This design comes from an exercise in tuning for small area and a short achievable clock period on the open sky130 flow, not from production work.
The RTL was checked by simulation tests, not by an equivalence proof against the original design.
Some runs may be left out. An edit can pass the tests and still lose a function that they never use.
The clock port is modelled as an ideal driver; clocking choices that lean on that would not hold on a real chip.

Figure 1. M3 wires (run 1).
Bar = 50 um.
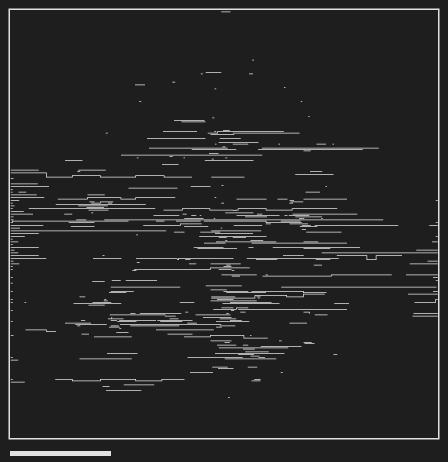
Figure 2. Finished layout with every layer on (run 1).
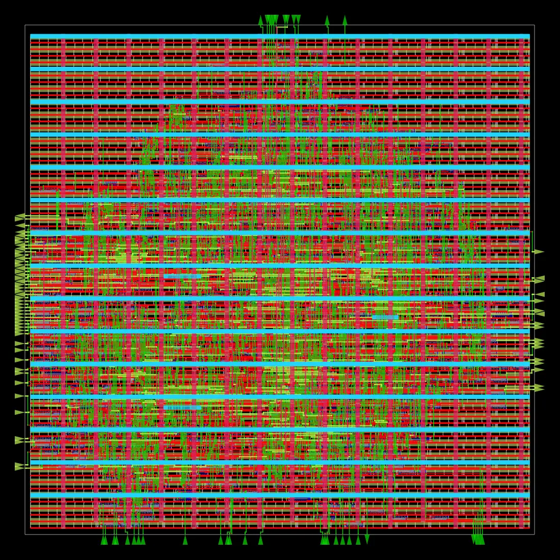
Figure 3. Routed metal per tile (run 1).
Bar = 50 um. 21 x 21 tiles, from black (low) to pale yellow (high), scaled to the fullest tile. Values are wire area over tile area, all layers added.
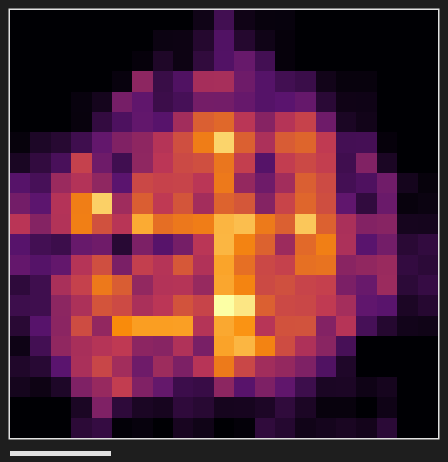
Figure 4. I/O pins on the die edge (run 1).
Bar = 50 um. Pins as bars across the die edge, other pins in gray.
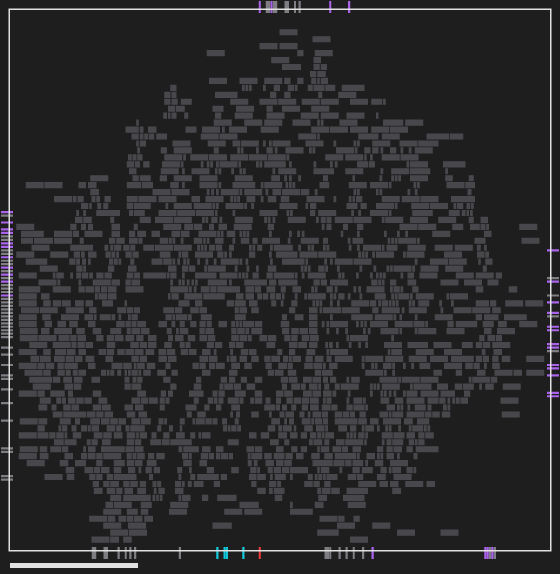
File: config.mk
export PLATFORM = sky130hd
export DESIGN_NAME = alu_top
export DESIGN_NICKNAME = alu_top
export VERILOG_FILES = /design/flow/design.v
export SDC_FILE = /design/flow/constraint.sdc
export NUM_CORES = 4
export LEC_CHECK = 0
export CAP_MARGIN = 20
export CORE_MARGIN = 2
export CORE_UTILIZATION = 30
export HOLD_SLACK_MARGIN = 0.1
export PLACE_DENSITY = 0.5
export SETUP_SLACK_MARGIN = 3.0
export SLEW_MARGIN = 20
export SYNTH_HIERARCHICAL = 1
export SYNTH_MINIMUM_KEEP_SIZE = 0
File: constraint.sdc
create_clock -name core_clock -period 7.0 [get_ports {clk}]
set_input_delay 1.4000 -clock core_clock [delete_from_list [all_inputs] [get_ports {clk}]]
set_output_delay 1.4000 -clock core_clock [all_outputs]
set_load 0.01 [all_outputs]
File: design.v
module alu_top (clk, A, B, sel, Cin, Y, Zero);
	input clk;
	input [31:0] A, B;
	input [3:0] sel;
	input Cin;
	output [31:0] Y;
	output Zero;
	reg [31:0] a_q, b_q;
	reg [3:0]  sel_q;
	reg        cin_q;
	reg [31:0] y_q;
	reg        zero_q;
	wire [31:0] y_d;
	wire        zero_d;
	ALU u_alu (.A(a_q), .B(b_q), .sel(sel_q), .Cin(cin_q), .Y(y_d), .Zero(zero_d));
	always @(posedge clk) begin
		a_q    <= A;
		b_q    <= B;
		sel_q  <= sel;
		cin_q  <= Cin;
		y_q    <= y_d;
		zero_q <= zero_d;
	end
	assign Y    = y_q;
	assign Zero = zero_q;
endmodule

module ALU (A, B, sel, Cin, Y, Zero);
	input [31:0] A, B;
	input [3:0] sel;
	input Cin;
	output reg [31:0] Y;
	output Zero;
	wire is6 = (sel == 4'd6);
	wire is7 = (sel == 4'd7);
	wire is8 = (sel == 4'd8);
	wire sub = is7 | is8;
	wire is9 = (sel == 4'd9);
	wire [15:0] Am = A[15:0];
	wire pp1 = Am[0] & B[0];
	wire pp2 = Am[0] & B[1];
	wire pp3 = Am[0] & B[2];
	wire pp4 = Am[0] & B[3];
	wire pp5 = Am[0] & B[4];
	wire pp6 = Am[0] & B[5];
	wire pp7 = Am[0] & B[6];
	wire pp8 = Am[0] & B[7];
	wire pp9 = Am[0] & B[8];
	wire pp10 = Am[0] & B[9];
	wire pp11 = Am[0] & B[10];
	wire pp12 = Am[0] & B[11];
	wire pp13 = Am[0] & B[12];
	wire pp14 = Am[0] & B[13];
	wire pp15 = Am[0] & B[14];
	wire pp16 = Am[0] & B[15];
	wire pp17 = Am[1] & B[0];
	wire pp18 = Am[1] & B[1];
	wire pp19 = Am[1] & B[2];
	wire pp20 = Am[1] & B[3];
	wire pp21 = Am[1] & B[4];
	wire pp22 = Am[1] & B[5];
	wire pp23 = Am[1] & B[6];
	wire pp24 = Am[1] & B[7];
	wire pp25 = Am[1] & B[8];
	wire pp26 = Am[1] & B[9];
	wire pp27 = Am[1] & B[10];
	wire pp28 = Am[1] & B[11];
	wire pp29 = Am[1] & B[12];
	wire pp30 = Am[1] & B[13];
	wire pp31 = Am[1] & B[14];
	wire pp32 = Am[1] & B[15];
	wire pp33 = Am[2] & B[0];
	wire pp34 = Am[2] & B[1];
	wire pp35 = Am[2] & B[2];
	wire pp36 = Am[2] & B[3];
	wire pp37 = Am[2] & B[4];
	wire pp38 = Am[2] & B[5];
	wire pp39 = Am[2] & B[6];
	wire pp40 = Am[2] & B[7];
	wire pp41 = Am[2] & B[8];
	wire pp42 = Am[2] & B[9];
	wire pp43 = Am[2] & B[10];
	wire pp44 = Am[2] & B[11];
	wire pp45 = Am[2] & B[12];
	wire pp46 = Am[2] & B[13];
	wire pp47 = Am[2] & B[14];
	wire pp48 = Am[2] & B[15];
	wire pp49 = Am[3] & B[0];
	wire pp50 = Am[3] & B[1];
	wire pp51 = Am[3] & B[2];
	wire pp52 = Am[3] & B[3];
	wire pp53 = Am[3] & B[4];
	wire pp54 = Am[3] & B[5];
	wire pp55 = Am[3] & B[6];
	wire pp56 = Am[3] & B[7];
	wire pp57 = Am[3] & B[8];
	wire pp58 = Am[3] & B[9];
	wire pp59 = Am[3] & B[10];
	wire pp60 = Am[3] & B[11];
	wire pp61 = Am[3] & B[12];
	wire pp62 = Am[3] & B[13];
	wire pp63 = Am[3] & B[14];
	wire pp64 = Am[3] & B[15];
	wire pp65 = Am[4] & B[0];
	wire pp66 = Am[4] & B[1];
	wire pp67 = Am[4] & B[2];
	wire pp68 = Am[4] & B[3];
	wire pp69 = Am[4] & B[4];
	wire pp70 = Am[4] & B[5];
	wire pp71 = Am[4] & B[6];
	wire pp72 = Am[4] & B[7];
	wire pp73 = Am[4] & B[8];
	wire pp74 = Am[4] & B[9];
	wire pp75 = Am[4] & B[10];
	wire pp76 = Am[4] & B[11];
	wire pp77 = Am[4] & B[12];
	wire pp78 = Am[4] & B[13];
	wire pp79 = Am[4] & B[14];
	wire pp80 = Am[4] & B[15];
	wire pp81 = Am[5] & B[0];
	wire pp82 = Am[5] & B[1];
	wire pp83 = Am[5] & B[2];
	wire pp84 = Am[5] & B[3];
	wire pp85 = Am[5] & B[4];
	wire pp86 = Am[5] & B[5];
	wire pp87 = Am[5] & B[6];
	wire pp88 = Am[5] & B[7];
	wire pp89 = Am[5] & B[8];
	wire pp90 = Am[5] & B[9];
	wire pp91 = Am[5] & B[10];
	wire pp92 = Am[5] & B[11];
	wire pp93 = Am[5] & B[12];
	wire pp94 = Am[5] & B[13];
	wire pp95 = Am[5] & B[14];
	wire pp96 = Am[5] & B[15];
	wire pp97 = Am[6] & B[0];
	wire pp98 = Am[6] & B[1];
	wire pp99 = Am[6] & B[2];
	wire pp100 = Am[6] & B[3];
	wire pp101 = Am[6] & B[4];
	wire pp102 = Am[6] & B[5];
	wire pp103 = Am[6] & B[6];
	wire pp104 = Am[6] & B[7];
	wire pp105 = Am[6] & B[8];
	wire pp106 = Am[6] & B[9];
	wire pp107 = Am[6] & B[10];
	wire pp108 = Am[6] & B[11];
	wire pp109 = Am[6] & B[12];
	wire pp110 = Am[6] & B[13];
	wire pp111 = Am[6] & B[14];
	wire pp112 = Am[6] & B[15];
	wire pp113 = Am[7] & B[0];
	wire pp114 = Am[7] & B[1];
	wire pp115 = Am[7] & B[2];
	wire pp116 = Am[7] & B[3];
	wire pp117 = Am[7] & B[4];
	wire pp118 = Am[7] & B[5];
	wire pp119 = Am[7] & B[6];
	wire pp120 = Am[7] & B[7];
	wire pp121 = Am[7] & B[8];
	wire pp122 = Am[7] & B[9];
	wire pp123 = Am[7] & B[10];
	wire pp124 = Am[7] & B[11];
	wire pp125 = Am[7] & B[12];
	wire pp126 = Am[7] & B[13];
	wire pp127 = Am[7] & B[14];
	wire pp128 = Am[7] & B[15];
	wire pp129 = Am[8] & B[0];
	wire pp130 = Am[8] & B[1];
	wire pp131 = Am[8] & B[2];
	wire pp132 = Am[8] & B[3];
	wire pp133 = Am[8] & B[4];
	wire pp134 = Am[8] & B[5];
	wire pp135 = Am[8] & B[6];
	wire pp136 = Am[8] & B[7];
	wire pp137 = Am[8] & B[8];
	wire pp138 = Am[8] & B[9];
	wire pp139 = Am[8] & B[10];
	wire pp140 = Am[8] & B[11];
	wire pp141 = Am[8] & B[12];
	wire pp142 = Am[8] & B[13];
	wire pp143 = Am[8] & B[14];
	wire pp144 = Am[8] & B[15];
	wire pp145 = Am[9] & B[0];
	wire pp146 = Am[9] & B[1];
	wire pp147 = Am[9] & B[2];
	wire pp148 = Am[9] & B[3];
	wire pp149 = Am[9] & B[4];
	wire pp150 = Am[9] & B[5];
	wire pp151 = Am[9] & B[6];
	wire pp152 = Am[9] & B[7];
	wire pp153 = Am[9] & B[8];
	wire pp154 = Am[9] & B[9];
	wire pp155 = Am[9] & B[10];
	wire pp156 = Am[9] & B[11];
	wire pp157 = Am[9] & B[12];
	wire pp158 = Am[9] & B[13];
	wire pp159 = Am[9] & B[14];
	wire pp160 = Am[9] & B[15];
	wire pp161 = Am[10] & B[0];
	wire pp162 = Am[10] & B[1];
	wire pp163 = Am[10] & B[2];
	wire pp164 = Am[10] & B[3];
	wire pp165 = Am[10] & B[4];
	wire pp166 = Am[10] & B[5];
	wire pp167 = Am[10] & B[6];
	wire pp168 = Am[10] & B[7];
	wire pp169 = Am[10] & B[8];
	wire pp170 = Am[10] & B[9];
	wire pp171 = Am[10] & B[10];
	wire pp172 = Am[10] & B[11];
	wire pp173 = Am[10] & B[12];
	wire pp174 = Am[10] & B[13];
	wire pp175 = Am[10] & B[14];
	wire pp176 = Am[10] & B[15];
	wire pp177 = Am[11] & B[0];
	wire pp178 = Am[11] & B[1];
	wire pp179 = Am[11] & B[2];
	wire pp180 = Am[11] & B[3];
	wire pp181 = Am[11] & B[4];
	wire pp182 = Am[11] & B[5];
	wire pp183 = Am[11] & B[6];
	wire pp184 = Am[11] & B[7];
	wire pp185 = Am[11] & B[8];
	wire pp186 = Am[11] & B[9];
	wire pp187 = Am[11] & B[10];
	wire pp188 = Am[11] & B[11];
	wire pp189 = Am[11] & B[12];
	wire pp190 = Am[11] & B[13];
	wire pp191 = Am[11] & B[14];
	wire pp192 = Am[11] & B[15];
	wire pp193 = Am[12] & B[0];
	wire pp194 = Am[12] & B[1];
	wire pp195 = Am[12] & B[2];
	wire pp196 = Am[12] & B[3];
	wire pp197 = Am[12] & B[4];
	wire pp198 = Am[12] & B[5];
	wire pp199 = Am[12] & B[6];
	wire pp200 = Am[12] & B[7];
	wire pp201 = Am[12] & B[8];
	wire pp202 = Am[12] & B[9];
	wire pp203 = Am[12] & B[10];
	wire pp204 = Am[12] & B[11];
	wire pp205 = Am[12] & B[12];
	wire pp206 = Am[12] & B[13];
	wire pp207 = Am[12] & B[14];
	wire pp208 = Am[12] & B[15];
	wire pp209 = Am[13] & B[0];
	wire pp210 = Am[13] & B[1];
	wire pp211 = Am[13] & B[2];
	wire pp212 = Am[13] & B[3];
	wire pp213 = Am[13] & B[4];
	wire pp214 = Am[13] & B[5];
	wire pp215 = Am[13] & B[6];
	wire pp216 = Am[13] & B[7];
	wire pp217 = Am[13] & B[8];
	wire pp218 = Am[13] & B[9];
	wire pp219 = Am[13] & B[10];
	wire pp220 = Am[13] & B[11];
	wire pp221 = Am[13] & B[12];
	wire pp222 = Am[13] & B[13];
	wire pp223 = Am[13] & B[14];
	wire pp224 = Am[13] & B[15];
	wire pp225 = Am[14] & B[0];
	wire pp226 = Am[14] & B[1];
	wire pp227 = Am[14] & B[2];
	wire pp228 = Am[14] & B[3];
	wire pp229 = Am[14] & B[4];
	wire pp230 = Am[14] & B[5];
	wire pp231 = Am[14] & B[6];
	wire pp232 = Am[14] & B[7];
	wire pp233 = Am[14] & B[8];
	wire pp234 = Am[14] & B[9];
	wire pp235 = Am[14] & B[10];
	wire pp236 = Am[14] & B[11];
	wire pp237 = Am[14] & B[12];
	wire pp238 = Am[14] & B[13];
	wire pp239 = Am[14] & B[14];
	wire pp240 = Am[14] & B[15];
	wire pp241 = Am[15] & B[0];
	wire pp242 = Am[15] & B[1];
	wire pp243 = Am[15] & B[2];
	wire pp244 = Am[15] & B[3];
	wire pp245 = Am[15] & B[4];
	wire pp246 = Am[15] & B[5];
	wire pp247 = Am[15] & B[6];
	wire pp248 = Am[15] & B[7];
	wire pp249 = Am[15] & B[8];
	wire pp250 = Am[15] & B[9];
	wire pp251 = Am[15] & B[10];
	wire pp252 = Am[15] & B[11];
	wire pp253 = Am[15] & B[12];
	wire pp254 = Am[15] & B[13];
	wire pp255 = Am[15] & B[14];
	wire pp256 = Am[15] & B[15];
	wire s257 = pp14 ^ pp29;
	wire c258 = pp14 & pp29;
	wire s259 = ~(~pp15 ^ pp30 ^ pp45);
	wire c260 = ~((~pp15 & ~pp30) | (~pp15 & ~pp45) | (~pp30 & ~pp45));
	wire s261 = pp60 ^ pp75;
	wire c262 = pp60 & pp75;
	wire s263 = ~(~pp16 ^ pp31 ^ pp46);
	wire c264 = ~((~pp16 & ~pp31) | (~pp16 & ~pp46) | (~pp31 & ~pp46));
	wire s265 = ~(~pp61 ^ pp76 ^ pp91);
	wire c266 = ~((~pp61 & ~pp76) | (~pp61 & ~pp91) | (~pp76 & ~pp91));
	wire s267 = pp106 ^ pp121;
	wire c268 = pp106 & pp121;
	wire s269 = ~(~pp32 ^ pp47 ^ pp62);
	wire c270 = ~((~pp32 & ~pp47) | (~pp32 & ~pp62) | (~pp47 & ~pp62));
	wire s271 = ~(~pp77 ^ pp92 ^ pp107);
	wire c272 = ~((~pp77 & ~pp92) | (~pp77 & ~pp107) | (~pp92 & ~pp107));
	wire s273 = pp122 ^ pp137;
	wire c274 = pp122 & pp137;
	wire s275 = ~(~pp48 ^ pp63 ^ pp78);
	wire c276 = ~((~pp48 & ~pp63) | (~pp48 & ~pp78) | (~pp63 & ~pp78));
	wire s277 = ~(~pp93 ^ pp108 ^ pp123);
	wire c278 = ~((~pp93 & ~pp108) | (~pp93 & ~pp123) | (~pp108 & ~pp123));
	wire s279 = ~(~pp64 ^ pp79 ^ pp94);
	wire c280 = ~((~pp64 & ~pp79) | (~pp64 & ~pp94) | (~pp79 & ~pp94));
	wire s281 = pp10 ^ pp25;
	wire c282 = pp10 & pp25;
	wire s283 = ~(~pp11 ^ pp26 ^ pp41);
	wire c284 = ~((~pp11 & ~pp26) | (~pp11 & ~pp41) | (~pp26 & ~pp41));
	wire s285 = pp56 ^ pp71;
	wire c286 = pp56 & pp71;
	wire s287 = ~(~pp12 ^ pp27 ^ pp42);
	wire c288 = ~((~pp12 & ~pp27) | (~pp12 & ~pp42) | (~pp27 & ~pp42));
	wire s289 = ~(~pp57 ^ pp72 ^ pp87);
	wire c290 = ~((~pp57 & ~pp72) | (~pp57 & ~pp87) | (~pp72 & ~pp87));
	wire s291 = pp102 ^ pp117;
	wire c292 = pp102 & pp117;
	wire s293 = ~(~pp13 ^ pp28 ^ pp43);
	wire c294 = ~((~pp13 & ~pp28) | (~pp13 & ~pp43) | (~pp28 & ~pp43));
	wire s295 = ~(~pp58 ^ pp73 ^ pp88);
	wire c296 = ~((~pp58 & ~pp73) | (~pp58 & ~pp88) | (~pp73 & ~pp88));
	wire s297 = ~(~pp103 ^ pp118 ^ pp133);
	wire c298 = ~((~pp103 & ~pp118) | (~pp103 & ~pp133) | (~pp118 & ~pp133));
	wire s299 = pp148 ^ pp163;
	wire c300 = pp148 & pp163;
	wire s301 = ~(~pp44 ^ pp59 ^ pp74);
	wire c302 = ~((~pp44 & ~pp59) | (~pp44 & ~pp74) | (~pp59 & ~pp74));
	wire s303 = ~(~pp89 ^ pp104 ^ pp119);
	wire c304 = ~((~pp89 & ~pp104) | (~pp89 & ~pp119) | (~pp104 & ~pp119));
	wire s305 = ~(~pp134 ^ pp149 ^ pp164);
	wire c306 = ~((~pp134 & ~pp149) | (~pp134 & ~pp164) | (~pp149 & ~pp164));
	wire s307 = ~(~pp179 ^ pp194 ^ pp209);
	wire c308 = ~((~pp179 & ~pp194) | (~pp179 & ~pp209) | (~pp194 & ~pp209));
	wire s309 = ~(~pp90 ^ pp105 ^ pp120);
	wire c310 = ~((~pp90 & ~pp105) | (~pp90 & ~pp120) | (~pp105 & ~pp120));
	wire s311 = ~(~pp135 ^ pp150 ^ pp165);
	wire c312 = ~((~pp135 & ~pp150) | (~pp135 & ~pp165) | (~pp150 & ~pp165));
	wire s313 = ~(~pp180 ^ pp195 ^ pp210);
	wire c314 = ~((~pp180 & ~pp195) | (~pp180 & ~pp210) | (~pp195 & ~pp210));
	wire s315 = ~(~pp225 ^ c258 ^ s261);
	wire c316 = ~((~pp225 & ~c258) | (~pp225 & ~s261) | (~c258 & ~s261));
	wire s317 = ~(~pp136 ^ pp151 ^ pp166);
	wire c318 = ~((~pp136 & ~pp151) | (~pp136 & ~pp166) | (~pp151 & ~pp166));
	wire s319 = ~(~pp181 ^ pp196 ^ pp211);
	wire c320 = ~((~pp181 & ~pp196) | (~pp181 & ~pp211) | (~pp196 & ~pp211));
	wire s321 = ~(~pp226 ^ pp241 ^ c262);
	wire c322 = ~((~pp226 & ~pp241) | (~pp226 & ~c262) | (~pp241 & ~c262));
	wire s323 = ~(~s267 ^ c260 ^ s263);
	wire c324 = ~((~s267 & ~c260) | (~s267 & ~s263) | (~c260 & ~s263));
	wire s325 = ~(~pp152 ^ pp167 ^ pp182);
	wire c326 = ~((~pp152 & ~pp167) | (~pp152 & ~pp182) | (~pp167 & ~pp182));
	wire s327 = ~(~pp197 ^ pp212 ^ pp227);
	wire c328 = ~((~pp197 & ~pp212) | (~pp197 & ~pp227) | (~pp212 & ~pp227));
	wire s329 = ~(~pp242 ^ c268 ^ s273);
	wire c330 = ~((~pp242 & ~c268) | (~pp242 & ~s273) | (~c268 & ~s273));
	wire s331 = ~(~c264 ^ c266 ^ s269);
	wire c332 = ~((~c264 & ~c266) | (~c264 & ~s269) | (~c266 & ~s269));
	wire s333 = ~(~pp138 ^ pp153 ^ pp168);
	wire c334 = ~((~pp138 & ~pp153) | (~pp138 & ~pp168) | (~pp153 & ~pp168));
	wire s335 = ~(~pp183 ^ pp198 ^ pp213);
	wire c336 = ~((~pp183 & ~pp198) | (~pp183 & ~pp213) | (~pp198 & ~pp213));
	wire s337 = ~(~pp228 ^ pp243 ^ c274);
	wire c338 = ~((~pp228 & ~pp243) | (~pp228 & ~c274) | (~pp243 & ~c274));
	wire s339 = ~(~c270 ^ c272 ^ s275);
	wire c340 = ~((~c270 & ~c272) | (~c270 & ~s275) | (~c272 & ~s275));
	wire s341 = ~(~pp109 ^ pp124 ^ pp139);
	wire c342 = ~((~pp109 & ~pp124) | (~pp109 & ~pp139) | (~pp124 & ~pp139));
	wire s343 = ~(~pp154 ^ pp169 ^ pp184);
	wire c344 = ~((~pp154 & ~pp169) | (~pp154 & ~pp184) | (~pp169 & ~pp184));
	wire s345 = ~(~pp199 ^ pp214 ^ pp229);
	wire c346 = ~((~pp199 & ~pp214) | (~pp199 & ~pp229) | (~pp214 & ~pp229));
	wire s347 = ~(~pp244 ^ c276 ^ c278);
	wire c348 = ~((~pp244 & ~c276) | (~pp244 & ~c278) | (~c276 & ~c278));
	wire s349 = ~(~pp80 ^ pp95 ^ pp110);
	wire c350 = ~((~pp80 & ~pp95) | (~pp80 & ~pp110) | (~pp95 & ~pp110));
	wire s351 = ~(~pp125 ^ pp140 ^ pp155);
	wire c352 = ~((~pp125 & ~pp140) | (~pp125 & ~pp155) | (~pp140 & ~pp155));
	wire s353 = ~(~pp170 ^ pp185 ^ pp200);
	wire c354 = ~((~pp170 & ~pp185) | (~pp170 & ~pp200) | (~pp185 & ~pp200));
	wire s355 = ~(~pp215 ^ pp230 ^ pp245);
	wire c356 = ~((~pp215 & ~pp230) | (~pp215 & ~pp245) | (~pp230 & ~pp245));
	wire s357 = ~(~pp96 ^ pp111 ^ pp126);
	wire c358 = ~((~pp96 & ~pp111) | (~pp96 & ~pp126) | (~pp111 & ~pp126));
	wire s359 = ~(~pp141 ^ pp156 ^ pp171);
	wire c360 = ~((~pp141 & ~pp156) | (~pp141 & ~pp171) | (~pp156 & ~pp171));
	wire s361 = ~(~pp186 ^ pp201 ^ pp216);
	wire c362 = ~((~pp186 & ~pp201) | (~pp186 & ~pp216) | (~pp201 & ~pp216));
	wire s363 = ~(~pp112 ^ pp127 ^ pp142);
	wire c364 = ~((~pp112 & ~pp127) | (~pp112 & ~pp142) | (~pp127 & ~pp142));
	wire s365 = ~(~pp157 ^ pp172 ^ pp187);
	wire c366 = ~((~pp157 & ~pp172) | (~pp157 & ~pp187) | (~pp172 & ~pp187));
	wire s367 = ~(~pp128 ^ pp143 ^ pp158);
	wire c368 = ~((~pp128 & ~pp143) | (~pp128 & ~pp158) | (~pp143 & ~pp158));
	wire s369 = pp7 ^ pp22;
	wire c370 = pp7 & pp22;
	wire s371 = ~(~pp8 ^ pp23 ^ pp38);
	wire c372 = ~((~pp8 & ~pp23) | (~pp8 & ~pp38) | (~pp23 & ~pp38));
	wire s373 = pp53 ^ pp68;
	wire c374 = pp53 & pp68;
	wire s375 = ~(~pp9 ^ pp24 ^ pp39);
	wire c376 = ~((~pp9 & ~pp24) | (~pp9 & ~pp39) | (~pp24 & ~pp39));
	wire s377 = ~(~pp54 ^ pp69 ^ pp84);
	wire c378 = ~((~pp54 & ~pp69) | (~pp54 & ~pp84) | (~pp69 & ~pp84));
	wire s379 = pp99 ^ pp114;
	wire c380 = pp99 & pp114;
	wire s381 = ~(~pp40 ^ pp55 ^ pp70);
	wire c382 = ~((~pp40 & ~pp55) | (~pp40 & ~pp70) | (~pp55 & ~pp70));
	wire s383 = ~(~pp85 ^ pp100 ^ pp115);
	wire c384 = ~((~pp85 & ~pp100) | (~pp85 & ~pp115) | (~pp100 & ~pp115));
	wire s385 = ~(~pp130 ^ pp145 ^ s281);
	wire c386 = ~((~pp130 & ~pp145) | (~pp130 & ~s281) | (~pp145 & ~s281));
	wire s387 = ~(~pp86 ^ pp101 ^ pp116);
	wire c388 = ~((~pp86 & ~pp101) | (~pp86 & ~pp116) | (~pp101 & ~pp116));
	wire s389 = ~(~pp131 ^ pp146 ^ pp161);
	wire c390 = ~((~pp131 & ~pp146) | (~pp131 & ~pp161) | (~pp146 & ~pp161));
	wire s391 = ~(~c282 ^ s285 ^ s283);
	wire c392 = ~((~c282 & ~s285) | (~c282 & ~s283) | (~s285 & ~s283));
	wire s393 = ~(~pp132 ^ pp147 ^ pp162);
	wire c394 = ~((~pp132 & ~pp147) | (~pp132 & ~pp162) | (~pp147 & ~pp162));
	wire s395 = ~(~pp177 ^ c286 ^ s291);
	wire c396 = ~((~pp177 & ~c286) | (~pp177 & ~s291) | (~c286 & ~s291));
	wire s397 = ~(~c284 ^ s287 ^ s289);
	wire c398 = ~((~c284 & ~s287) | (~c284 & ~s289) | (~s287 & ~s289));
	wire s399 = ~(~pp178 ^ pp193 ^ c292);
	wire c400 = ~((~pp178 & ~pp193) | (~pp178 & ~c292) | (~pp193 & ~c292));
	wire s401 = ~(~s299 ^ c288 ^ c290);
	wire c402 = ~((~s299 & ~c288) | (~s299 & ~c290) | (~c288 & ~c290));
	wire s403 = ~(~s293 ^ s295 ^ s297);
	wire c404 = ~((~s293 & ~s295) | (~s293 & ~s297) | (~s295 & ~s297));
	wire s405 = ~(~c300 ^ s257 ^ c294);
	wire c406 = ~((~c300 & ~s257) | (~c300 & ~c294) | (~s257 & ~c294));
	wire s407 = ~(~c296 ^ c298 ^ s301);
	wire c408 = ~((~c296 & ~c298) | (~c296 & ~s301) | (~c298 & ~s301));
	wire s409 = ~(~s303 ^ s305 ^ s307);
	wire c410 = ~((~s303 & ~s305) | (~s303 & ~s307) | (~s305 & ~s307));
	wire s411 = ~(~c302 ^ c304 ^ c306);
	wire c412 = ~((~c302 & ~c304) | (~c302 & ~c306) | (~c304 & ~c306));
	wire s413 = ~(~c308 ^ s259 ^ s309);
	wire c414 = ~((~c308 & ~s259) | (~c308 & ~s309) | (~s259 & ~s309));
	wire s415 = ~(~s311 ^ s313 ^ s315);
	wire c416 = ~((~s311 & ~s313) | (~s311 & ~s315) | (~s313 & ~s315));
	wire s417 = ~(~c310 ^ c312 ^ c314);
	wire c418 = ~((~c310 & ~c312) | (~c310 & ~c314) | (~c312 & ~c314));
	wire s419 = ~(~s265 ^ s317 ^ s319);
	wire c420 = ~((~s265 & ~s317) | (~s265 & ~s319) | (~s317 & ~s319));
	wire s421 = ~(~s321 ^ c316 ^ s323);
	wire c422 = ~((~s321 & ~c316) | (~s321 & ~s323) | (~c316 & ~s323));
	wire s423 = ~(~c318 ^ c320 ^ s271);
	wire c424 = ~((~c318 & ~c320) | (~c318 & ~s271) | (~c320 & ~s271));
	wire s425 = ~(~s325 ^ s327 ^ c322);
	wire c426 = ~((~s325 & ~s327) | (~s325 & ~c322) | (~s327 & ~c322));
	wire s427 = ~(~s329 ^ c324 ^ s331);
	wire c428 = ~((~s329 & ~c324) | (~s329 & ~s331) | (~c324 & ~s331));
	wire s429 = ~(~c326 ^ c328 ^ s277);
	wire c430 = ~((~c326 & ~c328) | (~c326 & ~s277) | (~c328 & ~s277));
	wire s431 = ~(~s333 ^ s335 ^ s337);
	wire c432 = ~((~s333 & ~s335) | (~s333 & ~s337) | (~s335 & ~s337));
	wire s433 = ~(~c330 ^ c332 ^ s339);
	wire c434 = ~((~c330 & ~c332) | (~c330 & ~s339) | (~c332 & ~s339));
	wire s435 = ~(~c334 ^ c336 ^ s279);
	wire c436 = ~((~c334 & ~c336) | (~c334 & ~s279) | (~c336 & ~s279));
	wire s437 = ~(~s341 ^ s343 ^ s345);
	wire c438 = ~((~s341 & ~s343) | (~s341 & ~s345) | (~s343 & ~s345));
	wire s439 = ~(~c338 ^ s347 ^ c340);
	wire c440 = ~((~c338 & ~s347) | (~c338 & ~c340) | (~s347 & ~c340));
	wire s441 = ~(~c280 ^ c342 ^ c344);
	wire c442 = ~((~c280 & ~c342) | (~c280 & ~c344) | (~c342 & ~c344));
	wire s443 = ~(~c346 ^ s349 ^ s351);
	wire c444 = ~((~c346 & ~s349) | (~c346 & ~s351) | (~s349 & ~s351));
	wire s445 = ~(~s353 ^ s355 ^ c348);
	wire c446 = ~((~s353 & ~s355) | (~s353 & ~c348) | (~s355 & ~c348));
	wire s447 = ~(~pp231 ^ pp246 ^ c350);
	wire c448 = ~((~pp231 & ~pp246) | (~pp231 & ~c350) | (~pp246 & ~c350));
	wire s449 = ~(~c352 ^ c354 ^ c356);
	wire c450 = ~((~c352 & ~c354) | (~c352 & ~c356) | (~c354 & ~c356));
	wire s451 = ~(~s357 ^ s359 ^ s361);
	wire c452 = ~((~s357 & ~s359) | (~s357 & ~s361) | (~s359 & ~s361));
	wire s453 = ~(~pp202 ^ pp217 ^ pp232);
	wire c454 = ~((~pp202 & ~pp217) | (~pp202 & ~pp232) | (~pp217 & ~pp232));
	wire s455 = ~(~pp247 ^ c358 ^ c360);
	wire c456 = ~((~pp247 & ~c358) | (~pp247 & ~c360) | (~c358 & ~c360));
	wire s457 = ~(~c362 ^ s363 ^ s365);
	wire c458 = ~((~c362 & ~s363) | (~c362 & ~s365) | (~s363 & ~s365));
	wire s459 = ~(~pp173 ^ pp188 ^ pp203);
	wire c460 = ~((~pp173 & ~pp188) | (~pp173 & ~pp203) | (~pp188 & ~pp203));
	wire s461 = ~(~pp218 ^ pp233 ^ pp248);
	wire c462 = ~((~pp218 & ~pp233) | (~pp218 & ~pp248) | (~pp233 & ~pp248));
	wire s463 = ~(~c364 ^ c366 ^ s367);
	wire c464 = ~((~c364 & ~c366) | (~c364 & ~s367) | (~c366 & ~s367));
	wire s465 = ~(~pp144 ^ pp159 ^ pp174);
	wire c466 = ~((~pp144 & ~pp159) | (~pp144 & ~pp174) | (~pp159 & ~pp174));
	wire s467 = ~(~pp189 ^ pp204 ^ pp219);
	wire c468 = ~((~pp189 & ~pp204) | (~pp189 & ~pp219) | (~pp204 & ~pp219));
	wire s469 = ~(~pp234 ^ pp249 ^ c368);
	wire c470 = ~((~pp234 & ~pp249) | (~pp234 & ~c368) | (~pp249 & ~c368));
	wire s471 = ~(~pp160 ^ pp175 ^ pp190);
	wire c472 = ~((~pp160 & ~pp175) | (~pp160 & ~pp190) | (~pp175 & ~pp190));
	wire s473 = ~(~pp205 ^ pp220 ^ pp235);
	wire c474 = ~((~pp205 & ~pp220) | (~pp205 & ~pp235) | (~pp220 & ~pp235));
	wire s475 = ~(~pp176 ^ pp191 ^ pp206);
	wire c476 = ~((~pp176 & ~pp191) | (~pp176 & ~pp206) | (~pp191 & ~pp206));
	wire s477 = pp5 ^ pp20;
	wire c478 = pp5 & pp20;
	wire s479 = ~(~pp6 ^ pp21 ^ pp36);
	wire c480 = ~((~pp6 & ~pp21) | (~pp6 & ~pp36) | (~pp21 & ~pp36));
	wire s481 = pp51 ^ pp66;
	wire c482 = pp51 & pp66;
	wire s483 = ~(~pp37 ^ pp52 ^ pp67);
	wire c484 = ~((~pp37 & ~pp52) | (~pp37 & ~pp67) | (~pp52 & ~pp67));
	wire s485 = ~(~pp82 ^ pp97 ^ s369);
	wire c486 = ~((~pp82 & ~pp97) | (~pp82 & ~s369) | (~pp97 & ~s369));
	wire s487 = ~(~pp83 ^ pp98 ^ pp113);
	wire c488 = ~((~pp83 & ~pp98) | (~pp83 & ~pp113) | (~pp98 & ~pp113));
	wire s489 = ~(~c370 ^ s373 ^ s371);
	wire c490 = ~((~c370 & ~s373) | (~c370 & ~s371) | (~s373 & ~s371));
	wire s491 = ~(~pp129 ^ c374 ^ s379);
	wire c492 = ~((~pp129 & ~c374) | (~pp129 & ~s379) | (~c374 & ~s379));
	wire s493 = ~(~c372 ^ s375 ^ s377);
	wire c494 = ~((~c372 & ~s375) | (~c372 & ~s377) | (~s375 & ~s377));
	wire s495 = ~(~c380 ^ c376 ^ c378);
	wire c496 = ~((~c380 & ~c376) | (~c380 & ~c378) | (~c376 & ~c378));
	wire s497 = ~(~s381 ^ s383 ^ s385);
	wire c498 = ~((~s381 & ~s383) | (~s381 & ~s385) | (~s383 & ~s385));
	wire s499 = ~(~c382 ^ c384 ^ s387);
	wire c500 = ~((~c382 & ~c384) | (~c382 & ~s387) | (~c384 & ~s387));
	wire s501 = ~(~s389 ^ c386 ^ s391);
	wire c502 = ~((~s389 & ~c386) | (~s389 & ~s391) | (~c386 & ~s391));
	wire s503 = ~(~c388 ^ c390 ^ s393);
	wire c504 = ~((~c388 & ~c390) | (~c388 & ~s393) | (~c390 & ~s393));
	wire s505 = ~(~s395 ^ c392 ^ s397);
	wire c506 = ~((~s395 & ~c392) | (~s395 & ~s397) | (~c392 & ~s397));
	wire s507 = ~(~c394 ^ s399 ^ c396);
	wire c508 = ~((~c394 & ~s399) | (~c394 & ~c396) | (~s399 & ~c396));
	wire s509 = ~(~s401 ^ c398 ^ s403);
	wire c510 = ~((~s401 & ~c398) | (~s401 & ~s403) | (~c398 & ~s403));
	wire s511 = ~(~c400 ^ c402 ^ s405);
	wire c512 = ~((~c400 & ~c402) | (~c400 & ~s405) | (~c402 & ~s405));
	wire s513 = ~(~c404 ^ s407 ^ s409);
	wire c514 = ~((~c404 & ~s407) | (~c404 & ~s409) | (~s407 & ~s409));
	wire s515 = ~(~c406 ^ s411 ^ c408);
	wire c516 = ~((~c406 & ~s411) | (~c406 & ~c408) | (~s411 & ~c408));
	wire s517 = ~(~c410 ^ s413 ^ s415);
	wire c518 = ~((~c410 & ~s413) | (~c410 & ~s415) | (~s413 & ~s415));
	wire s519 = ~(~c412 ^ s417 ^ c414);
	wire c520 = ~((~c412 & ~s417) | (~c412 & ~c414) | (~s417 & ~c414));
	wire s521 = ~(~s419 ^ c416 ^ s421);
	wire c522 = ~((~s419 & ~c416) | (~s419 & ~s421) | (~c416 & ~s421));
	wire s523 = ~(~c418 ^ c420 ^ s423);
	wire c524 = ~((~c418 & ~c420) | (~c418 & ~s423) | (~c420 & ~s423));
	wire s525 = ~(~s425 ^ c422 ^ s427);
	wire c526 = ~((~s425 & ~c422) | (~s425 & ~s427) | (~c422 & ~s427));
	wire s527 = ~(~c424 ^ s429 ^ c426);
	wire c528 = ~((~c424 & ~s429) | (~c424 & ~c426) | (~s429 & ~c426));
	wire s529 = ~(~s431 ^ c428 ^ s433);
	wire c530 = ~((~s431 & ~c428) | (~s431 & ~s433) | (~c428 & ~s433));
	wire s531 = ~(~c430 ^ s435 ^ s437);
	wire c532 = ~((~c430 & ~s435) | (~c430 & ~s437) | (~s435 & ~s437));
	wire s533 = ~(~c432 ^ s439 ^ c434);
	wire c534 = ~((~c432 & ~s439) | (~c432 & ~c434) | (~s439 & ~c434));
	wire s535 = ~(~s441 ^ c436 ^ c438);
	wire c536 = ~((~s441 & ~c436) | (~s441 & ~c438) | (~c436 & ~c438));
	wire s537 = ~(~s443 ^ s445 ^ c440);
	wire c538 = ~((~s443 & ~s445) | (~s443 & ~c440) | (~s445 & ~c440));
	wire s539 = ~(~c442 ^ s447 ^ s449);
	wire c540 = ~((~c442 & ~s447) | (~c442 & ~s449) | (~s447 & ~s449));
	wire s541 = ~(~c444 ^ s451 ^ c446);
	wire c542 = ~((~c444 & ~s451) | (~c444 & ~c446) | (~s451 & ~c446));
	wire s543 = ~(~s453 ^ c448 ^ c450);
	wire c544 = ~((~s453 & ~c448) | (~s453 & ~c450) | (~c448 & ~c450));
	wire s545 = ~(~s455 ^ c452 ^ s457);
	wire c546 = ~((~s455 & ~c452) | (~s455 & ~s457) | (~c452 & ~s457));
	wire s547 = ~(~c454 ^ s459 ^ s461);
	wire c548 = ~((~c454 & ~s459) | (~c454 & ~s461) | (~s459 & ~s461));
	wire s549 = ~(~c456 ^ c458 ^ s463);
	wire c550 = ~((~c456 & ~c458) | (~c456 & ~s463) | (~c458 & ~s463));
	wire s551 = ~(~c460 ^ c462 ^ s465);
	wire c552 = ~((~c460 & ~c462) | (~c460 & ~s465) | (~c462 & ~s465));
	wire s553 = ~(~s467 ^ s469 ^ c464);
	wire c554 = ~((~s467 & ~s469) | (~s467 & ~c464) | (~s469 & ~c464));
	wire s555 = ~(~pp250 ^ c466 ^ c468);
	wire c556 = ~((~pp250 & ~c466) | (~pp250 & ~c468) | (~c466 & ~c468));
	wire s557 = ~(~s471 ^ s473 ^ c470);
	wire c558 = ~((~s471 & ~s473) | (~s471 & ~c470) | (~s473 & ~c470));
	wire s559 = ~(~pp221 ^ pp236 ^ pp251);
	wire c560 = ~((~pp221 & ~pp236) | (~pp221 & ~pp251) | (~pp236 & ~pp251));
	wire s561 = ~(~c472 ^ c474 ^ s475);
	wire c562 = ~((~c472 & ~c474) | (~c472 & ~s475) | (~c474 & ~s475));
	wire s563 = ~(~pp192 ^ pp207 ^ pp222);
	wire c564 = ~((~pp192 & ~pp207) | (~pp192 & ~pp222) | (~pp207 & ~pp222));
	wire s565 = ~(~pp237 ^ pp252 ^ c476);
	wire c566 = ~((~pp237 & ~pp252) | (~pp237 & ~c476) | (~pp252 & ~c476));
	wire s567 = ~(~pp208 ^ pp223 ^ pp238);
	wire c568 = ~((~pp208 & ~pp223) | (~pp208 & ~pp238) | (~pp223 & ~pp238));
	wire s569 = pp4 ^ pp19;
	wire c570 = pp4 & pp19;
	wire s571 = ~(~pp35 ^ pp50 ^ pp65);
	wire c572 = ~((~pp35 & ~pp50) | (~pp35 & ~pp65) | (~pp50 & ~pp65));
	wire s573 = ~(~pp81 ^ c478 ^ s481);
	wire c574 = ~((~pp81 & ~c478) | (~pp81 & ~s481) | (~c478 & ~s481));
	wire s575 = ~(~c482 ^ c480 ^ s483);
	wire c576 = ~((~c482 & ~c480) | (~c482 & ~s483) | (~c480 & ~s483));
	wire s577 = ~(~c484 ^ s487 ^ c486);
	wire c578 = ~((~c484 & ~s487) | (~c484 & ~c486) | (~s487 & ~c486));
	wire s579 = ~(~c488 ^ s491 ^ c490);
	wire c580 = ~((~c488 & ~s491) | (~c488 & ~c490) | (~s491 & ~c490));
	wire s581 = ~(~c492 ^ s495 ^ c494);
	wire c582 = ~((~c492 & ~s495) | (~c492 & ~c494) | (~s495 & ~c494));
	wire s583 = ~(~c496 ^ s499 ^ c498);
	wire c584 = ~((~c496 & ~s499) | (~c496 & ~c498) | (~s499 & ~c498));
	wire s585 = ~(~c500 ^ s503 ^ c502);
	wire c586 = ~((~c500 & ~s503) | (~c500 & ~c502) | (~s503 & ~c502));
	wire s587 = ~(~c504 ^ s507 ^ c506);
	wire c588 = ~((~c504 & ~s507) | (~c504 & ~c506) | (~s507 & ~c506));
	wire s589 = ~(~c508 ^ s511 ^ c510);
	wire c590 = ~((~c508 & ~s511) | (~c508 & ~c510) | (~s511 & ~c510));
	wire s591 = ~(~c512 ^ s515 ^ c514);
	wire c592 = ~((~c512 & ~s515) | (~c512 & ~c514) | (~s515 & ~c514));
	wire s593 = ~(~c516 ^ s519 ^ c518);
	wire c594 = ~((~c516 & ~s519) | (~c516 & ~c518) | (~s519 & ~c518));
	wire s595 = ~(~c520 ^ s523 ^ c522);
	wire c596 = ~((~c520 & ~s523) | (~c520 & ~c522) | (~s523 & ~c522));
	wire s597 = ~(~c524 ^ s527 ^ c526);
	wire c598 = ~((~c524 & ~s527) | (~c524 & ~c526) | (~s527 & ~c526));
	wire s599 = ~(~s531 ^ c528 ^ s533);
	wire c600 = ~((~s531 & ~c528) | (~s531 & ~s533) | (~c528 & ~s533));
	wire s601 = ~(~s535 ^ c532 ^ s537);
	wire c602 = ~((~s535 & ~c532) | (~s535 & ~s537) | (~c532 & ~s537));
	wire s603 = ~(~c536 ^ s539 ^ c538);
	wire c604 = ~((~c536 & ~s539) | (~c536 & ~c538) | (~s539 & ~c538));
	wire s605 = ~(~s543 ^ c540 ^ s545);
	wire c606 = ~((~s543 & ~c540) | (~s543 & ~s545) | (~c540 & ~s545));
	wire s607 = ~(~s547 ^ c544 ^ c546);
	wire c608 = ~((~s547 & ~c544) | (~s547 & ~c546) | (~c544 & ~c546));
	wire s609 = ~(~c548 ^ s551 ^ s553);
	wire c610 = ~((~c548 & ~s551) | (~c548 & ~s553) | (~s551 & ~s553));
	wire s611 = ~(~s555 ^ c552 ^ s557);
	wire c612 = ~((~s555 & ~c552) | (~s555 & ~s557) | (~c552 & ~s557));
	wire s613 = ~(~s559 ^ c556 ^ s561);
	wire c614 = ~((~s559 & ~c556) | (~s559 & ~s561) | (~c556 & ~s561));
	wire s615 = ~(~c560 ^ s563 ^ s565);
	wire c616 = ~((~c560 & ~s563) | (~c560 & ~s565) | (~s563 & ~s565));
	wire s617 = ~(~pp253 ^ c564 ^ s567);
	wire c618 = ~((~pp253 & ~c564) | (~pp253 & ~s567) | (~c564 & ~s567));
	wire s619 = ~(~pp224 ^ pp239 ^ pp254);
	wire c620 = ~((~pp224 & ~pp239) | (~pp224 & ~pp254) | (~pp239 & ~pp254));
	wire s621 = pp3 ^ pp18;
	wire c622 = pp3 & pp18;
	wire s623 = ~(~pp34 ^ pp49 ^ s569);
	wire c624 = ~((~pp34 & ~pp49) | (~pp34 & ~s569) | (~pp49 & ~s569));
	wire s625 = ~(~c570 ^ s477 ^ s571);
	wire c626 = ~((~c570 & ~s477) | (~c570 & ~s571) | (~s477 & ~s571));
	wire s627 = ~(~c572 ^ s479 ^ s573);
	wire c628 = ~((~c572 & ~s479) | (~c572 & ~s573) | (~s479 & ~s573));
	wire s629 = ~(~c574 ^ s485 ^ s575);
	wire c630 = ~((~c574 & ~s485) | (~c574 & ~s575) | (~s485 & ~s575));
	wire s631 = ~(~c576 ^ s489 ^ s577);
	wire c632 = ~((~c576 & ~s489) | (~c576 & ~s577) | (~s489 & ~s577));
	wire s633 = ~(~s493 ^ c578 ^ s579);
	wire c634 = ~((~s493 & ~c578) | (~s493 & ~s579) | (~c578 & ~s579));
	wire s635 = ~(~s497 ^ c580 ^ s581);
	wire c636 = ~((~s497 & ~c580) | (~s497 & ~s581) | (~c580 & ~s581));
	wire s637 = ~(~c582 ^ s501 ^ s583);
	wire c638 = ~((~c582 & ~s501) | (~c582 & ~s583) | (~s501 & ~s583));
	wire s639 = ~(~s505 ^ c584 ^ s585);
	wire c640 = ~((~s505 & ~c584) | (~s505 & ~s585) | (~c584 & ~s585));
	wire s641 = ~(~s509 ^ c586 ^ s587);
	wire c642 = ~((~s509 & ~c586) | (~s509 & ~s587) | (~c586 & ~s587));
	wire s643 = ~(~s513 ^ c588 ^ s589);
	wire c644 = ~((~s513 & ~c588) | (~s513 & ~s589) | (~c588 & ~s589));
	wire s645 = ~(~s517 ^ c590 ^ s591);
	wire c646 = ~((~s517 & ~c590) | (~s517 & ~s591) | (~c590 & ~s591));
	wire s647 = ~(~c592 ^ s521 ^ s593);
	wire c648 = ~((~c592 & ~s521) | (~c592 & ~s593) | (~s521 & ~s593));
	wire s649 = ~(~s525 ^ c594 ^ s595);
	wire c650 = ~((~s525 & ~c594) | (~s525 & ~s595) | (~c594 & ~s595));
	wire s651 = ~(~s529 ^ c596 ^ s597);
	wire c652 = ~((~s529 & ~c596) | (~s529 & ~s597) | (~c596 & ~s597));
	wire s653 = ~(~c530 ^ c598 ^ s599);
	wire c654 = ~((~c530 & ~c598) | (~c530 & ~s599) | (~c598 & ~s599));
	wire s655 = ~(~c534 ^ s601 ^ c600);
	wire c656 = ~((~c534 & ~s601) | (~c534 & ~c600) | (~s601 & ~c600));
	wire s657 = ~(~s541 ^ s603 ^ c602);
	wire c658 = ~((~s541 & ~s603) | (~s541 & ~c602) | (~s603 & ~c602));
	wire s659 = ~(~c542 ^ s605 ^ c604);
	wire c660 = ~((~c542 & ~s605) | (~c542 & ~c604) | (~s605 & ~c604));
	wire s661 = ~(~s549 ^ s607 ^ c606);
	wire c662 = ~((~s549 & ~s607) | (~s549 & ~c606) | (~s607 & ~c606));
	wire s663 = ~(~c550 ^ c608 ^ s609);
	wire c664 = ~((~c550 & ~c608) | (~c550 & ~s609) | (~c608 & ~s609));
	wire s665 = ~(~c554 ^ s611 ^ c610);
	wire c666 = ~((~c554 & ~s611) | (~c554 & ~c610) | (~s611 & ~c610));
	wire s667 = ~(~c558 ^ s613 ^ c612);
	wire c668 = ~((~c558 & ~s613) | (~c558 & ~c612) | (~s613 & ~c612));
	wire s669 = ~(~c562 ^ s615 ^ c614);
	wire c670 = ~((~c562 & ~s615) | (~c562 & ~c614) | (~s615 & ~c614));
	wire s671 = ~(~c566 ^ s617 ^ c616);
	wire c672 = ~((~c566 & ~s617) | (~c566 & ~c616) | (~s617 & ~c616));
	wire s673 = ~(~c568 ^ s619 ^ c618);
	wire c674 = ~((~c568 & ~s619) | (~c568 & ~c618) | (~s619 & ~c618));
	wire s675 = ~(~pp240 ^ pp255 ^ c620);
	wire c676 = ~((~pp240 & ~pp255) | (~pp240 & ~c620) | (~pp255 & ~c620));
	wire [31:0] mx = {1'b0, pp256, s675, s673, s671, s669, s667, s665, s663, s661, s659, s657, s655, s653, s651, s649, s647, s645, s643, s641, s639, s637, s635, s633, s631, s629, s627, s625, s623, pp33, pp2, pp1};
	wire [31:0] my = {1'b0, c676, c674, c672, c670, c668, c666, c664, c662, c660, c658, c656, c654, c652, c650, c648, c646, c644, c642, c640, c638, c636, c634, c632, c630, c628, c626, c624, c622, s621, pp17, 1'b0};
	wire [31:0] asum;
	ALU_add u_add (.A(A), .B(B), .Cin(Cin), .is6(is6), .is7(is7), .is8(is8), .asum(asum));
	wire [31:0] dec = 32'h1 << A[4:0];
	wire [4:0] arb = A[4:0] & (~A[4:0] + 5'd1);
	reg [31:0] yo;
	always @(*) begin
		case (sel)
			4'd0: yo = {31'b0, A[0] & B[0]};
			4'd1: yo = {31'b0, A[0] | B[0]};
			4'd2: yo = {31'b0, ~A[0]};
			4'd3: yo = {31'b0, A[0] ^ B[0]};
			4'd4: yo = {31'b0, ~(A[0] ^ B[0])};
			4'd5: yo = {31'b0, ~(A[0] | B[0])};
			4'd6, 4'd7, 4'd8: yo = asum;
			4'd10, 4'd11: yo = {A[30:0], 1'b0};
			4'd12: yo = {1'b0, A[31:1]};
			4'd13: yo = {A[31], A[31:1]};
			4'd14: yo = dec;
			4'd15: yo = {27'b0, arb};
			default: yo = 32'b0;
		endcase
	end
	wire [31:0] yfin;
	ALU_fin u_fin (.mx(mx), .my(my), .is9(is9), .yo(yo), .Y(yfin));
	always @(*) Y = yfin;
	wire mulz = ~|A[15:0] | ~|B[15:0];
	assign Zero = is9 ? mulz : (~(sel[3] & sel[2] & sel[1]) & ~|yo);
endmodule
module ALU_fin (mx, my, is9, yo, Y);
	input [31:0] mx, my, yo;
	input is9;
	output [31:0] Y;
	wire mg677 = (mx[0] & my[0]);
	wire mg678 = (mx[1] & my[1]);
	wire mg679 = (mx[2] & my[2]);
	wire mg680 = (mx[3] & my[3]);
	wire mg681 = (mx[4] & my[4]);
	wire mg682 = (mx[5] & my[5]);
	wire mg683 = (mx[6] & my[6]);
	wire mg684 = (mx[7] & my[7]);
	wire mg685 = (mx[8] & my[8]);
	wire mg686 = (mx[9] & my[9]);
	wire mg687 = (mx[10] & my[10]);
	wire mg688 = (mx[11] & my[11]);
	wire mg689 = (mx[12] & my[12]);
	wire mg690 = (mx[13] & my[13]);
	wire mg691 = (mx[14] & my[14]);
	wire mg692 = (mx[15] & my[15]);
	wire mg693 = (mx[16] & my[16]);
	wire mg694 = (mx[17] & my[17]);
	wire mg695 = (mx[18] & my[18]);
	wire mg696 = (mx[19] & my[19]);
	wire mg697 = (mx[20] & my[20]);
	wire mg698 = (mx[21] & my[21]);
	wire mg699 = (mx[22] & my[22]);
	wire mg700 = (mx[23] & my[23]);
	wire mg701 = (mx[24] & my[24]);
	wire mg702 = (mx[25] & my[25]);
	wire mg703 = (mx[26] & my[26]);
	wire mg704 = (mx[27] & my[27]);
	wire mg705 = (mx[28] & my[28]);
	wire mg706 = (mx[29] & my[29]);
	wire mg707 = (mx[30] & my[30]);
	wire mg708 = (mx[31] & my[31]);
	wire mp709 = (mx[0] ^ my[0]);
	wire mp710 = (mx[1] ^ my[1]);
	wire mp711 = (mx[2] ^ my[2]);
	wire mp712 = (mx[3] ^ my[3]);
	wire mp713 = (mx[4] ^ my[4]);
	wire mp714 = (mx[5] ^ my[5]);
	wire mp715 = (mx[6] ^ my[6]);
	wire mp716 = (mx[7] ^ my[7]);
	wire mp717 = (mx[8] ^ my[8]);
	wire mp718 = (mx[9] ^ my[9]);
	wire mp719 = (mx[10] ^ my[10]);
	wire mp720 = (mx[11] ^ my[11]);
	wire mp721 = (mx[12] ^ my[12]);
	wire mp722 = (mx[13] ^ my[13]);
	wire mp723 = (mx[14] ^ my[14]);
	wire mp724 = (mx[15] ^ my[15]);
	wire mp725 = (mx[16] ^ my[16]);
	wire mp726 = (mx[17] ^ my[17]);
	wire mp727 = (mx[18] ^ my[18]);
	wire mp728 = (mx[19] ^ my[19]);
	wire mp729 = (mx[20] ^ my[20]);
	wire mp730 = (mx[21] ^ my[21]);
	wire mp731 = (mx[22] ^ my[22]);
	wire mp732 = (mx[23] ^ my[23]);
	wire mp733 = (mx[24] ^ my[24]);
	wire mp734 = (mx[25] ^ my[25]);
	wire mp735 = (mx[26] ^ my[26]);
	wire mp736 = (mx[27] ^ my[27]);
	wire mp737 = (mx[28] ^ my[28]);
	wire mp738 = (mx[29] ^ my[29]);
	wire mp739 = (mx[30] ^ my[30]);
	wire mp740 = (mx[31] ^ my[31]);
	wire mh741 = mx[0] ^ my[0];
	wire mh742 = mx[1] ^ my[1];
	wire mh743 = mx[2] ^ my[2];
	wire mh744 = mx[3] ^ my[3];
	wire mh745 = mx[4] ^ my[4];
	wire mh746 = mx[5] ^ my[5];
	wire mh747 = mx[6] ^ my[6];
	wire mh748 = mx[7] ^ my[7];
	wire mh749 = mx[8] ^ my[8];
	wire mh750 = mx[9] ^ my[9];
	wire mh751 = mx[10] ^ my[10];
	wire mh752 = mx[11] ^ my[11];
	wire mh753 = mx[12] ^ my[12];
	wire mh754 = mx[13] ^ my[13];
	wire mh755 = mx[14] ^ my[14];
	wire mh756 = mx[15] ^ my[15];
	wire mh757 = mx[16] ^ my[16];
	wire mh758 = mx[17] ^ my[17];
	wire mh759 = mx[18] ^ my[18];
	wire mh760 = mx[19] ^ my[19];
	wire mh761 = mx[20] ^ my[20];
	wire mh762 = mx[21] ^ my[21];
	wire mh763 = mx[22] ^ my[22];
	wire mh764 = mx[23] ^ my[23];
	wire mh765 = mx[24] ^ my[24];
	wire mh766 = mx[25] ^ my[25];
	wire mh767 = mx[26] ^ my[26];
	wire mh768 = mx[27] ^ my[27];
	wire mh769 = mx[28] ^ my[28];
	wire mh770 = mx[29] ^ my[29];
	wire mh771 = mx[30] ^ my[30];
	wire mh772 = mx[31] ^ my[31];
	wire mg773 = mg678 | (mp710 & mg677);
	wire mp774 = mp710 & mp709;
	wire mg775 = mg680 | (mp712 & mg679);
	wire mp776 = mp712 & mp711;
	wire mg777 = mg682 | (mp714 & mg681);
	wire mp778 = mp714 & mp713;
	wire mg779 = mg684 | (mp716 & mg683);
	wire mp780 = mp716 & mp715;
	wire mg781 = mg686 | (mp718 & mg685);
	wire mp782 = mp718 & mp717;
	wire mg783 = mg688 | (mp720 & mg687);
	wire mp784 = mp720 & mp719;
	wire mg785 = mg690 | (mp722 & mg689);
	wire mp786 = mp722 & mp721;
	wire mg787 = mg692 | (mp724 & mg691);
	wire mp788 = mp724 & mp723;
	wire mg789 = mg694 | (mp726 & mg693);
	wire mp790 = mp726 & mp725;
	wire mg791 = mg696 | (mp728 & mg695);
	wire mp792 = mp728 & mp727;
	wire mg793 = mg698 | (mp730 & mg697);
	wire mp794 = mp730 & mp729;
	wire mg795 = mg700 | (mp732 & mg699);
	wire mp796 = mp732 & mp731;
	wire mg797 = mg702 | (mp734 & mg701);
	wire mp798 = mp734 & mp733;
	wire mg799 = mg704 | (mp736 & mg703);
	wire mp800 = mp736 & mp735;
	wire mg801 = mg706 | (mp738 & mg705);
	wire mp802 = mp738 & mp737;
	wire mg803 = mg708 | (mp740 & mg707);
	wire mp804 = mp740 & mp739;
	wire mg805 = mg679 | (mp711 & mg773);
	wire mp806 = mp711 & mp774;
	wire mg807 = mg775 | (mp776 & mg773);
	wire mp808 = mp776 & mp774;
	wire mg809 = mg683 | (mp715 & mg777);
	wire mp810 = mp715 & mp778;
	wire mg811 = mg779 | (mp780 & mg777);
	wire mp812 = mp780 & mp778;
	wire mg813 = mg687 | (mp719 & mg781);
	wire mp814 = mp719 & mp782;
	wire mg815 = mg783 | (mp784 & mg781);
	wire mp816 = mp784 & mp782;
	wire mg817 = mg691 | (mp723 & mg785);
	wire mp818 = mp723 & mp786;
	wire mg819 = mg787 | (mp788 & mg785);
	wire mp820 = mp788 & mp786;
	wire mg821 = mg695 | (mp727 & mg789);
	wire mp822 = mp727 & mp790;
	wire mg823 = mg791 | (mp792 & mg789);
	wire mp824 = mp792 & mp790;
	wire mg825 = mg699 | (mp731 & mg793);
	wire mp826 = mp731 & mp794;
	wire mg827 = mg795 | (mp796 & mg793);
	wire mp828 = mp796 & mp794;
	wire mg829 = mg703 | (mp735 & mg797);
	wire mp830 = mp735 & mp798;
	wire mg831 = mg799 | (mp800 & mg797);
	wire mp832 = mp800 & mp798;
	wire mg833 = mg707 | (mp739 & mg801);
	wire mp834 = mp739 & mp802;
	wire mg835 = mg803 | (mp804 & mg801);
	wire mp836 = mp804 & mp802;
	wire mg837 = mg681 | (mp713 & mg807);
	wire mp838 = mp713 & mp808;
	wire mg839 = mg777 | (mp778 & mg807);
	wire mp840 = mp778 & mp808;
	wire mg841 = mg809 | (mp810 & mg807);
	wire mp842 = mp810 & mp808;
	wire mg843 = mg811 | (mp812 & mg807);
	wire mp844 = mp812 & mp808;
	wire mg845 = mg689 | (mp721 & mg815);
	wire mp846 = mp721 & mp816;
	wire mg847 = mg785 | (mp786 & mg815);
	wire mp848 = mp786 & mp816;
	wire mg849 = mg817 | (mp818 & mg815);
	wire mp850 = mp818 & mp816;
	wire mg851 = mg819 | (mp820 & mg815);
	wire mp852 = mp820 & mp816;
	wire mg853 = mg697 | (mp729 & mg823);
	wire mp854 = mp729 & mp824;
	wire mg855 = mg793 | (mp794 & mg823);
	wire mp856 = mp794 & mp824;
	wire mg857 = mg825 | (mp826 & mg823);
	wire mp858 = mp826 & mp824;
	wire mg859 = mg827 | (mp828 & mg823);
	wire mp860 = mp828 & mp824;
	wire mg861 = mg705 | (mp737 & mg831);
	wire mp862 = mp737 & mp832;
	wire mg863 = mg801 | (mp802 & mg831);
	wire mp864 = mp802 & mp832;
	wire mg865 = mg833 | (mp834 & mg831);
	wire mp866 = mp834 & mp832;
	wire mg867 = mg835 | (mp836 & mg831);
	wire mp868 = mp836 & mp832;
	wire mg869 = mg685 | (mp717 & mg843);
	wire mp870 = mp717 & mp844;
	wire mg871 = mg781 | (mp782 & mg843);
	wire mp872 = mp782 & mp844;
	wire mg873 = mg813 | (mp814 & mg843);
	wire mp874 = mp814 & mp844;
	wire mg875 = mg815 | (mp816 & mg843);
	wire mp876 = mp816 & mp844;
	wire mg877 = mg845 | (mp846 & mg843);
	wire mp878 = mp846 & mp844;
	wire mg879 = mg847 | (mp848 & mg843);
	wire mp880 = mp848 & mp844;
	wire mg881 = mg849 | (mp850 & mg843);
	wire mp882 = mp850 & mp844;
	wire mg883 = mg851 | (mp852 & mg843);
	wire mp884 = mp852 & mp844;
	wire mg885 = mg701 | (mp733 & mg859);
	wire mp886 = mp733 & mp860;
	wire mg887 = mg797 | (mp798 & mg859);
	wire mp888 = mp798 & mp860;
	wire mg889 = mg829 | (mp830 & mg859);
	wire mp890 = mp830 & mp860;
	wire mg891 = mg831 | (mp832 & mg859);
	wire mp892 = mp832 & mp860;
	wire mg893 = mg861 | (mp862 & mg859);
	wire mp894 = mp862 & mp860;
	wire mg895 = mg863 | (mp864 & mg859);
	wire mp896 = mp864 & mp860;
	wire mg897 = mg865 | (mp866 & mg859);
	wire mp898 = mp866 & mp860;
	wire mg899 = mg867 | (mp868 & mg859);
	wire mp900 = mp868 & mp860;
	wire mg901 = mg693 | (mp725 & mg883);
	wire mp902 = mp725 & mp884;
	wire mg903 = mg789 | (mp790 & mg883);
	wire mp904 = mp790 & mp884;
	wire mg905 = mg821 | (mp822 & mg883);
	wire mp906 = mp822 & mp884;
	wire mg907 = mg823 | (mp824 & mg883);
	wire mp908 = mp824 & mp884;
	wire mg909 = mg853 | (mp854 & mg883);
	wire mp910 = mp854 & mp884;
	wire mg911 = mg855 | (mp856 & mg883);
	wire mp912 = mp856 & mp884;
	wire mg913 = mg857 | (mp858 & mg883);
	wire mp914 = mp858 & mp884;
	wire mg915 = mg859 | (mp860 & mg883);
	wire mp916 = mp860 & mp884;
	wire mg917 = mg885 | (mp886 & mg883);
	wire mp918 = mp886 & mp884;
	wire mg919 = mg887 | (mp888 & mg883);
	wire mp920 = mp888 & mp884;
	wire mg921 = mg889 | (mp890 & mg883);
	wire mp922 = mp890 & mp884;
	wire mg923 = mg891 | (mp892 & mg883);
	wire mp924 = mp892 & mp884;
	wire mg925 = mg893 | (mp894 & mg883);
	wire mp926 = mp894 & mp884;
	wire mg927 = mg895 | (mp896 & mg883);
	wire mp928 = mp896 & mp884;
	wire mg929 = mg897 | (mp898 & mg883);
	wire mp930 = mp898 & mp884;
	wire mg931 = mg899 | (mp900 & mg883);
	wire mp932 = mp900 & mp884;
	wire [31:0] prod = {(mh772 ^ mg929), (mh771 ^ mg927), (mh770 ^ mg925), (mh769 ^ mg923), (mh768 ^ mg921), (mh767 ^ mg919), (mh766 ^ mg917), (mh765 ^ mg915), (mh764 ^ mg913), (mh763 ^ mg911), (mh762 ^ mg909), (mh761 ^ mg907), (mh760 ^ mg905), (mh759 ^ mg903), (mh758 ^ mg901), (mh757 ^ mg883), (mh756 ^ mg881), (mh755 ^ mg879), (mh754 ^ mg877), (mh753 ^ mg875), (mh752 ^ mg873), (mh751 ^ mg871), (mh750 ^ mg869), (mh749 ^ mg843), (mh748 ^ mg841), (mh747 ^ mg839), (mh746 ^ mg837), (mh745 ^ mg807), (mh744 ^ mg805), (mh743 ^ mg773), (mh742 ^ mg677), (mh741)};
	assign Y = ({32{is9}} & prod) | yo;
endmodule
module ALU_add (A, B, Cin, is6, is7, is8, asum);
	input [31:0] A, B;
	input Cin, is6, is7, is8;
	output [31:0] asum;
	wire sub = is7 | is8;
	wire [31:0] Zb = B ^ {32{sub}};
	wire ag933 = (A[0] & Zb[0]);
	wire ag934 = (A[1] & Zb[1]);
	wire ag935 = (A[2] & Zb[2]);
	wire ag936 = (A[3] & Zb[3]);
	wire ag937 = (A[4] & Zb[4]);
	wire ag938 = (A[5] & Zb[5]);
	wire ag939 = (A[6] & Zb[6]);
	wire ag940 = (A[7] & Zb[7]);
	wire ag941 = (A[8] & Zb[8]);
	wire ag942 = (A[9] & Zb[9]);
	wire ag943 = (A[10] & Zb[10]);
	wire ag944 = (A[11] & Zb[11]);
	wire ag945 = (A[12] & Zb[12]);
	wire ag946 = (A[13] & Zb[13]);
	wire ag947 = (A[14] & Zb[14]);
	wire ag948 = (A[15] & Zb[15]);
	wire ag949 = (A[16] & Zb[16]);
	wire ag950 = (A[17] & Zb[17]);
	wire ag951 = (A[18] & Zb[18]);
	wire ag952 = (A[19] & Zb[19]);
	wire ag953 = (A[20] & Zb[20]);
	wire ag954 = (A[21] & Zb[21]);
	wire ag955 = (A[22] & Zb[22]);
	wire ag956 = (A[23] & Zb[23]);
	wire ag957 = (A[24] & Zb[24]);
	wire ag958 = (A[25] & Zb[25]);
	wire ag959 = (A[26] & Zb[26]);
	wire ag960 = (A[27] & Zb[27]);
	wire ag961 = (A[28] & Zb[28]);
	wire ag962 = (A[29] & Zb[29]);
	wire ag963 = (A[30] & Zb[30]);
	wire ag964 = (A[31] & Zb[31]);
	wire ap965 = (A[0] ^ Zb[0]);
	wire ap966 = (A[1] ^ Zb[1]);
	wire ap967 = (A[2] ^ Zb[2]);
	wire ap968 = (A[3] ^ Zb[3]);
	wire ap969 = (A[4] ^ Zb[4]);
	wire ap970 = (A[5] ^ Zb[5]);
	wire ap971 = (A[6] ^ Zb[6]);
	wire ap972 = (A[7] ^ Zb[7]);
	wire ap973 = (A[8] ^ Zb[8]);
	wire ap974 = (A[9] ^ Zb[9]);
	wire ap975 = (A[10] ^ Zb[10]);
	wire ap976 = (A[11] ^ Zb[11]);
	wire ap977 = (A[12] ^ Zb[12]);
	wire ap978 = (A[13] ^ Zb[13]);
	wire ap979 = (A[14] ^ Zb[14]);
	wire ap980 = (A[15] ^ Zb[15]);
	wire ap981 = (A[16] ^ Zb[16]);
	wire ap982 = (A[17] ^ Zb[17]);
	wire ap983 = (A[18] ^ Zb[18]);
	wire ap984 = (A[19] ^ Zb[19]);
	wire ap985 = (A[20] ^ Zb[20]);
	wire ap986 = (A[21] ^ Zb[21]);
	wire ap987 = (A[22] ^ Zb[22]);
	wire ap988 = (A[23] ^ Zb[23]);
	wire ap989 = (A[24] ^ Zb[24]);
	wire ap990 = (A[25] ^ Zb[25]);
	wire ap991 = (A[26] ^ Zb[26]);
	wire ap992 = (A[27] ^ Zb[27]);
	wire ap993 = (A[28] ^ Zb[28]);
	wire ap994 = (A[29] ^ Zb[29]);
	wire ap995 = (A[30] ^ Zb[30]);
	wire ap996 = (A[31] ^ Zb[31]);
	wire ah997 = A[0] ^ Zb[0];
	wire ah998 = A[1] ^ Zb[1];
	wire ah999 = A[2] ^ Zb[2];
	wire ah1000 = A[3] ^ Zb[3];
	wire ah1001 = A[4] ^ Zb[4];
	wire ah1002 = A[5] ^ Zb[5];
	wire ah1003 = A[6] ^ Zb[6];
	wire ah1004 = A[7] ^ Zb[7];
	wire ah1005 = A[8] ^ Zb[8];
	wire ah1006 = A[9] ^ Zb[9];
	wire ah1007 = A[10] ^ Zb[10];
	wire ah1008 = A[11] ^ Zb[11];
	wire ah1009 = A[12] ^ Zb[12];
	wire ah1010 = A[13] ^ Zb[13];
	wire ah1011 = A[14] ^ Zb[14];
	wire ah1012 = A[15] ^ Zb[15];
	wire ah1013 = A[16] ^ Zb[16];
	wire ah1014 = A[17] ^ Zb[17];
	wire ah1015 = A[18] ^ Zb[18];
	wire ah1016 = A[19] ^ Zb[19];
	wire ah1017 = A[20] ^ Zb[20];
	wire ah1018 = A[21] ^ Zb[21];
	wire ah1019 = A[22] ^ Zb[22];
	wire ah1020 = A[23] ^ Zb[23];
	wire ah1021 = A[24] ^ Zb[24];
	wire ah1022 = A[25] ^ Zb[25];
	wire ah1023 = A[26] ^ Zb[26];
	wire ah1024 = A[27] ^ Zb[27];
	wire ah1025 = A[28] ^ Zb[28];
	wire ah1026 = A[29] ^ Zb[29];
	wire ah1027 = A[30] ^ Zb[30];
	wire ah1028 = A[31] ^ Zb[31];
	wire ag1029 = ag934 | (ap966 & ag933);
	wire ap1030 = ap966 & ap965;
	wire ag1031 = ag936 | (ap968 & ag935);
	wire ap1032 = ap968 & ap967;
	wire ag1033 = ag938 | (ap970 & ag937);
	wire ap1034 = ap970 & ap969;
	wire ag1035 = ag940 | (ap972 & ag939);
	wire ap1036 = ap972 & ap971;
	wire ag1037 = ag942 | (ap974 & ag941);
	wire ap1038 = ap974 & ap973;
	wire ag1039 = ag944 | (ap976 & ag943);
	wire ap1040 = ap976 & ap975;
	wire ag1041 = ag946 | (ap978 & ag945);
	wire ap1042 = ap978 & ap977;
	wire ag1043 = ag948 | (ap980 & ag947);
	wire ap1044 = ap980 & ap979;
	wire ag1045 = ag950 | (ap982 & ag949);
	wire ap1046 = ap982 & ap981;
	wire ag1047 = ag952 | (ap984 & ag951);
	wire ap1048 = ap984 & ap983;
	wire ag1049 = ag954 | (ap986 & ag953);
	wire ap1050 = ap986 & ap985;
	wire ag1051 = ag956 | (ap988 & ag955);
	wire ap1052 = ap988 & ap987;
	wire ag1053 = ag958 | (ap990 & ag957);
	wire ap1054 = ap990 & ap989;
	wire ag1055 = ag960 | (ap992 & ag959);
	wire ap1056 = ap992 & ap991;
	wire ag1057 = ag962 | (ap994 & ag961);
	wire ap1058 = ap994 & ap993;
	wire ag1059 = ag964 | (ap996 & ag963);
	wire ap1060 = ap996 & ap995;
	wire ag1061 = ag935 | (ap967 & ag1029);
	wire ap1062 = ap967 & ap1030;
	wire ag1063 = ag1031 | (ap1032 & ag1029);
	wire ap1064 = ap1032 & ap1030;
	wire ag1065 = ag939 | (ap971 & ag1033);
	wire ap1066 = ap971 & ap1034;
	wire ag1067 = ag1035 | (ap1036 & ag1033);
	wire ap1068 = ap1036 & ap1034;
	wire ag1069 = ag943 | (ap975 & ag1037);
	wire ap1070 = ap975 & ap1038;
	wire ag1071 = ag1039 | (ap1040 & ag1037);
	wire ap1072 = ap1040 & ap1038;
	wire ag1073 = ag947 | (ap979 & ag1041);
	wire ap1074 = ap979 & ap1042;
	wire ag1075 = ag1043 | (ap1044 & ag1041);
	wire ap1076 = ap1044 & ap1042;
	wire ag1077 = ag951 | (ap983 & ag1045);
	wire ap1078 = ap983 & ap1046;
	wire ag1079 = ag1047 | (ap1048 & ag1045);
	wire ap1080 = ap1048 & ap1046;
	wire ag1081 = ag955 | (ap987 & ag1049);
	wire ap1082 = ap987 & ap1050;
	wire ag1083 = ag1051 | (ap1052 & ag1049);
	wire ap1084 = ap1052 & ap1050;
	wire ag1085 = ag959 | (ap991 & ag1053);
	wire ap1086 = ap991 & ap1054;
	wire ag1087 = ag1055 | (ap1056 & ag1053);
	wire ap1088 = ap1056 & ap1054;
	wire ag1089 = ag963 | (ap995 & ag1057);
	wire ap1090 = ap995 & ap1058;
	wire ag1091 = ag1059 | (ap1060 & ag1057);
	wire ap1092 = ap1060 & ap1058;
	wire ag1093 = ag937 | (ap969 & ag1063);
	wire ap1094 = ap969 & ap1064;
	wire ag1095 = ag1033 | (ap1034 & ag1063);
	wire ap1096 = ap1034 & ap1064;
	wire ag1097 = ag1065 | (ap1066 & ag1063);
	wire ap1098 = ap1066 & ap1064;
	wire ag1099 = ag1067 | (ap1068 & ag1063);
	wire ap1100 = ap1068 & ap1064;
	wire ag1101 = ag945 | (ap977 & ag1071);
	wire ap1102 = ap977 & ap1072;
	wire ag1103 = ag1041 | (ap1042 & ag1071);
	wire ap1104 = ap1042 & ap1072;
	wire ag1105 = ag1073 | (ap1074 & ag1071);
	wire ap1106 = ap1074 & ap1072;
	wire ag1107 = ag1075 | (ap1076 & ag1071);
	wire ap1108 = ap1076 & ap1072;
	wire ag1109 = ag953 | (ap985 & ag1079);
	wire ap1110 = ap985 & ap1080;
	wire ag1111 = ag1049 | (ap1050 & ag1079);
	wire ap1112 = ap1050 & ap1080;
	wire ag1113 = ag1081 | (ap1082 & ag1079);
	wire ap1114 = ap1082 & ap1080;
	wire ag1115 = ag1083 | (ap1084 & ag1079);
	wire ap1116 = ap1084 & ap1080;
	wire ag1117 = ag961 | (ap993 & ag1087);
	wire ap1118 = ap993 & ap1088;
	wire ag1119 = ag1057 | (ap1058 & ag1087);
	wire ap1120 = ap1058 & ap1088;
	wire ag1121 = ag1089 | (ap1090 & ag1087);
	wire ap1122 = ap1090 & ap1088;
	wire ag1123 = ag1091 | (ap1092 & ag1087);
	wire ap1124 = ap1092 & ap1088;
	wire ag1125 = ag941 | (ap973 & ag1099);
	wire ap1126 = ap973 & ap1100;
	wire ag1127 = ag1037 | (ap1038 & ag1099);
	wire ap1128 = ap1038 & ap1100;
	wire ag1129 = ag1069 | (ap1070 & ag1099);
	wire ap1130 = ap1070 & ap1100;
	wire ag1131 = ag1071 | (ap1072 & ag1099);
	wire ap1132 = ap1072 & ap1100;
	wire ag1133 = ag1101 | (ap1102 & ag1099);
	wire ap1134 = ap1102 & ap1100;
	wire ag1135 = ag1103 | (ap1104 & ag1099);
	wire ap1136 = ap1104 & ap1100;
	wire ag1137 = ag1105 | (ap1106 & ag1099);
	wire ap1138 = ap1106 & ap1100;
	wire ag1139 = ag1107 | (ap1108 & ag1099);
	wire ap1140 = ap1108 & ap1100;
	wire ag1141 = ag957 | (ap989 & ag1115);
	wire ap1142 = ap989 & ap1116;
	wire ag1143 = ag1053 | (ap1054 & ag1115);
	wire ap1144 = ap1054 & ap1116;
	wire ag1145 = ag1085 | (ap1086 & ag1115);
	wire ap1146 = ap1086 & ap1116;
	wire ag1147 = ag1087 | (ap1088 & ag1115);
	wire ap1148 = ap1088 & ap1116;
	wire ag1149 = ag1117 | (ap1118 & ag1115);
	wire ap1150 = ap1118 & ap1116;
	wire ag1151 = ag1119 | (ap1120 & ag1115);
	wire ap1152 = ap1120 & ap1116;
	wire ag1153 = ag1121 | (ap1122 & ag1115);
	wire ap1154 = ap1122 & ap1116;
	wire ag1155 = ag1123 | (ap1124 & ag1115);
	wire ap1156 = ap1124 & ap1116;
	wire ag1157 = ag949 | (ap981 & ag1139);
	wire ap1158 = ap981 & ap1140;
	wire ag1159 = ag1045 | (ap1046 & ag1139);
	wire ap1160 = ap1046 & ap1140;
	wire ag1161 = ag1077 | (ap1078 & ag1139);
	wire ap1162 = ap1078 & ap1140;
	wire ag1163 = ag1079 | (ap1080 & ag1139);
	wire ap1164 = ap1080 & ap1140;
	wire ag1165 = ag1109 | (ap1110 & ag1139);
	wire ap1166 = ap1110 & ap1140;
	wire ag1167 = ag1111 | (ap1112 & ag1139);
	wire ap1168 = ap1112 & ap1140;
	wire ag1169 = ag1113 | (ap1114 & ag1139);
	wire ap1170 = ap1114 & ap1140;
	wire ag1171 = ag1115 | (ap1116 & ag1139);
	wire ap1172 = ap1116 & ap1140;
	wire ag1173 = ag1141 | (ap1142 & ag1139);
	wire ap1174 = ap1142 & ap1140;
	wire ag1175 = ag1143 | (ap1144 & ag1139);
	wire ap1176 = ap1144 & ap1140;
	wire ag1177 = ag1145 | (ap1146 & ag1139);
	wire ap1178 = ap1146 & ap1140;
	wire ag1179 = ag1147 | (ap1148 & ag1139);
	wire ap1180 = ap1148 & ap1140;
	wire ag1181 = ag1149 | (ap1150 & ag1139);
	wire ap1182 = ap1150 & ap1140;
	wire ag1183 = ag1151 | (ap1152 & ag1139);
	wire ap1184 = ap1152 & ap1140;
	wire ag1185 = ag1153 | (ap1154 & ag1139);
	wire ap1186 = ap1154 & ap1140;
	wire ag1187 = ag1155 | (ap1156 & ag1139);
	wire ap1188 = ap1156 & ap1140;
	wire cout0 = ag1187;
	wire cin_eff = is6 ? Cin : (is7 ? 1'b1 : cout0);
	wire inv = is8 & ~cout0;
	assign asum = {(ah1028 ^ (ag1185 | (ap1186 & cin_eff)) ^ inv), (ah1027 ^ (ag1183 | (ap1184 & cin_eff)) ^ inv), (ah1026 ^ (ag1181 | (ap1182 & cin_eff)) ^ inv), (ah1025 ^ (ag1179 | (ap1180 & cin_eff)) ^ inv), (ah1024 ^ (ag1177 | (ap1178 & cin_eff)) ^ inv), (ah1023 ^ (ag1175 | (ap1176 & cin_eff)) ^ inv), (ah1022 ^ (ag1173 | (ap1174 & cin_eff)) ^ inv), (ah1021 ^ (ag1171 | (ap1172 & cin_eff)) ^ inv), (ah1020 ^ (ag1169 | (ap1170 & cin_eff)) ^ inv), (ah1019 ^ (ag1167 | (ap1168 & cin_eff)) ^ inv), (ah1018 ^ (ag1165 | (ap1166 & cin_eff)) ^ inv), (ah1017 ^ (ag1163 | (ap1164 & cin_eff)) ^ inv), (ah1016 ^ (ag1161 | (ap1162 & cin_eff)) ^ inv), (ah1015 ^ (ag1159 | (ap1160 & cin_eff)) ^ inv), (ah1014 ^ (ag1157 | (ap1158 & cin_eff)) ^ inv), (ah1013 ^ (ag1139 | (ap1140 & cin_eff)) ^ inv), (ah1012 ^ (ag1137 | (ap1138 & cin_eff)) ^ inv), (ah1011 ^ (ag1135 | (ap1136 & cin_eff)) ^ inv), (ah1010 ^ (ag1133 | (ap1134 & cin_eff)) ^ inv), (ah1009 ^ (ag1131 | (ap1132 & cin_eff)) ^ inv), (ah1008 ^ (ag1129 | (ap1130 & cin_eff)) ^ inv), (ah1007 ^ (ag1127 | (ap1128 & cin_eff)) ^ inv), (ah1006 ^ (ag1125 | (ap1126 & cin_eff)) ^ inv), (ah1005 ^ (ag1099 | (ap1100 & cin_eff)) ^ inv), (ah1004 ^ (ag1097 | (ap1098 & cin_eff)) ^ inv), (ah1003 ^ (ag1095 | (ap1096 & cin_eff)) ^ inv), (ah1002 ^ (ag1093 | (ap1094 & cin_eff)) ^ inv), (ah1001 ^ (ag1063 | (ap1064 & cin_eff)) ^ inv), (ah1000 ^ (ag1061 | (ap1062 & cin_eff)) ^ inv), (ah999 ^ (ag1029 | (ap1030 & cin_eff)) ^ inv), (ah998 ^ (ag933 | (ap965 & cin_eff)) ^ inv), (ah997 ^ cin_eff ^ inv)};
endmodule
File: flow/run.sh
#!/bin/bash
# Standard ORFS flow (standard.sh) with these changes:
#  - netopt.py: after synthesis, two local rewrites of the gate netlist (registers
#    untouched): and2 cells on widely shared signals become nor2 cells on shared
#    inverted copies, and full adders are used in inverted form where that removes
#    inverters between them (a full adder is self-dual)
#  - ports.tcl: port buffers with chosen cells (DONT_BUFFER_PORTS skips ORFS's own call)
#  - skew.tcl: output registers clocked from taps of a delayed clock branch (before CTS)
#  - CTS without latency balancing, so that the branch keeps its delay
# standard.sh writes the full ORFS logs under orfs/logs; console output goes to *.log here.
set -e
F=$PWD/flow
R=$PWD/orfs/results/sky130hd/alu_top/base
source $F/params.sh
ARGS=(DONT_BUFFER_PORTS=1 PRE_GLOBAL_PLACE_TCL=$F/ports.tcl PRE_CTS_TCL=$F/skew.tcl
  "CTS_ARGS=-sink_clustering_enable -repair_clock_nets -no_insertion_delay")
bash standard.sh "${ARGS[@]}" $R/1_2_yosys.v > synth.log 2>&1
if [[ "${FLOW_NETOPT:-1}" == 1 ]]; then
  python3 $F/netopt.py $R/1_2_yosys.v $R/1_2_yosys.flip.v > netopt.log 2>&1
  cp $R/1_2_yosys.v $R/1_2_yosys.orig.v
  mv $R/1_2_yosys.flip.v $R/1_2_yosys.v
fi
bash standard.sh "${ARGS[@]}" finish > standard.log 2>&1
File: flow/netopt.py
#!/usr/bin/env python3
"""Remove inverters around full-adder cells in a Yosys gate netlist.

A full adder is self-dual: FA(~a, ~b, ~c) = (~sum, ~cout). Yosys's extract_fa often
maps adders with inverted inputs and outputs, leaving inverters between adder cells.
This picks, for each fa cell, whether to use it in inverted form, so that as few
inverters as possible are needed, then rewrites the netlist: inverters on adder
nets are rebuilt (at most one per signal), everything else is left as it is.
usage: faflip.py in.v out.v
"""
import re, sys, collections, random, os

src = open(sys.argv[1]).read()
# split module body into statements ending with ';'
m = re.search(r'\bmodule\b.*?;\n', src, re.S)
head_end = m.end()
end_idx = src.rindex('endmodule')
body = src[head_end:end_idx]
stmts = [s for s in re.split(r';\s*\n', body) if s.strip()]

INV = re.compile(r'sky130_fd_sc_hd__(clk)?inv_\d+$')
cells = []   # dict(type, name, pins: {pin: net}, text)
other = []
for s in stmts:
    t = s.strip()
    mm = re.match(r'(sky130_fd_sc_hd__\w+)\s+(\S+)\s*\((.*)\)\s*$', t, re.S)
    if mm:
        pins = dict((p, n.strip()) for p, n in re.findall(r'\.(\w+)\(([^()]*)\)', mm.group(3)))
        cells.append(dict(type=mm.group(1), name=mm.group(2), pins=pins))
    else:
        other.append(t)


# Pass 1: and2 cells on signals that feed several and2 cells become nor2 cells on
# inverted copies of those signals (one inverter per signal, shared).
if os.environ.get('NETOPT_AND2', '1') == '1':
    AND2 = re.compile(r'sky130_fd_sc_hd__and2_\d+$')
    BUF = re.compile(r'sky130_fd_sc_hd__(clk)?buf_\d+$')
    bufdrv = {}
    for c in cells:
        if BUF.match(c['type']):
            bufdrv[c['pins']['X']] = c['pins']['A']
    def root(n):
        seen = 0
        while n in bufdrv and seen < 10:
            n = bufdrv[n]; seen += 1
        return n
    use = collections.Counter()
    for c in cells:
        if AND2.match(c['type']):
            c['pins']['A'] = root(c['pins']['A']); c['pins']['B'] = root(c['pins']['B'])
            use[c['pins']['A']] += 1; use[c['pins']['B']] += 1
    inv_have = {}
    for c in cells:
        if INV.match(c['type']):
            inv_have.setdefault(c['pins']['A'], c['pins']['Y'])
    ports_in = set()
    for t in other:
        mm = re.match(r'input\s+(\[\d+:\d+\]\s*)?(\S+)', t)
        if mm: ports_in.add(mm.group(2))
    made = 0; conv = 0
    extra = []
    for c in list(cells):
        if not AND2.match(c['type']):
            continue
        a, b = c['pins']['A'], c['pins']['B']
        if use[a] < 2 or use[b] < 2:
            continue
        for sgl in (a, b):
            if sgl not in inv_have:
                made += 1
                nn = f"_netopt_n{made}_"
                extra.append(dict(type='sky130_fd_sc_hd__inv_1', name=f"_netopt_i{made}_", pins={'A': sgl, 'Y': nn}))
                inv_have[sgl] = nn
        c['type'] = 'sky130_fd_sc_hd__nor2_1'
        c['pins'] = {'A': inv_have[a], 'B': inv_have[b], 'Y': c['pins']['X']}
        conv += 1
    cells.extend(extra)
    # drop buffers left without loads
    while True:
        used = set()
        for c in cells:
            for p, n in c['pins'].items():
                if p not in ('X', 'Y', 'Q', 'SUM', 'COUT', 'Q_N', 'HI', 'LO'):
                    used.add(n)
        for t in other:
            if re.match(r'(assign|output)\b', t):
                for n in re.findall(r'(\\\S+|[A-Za-z_][\w$]*(?:\[\d+\])?)', t):
                    used.add(n)
        dead = [i for i, c in enumerate(cells) if BUF.match(c['type']) and c['pins']['X'] not in used]
        if not dead:
            break
        for i in reversed(dead):
            del cells[i]
    print(f"netopt: {len(cells)} cells after buffer cleanup", file=sys.stderr)
    NEWWIRES = [e['pins']['Y'] for e in extra]
    print(f"netopt: {conv} and2 -> nor2, {made} inverters added", file=sys.stderr)
else:
    NEWWIRES = []

OUTPINS = {'X', 'Y', 'Q', 'SUM', 'COUT', 'Q_N', 'HI', 'LO'}
driver = {}
loads = collections.defaultdict(list)
for i, c in enumerate(cells):
    for p, n in c['pins'].items():
        if p in OUTPINS:
            driver[n] = (i, p)
        else:
            loads[n].append((i, p))
# nets used by assigns/ports are treated as fixed loads
fixed_nets = set()
for t in other:
    if not re.match(r'(assign|input|output)\b', t):
        continue
    for n in re.findall(r'(\\\S+|[A-Za-z_][\w$]*(?:\[\d+\])?)', t):
        fixed_nets.add(n)

def is_inv(i): return bool(INV.match(cells[i]['type']))
def is_fa(i): return cells[i]['type'].startswith('sky130_fd_sc_hd__fa_')

# signals: nets driven by a non-inverter cell output (or undriven = input)
# For each such signal S: level-1 loads (pol 0) and loads through one inverter (pol 1).
inv_of = collections.defaultdict(list)   # S -> inverter cell indices fed by S
for i, c in enumerate(cells):
    if is_inv(i):
        inv_of[c['pins']['A']].append(i)

def src_of(net):
    """signal and polarity that a net carries: through at most one inverter."""
    d = driver.get(net)
    if d is not None and is_inv(d[0]):
        a = cells[d[0]]['pins']['A']
        da = driver.get(a)
        if da is None or not is_inv(da[0]):
            return a, 1
    return net, 0

fa_idx = [i for i in range(len(cells)) if is_fa(i)]
# signals touched by adders
sigs = set()
for i in fa_idx:
    for p in ('A', 'B', 'CIN'):
        sigs.add(src_of(cells[i]['pins'][p])[0])
    for p in ('SUM', 'COUT'):
        sigs.add(cells[i]['pins'][p])

# for each signal: list of (load cell, pin, pol) reached directly or via its inverters;
# a signal is rebuildable if all its inverters have only cell loads (no fixed nets)
info = {}
for S in sigs:
    d = driver.get(S)
    if d is not None and is_inv(d[0]):
        continue
    ok = S not in fixed_nets or True
    ls = [(i, p, 0) for (i, p) in loads[S] if not is_inv(i)]
    invs = []
    for iv in inv_of.get(S, []):
        y = cells[iv]['pins']['Y']
        if y in fixed_nets:
            ok = False
        for (i, p) in loads[y]:
            ls.append((i, p, 1))
        invs.append(iv)
    # direct inverter loads that feed further inverters are fine (they become pol-1 loads)
    info[S] = dict(loads=ls, invs=invs, ok=ok, drv=d)

flip = {i: 0 for i in fa_idx}
def delivered(S):
    d = info[S]['drv']
    if d is not None and d[0] in flip and d[1] in ('SUM', 'COUT'):
        return flip[d[0]]
    return 0
def need(S, l):
    i, p, pol = l
    if i in flip and p in ('A', 'B', 'CIN'):
        return pol ^ flip[i]
    return pol
def cost(S):
    if not info[S]['ok']:
        return 0
    dv = delivered(S)
    return 1 if any(need(S, l) != dv for l in info[S]['loads']) else 0

touch = collections.defaultdict(set)
for S in info:
    d = info[S]['drv']
    if d is not None and d[0] in flip:
        touch[d[0]].add(S)
    for (i, p, pol) in info[S]['loads']:
        if i in flip:
            touch[i].add(S)
total0 = sum(cost(S) for S in info)
random.seed(1)
improved = True
while improved:
    improved = False
    for i in fa_idx:
        before = sum(cost(S) for S in touch[i])
        flip[i] ^= 1
        after = sum(cost(S) for S in touch[i])
        if after < before:
            improved = True
        else:
            flip[i] ^= 1
total1 = sum(cost(S) for S in info)
old_invs = sum(len(info[S]['invs']) for S in info if info[S]['ok'])
print(f"faflip: {sum(flip.values())} of {len(fa_idx)} adders flipped; inverters on adder signals {old_invs} -> {total1} (cost before {total0})", file=sys.stderr)

# rewrite
removed = set()
newcells = []
k = 0
for S, inf in info.items():
    if not inf['ok']:
        continue
    dv = delivered(S)
    for iv in inf['invs']:
        removed.add(iv)
    need_inv = [l for l in inf['loads'] if need(S, l) != dv]
    same = [l for l in inf['loads'] if need(S, l) == dv]
    for (i, p, pol) in same:
        cells[i]['pins'][p] = S
    if need_inv:
        k += 1
        nn = f"_faflip_n{k}_"
        newcells.append(dict(type='sky130_fd_sc_hd__inv_1', name=f"_faflip_i{k}_", pins={'A': S, 'Y': nn}, new=True))
        for (i, p, pol) in need_inv:
            cells[i]['pins'][p] = nn

out = [src[:head_end]]
for k2 in range(1, k + 1):
    out.append(f"  wire _faflip_n{k2}_;\n")
for w in NEWWIRES:
    out.append(f"  wire {w};\n")
for t in other:
    out.append("  " + t + " ;\n")
for i, c in enumerate(cells + newcells):
    if i in removed and i < len(cells):
        continue
    pins = ",\n    ".join(f".{p}({n}{' ' if n.startswith(chr(92)) else ''})" for p, n in c['pins'].items())
    out.append(f" {c['type']} {c['name']} ({pins});\n")
out.append("endmodule\n")
open(sys.argv[2], 'w').write("".join(out))
File: flow/params.sh
export FLOW_SKEW_CELLS="sky130_fd_sc_hd__clkdlybuf4s50_1 sky130_fd_sc_hd__clkdlybuf4s50_1 sky130_fd_sc_hd__clkdlybuf4s25_1"
export FLOW_SKEW_GROUPS='{^y_q 3} {^zero_q 3}'
export FLOW_INBUF=sky130_fd_sc_hd__buf_1
export FLOW_OUTBUF=sky130_fd_sc_hd__buf_4
File: flow/ports.tcl
# Buffer every input and output port, as the standard flow does, with smaller cells.
buffer_ports -inputs -buffer_cell $::env(FLOW_INBUF)
buffer_ports -outputs -buffer_cell $::env(FLOW_OUTBUF)
File: flow/skew.tcl
proc my_insert_skew {cells groups} {
  set block [ord::get_db_block]
  set clknet [$block findNet clk]
  set members [dict create]
  foreach inst [$block getInsts] {
    set n [$inst getName]
    foreach g $groups {
      lassign $g re tap
      if {[regexp $re $n]} {
        if {$tap > 0} { dict lappend members $tap $inst }
        break
      }
    }
  }
  # place the chain at the centroid of all moved registers
  set sx 0; set sy 0; set cnt 0
  dict for {tap insts} $members {
    foreach inst $insts {
      set loc [$inst getLocation]
      set sx [expr {$sx + [lindex $loc 0]}]; set sy [expr {$sy + [lindex $loc 1]}]; incr cnt
    }
  }
  set cx [expr {int($sx / $cnt)}]; set cy [expr {int($sy / $cnt)}]
  set taps [list $clknet]
  set prev $clknet
  set i 0
  foreach dlycell $cells {
    set master [[ord::get_db] findMaster $dlycell]
    set inst [odb::dbInst_create $block $master "skewdly_$i"]
    $inst setLocation $cx $cy
    $inst setPlacementStatus PLACED
    set out [odb::dbNet_create $block "clk_skew_$i"]
    $out setSigType CLOCK
    [$inst findITerm A] connect $prev
    [$inst findITerm X] connect $out
    set prev $out
    lappend taps $out
    incr i
  }
  dict for {tap insts} $members {
    set net [lindex $taps $tap]
    foreach inst $insts {
      set it [$inst findITerm CLK]
      $it disconnect
      $it connect $net
    }
    puts "my_insert_skew: [llength $insts] registers on tap $tap ([$net getName])"
  }
}
my_insert_skew $::env(FLOW_SKEW_CELLS) $::env(FLOW_SKEW_GROUPS)
File: standard.sh
#!/bin/bash
# synth_recipe.tcl (not shown) runs the flow's synth.tcl, then flattens the netlist and writes it again
# the make line also repeats each setting of config.mk as NAME=value (left out here)
make -C /OpenROAD-flow-scripts/flow DESIGN_CONFIG=/design/flow/config.mk WORK_HOME=/design/flow/orfs CLKGATE_MAP_FILE= SYNTH_SCRIPT=/design/flow/synth_recipe.tcl "${@:-finish}"
==> reports/metrics.csv, run 1 <==
stage,metric,value,unit
run_status,status,"complete, no violations",
critical_path,critical path depth,14,
layout,multi-input combinational area share,61.7,%
layout,fin cells,2180,
sta,Final Skew,1.68,ns
cts,Post-CTS Resized,31,
layout,Util after Layout,39.9,%
drt,met3 wire len,4.13,mm
drt,WL per Instance,22.5,um
critical_path,crit-path leading delay family,buffers and inverters,
drt,met2 wire length,21.7,mm
sta,Setup Total Neg Slack,0,ns
grt,All-Layer GR Usage,22.9,%
critical_path,Critical Path AT,5.87,ns
placement,Placed Cells,1895,
min_path,Min-Delay Path Class,flop to flop,
die,die area,0.0447,sq mm
grt,initial antenna violation count,9,
die,Initial Util,30.5,%
die,Tap Count,539,
placement,Placement Cell Area,0.0137,sq mm
die,Core ar.,0.0422,sq mm
critical_path,buffer and inverter count on the worst path,6,
cts,postcts setup bufs,24,
drt,Vias/cell,5.39,
critical_path,"Slowest-stage cell, CP",dlygate4sd3_1,
grt,GR peak layer,met2,
sta,Fmax,255,MHz
placement,DP Worst Slack,0.830,ns
grt,grt met1 use,29.9,%
grt,vias in the first global route,12300,
grt,first-pass GRT wire length,74.9,mm
sta,final hold vios,0,
critical_path,last element of the critical path,y_q[30]$_DFF_P_,
layout,"most common cell after layout, fill and taps aside",dlygate4sd3_1,
min_path,Hold Startpoint,sel_q[1]$_DFF_P_,
grt,grt met2 use,34.6,%
layout,Storage cell area,0.00210,sq mm
layout,#MultiIn Comb,1113,
sta,final worst-path cycle share,56.0,%
cts,CTS clock-pin slew for the worst setup and hold paths,0.07,ns
critical_path,CP max stage delay,0.62,ns
min_path,Hold Path Sink,zero_q$_DFF_P_,
critical_path,crit path max fanout,11,
critical_path,worst-path cell chain,inv_4 -> dlygate4sd3_1 -> nor2_1 -> dlygate4sd3_1 -> fa_1 -> dlygate4sd3_1 -> fa_1 -> dlygate4sd3_1 -> ha_4 -> or3_1 -> o211ai_1 -> nand3_1 -> dlygate4sd3_1 -> o211ai_1,
sta,Tmin final,3.92,ns
critical_path,R2R Setup Slk,3.08,ns
sta,final setup margin,3.08,ns
sta,Max Slew Vio Count,0,
layout,layout cells sized above 1,12.6,%
grt,largest net degree at the start of global routing,32,
layout,FF+latch count,102,
layout,ANT cells,4,
layout,count of non-CTS inverters in the layout,122,
critical_path,Required @ worst endpoint,8.95,ns
drt,initial drt markers,1021,
sta,Slew @ Worst Pin,0.994,ns
layout,Leading cell kind,multi-input combinational cells,
sta,setup violators final,0,
layout,filler instances,4261,
layout,post-route cell area,0.0168,sq mm
placement,dpl hpwl,35.8,mm
critical_path,CP Class,flop to flop,
layout,area added between synthesis and finish,30.5,%
logic_synthesis,cells after synthesis,1413,
cts,CTS tree,built,
drt,Initial DRT Pass Iterations,6,
critical_path,worst flop-to-flop path endpoint,y_q[30]$_DFF_P_,
logic_synthesis,Post-Syn Area,0.0129,sq mm
layout,multi-input logic area,0.0104,sq mm
job,Max Cap Viol,0,
drt,WL final,49.0,mm
critical_path,R2R depth,14,
sta,Slew headroom,33.7,%
layout,most frequent cells in the layout,"dlygate4sd3_1, nor2_1, fa_1, nand2_1, inv_1",
min_path,WHS Path Cells,10,
cts,"Hold-fix buffers, CTS",209,
drt,Residual DRC,0,
logic_synthesis,Ys Warns,8,
sta,hold slack,0.0438,ns
drt,Final ANT Viol Nets,0,
critical_path,CP Capture Type,flop,
grt,grt total ovfl,0,
drt,Metal-1 WL,21.1,mm
cts,clk latency of the worst-skew pair,2.04,ns
logic_synthesis,Syn Area/Cell,9.13,sq um
critical_path,launch point of the worst path,b_q[13]$_DFF_P_,
layout,Seq area share,12.5,%
die,IO Pins,103,
layout,Final nets,1980,
layout,Largest regs,"a_q x32, b_q x32, y_q x32",
critical_path,Most common cell on crit path,dlygate4sd3_1,
drt,highest metal layer with signal wires,met5,
sta,unrepaired setup endpoints after global routing,yes,
Notes on Figure 1 above:
wire length on this layer: 4130 um
share of all routed wire: 8.4%
main direction: horizontal
nets with wire on the layer: 237
longest straight run: 138 um
routing usage on met3: 6.59%
vias post-DR: 11700

Notes on Figure 2 above:
# rows: 75
Die Span Y: 211 um

Notes on Figure 3 above:
fullest tile: 0.66
mean over tiles: 0.18
densest ninth of the die: middle
nearly empty tiles: 22%
tiles over half the peak: 22%

Notes on Figure 4 above:
legend:
  Cin:
    color: red
    pins: 1
    direction: input
    edge: bottom
  sel:
    color: cyan
    pins: 4
    direction: input
    edge: bottom
  Y:
    color: purple
    pins: 32
    direction: output
    edge: 13 right, 11 left, 4 bottom, 4 top
chip width: 211 um
port bufs: 102

==> run 2, diff against run 1 <==
--- a/flow/netopt.py
+++ b/flow/netopt.py
@@ -191,10 +191,21 @@
             touch[i].add(S)
 total0 = sum(cost(S) for S in info)
 random.seed(1)
+# adders driving a net that an assign statement or a port reads keep their polarity
+frozen = set(i for i in fa_idx if cells[i]['pins']['SUM'] in fixed_nets or cells[i]['pins']['COUT'] in fixed_nets)
+# and so do adders with a pin on a signal that is not rebuilt
+for i in fa_idx:
+    for p in ('A', 'B', 'CIN', 'SUM', 'COUT'):
+        S = src_of(cells[i]['pins'][p])[0] if p in ('A', 'B', 'CIN') else cells[i]['pins'][p]
+        if S not in info or not info[S]['ok']:
+            frozen.add(i)
+print(f"faflip: {len(frozen)} adders frozen (outputs used by assigns/ports)", file=sys.stderr)
 improved = True
 while improved:
     improved = False
     for i in fa_idx:
+        if i in frozen:
+            continue
         before = sum(cost(S) for S in touch[i])
         flip[i] ^= 1
         after = sum(cost(S) for S in touch[i])
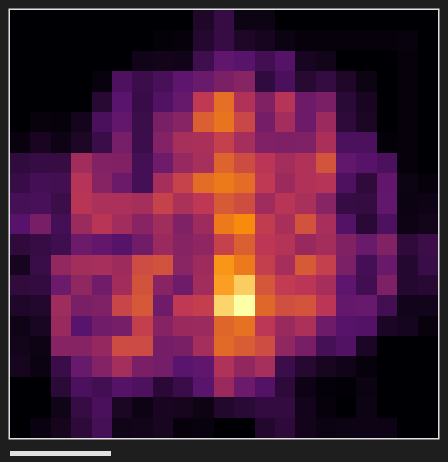
Figure 5: run 2, routed metal per tile.
Bar = 50 um. 21 x 21 tiles, from black (low) to pale yellow (high), scaled to the fullest tile. Values are wire area over tile area, all layers added.
All-Layer GR Usage: 23.7%
vias post-DR: 12000

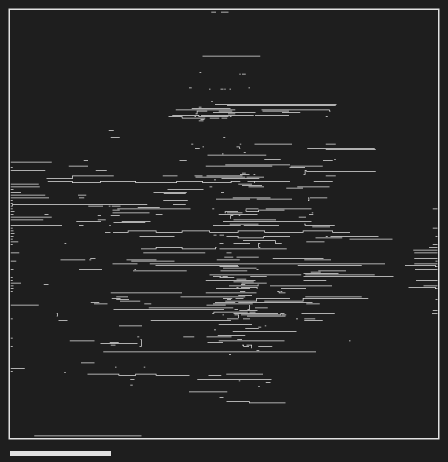
Figure 6: run 2, M3 wires.
Bar = 50 um.
WL final: 51.2 mm
routing usage on met3: 5.46%

==> run 2 against run 1 <==
- maximum frequency shrank 1.2%
- cell area grew 0.94%
- die area grew 0.11%
- sequential share of layout area is essentially flat
- highest routed layer unchanged
- critical endpoint is now y_q[27]$_DFF_P_
- largest cell class unchanged
==> reports/metrics.csv, run 2 <==
stage,metric,value,unit
run_status,status,"complete, no violations",
layout,Storage cell area,0.00212,sq mm
min_path,Min-Delay Path Class,flop to flop,
logic_synthesis,Syn Area/Cell,9.11,sq um
logic_synthesis,cells after synthesis,1417,
layout,"most common cell after layout, fill and taps aside",dlygate4sd3_1,
grt,GR peak layer,met2,
drt,met2 wire length,23.4,mm
sta,Final Skew,1.64,ns
placement,Placement Cell Area,0.0136,sq mm
drt,Residual DRC,0,
grt,initial antenna violation count,8,
die,Initial Util,30.2,%
grt,vias in the first global route,12600,
layout,most frequent cells in the layout,"dlygate4sd3_1, nor2_1, fa_1, nand2_1, inv_1",
critical_path,critical path depth,15,
sta,final hold vios,0,
critical_path,R2R depth,15,
placement,DP Worst Slack,0.905,ns
sta,setup violators final,0,
critical_path,"Slowest-stage cell, CP",fa_1,
layout,post-route cell area,0.0170,sq mm
min_path,Hold Path Sink,y_q[22]$_DFF_P_,
die,Tap Count,546,
critical_path,crit-path leading delay family,adder cells,
logic_synthesis,Post-Syn Area,0.0129,sq mm
layout,Leading cell kind,multi-input combinational cells,
drt,initial drt markers,985,
die,chip width,211,um
critical_path,launch point of the worst path,a_q[11]$_DFF_P_,
drt,highest metal layer with signal wires,met5,
drt,met3 wire len,4.14,mm
critical_path,CP Class,flop to flop,
layout,ANT cells,5,
layout,multi-input logic area,0.0104,sq mm
critical_path,Critical Path AT,5.85,ns
critical_path,buffer and inverter count on the worst path,2,
grt,grt met1 use,30.8,%
cts,clk latency of the worst-skew pair,2.01,ns
sta,unrepaired setup endpoints after global routing,yes,
job,Max Cap Viol,0,
sta,Slew @ Worst Pin,1.05,ns
layout,fin cells,2210,
critical_path,crit path max fanout,11,
die,# rows,76,
cts,CTS tree,built,
sta,Tmin final,3.97,ns
layout,layout cells sized above 1,15.2,%
critical_path,Required @ worst endpoint,8.88,ns
cts,postcts setup bufs,43,
cts,Post-CTS Resized,43,
sta,Setup Total Neg Slack,0,ns
min_path,Hold Startpoint,sel_q[3]$_DFF_P_,
critical_path,worst-path cell chain,buf_4 -> clkinvlp_4 -> nor2_1 -> fa_1 -> fa_1 -> fa_1 -> fa_1 -> fa_1 -> ha_4 -> and2_4 -> a221o_2 -> a21o_4 -> a221oi_2 -> a211oi_1 -> a311o_1,
drt,WL per Instance,23.2,um
sta,final worst-path cycle share,56.7,%
layout,count of non-CTS inverters in the layout,126,
grt,grt total ovfl,0,
layout,multi-input combinational area share,61.3,%
layout,area added between synthesis and finish,31.6,%
layout,#MultiIn Comb,1113,
min_path,WHS Path Cells,4,
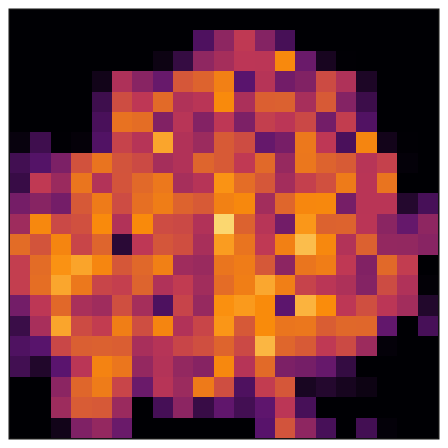
Figure 7: run 2, cell area per tile.
21 x 21 tiles, from black (low) to pale yellow (high), 0 to 100% covered.
fullest tile: 91%
nearly empty tiles: 26%
emptiest ninth of the die: top left
mean over tiles: 36%
tiles over 75% full: 3.9%
Util after Layout: 39.7%
Core ar.: 0.0428 sq mm

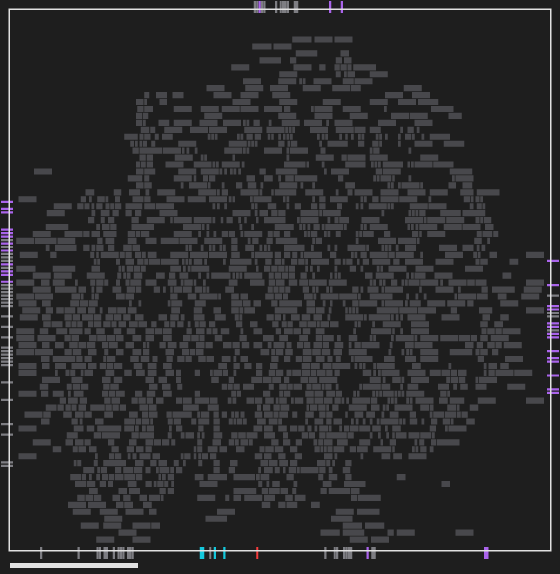
Figure 8: run 2, I/O pins on the die edge.
Bar = 50 um. Pins as bars across the die edge, other pins in gray.
legend:
  Cin:
    color: red
    pins: 1
    direction: input
    edge: bottom
  sel:
    color: cyan
    pins: 4
    direction: input
    edge: bottom
  Y:
    color: purple
    pins: 32
    direction: output
    edge: 14 right, 12 left, 3 bottom, 3 top
all pins by edge: 40 left, 31 bottom, 18 right, 14 top

--- run 3 (changed files replaced; the others as in run 2) ---
==> design.v <==
module alu_top (clk, A, B, sel, Cin, Y, Zero);
	input clk;
	input [31:0] A, B;
	input [3:0] sel;
	input Cin;
	output [31:0] Y;
	output Zero;
	reg [31:0] a_q, b_q;
	reg [3:0]  sel_q;
	reg        cin_q;
	reg [31:0] y_q;
	reg        zero_q;
	wire [31:0] y_d;
	wire        zero_d;
	ALU u_alu (.A(a_q), .B(b_q), .sel(sel_q), .Cin(cin_q), .Y(y_d), .Zero(zero_d));
	always @(posedge clk) begin
		a_q    <= A;
		b_q    <= B;
		sel_q  <= sel;
		cin_q  <= Cin;
		y_q    <= y_d;
		zero_q <= zero_d;
	end
	assign Y    = y_q;
	assign Zero = zero_q;
endmodule

module ALU (A, B, sel, Cin, Y, Zero);
	input [31:0] A, B;
	input [3:0] sel;
	input Cin;
	output reg [31:0] Y;
	output Zero;
	wire is6 = (sel == 4'd6);
	wire is7 = (sel == 4'd7);
	wire is8 = (sel == 4'd8);
	wire sub = is7 | is8;
	wire is9 = (sel == 4'd9);
	wire [15:0] Am = A[15:0];
	wire pp1 = Am[0] & B[0];
	wire pp2 = Am[0] & B[1];
	wire pp3 = Am[0] & B[2];
	wire pp4 = Am[0] & B[3];
	wire pp5 = Am[0] & B[4];
	wire pp6 = Am[0] & B[5];
	wire pp7 = Am[0] & B[6];
	wire pp8 = Am[0] & B[7];
	wire pp9 = Am[0] & B[8];
	wire pp10 = Am[0] & B[9];
	wire pp11 = Am[0] & B[10];
	wire pp12 = Am[0] & B[11];
	wire pp13 = Am[0] & B[12];
	wire pp14 = Am[0] & B[13];
	wire pp15 = Am[0] & B[14];
	wire pp16 = Am[0] & B[15];
	wire pp17 = Am[1] & B[0];
	wire pp18 = Am[1] & B[1];
	wire pp19 = Am[1] & B[2];
	wire pp20 = Am[1] & B[3];
	wire pp21 = Am[1] & B[4];
	wire pp22 = Am[1] & B[5];
	wire pp23 = Am[1] & B[6];
	wire pp24 = Am[1] & B[7];
	wire pp25 = Am[1] & B[8];
	wire pp26 = Am[1] & B[9];
	wire pp27 = Am[1] & B[10];
	wire pp28 = Am[1] & B[11];
	wire pp29 = Am[1] & B[12];
	wire pp30 = Am[1] & B[13];
	wire pp31 = Am[1] & B[14];
	wire pp32 = Am[1] & B[15];
	wire pp33 = Am[2] & B[0];
	wire pp34 = Am[2] & B[1];
	wire pp35 = Am[2] & B[2];
	wire pp36 = Am[2] & B[3];
	wire pp37 = Am[2] & B[4];
	wire pp38 = Am[2] & B[5];
	wire pp39 = Am[2] & B[6];
	wire pp40 = Am[2] & B[7];
	wire pp41 = Am[2] & B[8];
	wire pp42 = Am[2] & B[9];
	wire pp43 = Am[2] & B[10];
	wire pp44 = Am[2] & B[11];
	wire pp45 = Am[2] & B[12];
	wire pp46 = Am[2] & B[13];
	wire pp47 = Am[2] & B[14];
	wire pp48 = Am[2] & B[15];
	wire pp49 = Am[3] & B[0];
	wire pp50 = Am[3] & B[1];
	wire pp51 = Am[3] & B[2];
	wire pp52 = Am[3] & B[3];
	wire pp53 = Am[3] & B[4];
	wire pp54 = Am[3] & B[5];
	wire pp55 = Am[3] & B[6];
	wire pp56 = Am[3] & B[7];
	wire pp57 = Am[3] & B[8];
	wire pp58 = Am[3] & B[9];
	wire pp59 = Am[3] & B[10];
	wire pp60 = Am[3] & B[11];
	wire pp61 = Am[3] & B[12];
	wire pp62 = Am[3] & B[13];
	wire pp63 = Am[3] & B[14];
	wire pp64 = Am[3] & B[15];
	wire pp65 = Am[4] & B[0];
	wire pp66 = Am[4] & B[1];
	wire pp67 = Am[4] & B[2];
	wire pp68 = Am[4] & B[3];
	wire pp69 = Am[4] & B[4];
	wire pp70 = Am[4] & B[5];
	wire pp71 = Am[4] & B[6];
	wire pp72 = Am[4] & B[7];
	wire pp73 = Am[4] & B[8];
	wire pp74 = Am[4] & B[9];
	wire pp75 = Am[4] & B[10];
	wire pp76 = Am[4] & B[11];
	wire pp77 = Am[4] & B[12];
	wire pp78 = Am[4] & B[13];
	wire pp79 = Am[4] & B[14];
	wire pp80 = Am[4] & B[15];
	wire pp81 = Am[5] & B[0];
	wire pp82 = Am[5] & B[1];
	wire pp83 = Am[5] & B[2];
	wire pp84 = Am[5] & B[3];
	wire pp85 = Am[5] & B[4];
	wire pp86 = Am[5] & B[5];
	wire pp87 = Am[5] & B[6];
	wire pp88 = Am[5] & B[7];
	wire pp89 = Am[5] & B[8];
	wire pp90 = Am[5] & B[9];
	wire pp91 = Am[5] & B[10];
	wire pp92 = Am[5] & B[11];
	wire pp93 = Am[5] & B[12];
	wire pp94 = Am[5] & B[13];
	wire pp95 = Am[5] & B[14];
	wire pp96 = Am[5] & B[15];
	wire pp97 = Am[6] & B[0];
	wire pp98 = Am[6] & B[1];
	wire pp99 = Am[6] & B[2];
	wire pp100 = Am[6] & B[3];
	wire pp101 = Am[6] & B[4];
	wire pp102 = Am[6] & B[5];
	wire pp103 = Am[6] & B[6];
	wire pp104 = Am[6] & B[7];
	wire pp105 = Am[6] & B[8];
	wire pp106 = Am[6] & B[9];
	wire pp107 = Am[6] & B[10];
	wire pp108 = Am[6] & B[11];
	wire pp109 = Am[6] & B[12];
	wire pp110 = Am[6] & B[13];
	wire pp111 = Am[6] & B[14];
	wire pp112 = Am[6] & B[15];
	wire pp113 = Am[7] & B[0];
	wire pp114 = Am[7] & B[1];
	wire pp115 = Am[7] & B[2];
	wire pp116 = Am[7] & B[3];
	wire pp117 = Am[7] & B[4];
	wire pp118 = Am[7] & B[5];
	wire pp119 = Am[7] & B[6];
	wire pp120 = Am[7] & B[7];
	wire pp121 = Am[7] & B[8];
	wire pp122 = Am[7] & B[9];
	wire pp123 = Am[7] & B[10];
	wire pp124 = Am[7] & B[11];
	wire pp125 = Am[7] & B[12];
	wire pp126 = Am[7] & B[13];
	wire pp127 = Am[7] & B[14];
	wire pp128 = Am[7] & B[15];
	wire pp129 = Am[8] & B[0];
	wire pp130 = Am[8] & B[1];
	wire pp131 = Am[8] & B[2];
	wire pp132 = Am[8] & B[3];
	wire pp133 = Am[8] & B[4];
	wire pp134 = Am[8] & B[5];
	wire pp135 = Am[8] & B[6];
	wire pp136 = Am[8] & B[7];
	wire pp137 = Am[8] & B[8];
	wire pp138 = Am[8] & B[9];
	wire pp139 = Am[8] & B[10];
	wire pp140 = Am[8] & B[11];
	wire pp141 = Am[8] & B[12];
	wire pp142 = Am[8] & B[13];
	wire pp143 = Am[8] & B[14];
	wire pp144 = Am[8] & B[15];
	wire pp145 = Am[9] & B[0];
	wire pp146 = Am[9] & B[1];
	wire pp147 = Am[9] & B[2];
	wire pp148 = Am[9] & B[3];
	wire pp149 = Am[9] & B[4];
	wire pp150 = Am[9] & B[5];
	wire pp151 = Am[9] & B[6];
	wire pp152 = Am[9] & B[7];
	wire pp153 = Am[9] & B[8];
	wire pp154 = Am[9] & B[9];
	wire pp155 = Am[9] & B[10];
	wire pp156 = Am[9] & B[11];
	wire pp157 = Am[9] & B[12];
	wire pp158 = Am[9] & B[13];
	wire pp159 = Am[9] & B[14];
	wire pp160 = Am[9] & B[15];
	wire pp161 = Am[10] & B[0];
	wire pp162 = Am[10] & B[1];
	wire pp163 = Am[10] & B[2];
	wire pp164 = Am[10] & B[3];
	wire pp165 = Am[10] & B[4];
	wire pp166 = Am[10] & B[5];
	wire pp167 = Am[10] & B[6];
	wire pp168 = Am[10] & B[7];
	wire pp169 = Am[10] & B[8];
	wire pp170 = Am[10] & B[9];
	wire pp171 = Am[10] & B[10];
	wire pp172 = Am[10] & B[11];
	wire pp173 = Am[10] & B[12];
	wire pp174 = Am[10] & B[13];
	wire pp175 = Am[10] & B[14];
	wire pp176 = Am[10] & B[15];
	wire pp177 = Am[11] & B[0];
	wire pp178 = Am[11] & B[1];
	wire pp179 = Am[11] & B[2];
	wire pp180 = Am[11] & B[3];
	wire pp181 = Am[11] & B[4];
	wire pp182 = Am[11] & B[5];
	wire pp183 = Am[11] & B[6];
	wire pp184 = Am[11] & B[7];
	wire pp185 = Am[11] & B[8];
	wire pp186 = Am[11] & B[9];
	wire pp187 = Am[11] & B[10];
	wire pp188 = Am[11] & B[11];
	wire pp189 = Am[11] & B[12];
	wire pp190 = Am[11] & B[13];
	wire pp191 = Am[11] & B[14];
	wire pp192 = Am[11] & B[15];
	wire pp193 = Am[12] & B[0];
	wire pp194 = Am[12] & B[1];
	wire pp195 = Am[12] & B[2];
	wire pp196 = Am[12] & B[3];
	wire pp197 = Am[12] & B[4];
	wire pp198 = Am[12] & B[5];
	wire pp199 = Am[12] & B[6];
	wire pp200 = Am[12] & B[7];
	wire pp201 = Am[12] & B[8];
	wire pp202 = Am[12] & B[9];
	wire pp203 = Am[12] & B[10];
	wire pp204 = Am[12] & B[11];
	wire pp205 = Am[12] & B[12];
	wire pp206 = Am[12] & B[13];
	wire pp207 = Am[12] & B[14];
	wire pp208 = Am[12] & B[15];
	wire pp209 = Am[13] & B[0];
	wire pp210 = Am[13] & B[1];
	wire pp211 = Am[13] & B[2];
	wire pp212 = Am[13] & B[3];
	wire pp213 = Am[13] & B[4];
	wire pp214 = Am[13] & B[5];
	wire pp215 = Am[13] & B[6];
	wire pp216 = Am[13] & B[7];
	wire pp217 = Am[13] & B[8];
	wire pp218 = Am[13] & B[9];
	wire pp219 = Am[13] & B[10];
	wire pp220 = Am[13] & B[11];
	wire pp221 = Am[13] & B[12];
	wire pp222 = Am[13] & B[13];
	wire pp223 = Am[13] & B[14];
	wire pp224 = Am[13] & B[15];
	wire pp225 = Am[14] & B[0];
	wire pp226 = Am[14] & B[1];
	wire pp227 = Am[14] & B[2];
	wire pp228 = Am[14] & B[3];
	wire pp229 = Am[14] & B[4];
	wire pp230 = Am[14] & B[5];
	wire pp231 = Am[14] & B[6];
	wire pp232 = Am[14] & B[7];
	wire pp233 = Am[14] & B[8];
	wire pp234 = Am[14] & B[9];
	wire pp235 = Am[14] & B[10];
	wire pp236 = Am[14] & B[11];
	wire pp237 = Am[14] & B[12];
	wire pp238 = Am[14] & B[13];
	wire pp239 = Am[14] & B[14];
	wire pp240 = Am[14] & B[15];
	wire pp241 = Am[15] & B[0];
	wire pp242 = Am[15] & B[1];
	wire pp243 = Am[15] & B[2];
	wire pp244 = Am[15] & B[3];
	wire pp245 = Am[15] & B[4];
	wire pp246 = Am[15] & B[5];
	wire pp247 = Am[15] & B[6];
	wire pp248 = Am[15] & B[7];
	wire pp249 = Am[15] & B[8];
	wire pp250 = Am[15] & B[9];
	wire pp251 = Am[15] & B[10];
	wire pp252 = Am[15] & B[11];
	wire pp253 = Am[15] & B[12];
	wire pp254 = Am[15] & B[13];
	wire pp255 = Am[15] & B[14];
	wire pp256 = Am[15] & B[15];
	wire s257 = pp14 ^ pp29;
	wire c258 = pp14 & pp29;
	wire s259 = ~(~pp15 ^ pp30 ^ pp45);
	wire c260 = ~((~pp15 & ~pp30) | (~pp15 & ~pp45) | (~pp30 & ~pp45));
	wire s261 = pp60 ^ pp75;
	wire c262 = pp60 & pp75;
	wire s263 = ~(~pp16 ^ pp31 ^ pp46);
	wire c264 = ~((~pp16 & ~pp31) | (~pp16 & ~pp46) | (~pp31 & ~pp46));
	wire s265 = ~(~pp61 ^ pp76 ^ pp91);
	wire c266 = ~((~pp61 & ~pp76) | (~pp61 & ~pp91) | (~pp76 & ~pp91));
	wire s267 = pp106 ^ pp121;
	wire c268 = pp106 & pp121;
	wire s269 = ~(~pp32 ^ pp47 ^ pp62);
	wire c270 = ~((~pp32 & ~pp47) | (~pp32 & ~pp62) | (~pp47 & ~pp62));
	wire s271 = ~(~pp77 ^ pp92 ^ pp107);
	wire c272 = ~((~pp77 & ~pp92) | (~pp77 & ~pp107) | (~pp92 & ~pp107));
	wire s273 = pp122 ^ pp137;
	wire c274 = pp122 & pp137;
	wire s275 = ~(~pp48 ^ pp63 ^ pp78);
	wire c276 = ~((~pp48 & ~pp63) | (~pp48 & ~pp78) | (~pp63 & ~pp78));
	wire s277 = ~(~pp93 ^ pp108 ^ pp123);
	wire c278 = ~((~pp93 & ~pp108) | (~pp93 & ~pp123) | (~pp108 & ~pp123));
	wire s279 = ~(~pp64 ^ pp79 ^ pp94);
	wire c280 = ~((~pp64 & ~pp79) | (~pp64 & ~pp94) | (~pp79 & ~pp94));
	wire s281 = pp10 ^ pp25;
	wire c282 = pp10 & pp25;
	wire s283 = ~(~pp11 ^ pp26 ^ pp41);
	wire c284 = ~((~pp11 & ~pp26) | (~pp11 & ~pp41) | (~pp26 & ~pp41));
	wire s285 = pp56 ^ pp71;
	wire c286 = pp56 & pp71;
	wire s287 = ~(~pp12 ^ pp27 ^ pp42);
	wire c288 = ~((~pp12 & ~pp27) | (~pp12 & ~pp42) | (~pp27 & ~pp42));
	wire s289 = ~(~pp57 ^ pp72 ^ pp87);
	wire c290 = ~((~pp57 & ~pp72) | (~pp57 & ~pp87) | (~pp72 & ~pp87));
	wire s291 = pp102 ^ pp117;
	wire c292 = pp102 & pp117;
	wire s293 = ~(~pp13 ^ pp28 ^ pp43);
	wire c294 = ~((~pp13 & ~pp28) | (~pp13 & ~pp43) | (~pp28 & ~pp43));
	wire s295 = ~(~pp58 ^ pp73 ^ pp88);
	wire c296 = ~((~pp58 & ~pp73) | (~pp58 & ~pp88) | (~pp73 & ~pp88));
	wire s297 = ~(~pp103 ^ pp118 ^ pp133);
	wire c298 = ~((~pp103 & ~pp118) | (~pp103 & ~pp133) | (~pp118 & ~pp133));
	wire s299 = pp148 ^ pp163;
	wire c300 = pp148 & pp163;
	wire s301 = ~(~pp44 ^ pp59 ^ pp74);
	wire c302 = ~((~pp44 & ~pp59) | (~pp44 & ~pp74) | (~pp59 & ~pp74));
	wire s303 = ~(~pp89 ^ pp104 ^ pp119);
	wire c304 = ~((~pp89 & ~pp104) | (~pp89 & ~pp119) | (~pp104 & ~pp119));
	wire s305 = ~(~pp134 ^ pp149 ^ pp164);
	wire c306 = ~((~pp134 & ~pp149) | (~pp134 & ~pp164) | (~pp149 & ~pp164));
	wire s307 = ~(~pp179 ^ pp194 ^ pp209);
	wire c308 = ~((~pp179 & ~pp194) | (~pp179 & ~pp209) | (~pp194 & ~pp209));
	wire s309 = ~(~pp90 ^ pp105 ^ pp120);
	wire c310 = ~((~pp90 & ~pp105) | (~pp90 & ~pp120) | (~pp105 & ~pp120));
	wire s311 = ~(~pp135 ^ pp150 ^ pp165);
	wire c312 = ~((~pp135 & ~pp150) | (~pp135 & ~pp165) | (~pp150 & ~pp165));
	wire s313 = ~(~pp180 ^ pp195 ^ pp210);
	wire c314 = ~((~pp180 & ~pp195) | (~pp180 & ~pp210) | (~pp195 & ~pp210));
	wire s315 = ~(~pp225 ^ c258 ^ s261);
	wire c316 = ~((~pp225 & ~c258) | (~pp225 & ~s261) | (~c258 & ~s261));
	wire s317 = ~(~pp136 ^ pp151 ^ pp166);
	wire c318 = ~((~pp136 & ~pp151) | (~pp136 & ~pp166) | (~pp151 & ~pp166));
	wire s319 = ~(~pp181 ^ pp196 ^ pp211);
	wire c320 = ~((~pp181 & ~pp196) | (~pp181 & ~pp211) | (~pp196 & ~pp211));
	wire s321 = ~(~pp226 ^ pp241 ^ c262);
	wire c322 = ~((~pp226 & ~pp241) | (~pp226 & ~c262) | (~pp241 & ~c262));
	wire s323 = ~(~s267 ^ c260 ^ s263);
	wire c324 = ~((~s267 & ~c260) | (~s267 & ~s263) | (~c260 & ~s263));
	wire s325 = ~(~pp152 ^ pp167 ^ pp182);
	wire c326 = ~((~pp152 & ~pp167) | (~pp152 & ~pp182) | (~pp167 & ~pp182));
	wire s327 = ~(~pp197 ^ pp212 ^ pp227);
	wire c328 = ~((~pp197 & ~pp212) | (~pp197 & ~pp227) | (~pp212 & ~pp227));
	wire s329 = ~(~pp242 ^ c268 ^ s273);
	wire c330 = ~((~pp242 & ~c268) | (~pp242 & ~s273) | (~c268 & ~s273));
	wire s331 = ~(~c264 ^ c266 ^ s269);
	wire c332 = ~((~c264 & ~c266) | (~c264 & ~s269) | (~c266 & ~s269));
	wire s333 = ~(~pp138 ^ pp153 ^ pp168);
	wire c334 = ~((~pp138 & ~pp153) | (~pp138 & ~pp168) | (~pp153 & ~pp168));
	wire s335 = ~(~pp183 ^ pp198 ^ pp213);
	wire c336 = ~((~pp183 & ~pp198) | (~pp183 & ~pp213) | (~pp198 & ~pp213));
	wire s337 = ~(~pp228 ^ pp243 ^ c274);
	wire c338 = ~((~pp228 & ~pp243) | (~pp228 & ~c274) | (~pp243 & ~c274));
	wire s339 = ~(~c270 ^ c272 ^ s275);
	wire c340 = ~((~c270 & ~c272) | (~c270 & ~s275) | (~c272 & ~s275));
	wire s341 = ~(~pp109 ^ pp124 ^ pp139);
	wire c342 = ~((~pp109 & ~pp124) | (~pp109 & ~pp139) | (~pp124 & ~pp139));
	wire s343 = ~(~pp154 ^ pp169 ^ pp184);
	wire c344 = ~((~pp154 & ~pp169) | (~pp154 & ~pp184) | (~pp169 & ~pp184));
	wire s345 = ~(~pp199 ^ pp214 ^ pp229);
	wire c346 = ~((~pp199 & ~pp214) | (~pp199 & ~pp229) | (~pp214 & ~pp229));
	wire s347 = ~(~pp244 ^ c276 ^ c278);
	wire c348 = ~((~pp244 & ~c276) | (~pp244 & ~c278) | (~c276 & ~c278));
	wire s349 = ~(~pp80 ^ pp95 ^ pp110);
	wire c350 = ~((~pp80 & ~pp95) | (~pp80 & ~pp110) | (~pp95 & ~pp110));
	wire s351 = ~(~pp125 ^ pp140 ^ pp155);
	wire c352 = ~((~pp125 & ~pp140) | (~pp125 & ~pp155) | (~pp140 & ~pp155));
	wire s353 = ~(~pp170 ^ pp185 ^ pp200);
	wire c354 = ~((~pp170 & ~pp185) | (~pp170 & ~pp200) | (~pp185 & ~pp200));
	wire s355 = ~(~pp215 ^ pp230 ^ pp245);
	wire c356 = ~((~pp215 & ~pp230) | (~pp215 & ~pp245) | (~pp230 & ~pp245));
	wire s357 = ~(~pp96 ^ pp111 ^ pp126);
	wire c358 = ~((~pp96 & ~pp111) | (~pp96 & ~pp126) | (~pp111 & ~pp126));
	wire s359 = ~(~pp141 ^ pp156 ^ pp171);
	wire c360 = ~((~pp141 & ~pp156) | (~pp141 & ~pp171) | (~pp156 & ~pp171));
	wire s361 = ~(~pp186 ^ pp201 ^ pp216);
	wire c362 = ~((~pp186 & ~pp201) | (~pp186 & ~pp216) | (~pp201 & ~pp216));
	wire s363 = ~(~pp112 ^ pp127 ^ pp142);
	wire c364 = ~((~pp112 & ~pp127) | (~pp112 & ~pp142) | (~pp127 & ~pp142));
	wire s365 = ~(~pp157 ^ pp172 ^ pp187);
	wire c366 = ~((~pp157 & ~pp172) | (~pp157 & ~pp187) | (~pp172 & ~pp187));
	wire s367 = ~(~pp128 ^ pp143 ^ pp158);
	wire c368 = ~((~pp128 & ~pp143) | (~pp128 & ~pp158) | (~pp143 & ~pp158));
	wire s369 = pp7 ^ pp22;
	wire c370 = pp7 & pp22;
	wire s371 = ~(~pp8 ^ pp23 ^ pp38);
	wire c372 = ~((~pp8 & ~pp23) | (~pp8 & ~pp38) | (~pp23 & ~pp38));
	wire s373 = pp53 ^ pp68;
	wire c374 = pp53 & pp68;
	wire s375 = ~(~pp9 ^ pp24 ^ pp39);
	wire c376 = ~((~pp9 & ~pp24) | (~pp9 & ~pp39) | (~pp24 & ~pp39));
	wire s377 = ~(~pp54 ^ pp69 ^ pp84);
	wire c378 = ~((~pp54 & ~pp69) | (~pp54 & ~pp84) | (~pp69 & ~pp84));
	wire s379 = pp99 ^ pp114;
	wire c380 = pp99 & pp114;
	wire s381 = ~(~pp40 ^ pp55 ^ pp70);
	wire c382 = ~((~pp40 & ~pp55) | (~pp40 & ~pp70) | (~pp55 & ~pp70));
	wire s383 = ~(~pp85 ^ pp100 ^ pp115);
	wire c384 = ~((~pp85 & ~pp100) | (~pp85 & ~pp115) | (~pp100 & ~pp115));
	wire s385 = ~(~pp130 ^ pp145 ^ s281);
	wire c386 = ~((~pp130 & ~pp145) | (~pp130 & ~s281) | (~pp145 & ~s281));
	wire s387 = ~(~pp86 ^ pp101 ^ pp116);
	wire c388 = ~((~pp86 & ~pp101) | (~pp86 & ~pp116) | (~pp101 & ~pp116));
	wire s389 = ~(~pp131 ^ pp146 ^ pp161);
	wire c390 = ~((~pp131 & ~pp146) | (~pp131 & ~pp161) | (~pp146 & ~pp161));
	wire s391 = ~(~c282 ^ s285 ^ s283);
	wire c392 = ~((~c282 & ~s285) | (~c282 & ~s283) | (~s285 & ~s283));
	wire s393 = ~(~pp132 ^ pp147 ^ pp162);
	wire c394 = ~((~pp132 & ~pp147) | (~pp132 & ~pp162) | (~pp147 & ~pp162));
	wire s395 = ~(~pp177 ^ c286 ^ s291);
	wire c396 = ~((~pp177 & ~c286) | (~pp177 & ~s291) | (~c286 & ~s291));
	wire s397 = ~(~c284 ^ s287 ^ s289);
	wire c398 = ~((~c284 & ~s287) | (~c284 & ~s289) | (~s287 & ~s289));
	wire s399 = ~(~pp178 ^ pp193 ^ c292);
	wire c400 = ~((~pp178 & ~pp193) | (~pp178 & ~c292) | (~pp193 & ~c292));
	wire s401 = ~(~s299 ^ c288 ^ c290);
	wire c402 = ~((~s299 & ~c288) | (~s299 & ~c290) | (~c288 & ~c290));
	wire s403 = ~(~s293 ^ s295 ^ s297);
	wire c404 = ~((~s293 & ~s295) | (~s293 & ~s297) | (~s295 & ~s297));
	wire s405 = ~(~c300 ^ s257 ^ c294);
	wire c406 = ~((~c300 & ~s257) | (~c300 & ~c294) | (~s257 & ~c294));
	wire s407 = ~(~c296 ^ c298 ^ s301);
	wire c408 = ~((~c296 & ~c298) | (~c296 & ~s301) | (~c298 & ~s301));
	wire s409 = ~(~s303 ^ s305 ^ s307);
	wire c410 = ~((~s303 & ~s305) | (~s303 & ~s307) | (~s305 & ~s307));
	wire s411 = ~(~c302 ^ c304 ^ c306);
	wire c412 = ~((~c302 & ~c304) | (~c302 & ~c306) | (~c304 & ~c306));
	wire s413 = ~(~c308 ^ s259 ^ s309);
	wire c414 = ~((~c308 & ~s259) | (~c308 & ~s309) | (~s259 & ~s309));
	wire s415 = ~(~s311 ^ s313 ^ s315);
	wire c416 = ~((~s311 & ~s313) | (~s311 & ~s315) | (~s313 & ~s315));
	wire s417 = ~(~c310 ^ c312 ^ c314);
	wire c418 = ~((~c310 & ~c312) | (~c310 & ~c314) | (~c312 & ~c314));
	wire s419 = ~(~s265 ^ s317 ^ s319);
	wire c420 = ~((~s265 & ~s317) | (~s265 & ~s319) | (~s317 & ~s319));
	wire s421 = ~(~s321 ^ c316 ^ s323);
	wire c422 = ~((~s321 & ~c316) | (~s321 & ~s323) | (~c316 & ~s323));
	wire s423 = ~(~c318 ^ c320 ^ s271);
	wire c424 = ~((~c318 & ~c320) | (~c318 & ~s271) | (~c320 & ~s271));
	wire s425 = ~(~s325 ^ s327 ^ c322);
	wire c426 = ~((~s325 & ~s327) | (~s325 & ~c322) | (~s327 & ~c322));
	wire s427 = ~(~s329 ^ c324 ^ s331);
	wire c428 = ~((~s329 & ~c324) | (~s329 & ~s331) | (~c324 & ~s331));
	wire s429 = ~(~c326 ^ c328 ^ s277);
	wire c430 = ~((~c326 & ~c328) | (~c326 & ~s277) | (~c328 & ~s277));
	wire s431 = ~(~s333 ^ s335 ^ s337);
	wire c432 = ~((~s333 & ~s335) | (~s333 & ~s337) | (~s335 & ~s337));
	wire s433 = ~(~c330 ^ c332 ^ s339);
	wire c434 = ~((~c330 & ~c332) | (~c330 & ~s339) | (~c332 & ~s339));
	wire s435 = ~(~c334 ^ c336 ^ s279);
	wire c436 = ~((~c334 & ~c336) | (~c334 & ~s279) | (~c336 & ~s279));
	wire s437 = ~(~s341 ^ s343 ^ s345);
	wire c438 = ~((~s341 & ~s343) | (~s341 & ~s345) | (~s343 & ~s345));
	wire s439 = ~(~c338 ^ s347 ^ c340);
	wire c440 = ~((~c338 & ~s347) | (~c338 & ~c340) | (~s347 & ~c340));
	wire s441 = ~(~c280 ^ c342 ^ c344);
	wire c442 = ~((~c280 & ~c342) | (~c280 & ~c344) | (~c342 & ~c344));
	wire s443 = ~(~c346 ^ s349 ^ s351);
	wire c444 = ~((~c346 & ~s349) | (~c346 & ~s351) | (~s349 & ~s351));
	wire s445 = ~(~s353 ^ s355 ^ c348);
	wire c446 = ~((~s353 & ~s355) | (~s353 & ~c348) | (~s355 & ~c348));
	wire s447 = ~(~pp231 ^ pp246 ^ c350);
	wire c448 = ~((~pp231 & ~pp246) | (~pp231 & ~c350) | (~pp246 & ~c350));
	wire s449 = ~(~c352 ^ c354 ^ c356);
	wire c450 = ~((~c352 & ~c354) | (~c352 & ~c356) | (~c354 & ~c356));
	wire s451 = ~(~s357 ^ s359 ^ s361);
	wire c452 = ~((~s357 & ~s359) | (~s357 & ~s361) | (~s359 & ~s361));
	wire s453 = ~(~pp202 ^ pp217 ^ pp232);
	wire c454 = ~((~pp202 & ~pp217) | (~pp202 & ~pp232) | (~pp217 & ~pp232));
	wire s455 = ~(~pp247 ^ c358 ^ c360);
	wire c456 = ~((~pp247 & ~c358) | (~pp247 & ~c360) | (~c358 & ~c360));
	wire s457 = ~(~c362 ^ s363 ^ s365);
	wire c458 = ~((~c362 & ~s363) | (~c362 & ~s365) | (~s363 & ~s365));
	wire s459 = ~(~pp173 ^ pp188 ^ pp203);
	wire c460 = ~((~pp173 & ~pp188) | (~pp173 & ~pp203) | (~pp188 & ~pp203));
	wire s461 = ~(~pp218 ^ pp233 ^ pp248);
	wire c462 = ~((~pp218 & ~pp233) | (~pp218 & ~pp248) | (~pp233 & ~pp248));
	wire s463 = ~(~c364 ^ c366 ^ s367);
	wire c464 = ~((~c364 & ~c366) | (~c364 & ~s367) | (~c366 & ~s367));
	wire s465 = ~(~pp144 ^ pp159 ^ pp174);
	wire c466 = ~((~pp144 & ~pp159) | (~pp144 & ~pp174) | (~pp159 & ~pp174));
	wire s467 = ~(~pp189 ^ pp204 ^ pp219);
	wire c468 = ~((~pp189 & ~pp204) | (~pp189 & ~pp219) | (~pp204 & ~pp219));
	wire s469 = ~(~pp234 ^ pp249 ^ c368);
	wire c470 = ~((~pp234 & ~pp249) | (~pp234 & ~c368) | (~pp249 & ~c368));
	wire s471 = ~(~pp160 ^ pp175 ^ pp190);
	wire c472 = ~((~pp160 & ~pp175) | (~pp160 & ~pp190) | (~pp175 & ~pp190));
	wire s473 = ~(~pp205 ^ pp220 ^ pp235);
	wire c474 = ~((~pp205 & ~pp220) | (~pp205 & ~pp235) | (~pp220 & ~pp235));
	wire s475 = ~(~pp176 ^ pp191 ^ pp206);
	wire c476 = ~((~pp176 & ~pp191) | (~pp176 & ~pp206) | (~pp191 & ~pp206));
	wire s477 = pp5 ^ pp20;
	wire c478 = pp5 & pp20;
	wire s479 = ~(~pp6 ^ pp21 ^ pp36);
	wire c480 = ~((~pp6 & ~pp21) | (~pp6 & ~pp36) | (~pp21 & ~pp36));
	wire s481 = pp51 ^ pp66;
	wire c482 = pp51 & pp66;
	wire s483 = ~(~pp37 ^ pp52 ^ pp67);
	wire c484 = ~((~pp37 & ~pp52) | (~pp37 & ~pp67) | (~pp52 & ~pp67));
	wire s485 = ~(~pp82 ^ pp97 ^ s369);
	wire c486 = ~((~pp82 & ~pp97) | (~pp82 & ~s369) | (~pp97 & ~s369));
	wire s487 = ~(~pp83 ^ pp98 ^ pp113);
	wire c488 = ~((~pp83 & ~pp98) | (~pp83 & ~pp113) | (~pp98 & ~pp113));
	wire s489 = ~(~c370 ^ s373 ^ s371);
	wire c490 = ~((~c370 & ~s373) | (~c370 & ~s371) | (~s373 & ~s371));
	wire s491 = ~(~pp129 ^ c374 ^ s379);
	wire c492 = ~((~pp129 & ~c374) | (~pp129 & ~s379) | (~c374 & ~s379));
	wire s493 = ~(~c372 ^ s375 ^ s377);
	wire c494 = ~((~c372 & ~s375) | (~c372 & ~s377) | (~s375 & ~s377));
	wire s495 = ~(~c380 ^ c376 ^ c378);
	wire c496 = ~((~c380 & ~c376) | (~c380 & ~c378) | (~c376 & ~c378));
	wire s497 = ~(~s381 ^ s383 ^ s385);
	wire c498 = ~((~s381 & ~s383) | (~s381 & ~s385) | (~s383 & ~s385));
	wire s499 = ~(~c382 ^ c384 ^ s387);
	wire c500 = ~((~c382 & ~c384) | (~c382 & ~s387) | (~c384 & ~s387));
	wire s501 = ~(~s389 ^ c386 ^ s391);
	wire c502 = ~((~s389 & ~c386) | (~s389 & ~s391) | (~c386 & ~s391));
	wire s503 = ~(~c388 ^ c390 ^ s393);
	wire c504 = ~((~c388 & ~c390) | (~c388 & ~s393) | (~c390 & ~s393));
	wire s505 = ~(~s395 ^ c392 ^ s397);
	wire c506 = ~((~s395 & ~c392) | (~s395 & ~s397) | (~c392 & ~s397));
	wire s507 = ~(~c394 ^ s399 ^ c396);
	wire c508 = ~((~c394 & ~s399) | (~c394 & ~c396) | (~s399 & ~c396));
	wire s509 = ~(~s401 ^ c398 ^ s403);
	wire c510 = ~((~s401 & ~c398) | (~s401 & ~s403) | (~c398 & ~s403));
	wire s511 = ~(~c400 ^ c402 ^ s405);
	wire c512 = ~((~c400 & ~c402) | (~c400 & ~s405) | (~c402 & ~s405));
	wire s513 = ~(~c404 ^ s407 ^ s409);
	wire c514 = ~((~c404 & ~s407) | (~c404 & ~s409) | (~s407 & ~s409));
	wire s515 = ~(~c406 ^ s411 ^ c408);
	wire c516 = ~((~c406 & ~s411) | (~c406 & ~c408) | (~s411 & ~c408));
	wire s517 = ~(~c410 ^ s413 ^ s415);
	wire c518 = ~((~c410 & ~s413) | (~c410 & ~s415) | (~s413 & ~s415));
	wire s519 = ~(~c412 ^ s417 ^ c414);
	wire c520 = ~((~c412 & ~s417) | (~c412 & ~c414) | (~s417 & ~c414));
	wire s521 = ~(~s419 ^ c416 ^ s421);
	wire c522 = ~((~s419 & ~c416) | (~s419 & ~s421) | (~c416 & ~s421));
	wire s523 = ~(~c418 ^ c420 ^ s423);
	wire c524 = ~((~c418 & ~c420) | (~c418 & ~s423) | (~c420 & ~s423));
	wire s525 = ~(~s425 ^ c422 ^ s427);
	wire c526 = ~((~s425 & ~c422) | (~s425 & ~s427) | (~c422 & ~s427));
	wire s527 = ~(~c424 ^ s429 ^ c426);
	wire c528 = ~((~c424 & ~s429) | (~c424 & ~c426) | (~s429 & ~c426));
	wire s529 = ~(~s431 ^ c428 ^ s433);
	wire c530 = ~((~s431 & ~c428) | (~s431 & ~s433) | (~c428 & ~s433));
	wire s531 = ~(~c430 ^ s435 ^ s437);
	wire c532 = ~((~c430 & ~s435) | (~c430 & ~s437) | (~s435 & ~s437));
	wire s533 = ~(~c432 ^ s439 ^ c434);
	wire c534 = ~((~c432 & ~s439) | (~c432 & ~c434) | (~s439 & ~c434));
	wire s535 = ~(~s441 ^ c436 ^ c438);
	wire c536 = ~((~s441 & ~c436) | (~s441 & ~c438) | (~c436 & ~c438));
	wire s537 = ~(~s443 ^ s445 ^ c440);
	wire c538 = ~((~s443 & ~s445) | (~s443 & ~c440) | (~s445 & ~c440));
	wire s539 = ~(~c442 ^ s447 ^ s449);
	wire c540 = ~((~c442 & ~s447) | (~c442 & ~s449) | (~s447 & ~s449));
	wire s541 = ~(~c444 ^ s451 ^ c446);
	wire c542 = ~((~c444 & ~s451) | (~c444 & ~c446) | (~s451 & ~c446));
	wire s543 = ~(~s453 ^ c448 ^ c450);
	wire c544 = ~((~s453 & ~c448) | (~s453 & ~c450) | (~c448 & ~c450));
	wire s545 = ~(~s455 ^ c452 ^ s457);
	wire c546 = ~((~s455 & ~c452) | (~s455 & ~s457) | (~c452 & ~s457));
	wire s547 = ~(~c454 ^ s459 ^ s461);
	wire c548 = ~((~c454 & ~s459) | (~c454 & ~s461) | (~s459 & ~s461));
	wire s549 = ~(~c456 ^ c458 ^ s463);
	wire c550 = ~((~c456 & ~c458) | (~c456 & ~s463) | (~c458 & ~s463));
	wire s551 = ~(~c460 ^ c462 ^ s465);
	wire c552 = ~((~c460 & ~c462) | (~c460 & ~s465) | (~c462 & ~s465));
	wire s553 = ~(~s467 ^ s469 ^ c464);
	wire c554 = ~((~s467 & ~s469) | (~s467 & ~c464) | (~s469 & ~c464));
	wire s555 = ~(~pp250 ^ c466 ^ c468);
	wire c556 = ~((~pp250 & ~c466) | (~pp250 & ~c468) | (~c466 & ~c468));
	wire s557 = ~(~s471 ^ s473 ^ c470);
	wire c558 = ~((~s471 & ~s473) | (~s471 & ~c470) | (~s473 & ~c470));
	wire s559 = ~(~pp221 ^ pp236 ^ pp251);
	wire c560 = ~((~pp221 & ~pp236) | (~pp221 & ~pp251) | (~pp236 & ~pp251));
	wire s561 = ~(~c472 ^ c474 ^ s475);
	wire c562 = ~((~c472 & ~c474) | (~c472 & ~s475) | (~c474 & ~s475));
	wire s563 = ~(~pp192 ^ pp207 ^ pp222);
	wire c564 = ~((~pp192 & ~pp207) | (~pp192 & ~pp222) | (~pp207 & ~pp222));
	wire s565 = ~(~pp237 ^ pp252 ^ c476);
	wire c566 = ~((~pp237 & ~pp252) | (~pp237 & ~c476) | (~pp252 & ~c476));
	wire s567 = ~(~pp208 ^ pp223 ^ pp238);
	wire c568 = ~((~pp208 & ~pp223) | (~pp208 & ~pp238) | (~pp223 & ~pp238));
	wire s569 = pp4 ^ pp19;
	wire c570 = pp4 & pp19;
	wire s571 = ~(~pp35 ^ pp50 ^ pp65);
	wire c572 = ~((~pp35 & ~pp50) | (~pp35 & ~pp65) | (~pp50 & ~pp65));
	wire s573 = ~(~pp81 ^ c478 ^ s481);
	wire c574 = ~((~pp81 & ~c478) | (~pp81 & ~s481) | (~c478 & ~s481));
	wire s575 = ~(~c482 ^ c480 ^ s483);
	wire c576 = ~((~c482 & ~c480) | (~c482 & ~s483) | (~c480 & ~s483));
	wire s577 = ~(~c484 ^ s487 ^ c486);
	wire c578 = ~((~c484 & ~s487) | (~c484 & ~c486) | (~s487 & ~c486));
	wire s579 = ~(~c488 ^ s491 ^ c490);
	wire c580 = ~((~c488 & ~s491) | (~c488 & ~c490) | (~s491 & ~c490));
	wire s581 = ~(~c492 ^ s495 ^ c494);
	wire c582 = ~((~c492 & ~s495) | (~c492 & ~c494) | (~s495 & ~c494));
	wire s583 = ~(~c496 ^ s499 ^ c498);
	wire c584 = ~((~c496 & ~s499) | (~c496 & ~c498) | (~s499 & ~c498));
	wire s585 = ~(~c500 ^ s503 ^ c502);
	wire c586 = ~((~c500 & ~s503) | (~c500 & ~c502) | (~s503 & ~c502));
	wire s587 = ~(~c504 ^ s507 ^ c506);
	wire c588 = ~((~c504 & ~s507) | (~c504 & ~c506) | (~s507 & ~c506));
	wire s589 = ~(~c508 ^ s511 ^ c510);
	wire c590 = ~((~c508 & ~s511) | (~c508 & ~c510) | (~s511 & ~c510));
	wire s591 = ~(~c512 ^ s515 ^ c514);
	wire c592 = ~((~c512 & ~s515) | (~c512 & ~c514) | (~s515 & ~c514));
	wire s593 = ~(~c516 ^ s519 ^ c518);
	wire c594 = ~((~c516 & ~s519) | (~c516 & ~c518) | (~s519 & ~c518));
	wire s595 = ~(~c520 ^ s523 ^ c522);
	wire c596 = ~((~c520 & ~s523) | (~c520 & ~c522) | (~s523 & ~c522));
	wire s597 = ~(~c524 ^ s527 ^ c526);
	wire c598 = ~((~c524 & ~s527) | (~c524 & ~c526) | (~s527 & ~c526));
	wire s599 = ~(~s531 ^ c528 ^ s533);
	wire c600 = ~((~s531 & ~c528) | (~s531 & ~s533) | (~c528 & ~s533));
	wire s601 = ~(~s535 ^ c532 ^ s537);
	wire c602 = ~((~s535 & ~c532) | (~s535 & ~s537) | (~c532 & ~s537));
	wire s603 = ~(~c536 ^ s539 ^ c538);
	wire c604 = ~((~c536 & ~s539) | (~c536 & ~c538) | (~s539 & ~c538));
	wire s605 = ~(~s543 ^ c540 ^ s545);
	wire c606 = ~((~s543 & ~c540) | (~s543 & ~s545) | (~c540 & ~s545));
	wire s607 = ~(~s547 ^ c544 ^ c546);
	wire c608 = ~((~s547 & ~c544) | (~s547 & ~c546) | (~c544 & ~c546));
	wire s609 = ~(~c548 ^ s551 ^ s553);
	wire c610 = ~((~c548 & ~s551) | (~c548 & ~s553) | (~s551 & ~s553));
	wire s611 = ~(~s555 ^ c552 ^ s557);
	wire c612 = ~((~s555 & ~c552) | (~s555 & ~s557) | (~c552 & ~s557));
	wire s613 = ~(~s559 ^ c556 ^ s561);
	wire c614 = ~((~s559 & ~c556) | (~s559 & ~s561) | (~c556 & ~s561));
	wire s615 = ~(~c560 ^ s563 ^ s565);
	wire c616 = ~((~c560 & ~s563) | (~c560 & ~s565) | (~s563 & ~s565));
	wire s617 = ~(~pp253 ^ c564 ^ s567);
	wire c618 = ~((~pp253 & ~c564) | (~pp253 & ~s567) | (~c564 & ~s567));
	wire s619 = ~(~pp224 ^ pp239 ^ pp254);
	wire c620 = ~((~pp224 & ~pp239) | (~pp224 & ~pp254) | (~pp239 & ~pp254));
	wire s621 = pp3 ^ pp18;
	wire c622 = pp3 & pp18;
	wire s623 = ~(~pp34 ^ pp49 ^ s569);
	wire c624 = ~((~pp34 & ~pp49) | (~pp34 & ~s569) | (~pp49 & ~s569));
	wire s625 = ~(~c570 ^ s477 ^ s571);
	wire c626 = ~((~c570 & ~s477) | (~c570 & ~s571) | (~s477 & ~s571));
	wire s627 = ~(~c572 ^ s479 ^ s573);
	wire c628 = ~((~c572 & ~s479) | (~c572 & ~s573) | (~s479 & ~s573));
	wire s629 = ~(~c574 ^ s485 ^ s575);
	wire c630 = ~((~c574 & ~s485) | (~c574 & ~s575) | (~s485 & ~s575));
	wire s631 = ~(~c576 ^ s489 ^ s577);
	wire c632 = ~((~c576 & ~s489) | (~c576 & ~s577) | (~s489 & ~s577));
	wire s633 = ~(~s493 ^ c578 ^ s579);
	wire c634 = ~((~s493 & ~c578) | (~s493 & ~s579) | (~c578 & ~s579));
	wire s635 = ~(~s497 ^ c580 ^ s581);
	wire c636 = ~((~s497 & ~c580) | (~s497 & ~s581) | (~c580 & ~s581));
	wire s637 = ~(~c582 ^ s501 ^ s583);
	wire c638 = ~((~c582 & ~s501) | (~c582 & ~s583) | (~s501 & ~s583));
	wire s639 = ~(~s505 ^ c584 ^ s585);
	wire c640 = ~((~s505 & ~c584) | (~s505 & ~s585) | (~c584 & ~s585));
	wire s641 = ~(~s509 ^ c586 ^ s587);
	wire c642 = ~((~s509 & ~c586) | (~s509 & ~s587) | (~c586 & ~s587));
	wire s643 = ~(~s513 ^ c588 ^ s589);
	wire c644 = ~((~s513 & ~c588) | (~s513 & ~s589) | (~c588 & ~s589));
	wire s645 = ~(~s517 ^ c590 ^ s591);
	wire c646 = ~((~s517 & ~c590) | (~s517 & ~s591) | (~c590 & ~s591));
	wire t647 = c592 ^ s521;
	wire s648 = t647 ^ s593;
	wire c649 = t647 ? s593 : c592;
	wire t650 = s525 ^ c594;
	wire s651 = t650 ^ s595;
	wire c652 = t650 ? s595 : s525;
	wire t653 = s529 ^ c596;
	wire s654 = t653 ^ s597;
	wire c655 = t653 ? s597 : s529;
	wire t656 = c530 ^ c598;
	wire s657 = t656 ^ s599;
	wire c658 = t656 ? s599 : c530;
	wire t659 = c534 ^ s601;
	wire s660 = t659 ^ c600;
	wire c661 = t659 ? c600 : c534;
	wire t662 = s541 ^ s603;
	wire s663 = t662 ^ c602;
	wire c664 = t662 ? c602 : s541;
	wire t665 = c542 ^ s605;
	wire s666 = t665 ^ c604;
	wire c667 = t665 ? c604 : c542;
	wire s668 = ~(~s549 ^ s607 ^ c606);
	wire c669 = ~((~s549 & ~s607) | (~s549 & ~c606) | (~s607 & ~c606));
	wire s670 = ~(~c550 ^ c608 ^ s609);
	wire c671 = ~((~c550 & ~c608) | (~c550 & ~s609) | (~c608 & ~s609));
	wire s672 = ~(~c554 ^ s611 ^ c610);
	wire c673 = ~((~c554 & ~s611) | (~c554 & ~c610) | (~s611 & ~c610));
	wire s674 = ~(~c558 ^ s613 ^ c612);
	wire c675 = ~((~c558 & ~s613) | (~c558 & ~c612) | (~s613 & ~c612));
	wire s676 = ~(~c562 ^ s615 ^ c614);
	wire c677 = ~((~c562 & ~s615) | (~c562 & ~c614) | (~s615 & ~c614));
	wire s678 = ~(~c566 ^ s617 ^ c616);
	wire c679 = ~((~c566 & ~s617) | (~c566 & ~c616) | (~s617 & ~c616));
	wire s680 = ~(~c568 ^ s619 ^ c618);
	wire c681 = ~((~c568 & ~s619) | (~c568 & ~c618) | (~s619 & ~c618));
	wire s682 = ~(~pp240 ^ pp255 ^ c620);
	wire c683 = ~((~pp240 & ~pp255) | (~pp240 & ~c620) | (~pp255 & ~c620));
	wire [31:0] mx = {1'b0, pp256, s682, s680, s678, s676, s674, s672, s670, s668, s666, s663, s660, s657, s654, s651, s648, s645, s643, s641, s639, s637, s635, s633, s631, s629, s627, s625, s623, pp33, pp2, pp1};
	wire [31:0] my = {1'b0, c683, c681, c679, c677, c675, c673, c671, c669, c667, c664, c661, c658, c655, c652, c649, c646, c644, c642, c640, c638, c636, c634, c632, c630, c628, c626, c624, c622, s621, pp17, 1'b0};
	wire [31:0] asum;
	ALU_add u_add (.A(A), .B(B), .Cin(Cin), .is6(is6), .is7(is7), .is8(is8), .asum(asum));
	wire [31:0] dec = 32'h1 << A[4:0];
	wire [4:0] arb = A[4:0] & (~A[4:0] + 5'd1);
	reg [31:0] yo;
	always @(*) begin
		case (sel)
			4'd0: yo = {31'b0, A[0] & B[0]};
			4'd1: yo = {31'b0, A[0] | B[0]};
			4'd2: yo = {31'b0, ~A[0]};
			4'd3: yo = {31'b0, A[0] ^ B[0]};
			4'd4: yo = {31'b0, ~(A[0] ^ B[0])};
			4'd5: yo = {31'b0, ~(A[0] | B[0])};
			4'd6, 4'd7, 4'd8: yo = asum;
			4'd10, 4'd11: yo = {A[30:0], 1'b0};
			4'd12: yo = {1'b0, A[31:1]};
			4'd13: yo = {A[31], A[31:1]};
			4'd14: yo = dec;
			4'd15: yo = {27'b0, arb};
			default: yo = 32'b0;
		endcase
	end
	wire [31:0] yfin;
	ALU_fin u_fin (.mx(mx), .my(my), .is9(is9), .yo(yo), .Y(yfin));
	always @(*) Y = yfin;
	wire mulz = ~|A[15:0] | ~|B[15:0];
	assign Zero = is9 ? mulz : (~(sel[3] & sel[2] & sel[1]) & ~|yo);
endmodule
module ALU_fin (mx, my, is9, yo, Y);
	input [31:0] mx, my, yo;
	input is9;
	output [31:0] Y;
	wire mg684 = (mx[0] & my[0]);
	wire mg685 = (mx[1] & my[1]);
	wire mg686 = (mx[2] & my[2]);
	wire mg687 = (mx[3] & my[3]);
	wire mg688 = (mx[4] & my[4]);
	wire mg689 = (mx[5] & my[5]);
	wire mg690 = (mx[6] & my[6]);
	wire mg691 = (mx[7] & my[7]);
	wire mg692 = (mx[8] & my[8]);
	wire mg693 = (mx[9] & my[9]);
	wire mg694 = (mx[10] & my[10]);
	wire mg695 = (mx[11] & my[11]);
	wire mg696 = (mx[12] & my[12]);
	wire mg697 = (mx[13] & my[13]);
	wire mg698 = (mx[14] & my[14]);
	wire mg699 = (mx[15] & my[15]);
	wire mg700 = (mx[16] & my[16]);
	wire mg701 = (mx[17] & my[17]);
	wire mg702 = (mx[18] & my[18]);
	wire mg703 = (mx[19] & my[19]);
	wire mg704 = (mx[20] & my[20]);
	wire mg705 = (mx[21] & my[21]);
	wire mg706 = (mx[22] & my[22]);
	wire mg707 = (mx[23] & my[23]);
	wire mg708 = (mx[24] & my[24]);
	wire mg709 = (mx[25] & my[25]);
	wire mg710 = (mx[26] & my[26]);
	wire mg711 = (mx[27] & my[27]);
	wire mg712 = (mx[28] & my[28]);
	wire mg713 = (mx[29] & my[29]);
	wire mg714 = (mx[30] & my[30]);
	wire mg715 = (mx[31] & my[31]);
	wire mp716 = (mx[0] ^ my[0]);
	wire mp717 = (mx[1] ^ my[1]);
	wire mp718 = (mx[2] ^ my[2]);
	wire mp719 = (mx[3] ^ my[3]);
	wire mp720 = (mx[4] ^ my[4]);
	wire mp721 = (mx[5] ^ my[5]);
	wire mp722 = (mx[6] ^ my[6]);
	wire mp723 = (mx[7] ^ my[7]);
	wire mp724 = (mx[8] ^ my[8]);
	wire mp725 = (mx[9] ^ my[9]);
	wire mp726 = (mx[10] ^ my[10]);
	wire mp727 = (mx[11] ^ my[11]);
	wire mp728 = (mx[12] ^ my[12]);
	wire mp729 = (mx[13] ^ my[13]);
	wire mp730 = (mx[14] ^ my[14]);
	wire mp731 = (mx[15] ^ my[15]);
	wire mp732 = (mx[16] ^ my[16]);
	wire mp733 = (mx[17] ^ my[17]);
	wire mp734 = (mx[18] ^ my[18]);
	wire mp735 = (mx[19] ^ my[19]);
	wire mp736 = (mx[20] ^ my[20]);
	wire mp737 = (mx[21] ^ my[21]);
	wire mp738 = (mx[22] ^ my[22]);
	wire mp739 = (mx[23] ^ my[23]);
	wire mp740 = (mx[24] ^ my[24]);
	wire mp741 = (mx[25] ^ my[25]);
	wire mp742 = (mx[26] ^ my[26]);
	wire mp743 = (mx[27] ^ my[27]);
	wire mp744 = (mx[28] ^ my[28]);
	wire mp745 = (mx[29] ^ my[29]);
	wire mp746 = (mx[30] ^ my[30]);
	wire mp747 = (mx[31] ^ my[31]);
	wire mh748 = mx[0] ^ my[0];
	wire mh749 = mx[1] ^ my[1];
	wire mh750 = mx[2] ^ my[2];
	wire mh751 = mx[3] ^ my[3];
	wire mh752 = mx[4] ^ my[4];
	wire mh753 = mx[5] ^ my[5];
	wire mh754 = mx[6] ^ my[6];
	wire mh755 = mx[7] ^ my[7];
	wire mh756 = mx[8] ^ my[8];
	wire mh757 = mx[9] ^ my[9];
	wire mh758 = mx[10] ^ my[10];
	wire mh759 = mx[11] ^ my[11];
	wire mh760 = mx[12] ^ my[12];
	wire mh761 = mx[13] ^ my[13];
	wire mh762 = mx[14] ^ my[14];
	wire mh763 = mx[15] ^ my[15];
	wire mh764 = mx[16] ^ my[16];
	wire mh765 = mx[17] ^ my[17];
	wire mh766 = mx[18] ^ my[18];
	wire mh767 = mx[19] ^ my[19];
	wire mh768 = mx[20] ^ my[20];
	wire mh769 = mx[21] ^ my[21];
	wire mh770 = mx[22] ^ my[22];
	wire mh771 = mx[23] ^ my[23];
	wire mh772 = mx[24] ^ my[24];
	wire mh773 = mx[25] ^ my[25];
	wire mh774 = mx[26] ^ my[26];
	wire mh775 = mx[27] ^ my[27];
	wire mh776 = mx[28] ^ my[28];
	wire mh777 = mx[29] ^ my[29];
	wire mh778 = mx[30] ^ my[30];
	wire mh779 = mx[31] ^ my[31];
	wire mg780 = mg685 | (mp717 & mg684);
	wire mp781 = mp717 & mp716;
	wire mg782 = mg687 | (mp719 & mg686);
	wire mp783 = mp719 & mp718;
	wire mg784 = mg689 | (mp721 & mg688);
	wire mp785 = mp721 & mp720;
	wire mg786 = mg691 | (mp723 & mg690);
	wire mp787 = mp723 & mp722;
	wire mg788 = mg693 | (mp725 & mg692);
	wire mp789 = mp725 & mp724;
	wire mg790 = mg695 | (mp727 & mg694);
	wire mp791 = mp727 & mp726;
	wire mg792 = mg697 | (mp729 & mg696);
	wire mp793 = mp729 & mp728;
	wire mg794 = mg699 | (mp731 & mg698);
	wire mp795 = mp731 & mp730;
	wire mg796 = mg701 | (mp733 & mg700);
	wire mp797 = mp733 & mp732;
	wire mg798 = mg703 | (mp735 & mg702);
	wire mp799 = mp735 & mp734;
	wire mg800 = mg705 | (mp737 & mg704);
	wire mp801 = mp737 & mp736;
	wire mg802 = mg707 | (mp739 & mg706);
	wire mp803 = mp739 & mp738;
	wire mg804 = mg709 | (mp741 & mg708);
	wire mp805 = mp741 & mp740;
	wire mg806 = mg711 | (mp743 & mg710);
	wire mp807 = mp743 & mp742;
	wire mg808 = mg713 | (mp745 & mg712);
	wire mp809 = mp745 & mp744;
	wire mg810 = mg715 | (mp747 & mg714);
	wire mp811 = mp747 & mp746;
	wire mg812 = mg686 | (mp718 & mg780);
	wire mp813 = mp718 & mp781;
	wire mg814 = mg782 | (mp783 & mg780);
	wire mp815 = mp783 & mp781;
	wire mg816 = mg690 | (mp722 & mg784);
	wire mp817 = mp722 & mp785;
	wire mg818 = mg786 | (mp787 & mg784);
	wire mp819 = mp787 & mp785;
	wire mg820 = mg694 | (mp726 & mg788);
	wire mp821 = mp726 & mp789;
	wire mg822 = mg790 | (mp791 & mg788);
	wire mp823 = mp791 & mp789;
	wire mg824 = mg698 | (mp730 & mg792);
	wire mp825 = mp730 & mp793;
	wire mg826 = mg794 | (mp795 & mg792);
	wire mp827 = mp795 & mp793;
	wire mg828 = mg702 | (mp734 & mg796);
	wire mp829 = mp734 & mp797;
	wire mg830 = mg798 | (mp799 & mg796);
	wire mp831 = mp799 & mp797;
	wire mg832 = mg706 | (mp738 & mg800);
	wire mp833 = mp738 & mp801;
	wire mg834 = mg802 | (mp803 & mg800);
	wire mp835 = mp803 & mp801;
	wire mg836 = mg710 | (mp742 & mg804);
	wire mp837 = mp742 & mp805;
	wire mg838 = mg806 | (mp807 & mg804);
	wire mp839 = mp807 & mp805;
	wire mg840 = mg714 | (mp746 & mg808);
	wire mp841 = mp746 & mp809;
	wire mg842 = mg810 | (mp811 & mg808);
	wire mp843 = mp811 & mp809;
	wire mg844 = mg688 | (mp720 & mg814);
	wire mp845 = mp720 & mp815;
	wire mg846 = mg784 | (mp785 & mg814);
	wire mp847 = mp785 & mp815;
	wire mg848 = mg816 | (mp817 & mg814);
	wire mp849 = mp817 & mp815;
	wire mg850 = mg818 | (mp819 & mg814);
	wire mp851 = mp819 & mp815;
	wire mg852 = mg696 | (mp728 & mg822);
	wire mp853 = mp728 & mp823;
	wire mg854 = mg792 | (mp793 & mg822);
	wire mp855 = mp793 & mp823;
	wire mg856 = mg824 | (mp825 & mg822);
	wire mp857 = mp825 & mp823;
	wire mg858 = mg826 | (mp827 & mg822);
	wire mp859 = mp827 & mp823;
	wire mg860 = mg704 | (mp736 & mg830);
	wire mp861 = mp736 & mp831;
	wire mg862 = mg800 | (mp801 & mg830);
	wire mp863 = mp801 & mp831;
	wire mg864 = mg832 | (mp833 & mg830);
	wire mp865 = mp833 & mp831;
	wire mg866 = mg834 | (mp835 & mg830);
	wire mp867 = mp835 & mp831;
	wire mg868 = mg712 | (mp744 & mg838);
	wire mp869 = mp744 & mp839;
	wire mg870 = mg808 | (mp809 & mg838);
	wire mp871 = mp809 & mp839;
	wire mg872 = mg840 | (mp841 & mg838);
	wire mp873 = mp841 & mp839;
	wire mg874 = mg842 | (mp843 & mg838);
	wire mp875 = mp843 & mp839;
	wire mg876 = mg692 | (mp724 & mg850);
	wire mp877 = mp724 & mp851;
	wire mg878 = mg788 | (mp789 & mg850);
	wire mp879 = mp789 & mp851;
	wire mg880 = mg820 | (mp821 & mg850);
	wire mp881 = mp821 & mp851;
	wire mg882 = mg822 | (mp823 & mg850);
	wire mp883 = mp823 & mp851;
	wire mg884 = mg852 | (mp853 & mg850);
	wire mp885 = mp853 & mp851;
	wire mg886 = mg854 | (mp855 & mg850);
	wire mp887 = mp855 & mp851;
	wire mg888 = mg856 | (mp857 & mg850);
	wire mp889 = mp857 & mp851;
	wire mg890 = mg858 | (mp859 & mg850);
	wire mp891 = mp859 & mp851;
	wire mg892 = mg708 | (mp740 & mg866);
	wire mp893 = mp740 & mp867;
	wire mg894 = mg804 | (mp805 & mg866);
	wire mp895 = mp805 & mp867;
	wire mg896 = mg836 | (mp837 & mg866);
	wire mp897 = mp837 & mp867;
	wire mg898 = mg838 | (mp839 & mg866);
	wire mp899 = mp839 & mp867;
	wire mg900 = mg868 | (mp869 & mg866);
	wire mp901 = mp869 & mp867;
	wire mg902 = mg870 | (mp871 & mg866);
	wire mp903 = mp871 & mp867;
	wire mg904 = mg872 | (mp873 & mg866);
	wire mp905 = mp873 & mp867;
	wire mg906 = mg874 | (mp875 & mg866);
	wire mp907 = mp875 & mp867;
	wire mg908 = mg700 | (mp732 & mg890);
	wire mp909 = mp732 & mp891;
	wire mg910 = mg796 | (mp797 & mg890);
	wire mp911 = mp797 & mp891;
	wire mg912 = mg828 | (mp829 & mg890);
	wire mp913 = mp829 & mp891;
	wire mg914 = mg830 | (mp831 & mg890);
	wire mp915 = mp831 & mp891;
	wire mg916 = mg860 | (mp861 & mg890);
	wire mp917 = mp861 & mp891;
	wire mg918 = mg862 | (mp863 & mg890);
	wire mp919 = mp863 & mp891;
	wire mg920 = mg864 | (mp865 & mg890);
	wire mp921 = mp865 & mp891;
	wire mg922 = mg866 | (mp867 & mg890);
	wire mp923 = mp867 & mp891;
	wire mg924 = mg892 | (mp893 & mg890);
	wire mp925 = mp893 & mp891;
	wire mg926 = mg894 | (mp895 & mg890);
	wire mp927 = mp895 & mp891;
	wire mg928 = mg896 | (mp897 & mg890);
	wire mp929 = mp897 & mp891;
	wire mg930 = mg898 | (mp899 & mg890);
	wire mp931 = mp899 & mp891;
	wire mg932 = mg900 | (mp901 & mg890);
	wire mp933 = mp901 & mp891;
	wire mg934 = mg902 | (mp903 & mg890);
	wire mp935 = mp903 & mp891;
	wire mg936 = mg904 | (mp905 & mg890);
	wire mp937 = mp905 & mp891;
	wire mg938 = mg906 | (mp907 & mg890);
	wire mp939 = mp907 & mp891;
	wire [31:0] prod = {(mh779 ^ mg936), (mh778 ^ mg934), (mh777 ^ mg932), (mh776 ^ mg930), (mh775 ^ mg928), (mh774 ^ mg926), (mh773 ^ mg924), (mh772 ^ mg922), (mh771 ^ mg920), (mh770 ^ mg918), (mh769 ^ mg916), (mh768 ^ mg914), (mh767 ^ mg912), (mh766 ^ mg910), (mh765 ^ mg908), (mh764 ^ mg890), (mh763 ^ mg888), (mh762 ^ mg886), (mh761 ^ mg884), (mh760 ^ mg882), (mh759 ^ mg880), (mh758 ^ mg878), (mh757 ^ mg876), (mh756 ^ mg850), (mh755 ^ mg848), (mh754 ^ mg846), (mh753 ^ mg844), (mh752 ^ mg814), (mh751 ^ mg812), (mh750 ^ mg780), (mh749 ^ mg684), (mh748)};
	assign Y = ({32{is9}} & prod) | yo;
endmodule
module ALU_add (A, B, Cin, is6, is7, is8, asum);
	input [31:0] A, B;
	input Cin, is6, is7, is8;
	output [31:0] asum;
	wire sub = is7 | is8;
	wire [31:0] Zb = B ^ {32{sub}};
	wire ag940 = (A[0] & Zb[0]);
	wire ag941 = (A[1] & Zb[1]);
	wire ag942 = (A[2] & Zb[2]);
	wire ag943 = (A[3] & Zb[3]);
	wire ag944 = (A[4] & Zb[4]);
	wire ag945 = (A[5] & Zb[5]);
	wire ag946 = (A[6] & Zb[6]);
	wire ag947 = (A[7] & Zb[7]);
	wire ag948 = (A[8] & Zb[8]);
	wire ag949 = (A[9] & Zb[9]);
	wire ag950 = (A[10] & Zb[10]);
	wire ag951 = (A[11] & Zb[11]);
	wire ag952 = (A[12] & Zb[12]);
	wire ag953 = (A[13] & Zb[13]);
	wire ag954 = (A[14] & Zb[14]);
	wire ag955 = (A[15] & Zb[15]);
	wire ag956 = (A[16] & Zb[16]);
	wire ag957 = (A[17] & Zb[17]);
	wire ag958 = (A[18] & Zb[18]);
	wire ag959 = (A[19] & Zb[19]);
	wire ag960 = (A[20] & Zb[20]);
	wire ag961 = (A[21] & Zb[21]);
	wire ag962 = (A[22] & Zb[22]);
	wire ag963 = (A[23] & Zb[23]);
	wire ag964 = (A[24] & Zb[24]);
	wire ag965 = (A[25] & Zb[25]);
	wire ag966 = (A[26] & Zb[26]);
	wire ag967 = (A[27] & Zb[27]);
	wire ag968 = (A[28] & Zb[28]);
	wire ag969 = (A[29] & Zb[29]);
	wire ag970 = (A[30] & Zb[30]);
	wire ag971 = (A[31] & Zb[31]);
	wire ap972 = (A[0] ^ Zb[0]);
	wire ap973 = (A[1] ^ Zb[1]);
	wire ap974 = (A[2] ^ Zb[2]);
	wire ap975 = (A[3] ^ Zb[3]);
	wire ap976 = (A[4] ^ Zb[4]);
	wire ap977 = (A[5] ^ Zb[5]);
	wire ap978 = (A[6] ^ Zb[6]);
	wire ap979 = (A[7] ^ Zb[7]);
	wire ap980 = (A[8] ^ Zb[8]);
	wire ap981 = (A[9] ^ Zb[9]);
	wire ap982 = (A[10] ^ Zb[10]);
	wire ap983 = (A[11] ^ Zb[11]);
	wire ap984 = (A[12] ^ Zb[12]);
	wire ap985 = (A[13] ^ Zb[13]);
	wire ap986 = (A[14] ^ Zb[14]);
	wire ap987 = (A[15] ^ Zb[15]);
	wire ap988 = (A[16] ^ Zb[16]);
	wire ap989 = (A[17] ^ Zb[17]);
	wire ap990 = (A[18] ^ Zb[18]);
	wire ap991 = (A[19] ^ Zb[19]);
	wire ap992 = (A[20] ^ Zb[20]);
	wire ap993 = (A[21] ^ Zb[21]);
	wire ap994 = (A[22] ^ Zb[22]);
	wire ap995 = (A[23] ^ Zb[23]);
	wire ap996 = (A[24] ^ Zb[24]);
	wire ap997 = (A[25] ^ Zb[25]);
	wire ap998 = (A[26] ^ Zb[26]);
	wire ap999 = (A[27] ^ Zb[27]);
	wire ap1000 = (A[28] ^ Zb[28]);
	wire ap1001 = (A[29] ^ Zb[29]);
	wire ap1002 = (A[30] ^ Zb[30]);
	wire ap1003 = (A[31] ^ Zb[31]);
	wire ah1004 = A[0] ^ Zb[0];
	wire ah1005 = A[1] ^ Zb[1];
	wire ah1006 = A[2] ^ Zb[2];
	wire ah1007 = A[3] ^ Zb[3];
	wire ah1008 = A[4] ^ Zb[4];
	wire ah1009 = A[5] ^ Zb[5];
	wire ah1010 = A[6] ^ Zb[6];
	wire ah1011 = A[7] ^ Zb[7];
	wire ah1012 = A[8] ^ Zb[8];
	wire ah1013 = A[9] ^ Zb[9];
	wire ah1014 = A[10] ^ Zb[10];
	wire ah1015 = A[11] ^ Zb[11];
	wire ah1016 = A[12] ^ Zb[12];
	wire ah1017 = A[13] ^ Zb[13];
	wire ah1018 = A[14] ^ Zb[14];
	wire ah1019 = A[15] ^ Zb[15];
	wire ah1020 = A[16] ^ Zb[16];
	wire ah1021 = A[17] ^ Zb[17];
	wire ah1022 = A[18] ^ Zb[18];
	wire ah1023 = A[19] ^ Zb[19];
	wire ah1024 = A[20] ^ Zb[20];
	wire ah1025 = A[21] ^ Zb[21];
	wire ah1026 = A[22] ^ Zb[22];
	wire ah1027 = A[23] ^ Zb[23];
	wire ah1028 = A[24] ^ Zb[24];
	wire ah1029 = A[25] ^ Zb[25];
	wire ah1030 = A[26] ^ Zb[26];
	wire ah1031 = A[27] ^ Zb[27];
	wire ah1032 = A[28] ^ Zb[28];
	wire ah1033 = A[29] ^ Zb[29];
	wire ah1034 = A[30] ^ Zb[30];
	wire ah1035 = A[31] ^ Zb[31];
	wire ag1036 = ag941 | (ap973 & ag940);
	wire ap1037 = ap973 & ap972;
	wire ag1038 = ag943 | (ap975 & ag942);
	wire ap1039 = ap975 & ap974;
	wire ag1040 = ag945 | (ap977 & ag944);
	wire ap1041 = ap977 & ap976;
	wire ag1042 = ag947 | (ap979 & ag946);
	wire ap1043 = ap979 & ap978;
	wire ag1044 = ag949 | (ap981 & ag948);
	wire ap1045 = ap981 & ap980;
	wire ag1046 = ag951 | (ap983 & ag950);
	wire ap1047 = ap983 & ap982;
	wire ag1048 = ag953 | (ap985 & ag952);
	wire ap1049 = ap985 & ap984;
	wire ag1050 = ag955 | (ap987 & ag954);
	wire ap1051 = ap987 & ap986;
	wire ag1052 = ag957 | (ap989 & ag956);
	wire ap1053 = ap989 & ap988;
	wire ag1054 = ag959 | (ap991 & ag958);
	wire ap1055 = ap991 & ap990;
	wire ag1056 = ag961 | (ap993 & ag960);
	wire ap1057 = ap993 & ap992;
	wire ag1058 = ag963 | (ap995 & ag962);
	wire ap1059 = ap995 & ap994;
	wire ag1060 = ag965 | (ap997 & ag964);
	wire ap1061 = ap997 & ap996;
	wire ag1062 = ag967 | (ap999 & ag966);
	wire ap1063 = ap999 & ap998;
	wire ag1064 = ag969 | (ap1001 & ag968);
	wire ap1065 = ap1001 & ap1000;
	wire ag1066 = ag971 | (ap1003 & ag970);
	wire ap1067 = ap1003 & ap1002;
	wire ag1068 = ag942 | (ap974 & ag1036);
	wire ap1069 = ap974 & ap1037;
	wire ag1070 = ag1038 | (ap1039 & ag1036);
	wire ap1071 = ap1039 & ap1037;
	wire ag1072 = ag946 | (ap978 & ag1040);
	wire ap1073 = ap978 & ap1041;
	wire ag1074 = ag1042 | (ap1043 & ag1040);
	wire ap1075 = ap1043 & ap1041;
	wire ag1076 = ag950 | (ap982 & ag1044);
	wire ap1077 = ap982 & ap1045;
	wire ag1078 = ag1046 | (ap1047 & ag1044);
	wire ap1079 = ap1047 & ap1045;
	wire ag1080 = ag954 | (ap986 & ag1048);
	wire ap1081 = ap986 & ap1049;
	wire ag1082 = ag1050 | (ap1051 & ag1048);
	wire ap1083 = ap1051 & ap1049;
	wire ag1084 = ag958 | (ap990 & ag1052);
	wire ap1085 = ap990 & ap1053;
	wire ag1086 = ag1054 | (ap1055 & ag1052);
	wire ap1087 = ap1055 & ap1053;
	wire ag1088 = ag962 | (ap994 & ag1056);
	wire ap1089 = ap994 & ap1057;
	wire ag1090 = ag1058 | (ap1059 & ag1056);
	wire ap1091 = ap1059 & ap1057;
	wire ag1092 = ag966 | (ap998 & ag1060);
	wire ap1093 = ap998 & ap1061;
	wire ag1094 = ag1062 | (ap1063 & ag1060);
	wire ap1095 = ap1063 & ap1061;
	wire ag1096 = ag970 | (ap1002 & ag1064);
	wire ap1097 = ap1002 & ap1065;
	wire ag1098 = ag1066 | (ap1067 & ag1064);
	wire ap1099 = ap1067 & ap1065;
	wire ag1100 = ag944 | (ap976 & ag1070);
	wire ap1101 = ap976 & ap1071;
	wire ag1102 = ag1040 | (ap1041 & ag1070);
	wire ap1103 = ap1041 & ap1071;
	wire ag1104 = ag1072 | (ap1073 & ag1070);
	wire ap1105 = ap1073 & ap1071;
	wire ag1106 = ag1074 | (ap1075 & ag1070);
	wire ap1107 = ap1075 & ap1071;
	wire ag1108 = ag952 | (ap984 & ag1078);
	wire ap1109 = ap984 & ap1079;
	wire ag1110 = ag1048 | (ap1049 & ag1078);
	wire ap1111 = ap1049 & ap1079;
	wire ag1112 = ag1080 | (ap1081 & ag1078);
	wire ap1113 = ap1081 & ap1079;
	wire ag1114 = ag1082 | (ap1083 & ag1078);
	wire ap1115 = ap1083 & ap1079;
	wire ag1116 = ag960 | (ap992 & ag1086);
	wire ap1117 = ap992 & ap1087;
	wire ag1118 = ag1056 | (ap1057 & ag1086);
	wire ap1119 = ap1057 & ap1087;
	wire ag1120 = ag1088 | (ap1089 & ag1086);
	wire ap1121 = ap1089 & ap1087;
	wire ag1122 = ag1090 | (ap1091 & ag1086);
	wire ap1123 = ap1091 & ap1087;
	wire ag1124 = ag968 | (ap1000 & ag1094);
	wire ap1125 = ap1000 & ap1095;
	wire ag1126 = ag1064 | (ap1065 & ag1094);
	wire ap1127 = ap1065 & ap1095;
	wire ag1128 = ag1096 | (ap1097 & ag1094);
	wire ap1129 = ap1097 & ap1095;
	wire ag1130 = ag1098 | (ap1099 & ag1094);
	wire ap1131 = ap1099 & ap1095;
	wire ag1132 = ag948 | (ap980 & ag1106);
	wire ap1133 = ap980 & ap1107;
	wire ag1134 = ag1044 | (ap1045 & ag1106);
	wire ap1135 = ap1045 & ap1107;
	wire ag1136 = ag1076 | (ap1077 & ag1106);
	wire ap1137 = ap1077 & ap1107;
	wire ag1138 = ag1078 | (ap1079 & ag1106);
	wire ap1139 = ap1079 & ap1107;
	wire ag1140 = ag1108 | (ap1109 & ag1106);
	wire ap1141 = ap1109 & ap1107;
	wire ag1142 = ag1110 | (ap1111 & ag1106);
	wire ap1143 = ap1111 & ap1107;
	wire ag1144 = ag1112 | (ap1113 & ag1106);
	wire ap1145 = ap1113 & ap1107;
	wire ag1146 = ag1114 | (ap1115 & ag1106);
	wire ap1147 = ap1115 & ap1107;
	wire ag1148 = ag964 | (ap996 & ag1122);
	wire ap1149 = ap996 & ap1123;
	wire ag1150 = ag1060 | (ap1061 & ag1122);
	wire ap1151 = ap1061 & ap1123;
	wire ag1152 = ag1092 | (ap1093 & ag1122);
	wire ap1153 = ap1093 & ap1123;
	wire ag1154 = ag1094 | (ap1095 & ag1122);
	wire ap1155 = ap1095 & ap1123;
	wire ag1156 = ag1124 | (ap1125 & ag1122);
	wire ap1157 = ap1125 & ap1123;
	wire ag1158 = ag1126 | (ap1127 & ag1122);
	wire ap1159 = ap1127 & ap1123;
	wire ag1160 = ag1128 | (ap1129 & ag1122);
	wire ap1161 = ap1129 & ap1123;
	wire ag1162 = ag1130 | (ap1131 & ag1122);
	wire ap1163 = ap1131 & ap1123;
	wire ag1164 = ag956 | (ap988 & ag1146);
	wire ap1165 = ap988 & ap1147;
	wire ag1166 = ag1052 | (ap1053 & ag1146);
	wire ap1167 = ap1053 & ap1147;
	wire ag1168 = ag1084 | (ap1085 & ag1146);
	wire ap1169 = ap1085 & ap1147;
	wire ag1170 = ag1086 | (ap1087 & ag1146);
	wire ap1171 = ap1087 & ap1147;
	wire ag1172 = ag1116 | (ap1117 & ag1146);
	wire ap1173 = ap1117 & ap1147;
	wire ag1174 = ag1118 | (ap1119 & ag1146);
	wire ap1175 = ap1119 & ap1147;
	wire ag1176 = ag1120 | (ap1121 & ag1146);
	wire ap1177 = ap1121 & ap1147;
	wire ag1178 = ag1122 | (ap1123 & ag1146);
	wire ap1179 = ap1123 & ap1147;
	wire ag1180 = ag1148 | (ap1149 & ag1146);
	wire ap1181 = ap1149 & ap1147;
	wire ag1182 = ag1150 | (ap1151 & ag1146);
	wire ap1183 = ap1151 & ap1147;
	wire ag1184 = ag1152 | (ap1153 & ag1146);
	wire ap1185 = ap1153 & ap1147;
	wire ag1186 = ag1154 | (ap1155 & ag1146);
	wire ap1187 = ap1155 & ap1147;
	wire ag1188 = ag1156 | (ap1157 & ag1146);
	wire ap1189 = ap1157 & ap1147;
	wire ag1190 = ag1158 | (ap1159 & ag1146);
	wire ap1191 = ap1159 & ap1147;
	wire ag1192 = ag1160 | (ap1161 & ag1146);
	wire ap1193 = ap1161 & ap1147;
	wire ag1194 = ag1162 | (ap1163 & ag1146);
	wire ap1195 = ap1163 & ap1147;
	wire cout0 = ag1194;
	wire cin_eff = is6 ? Cin : (is7 ? 1'b1 : cout0);
	wire inv = is8 & ~cout0;
	assign asum = {(ah1035 ^ (ag1192 | (ap1193 & cin_eff)) ^ inv), (ah1034 ^ (ag1190 | (ap1191 & cin_eff)) ^ inv), (ah1033 ^ (ag1188 | (ap1189 & cin_eff)) ^ inv), (ah1032 ^ (ag1186 | (ap1187 & cin_eff)) ^ inv), (ah1031 ^ (ag1184 | (ap1185 & cin_eff)) ^ inv), (ah1030 ^ (ag1182 | (ap1183 & cin_eff)) ^ inv), (ah1029 ^ (ag1180 | (ap1181 & cin_eff)) ^ inv), (ah1028 ^ (ag1178 | (ap1179 & cin_eff)) ^ inv), (ah1027 ^ (ag1176 | (ap1177 & cin_eff)) ^ inv), (ah1026 ^ (ag1174 | (ap1175 & cin_eff)) ^ inv), (ah1025 ^ (ag1172 | (ap1173 & cin_eff)) ^ inv), (ah1024 ^ (ag1170 | (ap1171 & cin_eff)) ^ inv), (ah1023 ^ (ag1168 | (ap1169 & cin_eff)) ^ inv), (ah1022 ^ (ag1166 | (ap1167 & cin_eff)) ^ inv), (ah1021 ^ (ag1164 | (ap1165 & cin_eff)) ^ inv), (ah1020 ^ (ag1146 | (ap1147 & cin_eff)) ^ inv), (ah1019 ^ (ag1144 | (ap1145 & cin_eff)) ^ inv), (ah1018 ^ (ag1142 | (ap1143 & cin_eff)) ^ inv), (ah1017 ^ (ag1140 | (ap1141 & cin_eff)) ^ inv), (ah1016 ^ (ag1138 | (ap1139 & cin_eff)) ^ inv), (ah1015 ^ (ag1136 | (ap1137 & cin_eff)) ^ inv), (ah1014 ^ (ag1134 | (ap1135 & cin_eff)) ^ inv), (ah1013 ^ (ag1132 | (ap1133 & cin_eff)) ^ inv), (ah1012 ^ (ag1106 | (ap1107 & cin_eff)) ^ inv), (ah1011 ^ (ag1104 | (ap1105 & cin_eff)) ^ inv), (ah1010 ^ (ag1102 | (ap1103 & cin_eff)) ^ inv), (ah1009 ^ (ag1100 | (ap1101 & cin_eff)) ^ inv), (ah1008 ^ (ag1070 | (ap1071 & cin_eff)) ^ inv), (ah1007 ^ (ag1068 | (ap1069 & cin_eff)) ^ inv), (ah1006 ^ (ag1036 | (ap1037 & cin_eff)) ^ inv), (ah1005 ^ (ag940 | (ap972 & cin_eff)) ^ inv), (ah1004 ^ cin_eff ^ inv)};
endmodule
==> config.mk <==
export PLATFORM = sky130hd
export DESIGN_NAME = alu_top
export DESIGN_NICKNAME = alu_top
export VERILOG_FILES = /design/flow/design.v
export SDC_FILE = /design/flow/constraint.sdc
export NUM_CORES = 4
export LEC_CHECK = 0
export CAP_MARGIN = 20
export CORE_MARGIN = 2
export CORE_UTILIZATION = 40
export HOLD_SLACK_MARGIN = 0.1
export PLACE_DENSITY = 0.55
export SETUP_SLACK_MARGIN = 3.0
export SLEW_MARGIN = 20
export SYNTH_HIERARCHICAL = 1
export SYNTH_MINIMUM_KEEP_SIZE = 0
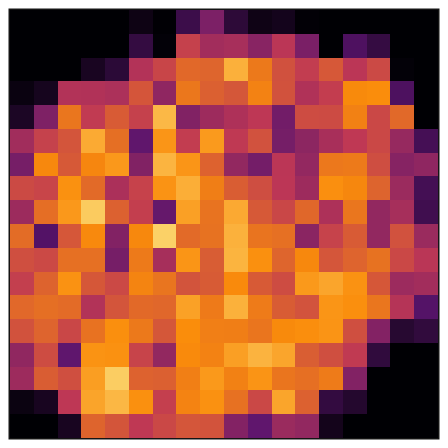
Figure 9: run 3, cell area per tile.
18 x 18 tiles, from black (low) to pale yellow (high), 0 to 100% covered.
nearly empty tiles: 13%
mean over tiles: 48%
fullest tile: 90%
emptiest ninth of the die: top left
Core ar.: 0.0317 sq mm
Initial Util: 40.7%

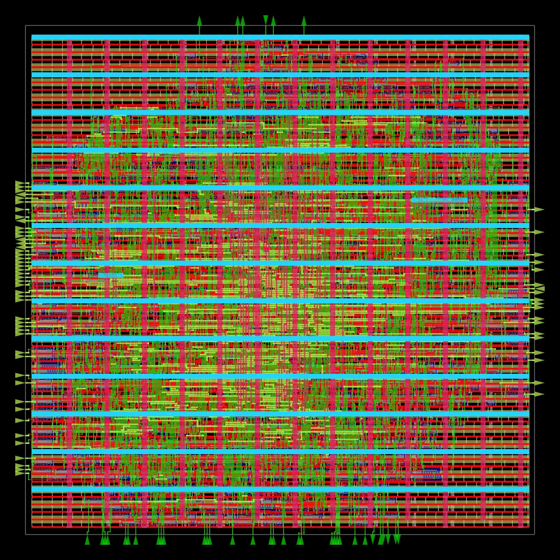
Figure 10: run 3, finished layout with every layer on.
# rows: 65
post-route cell area: 0.0167 sq mm
die area: 0.0338 sq mm
chip width: 184 um

==> run 3 against run 2 <==
- now fails the layout checks on hold timing
- utilization increased by 13 points
- global-route usage increased by 6.8 points
- sequential cell count unchanged
- critical endpoint is now y_q[23]$_DFF_P_
==> reports/metrics.csv, run 3 <==
stage,metric,value,unit
drt,WL per Instance,24.1,um
grt,All-Layer GR Usage,30.4,%
critical_path,critical path depth,17,
layout,FF+latch count,102,
cts,"Hold-fix buffers, CTS",175,
cts,CTS clock-pin slew for the worst setup and hold paths,0.08,ns
critical_path,crit path max fanout,9,
drt,Initial DRT Pass Iterations,6,
critical_path,worst-path cell chain,inv_4 -> nor2_1 -> fa_1 -> fa_1 -> fa_1 -> fa_1 -> fa_1 -> xor2_2 -> xnor2_2 -> ha_4 -> a21o_1 -> a221o_2 -> nand3_1 -> nand2_1 -> a21o_1 -> or3_1 -> a31o_1,
min_path,Hold Startpoint,sel_q[1]$_DFF_P_,
die,IO Pins,103,
grt,first-pass GRT wire length,75.9,mm
sta,final hold vios,2,
sta,Slew headroom,25.8,%
cts,clk latency of the worst-skew pair,2.06,ns
run_status,status,"complete, but fails checks",
grt,grt met2 use,47.5,%
grt,largest net degree at the start of global routing,32,
sta,hold slack,-0.713,ns
critical_path,CP Capture Type,flop,
critical_path,crit-path leading delay family,adder cells,
grt,grt met1 use,39.3,%
drt,met2 wire length,22.1,mm
critical_path,CP max stage delay,0.53,ns
sta,Tmin final,3.91,ns
sta,Max Slew Vio Count,0,
critical_path,launch point of the worst path,b_q[14]$_DFF_P_,
drt,Final ANT Viol Nets,0,
run_status,Layout Check Fails,hold timing,
drt,WL final,49.9,mm
placement,dpl hpwl,34.6,mm
grt,grt total ovfl,0,
die,Tap Count,402,
grt,initial antenna violation count,7,
layout,ANT cells,4,
layout,area added between synthesis and finish,29.3,%
layout,Leading cell kind,multi-input combinational cells,
layout,#MultiIn Comb,1132,
drt,vias post-DR,12300,
layout,fin cells,2069,
layout,"most common cell after layout, fill and taps aside",nor2_1,
layout,Final nets,1998,
critical_path,Critical Path AT,5.85,ns
placement,Placement Cell Area,0.0134,sq mm
layout,multi-input logic area,0.0104,sq mm
drt,Metal-1 WL,20.0,mm
sta,Final Skew,1.72,ns
drt,Residual DRC,0,
layout,most frequent cells in the layout,"nor2_1, fa_1, dlygate4sd3_1, nand2_1, xnor2_1",
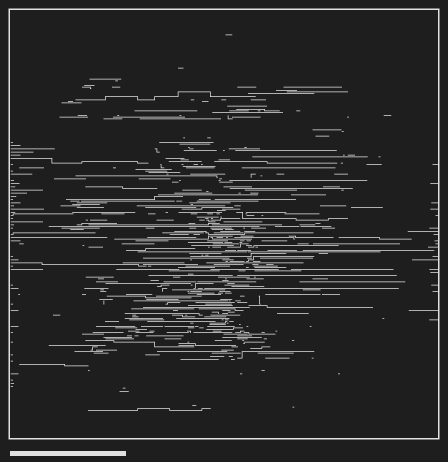
Figure 11: run 3, M3 wires.
Bar = 50 um.
main direction: horizontal
nets with wire on the layer: 311
share of all routed wire: 11%

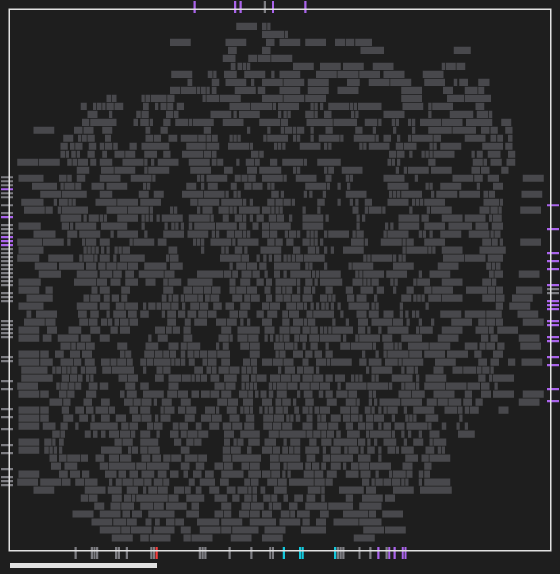
Figure 12: run 3, I/O pins on the die edge.
Bar = 50 um. Pins as bars across the die edge, other pins in gray.
legend:
  Y:
    color: purple
    pins: 32
    direction: output
    edge: 17 right, 5 bottom, 5 top, 5 left
  Cin:
    color: red
    pins: 1
    direction: input
    edge: bottom
  sel:
    color: cyan
    pins: 4
    direction: input
    edge: bottom

==> run 4, diff against run 3 <==
--- a/config.mk
+++ b/config.mk
@@ -7,9 +7,9 @@
 export LEC_CHECK = 0
 export CAP_MARGIN = 20
 export CORE_MARGIN = 2
-export CORE_UTILIZATION = 40
+export CORE_UTILIZATION = 30
 export HOLD_SLACK_MARGIN = 0.1
-export PLACE_DENSITY = 0.55
+export PLACE_DENSITY = 0.5
 export SETUP_SLACK_MARGIN = 3.0
 export SLEW_MARGIN = 20
 export SYNTH_HIERARCHICAL = 1
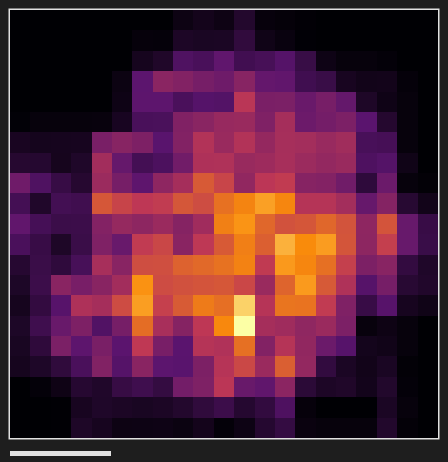
Figure 13: run 4, routed metal per tile.
Bar = 50 um. 21 x 21 tiles, from black (low) to pale yellow (high), scaled to the fullest tile. Values are wire area over tile area, all layers added.
tiles over half the peak: 16%
mean over tiles: 0.18
densest ninth of the die: middle
nearly empty tiles: 22%
emptiest ninth of the die: top left
fullest tile: 0.74

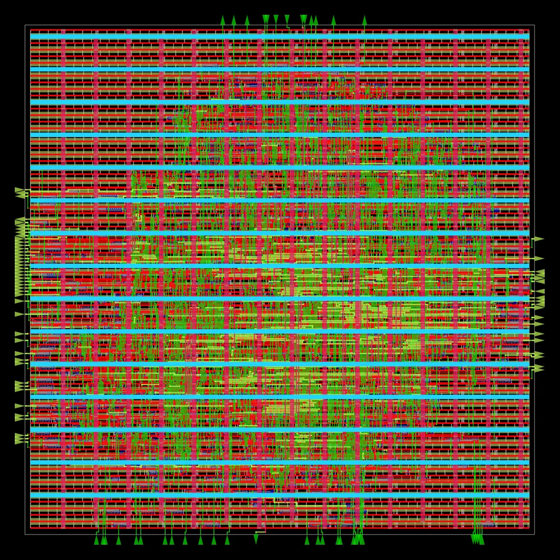
Figure 14: run 4, finished layout with every layer on.
die area: 0.0447 sq mm
post-route cell area: 0.0164 sq mm
WL final: 50.0 mm
IO Pins: 103
Util after Layout: 38.4%

==> run 4 against run 3 <==
- synthesized cell count stayed put
- maximum frequency down 0.55%
- register-to-register slack got worse by 0.02 ns
- utilization decreased by 14 points
- first-iteration DRC count shrank 21%
- critical path type unchanged
- routed wire length rose by 0.17%
- die area increased by 33%
- the run now finishes clean
- clock skew fell by 0.047 ns
- area after synthesis unchanged
- via count is 4.8% lower
- critical endpoint is now y_q[27]$_DFF_P_
==> reports/metrics.csv, run 4 <==
stage,metric,value,unit
run_status,status,"complete, no violations",
sta,Tmin final,3.93,ns
drt,Initial DRT Pass Iterations,7,
grt,grt total ovfl,0,
layout,Leading cell kind,multi-input combinational cells,
sta,Final Skew,1.67,ns
critical_path,crit path max fanout,11,
critical_path,Required @ worst endpoint,8.88,ns
critical_path,CP Capture Type,flop,
grt,initial antenna violation count,8,
sta,Fmax,254,MHz
sta,final worst-path cycle share,56.1,%
drt,met2 wire length,22.4,mm
min_path,Min-Delay Path Class,flop to flop,
min_path,Hold Path Sink,zero_q$_DFF_P_,
logic_synthesis,Post-Syn Area,0.0129,sq mm
drt,highest metal layer with signal wires,met4,
sta,Slew @ Worst Pin,1.13,ns
logic_synthesis,cells after synthesis,1433,
layout,FF+latch count,102,
drt,WL per Instance,23.0,um
logic_synthesis,Syn Area/Cell,9.02,sq um
layout,Final nets,1954,
grt,vias in the first global route,12300,
placement,port bufs,102,
placement,Placed Cells,1912,
drt,Residual DRC,0,
grt,All-Layer GR Usage,23.1,%
layout,ANT cells,3,
cts,Post-CTS Resized,56,
layout,filler instances,4331,
drt,Vias/cell,5.40,
grt,first-pass GRT wire length,75.7,mm
critical_path,R2R depth,15,
sta,Setup Total Neg Slack,0,ns
cts,CTS tree,built,
sta,hold slack,0.0332,ns
placement,DP Worst Slack,0.706,ns
layout,Largest regs,"a_q x32, b_q x32, y_q x32",
grt,largest net degree at the start of global routing,32,
grt,grt met2 use,36.1,%
grt,grt met1 use,30.4,%
cts,clk latency of the worst-skew pair,2.04,ns
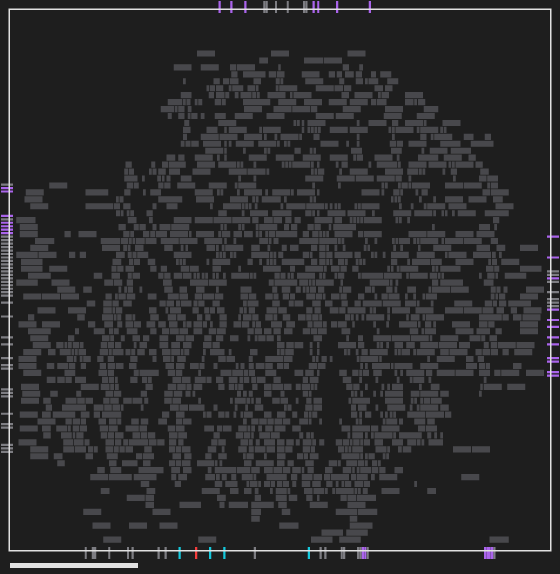
Figure 15: run 4, I/O pins on the die edge.
Bar = 50 um. Pins as bars across the die edge, other pins in gray.
Die Span Y: 212 um
chip width: 212 um

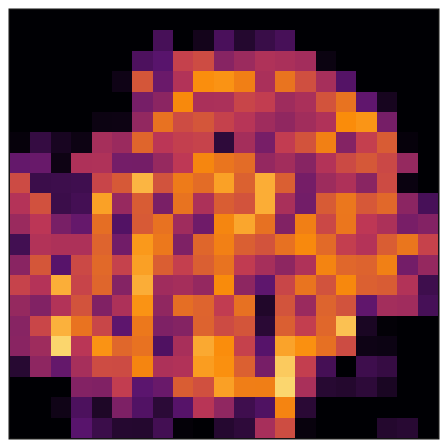
Figure 16: run 4, cell area per tile.
21 x 21 tiles, from black (low) to pale yellow (high), 0 to 100% covered.
Core ar.: 0.0428 sq mm
Initial Util: 30.2%

==> run 5, diff against run 4 <==
--- a/config.mk
+++ b/config.mk
@@ -10,7 +10,7 @@
 export CORE_UTILIZATION = 30
 export HOLD_SLACK_MARGIN = 0.1
 export PLACE_DENSITY = 0.5
-export SETUP_SLACK_MARGIN = 3.0
+export SETUP_SLACK_MARGIN = 3.3
 export SLEW_MARGIN = 20
 export SYNTH_HIERARCHICAL = 1
 export SYNTH_MINIMUM_KEEP_SIZE = 0
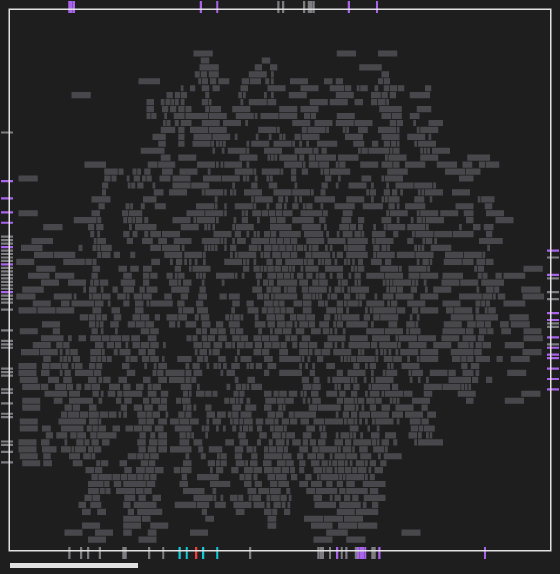
Figure 17: run 5, I/O pins on the die edge.
Bar = 50 um. Pins as bars across the die edge, other pins in gray.
legend:
  Cin:
    color: red
    pins: 1
    direction: input
    edge: bottom
  sel:
    color: cyan
    pins: 4
    direction: input
    edge: bottom
  Y:
    color: purple
    pins: 32
    direction: output
    edge: 11 right, 7 bottom, 7 top, 7 left
all pins by edge: 42 left, 30 bottom, 18 right, 13 top

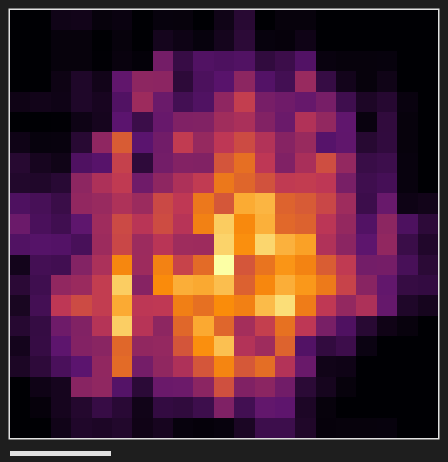
Figure 18: run 5, routed metal per tile.
Bar = 50 um. 21 x 21 tiles, from black (low) to pale yellow (high), scaled to the fullest tile. Values are wire area over tile area, all layers added.
nearly empty tiles: 19%
densest ninth of the die: middle
fullest tile: 0.71
tiles over half the peak: 21%

==> run 5 against run 4 <==
- sequential share of layout area decreased by 0.35 points
- largest cell class unchanged
- now fails the layout checks on hold timing
- utilization is 2.7 points higher
- first-iteration DRC count grew 4.3%
- cell area up 7.1%
==> reports/metrics.csv, run 5 <==
stage,metric,value,unit
critical_path,R2R depth,17,
layout,Leading cell kind,multi-input combinational cells,
run_status,Layout Check Fails,hold timing,
sta,final worst-path cycle share,54.4,%
grt,GR peak layer,met2,
layout,#MultiIn Comb,1132,
grt,All-Layer GR Usage,24.2,%
min_path,Min-Delay Path Class,flop to flop,
drt,Final ANT Viol Nets,0,
min_path,Hold Startpoint,sel_q[1]$_DFF_P_,
drt,vias post-DR,12300,
sta,Tmin final,3.81,ns
layout,filler instances,4206,
sta,final hold vios,2,
layout,most frequent cells in the layout,"nor2_1, fa_1, dlygate4sd3_1, buf_4, nand2_1",
critical_path,launch point of the worst path,zero_q$_DFF_P_,
cts,clk latency of the worst-skew pair,2.01,ns
min_path,Hold Path Sink,y_q[1]$_DFF_P_,
grt,first-pass GRT wire length,79.1,mm
drt,initial drt markers,1225,
cts,Post-CTS Resized,153,
critical_path,CP Class,flop to output port,
critical_path,last element of the critical path,Zero,
die,Tap Count,546,
layout,multi-input combinational area share,61.0,%
layout,area added between synthesis and finish,36.3,%
sta,Fmax,262,MHz
critical_path,R2R Setup Slk,3.22,ns
drt,met2 wire length,23.0,mm
drt,met3 wire len,4.59,mm
drt,highest metal layer with signal wires,met4,
layout,count of non-CTS inverters in the layout,122,
drt,Initial DRT Pass Iterations,6,
logic_synthesis,Ys Warns,8,
placement,dpl hpwl,35.6,mm
critical_path,critical path depth,0,
run_status,status,"complete, but fails checks",
placement,port bufs,102,
layout,Seq area share,12.5,%
sta,Setup Total Neg Slack,0,ns
sta,setup violators final,0,
critical_path,CP Capture Type,output port,
layout,layout cells sized above 1,23.6,%
layout,"most common cell after layout, fill and taps aside",nor2_1,
placement,DP Worst Slack,0.646,ns
job,Max Cap Viol,0,
critical_path,worst flop-to-flop path endpoint,y_q[27]$_DFF_P_,
critical_path,worst r2r src,a_q[7]$_DFF_P_,
die,Die Span Y,212,um
critical_path,crit path max fanout,1,
sta,unrepaired setup endpoints after global routing,yes,
die,Core ar.,0.0428,sq mm
logic_synthesis,Post-Syn Area,0.0129,sq mm
layout,ANT cells,3,
grt,initial antenna violation count,8,
critical_path,Critical Path AT,2.41,ns
drt,Residual DRC,0,
drt,Metal-1 WL,21.9,mm
logic_synthesis,Syn Area/Cell,9.02,sq um
critical_path,Required @ worst endpoint,5.60,ns
drt,WL per Instance,23.2,um
sta,Final Skew,1.65,ns
grt,vias in the first global route,12600,
grt,largest net degree at the start of global routing,32,
layout,Storage cell area,0.00220,sq mm
placement,Placement Cell Area,0.0136,sq mm
grt,grt total ovfl,0,
sta,Slew @ Worst Pin,1.04,ns
sta,final setup margin,3.19,ns
grt,grt met1 use,31.7,%
die,die area,0.0447,sq mm
layout,multi-input logic area,0.0107,sq mm
die,IO Pins,103,
die,chip width,212,um
layout,FF+latch count,102,
cts,CTS tree,built,
cts,CTS clock-pin slew for the worst setup and hold paths,0.08,ns
sta,hold slack,-0.658,ns
logic_synthesis,cells after synthesis,1433,
layout,Largest regs,"a_q x32, b_q x32, y_q x32",
min_path,WHS Path Cells,2,
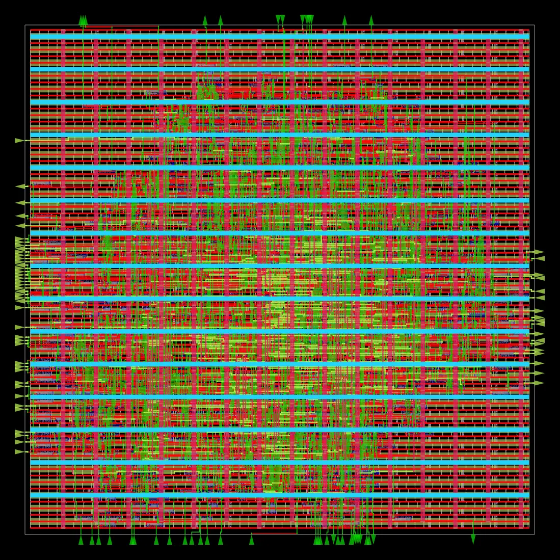
Figure 19: run 5, finished layout with every layer on.
fin cells: 2248
# rows: 76
Util after Layout: 41.2%
post-route cell area: 0.0176 sq mm

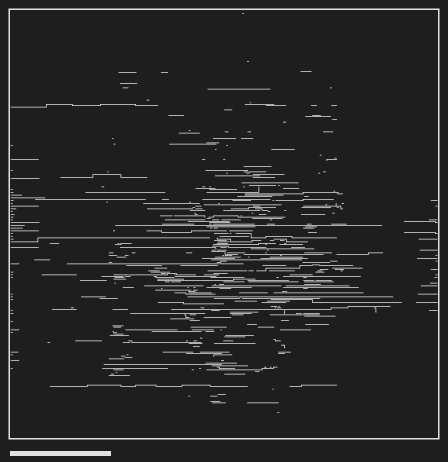
Figure 20: run 5, M3 wires.
Bar = 50 um.
share of all routed wire: 8.8%
longest straight run: 132 um
WL final: 52.2 mm
routing usage on met3: 6.26%

==> run 6, diff against run 5 <==
--- a/config.mk
+++ b/config.mk
@@ -8,9 +8,10 @@
 export CAP_MARGIN = 20
 export CORE_MARGIN = 2
 export CORE_UTILIZATION = 30
+export CTS_BUF_LIST = sky130_fd_sc_hd__clkbuf_8
 export HOLD_SLACK_MARGIN = 0.1
 export PLACE_DENSITY = 0.5
-export SETUP_SLACK_MARGIN = 3.3
+export SETUP_SLACK_MARGIN = 3.0
 export SLEW_MARGIN = 20
 export SYNTH_HIERARCHICAL = 1
 export SYNTH_MINIMUM_KEEP_SIZE = 0
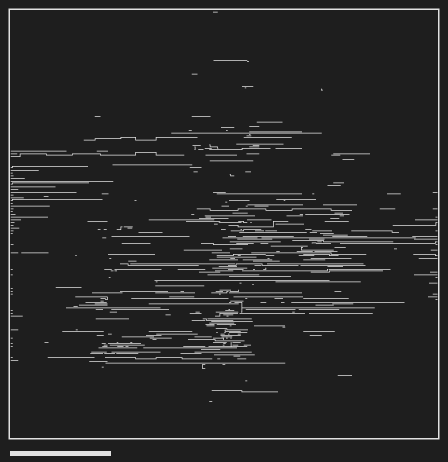
Figure 21: run 6, M3 wires.
Bar = 50 um.
wire length on this layer: 4620 um
nets with wire on the layer: 246

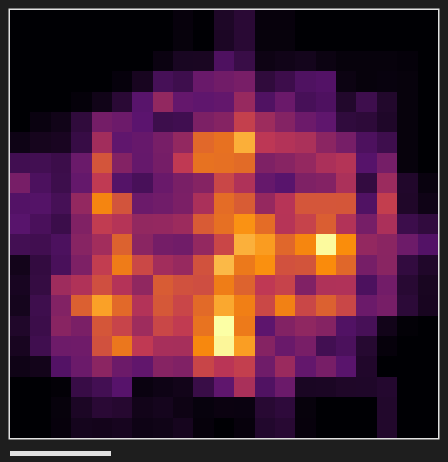
Figure 22: run 6, routed metal per tile.
Bar = 50 um. 21 x 21 tiles, from black (low) to pale yellow (high), scaled to the fullest tile. Values are wire area over tile area, all layers added.
emptiest ninth of the die: top left
mean over tiles: 0.19
tiles over half the peak: 18%
nearly empty tiles: 24%
fullest tile: 0.73

==> run 6 against run 5 <==
- still fails the layout checks on hold timing
- first-iteration DRC count grew 8.3%
- global-route usage shrank 1.2 points
- final cell count shrank 3.8%
- setup slack lost 0.11 ns
- sequential share of layout area grew 0.38 points
- clock skew grew 0.027 ns
==> reports/metrics.csv, run 6 <==
stage,metric,value,unit
layout,multi-input logic area,0.0104,sq mm
sta,final hold vios,3,
drt,WL per Instance,22.9,um
die,die area,0.0447,sq mm
layout,count of non-CTS inverters in the layout,122,
grt,All-Layer GR Usage,23.0,%
drt,Metal-1 WL,21.0,mm
job,Max Cap Viol,0,
drt,met2 wire length,21.9,mm
layout,filler instances,4348,
sta,final worst-path cycle share,56.0,%
placement,Placement Cell Area,0.0136,sq mm
critical_path,R2R Setup Slk,3.14,ns
sta,setup violators final,0,
grt,initial antenna violation count,13,
grt,grt met1 use,30.6,%
min_path,Min-Delay Path Class,flop to flop,
min_path,Hold Path Sink,y_q[1]$_DFF_P_,
grt,largest net degree at the start of global routing,32,
sta,Final Skew,1.67,ns
die,Tap Count,546,
cts,CTS tree,built,
cts,Post-CTS Resized,28,
sta,Max Slew Vio Count,0,
drt,Vias/cell,5.42,
cts,CTS clock-pin slew for the worst setup and hold paths,0.08,ns
critical_path,worst flop-to-flop path endpoint,y_q[27]$_DFF_P_,
placement,port bufs,102,
critical_path,launch point of the worst path,zero_q$_DFF_P_,
layout,multi-input combinational area share,63.6,%
drt,Residual DRC,0,
grt,routing usage on met3,6.39,%
layout,layout cells sized above 1,13.9,%
die,chip width,212,um
drt,highest metal layer with signal wires,met5,
critical_path,crit path max fanout,1,
grt,first-pass GRT wire length,75.2,mm
sta,final setup margin,3.08,ns
layout,Largest regs,"a_q x32, b_q x32, y_q x32",
layout,Storage cell area,0.00210,sq mm
grt,grt met2 use,35.0,%
min_path,Hold Startpoint,sel_q[1]$_DFF_P_,
drt,Initial DRT Pass Iterations,6,
critical_path,Required @ worst endpoint,5.60,ns
drt,vias post-DR,11700,
run_status,status,"complete, but fails checks",
die,Initial Util,30.2,%
sta,Slew @ Worst Pin,1.09,ns
drt,Final ANT Viol Nets,0,
logic_synthesis,Syn Area/Cell,9.02,sq um
critical_path,CP Class,flop to output port,
sta,Slew headroom,27.2,%
placement,DP Worst Slack,1.10,ns
layout,area added between synthesis and finish,26.4,%
die,Core ar.,0.0428,sq mm
critical_path,CP Capture Type,output port,
grt,vias in the first global route,11900,
layout,ANT cells,8,
logic_synthesis,cells after synthesis,1433,
sta,unrepaired setup endpoints after global routing,yes,
cts,postcts setup bufs,19,
grt,grt total ovfl,0,
critical_path,critical path depth,0,
sta,hold slack,-0.704,ns
run_status,Layout Check Fails,hold timing,
layout,Seq area share,12.9,%
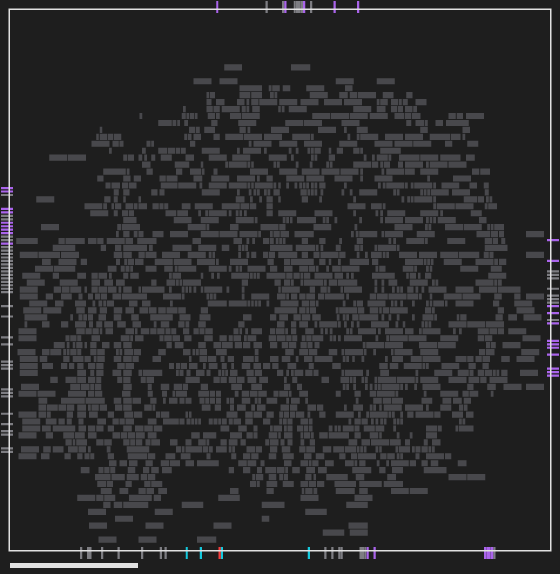
Figure 23: run 6, I/O pins on the die edge.
Bar = 50 um. Pins as bars across the die edge, other pins in gray.
legend:
  sel:
    color: cyan
    pins: 4
    direction: input
    edge: bottom
  Y:
    color: purple
    pins: 32
    direction: output
    edge: 12 right, 9 left, 6 bottom, 5 top
  Cin:
    color: red
    pins: 1
    direction: input
    edge: bottom
all pins by edge: 44 left, 27 bottom, 20 right, 12 top

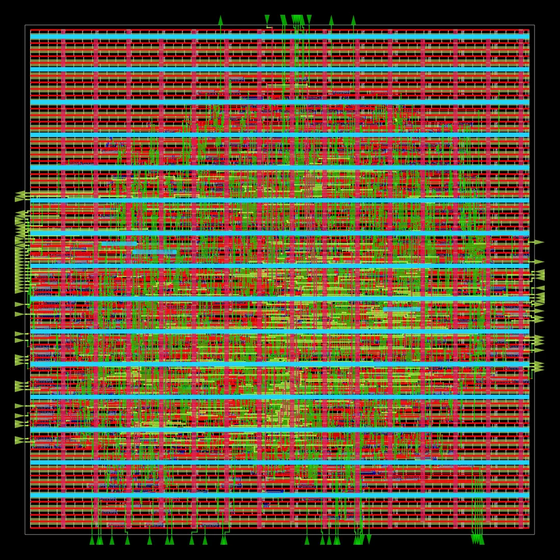
Figure 24: run 6, finished layout with every layer on.
Util after Layout: 38.2%
fin cells: 2163
WL final: 49.5 mm
post-route cell area: 0.0163 sq mm

==> run 7, diff against run 6 <==
--- a/flow/run.sh
+++ b/flow/run.sh
@@ -7,12 +7,13 @@
 #  - ports.tcl: port buffers with chosen cells (DONT_BUFFER_PORTS skips ORFS's own call)
 #  - skew.tcl: output registers clocked from taps of a delayed clock branch (before CTS)
 #  - CTS without latency balancing, so that the branch keeps its delay
+#  - holdfix.tcl: a hold repair after CTS that is not held back by the setup margin
 # standard.sh writes the full ORFS logs under orfs/logs; console output goes to *.log here.
 set -e
 F=$PWD/flow
 R=$PWD/orfs/results/sky130hd/alu_top/base
 source $F/params.sh
-ARGS=(DONT_BUFFER_PORTS=1 PRE_GLOBAL_PLACE_TCL=$F/ports.tcl PRE_CTS_TCL=$F/skew.tcl
+ARGS=(DONT_BUFFER_PORTS=1 PRE_GLOBAL_PLACE_TCL=$F/ports.tcl PRE_CTS_TCL=$F/skew.tcl POST_CTS_TCL=$F/holdfix.tcl
   "CTS_ARGS=-sink_clustering_enable -repair_clock_nets -no_insertion_delay")
 bash standard.sh "${ARGS[@]}" $R/1_2_yosys.v > synth.log 2>&1
 if [[ "${FLOW_NETOPT:-1}" == 1 ]]; then
==> flow/holdfix.tcl (new file) <==
# After CTS's own repair: one more hold repair without the setup margin. With
# SETUP_SLACK_MARGIN set, repair_timing will not put a hold buffer on a path whose
# setup slack is below that margin, and can leave hold violations; here setup only
# has to stay met.
estimate_parasitics -placement
repair_timing -hold -hold_margin $::env(HOLD_SLACK_MARGIN) -verbose
detailed_placement
check_placement -verbose
--- a/config.mk
+++ b/config.mk
@@ -8,7 +8,7 @@
 export CAP_MARGIN = 20
 export CORE_MARGIN = 2
 export CORE_UTILIZATION = 30
-export CTS_BUF_LIST = sky130_fd_sc_hd__clkbuf_8
+export CTS_BUF_LIST = sky130_fd_sc_hd__clkbuf_4
 export HOLD_SLACK_MARGIN = 0.1
 export PLACE_DENSITY = 0.5
 export SETUP_SLACK_MARGIN = 3.0
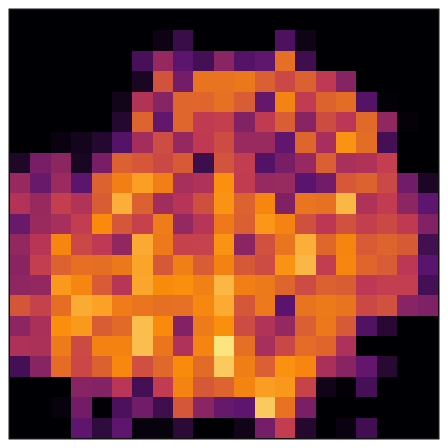
Figure 25: run 7, cell area per tile.
21 x 21 tiles, from black (low) to pale yellow (high), 0 to 100% covered.
mean over tiles: 38%
tiles over 75% full: 7.0%
emptiest ninth of the die: top left

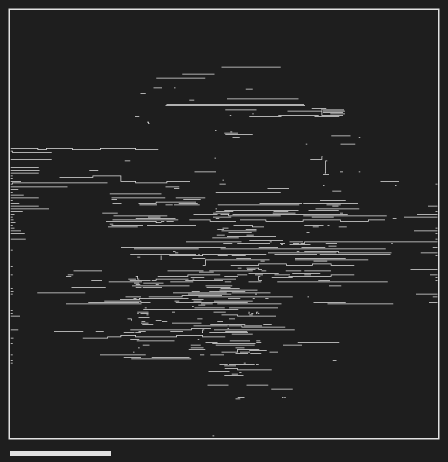
Figure 26: run 7, M3 wires.
Bar = 50 um.
routing usage on met3: 5.84%
vias post-DR: 12200
WL final: 52.1 mm

==> run 7 against run 6 <==
- the run now finishes clean
- routed wire length up 5.2%
- maximum frequency down 2.4%
- die area is the same
- setup slack worse by 0.098 ns
- register-to-register slack worse by 0.16 ns
- critical path depth is 21 higher
- first-iteration DRC count decreased by 11%
- final cell count up 3.9%
- highest routed layer is now met4
==> reports/metrics.csv, run 7 <==
stage,metric,value,unit
run_status,status,"complete, no violations",
sta,Slew @ Worst Pin,1.06,ns
grt,largest net degree at the start of global routing,32,
placement,Placed Cells,1910,
drt,WL per Instance,23.2,um
die,Core ar.,0.0428,sq mm
die,# rows,76,
grt,GR peak layer,met2,
sta,final worst-path cycle share,57.4,%
die,IO Pins,103,
sta,Max Slew Vio Count,0,
drt,Metal-1 WL,21.9,mm
layout,count of non-CTS inverters in the layout,122,
critical_path,launch point of the worst path,sel_q[1]$_DFF_P_,
layout,ANT cells,4,
min_path,WHS Path Cells,6,
critical_path,worst r2r src,sel_q[1]$_DFF_P_,
drt,initial drt markers,1179,
critical_path,critical path depth,21,
logic_synthesis,cells after synthesis,1433,
drt,Final ANT Viol Nets,0,
layout,multi-input logic area,0.0107,sq mm
layout,filler instances,4230,
placement,dpl hpwl,35.8,mm
grt,vias in the first global route,12500,
layout,Leading cell kind,multi-input combinational cells,
drt,Vias/cell,5.43,
layout,Final nets,2032,
sta,setup violators final,0,
layout,multi-input combinational area share,61.1,%
critical_path,CP Capture Type,flop,
die,chip width,212,um
critical_path,Required @ worst endpoint,8.95,ns
die,Tap Count,546,
critical_path,"Slowest-stage cell, CP",dlygate4sd3_1,
sta,final setup margin,2.98,ns
layout,FF+latch count,102,
critical_path,last element of the critical path,zero_q$_DFF_P_,
logic_synthesis,Ys Warns,8,
cts,clk latency of the worst-skew pair,2.01,ns
critical_path,R2R Setup Slk,2.98,ns
grt,first-pass GRT wire length,77.9,mm
layout,Seq area share,12.1,%
critical_path,worst-path cell chain,nor4b_4 -> nor2_4 -> buf_4 -> buf_4 -> xnor2_2 -> ha_1 -> nand4_1 -> buf_4 -> nor2_1 -> a22oi_2 -> a31oi_4 -> buf_4 -> o311ai_1 -> nand2_1 -> dlygate4sd3_1 -> xnor2_1 -> a222oi_1 -> nand2_1 -> nor4b_1 -> a41o_1 -> dlygate4sd3_1,
sta,Setup Total Neg Slack,0,ns
critical_path,CP max stage delay,0.58,ns
grt,grt met1 use,31.2,%
drt,highest metal layer with signal wires,met4,
placement,DP Worst Slack,0.740,ns
sta,final hold vios,0,
sta,Fmax,249,MHz
sta,Tmin final,4.02,ns
drt,met3 wire len,4.60,mm
grt,grt met2 use,36.7,%
job,Max Cap Viol,0,
grt,All-Layer GR Usage,23.7,%
critical_path,crit path max fanout,7,
min_path,Min-Delay Path Class,flop to flop,
min_path,Hold Startpoint,sel_q[0]$_DFF_P_,
critical_path,Most common cell on crit path,buf_4,
drt,Residual DRC,0,
sta,Final Skew,1.65,ns
logic_synthesis,Syn Area/Cell,9.02,sq um
critical_path,Critical Path AT,5.97,ns
min_path,Hold Path Sink,y_q[19]$_DFF_P_,
sta,Slew headroom,29.2,%
critical_path,CP Class,flop to flop,
layout,Storage cell area,0.00213,sq mm
placement,port bufs,102,
die,Initial Util,30.2,%
critical_path,worst flop-to-flop path endpoint,zero_q$_DFF_P_,
critical_path,buffer and inverter count on the worst path,6,
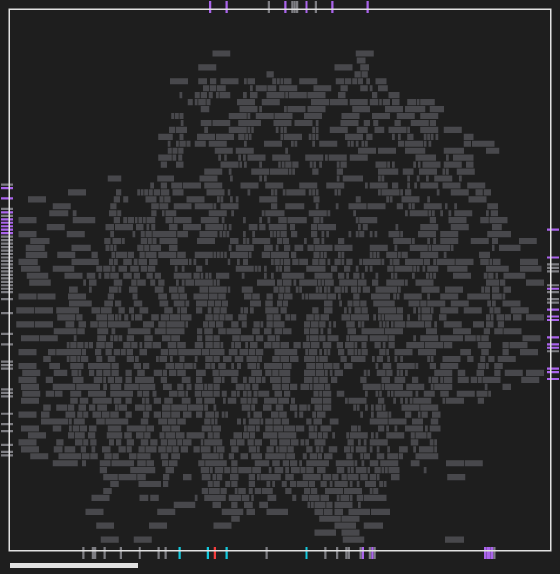
Figure 27: run 7, I/O pins on the die edge.
Bar = 50 um. Pins as bars across the die edge, other pins in gray.
legend:
  Y:
    color: purple
    pins: 32
    direction: output
    edge: 12 right, 8 left, 6 bottom, 6 top
  Cin:
    color: red
    pins: 1
    direction: input
    edge: bottom
  sel:
    color: cyan
    pins: 4
    direction: input
    edge: bottom
all pins by edge: 44 left, 28 bottom, 20 right, 11 top

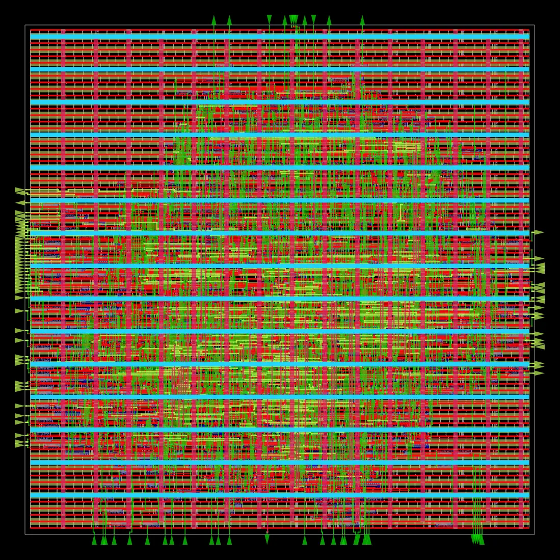
Figure 28: run 7, finished layout with every layer on.
fin cells: 2247
post-route cell area: 0.0175 sq mm
Util after Layout: 41.0%

==> run 8, diff against run 7 <==
--- a/config.mk
+++ b/config.mk
@@ -8,7 +8,7 @@
 export CAP_MARGIN = 20
 export CORE_MARGIN = 2
 export CORE_UTILIZATION = 30
-export CTS_BUF_LIST = sky130_fd_sc_hd__clkbuf_4
+export CTS_BUF_LIST = sky130_fd_sc_hd__clkbuf_8
 export HOLD_SLACK_MARGIN = 0.1
 export PLACE_DENSITY = 0.5
 export SETUP_SLACK_MARGIN = 3.0
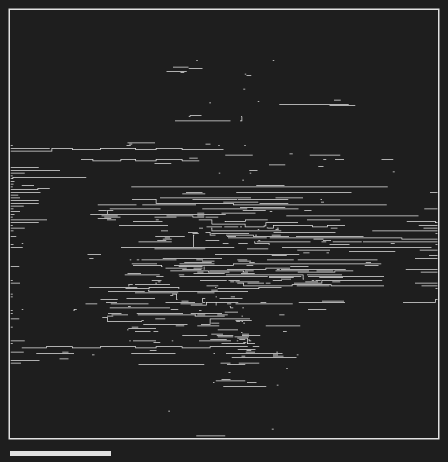
Figure 29: run 8, M3 wires.
Bar = 50 um.
main direction: horizontal
share of all routed wire: 9.2%

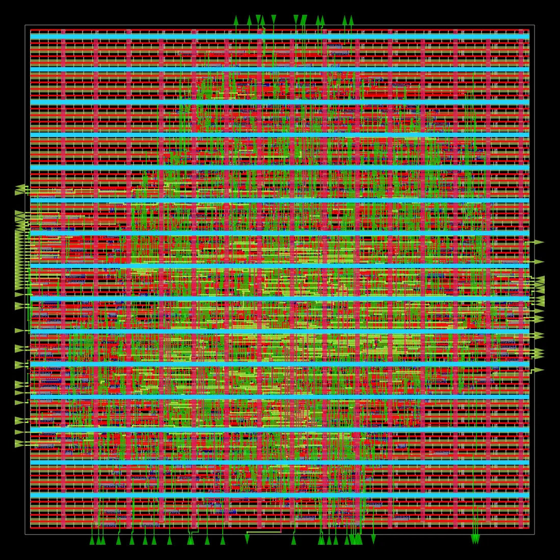
Figure 30: run 8, finished layout with every layer on.
WL final: 51.7 mm
post-route cell area: 0.0175 sq mm
Util after Layout: 40.8%
fin cells: 2240

==> run 8 against run 7 <==
- worst hold slack got worse by 0.049 ns
- largest cell class unchanged
- die area unchanged
- sequential share of layout area about the same
- via count about the same
- setup slack improved by 0.042 ns
- still clean
- maximum frequency increased by 1.1%
- final cell count decreased by 0.31%
- highest routed layer unchanged
==> reports/metrics.csv, run 8 <==
stage,metric,value,unit
job,Max Cap Viol,0,
drt,met3 wire len,4.73,mm
layout,Seq area share,12.2,%
layout,filler instances,4226,
layout,Largest regs,"a_q x32, b_q x32, y_q x32",
run_status,status,"complete, no violations",
drt,initial drt markers,1360,
die,IO Pins,103,
layout,FF+latch count,102,
min_path,WHS Path Cells,8,
critical_path,worst r2r src,sel_q[2]$_DFF_P_,
cts,CTS tree,built,
layout,"most common cell after layout, fill and taps aside",nor2_1,
critical_path,worst flop-to-flop path endpoint,zero_q$_DFF_P_,
grt,vias in the first global route,12400,
layout,layout cells sized above 1,20.7,%
drt,Residual DRC,0,
drt,Initial DRT Pass Iterations,8,
sta,Slew @ Worst Pin,0.942,ns
critical_path,launch point of the worst path,sel_q[2]$_DFF_P_,
drt,highest metal layer with signal wires,met4,
die,chip width,212,um
layout,area added between synthesis and finish,35.1,%
grt,grt total ovfl,0,
sta,Fmax,251,MHz
critical_path,worst-path cell chain,nor4b_4 -> nor2_4 -> buf_12 -> xnor2_2 -> ha_4 -> a21o_1 -> a21o_1 -> a211o_1 -> o221ai_4 -> buf_4 -> a211oi_1 -> or3b_4 -> a21oi_1 -> xnor2_1 -> a22oi_1 -> dlygate4sd3_1 -> o211ai_1 -> nor4b_2 -> a41o_1 -> dlygate4sd3_1,
die,Die Span Y,212,um
grt,GR peak layer,met2,
grt,grt met2 use,36.1,%
grt,routing usage on met3,6.38,%
placement,Placement Cell Area,0.0136,sq mm
cts,CTS clock-pin slew for the worst setup and hold paths,0.07,ns
critical_path,Required @ worst endpoint,8.99,ns
sta,final worst-path cycle share,56.8,%
placement,Placed Cells,1908,
layout,most frequent cells in the layout,"nor2_1, fa_1, dlygate4sd3_1, nand2_1, buf_4",
critical_path,crit-path leading delay family,compound AO/OA/AOI/OAI gates,
sta,Slew headroom,36.6,%
layout,multi-input combinational area share,61.5,%
layout,Leading cell kind,multi-input combinational cells,
sta,Setup Total Neg Slack,0,ns
layout,ANT cells,5,
layout,Final nets,2024,
sta,Max Slew Vio Count,0,
sta,Final Skew,1.68,ns
drt,Vias/cell,5.45,
drt,Final ANT Viol Nets,0,
placement,DP Worst Slack,0.785,ns
critical_path,last element of the critical path,zero_q$_DFF_P_,
critical_path,R2R Setup Slk,3.02,ns
critical_path,Critical Path AT,5.96,ns
die,# rows,76,
sta,Tmin final,3.98,ns
drt,met2 wire length,23.6,mm
min_path,Hold Path Sink,y_q[28]$_DFF_P_,
critical_path,crit path max fanout,8,
critical_path,CP max stage delay,0.61,ns
die,Initial Util,30.2,%
sta,setup violators final,0,
logic_synthesis,Post-Syn Area,0.0129,sq mm
placement,port bufs,102,
placement,dpl hpwl,35.8,mm
layout,multi-input logic area,0.0107,sq mm
cts,clk latency of the worst-skew pair,2.04,ns
grt,grt met1 use,30.1,%
critical_path,"Slowest-stage cell, CP",dlygate4sd3_1,
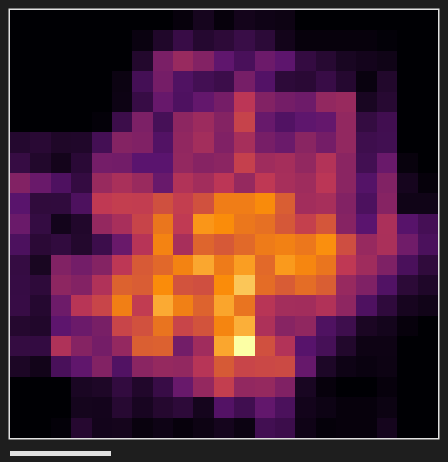
Figure 31: run 8, routed metal per tile.
Bar = 50 um. 21 x 21 tiles, from black (low) to pale yellow (high), scaled to the fullest tile. Values are wire area over tile area, all layers added.
vias post-DR: 12200
All-Layer GR Usage: 23.1%
WL per Instance: 23.1 um

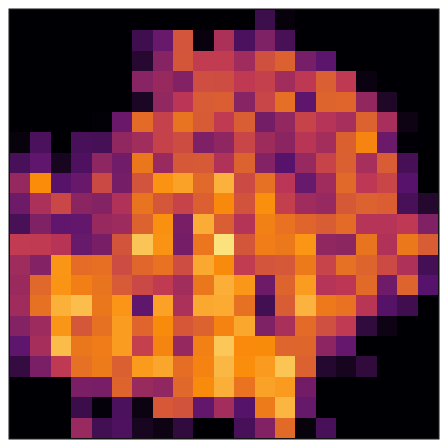
Figure 32: run 8, cell area per tile.
21 x 21 tiles, from black (low) to pale yellow (high), 0 to 100% covered.
nearly empty tiles: 25%
tiles over 75% full: 9.1%
mean over tiles: 38%
emptiest ninth of the die: top left
fullest tile: 94%

## re-timing with driven ports
Ports are ideal in the flow. The routed layouts listed here were re-timed in OpenROAD. Step 1 (the two cells are an assumption about what drives the block):
set clk [get_ports {clk}]
set_driving_cell -lib_cell sky130_fd_sc_hd__clkbuf_16 $clk
set_driving_cell -lib_cell sky130_fd_sc_hd__buf_2 [delete_from_list [all_inputs] $clk]
Step 2, shift: input delay + t, output delay - t, t = (earliest + latest rising clock arrival at the registers) / 2. This alone moves slack from input paths to output paths. Slacks: ideal / step 1 / step 2; pairs: ideal / step 1.
| run | t, ns | setup slack, ns | hold slack, ns | latest minus earliest clock arrival (ns) |
|---|---|---|---|---|
| run 1 | 1.245 | 3.081 / 3.076 / 3.081 | 0.044 / 0.044 / 0.044 | 1.681 / 1.681 |
| run 2 | 1.244 | 3.031 / 3.031 / 3.031 | 0.088 / 0.088 / 0.088 | 1.644 / 1.644 |
| run 3 | 1.242 | 3.092 / 3.073 / 3.092 | -0.713 / -0.713 / -0.713 | 1.721 / 1.720 |
| run 4 | 1.252 | 3.071 / 3.068 / 3.071 | 0.033 / 0.033 / 0.033 | 1.673 / 1.673 |
| run 5 | 1.241 | 3.190 / 3.132 / 3.221 | -0.658 / -0.658 / -0.658 | 1.647 / 1.648 |
| run 6 | 1.246 | 3.078 / 3.028 / 3.140 | -0.704 / -0.704 / -0.704 | 1.674 / 1.674 |
| run 7 | 1.233 | 2.979 / 2.979 / 2.979 | 0.117 / 0.117 / 0.117 | 1.654 / 1.654 |
| run 8 | 1.253 | 3.021 / 3.021 / 3.021 | 0.068 / 0.068 / 0.068 | 1.677 / 1.677 |
In every run listed the clock reaches the registers at very different times; t lies between them, and the last value is a rough guide only.
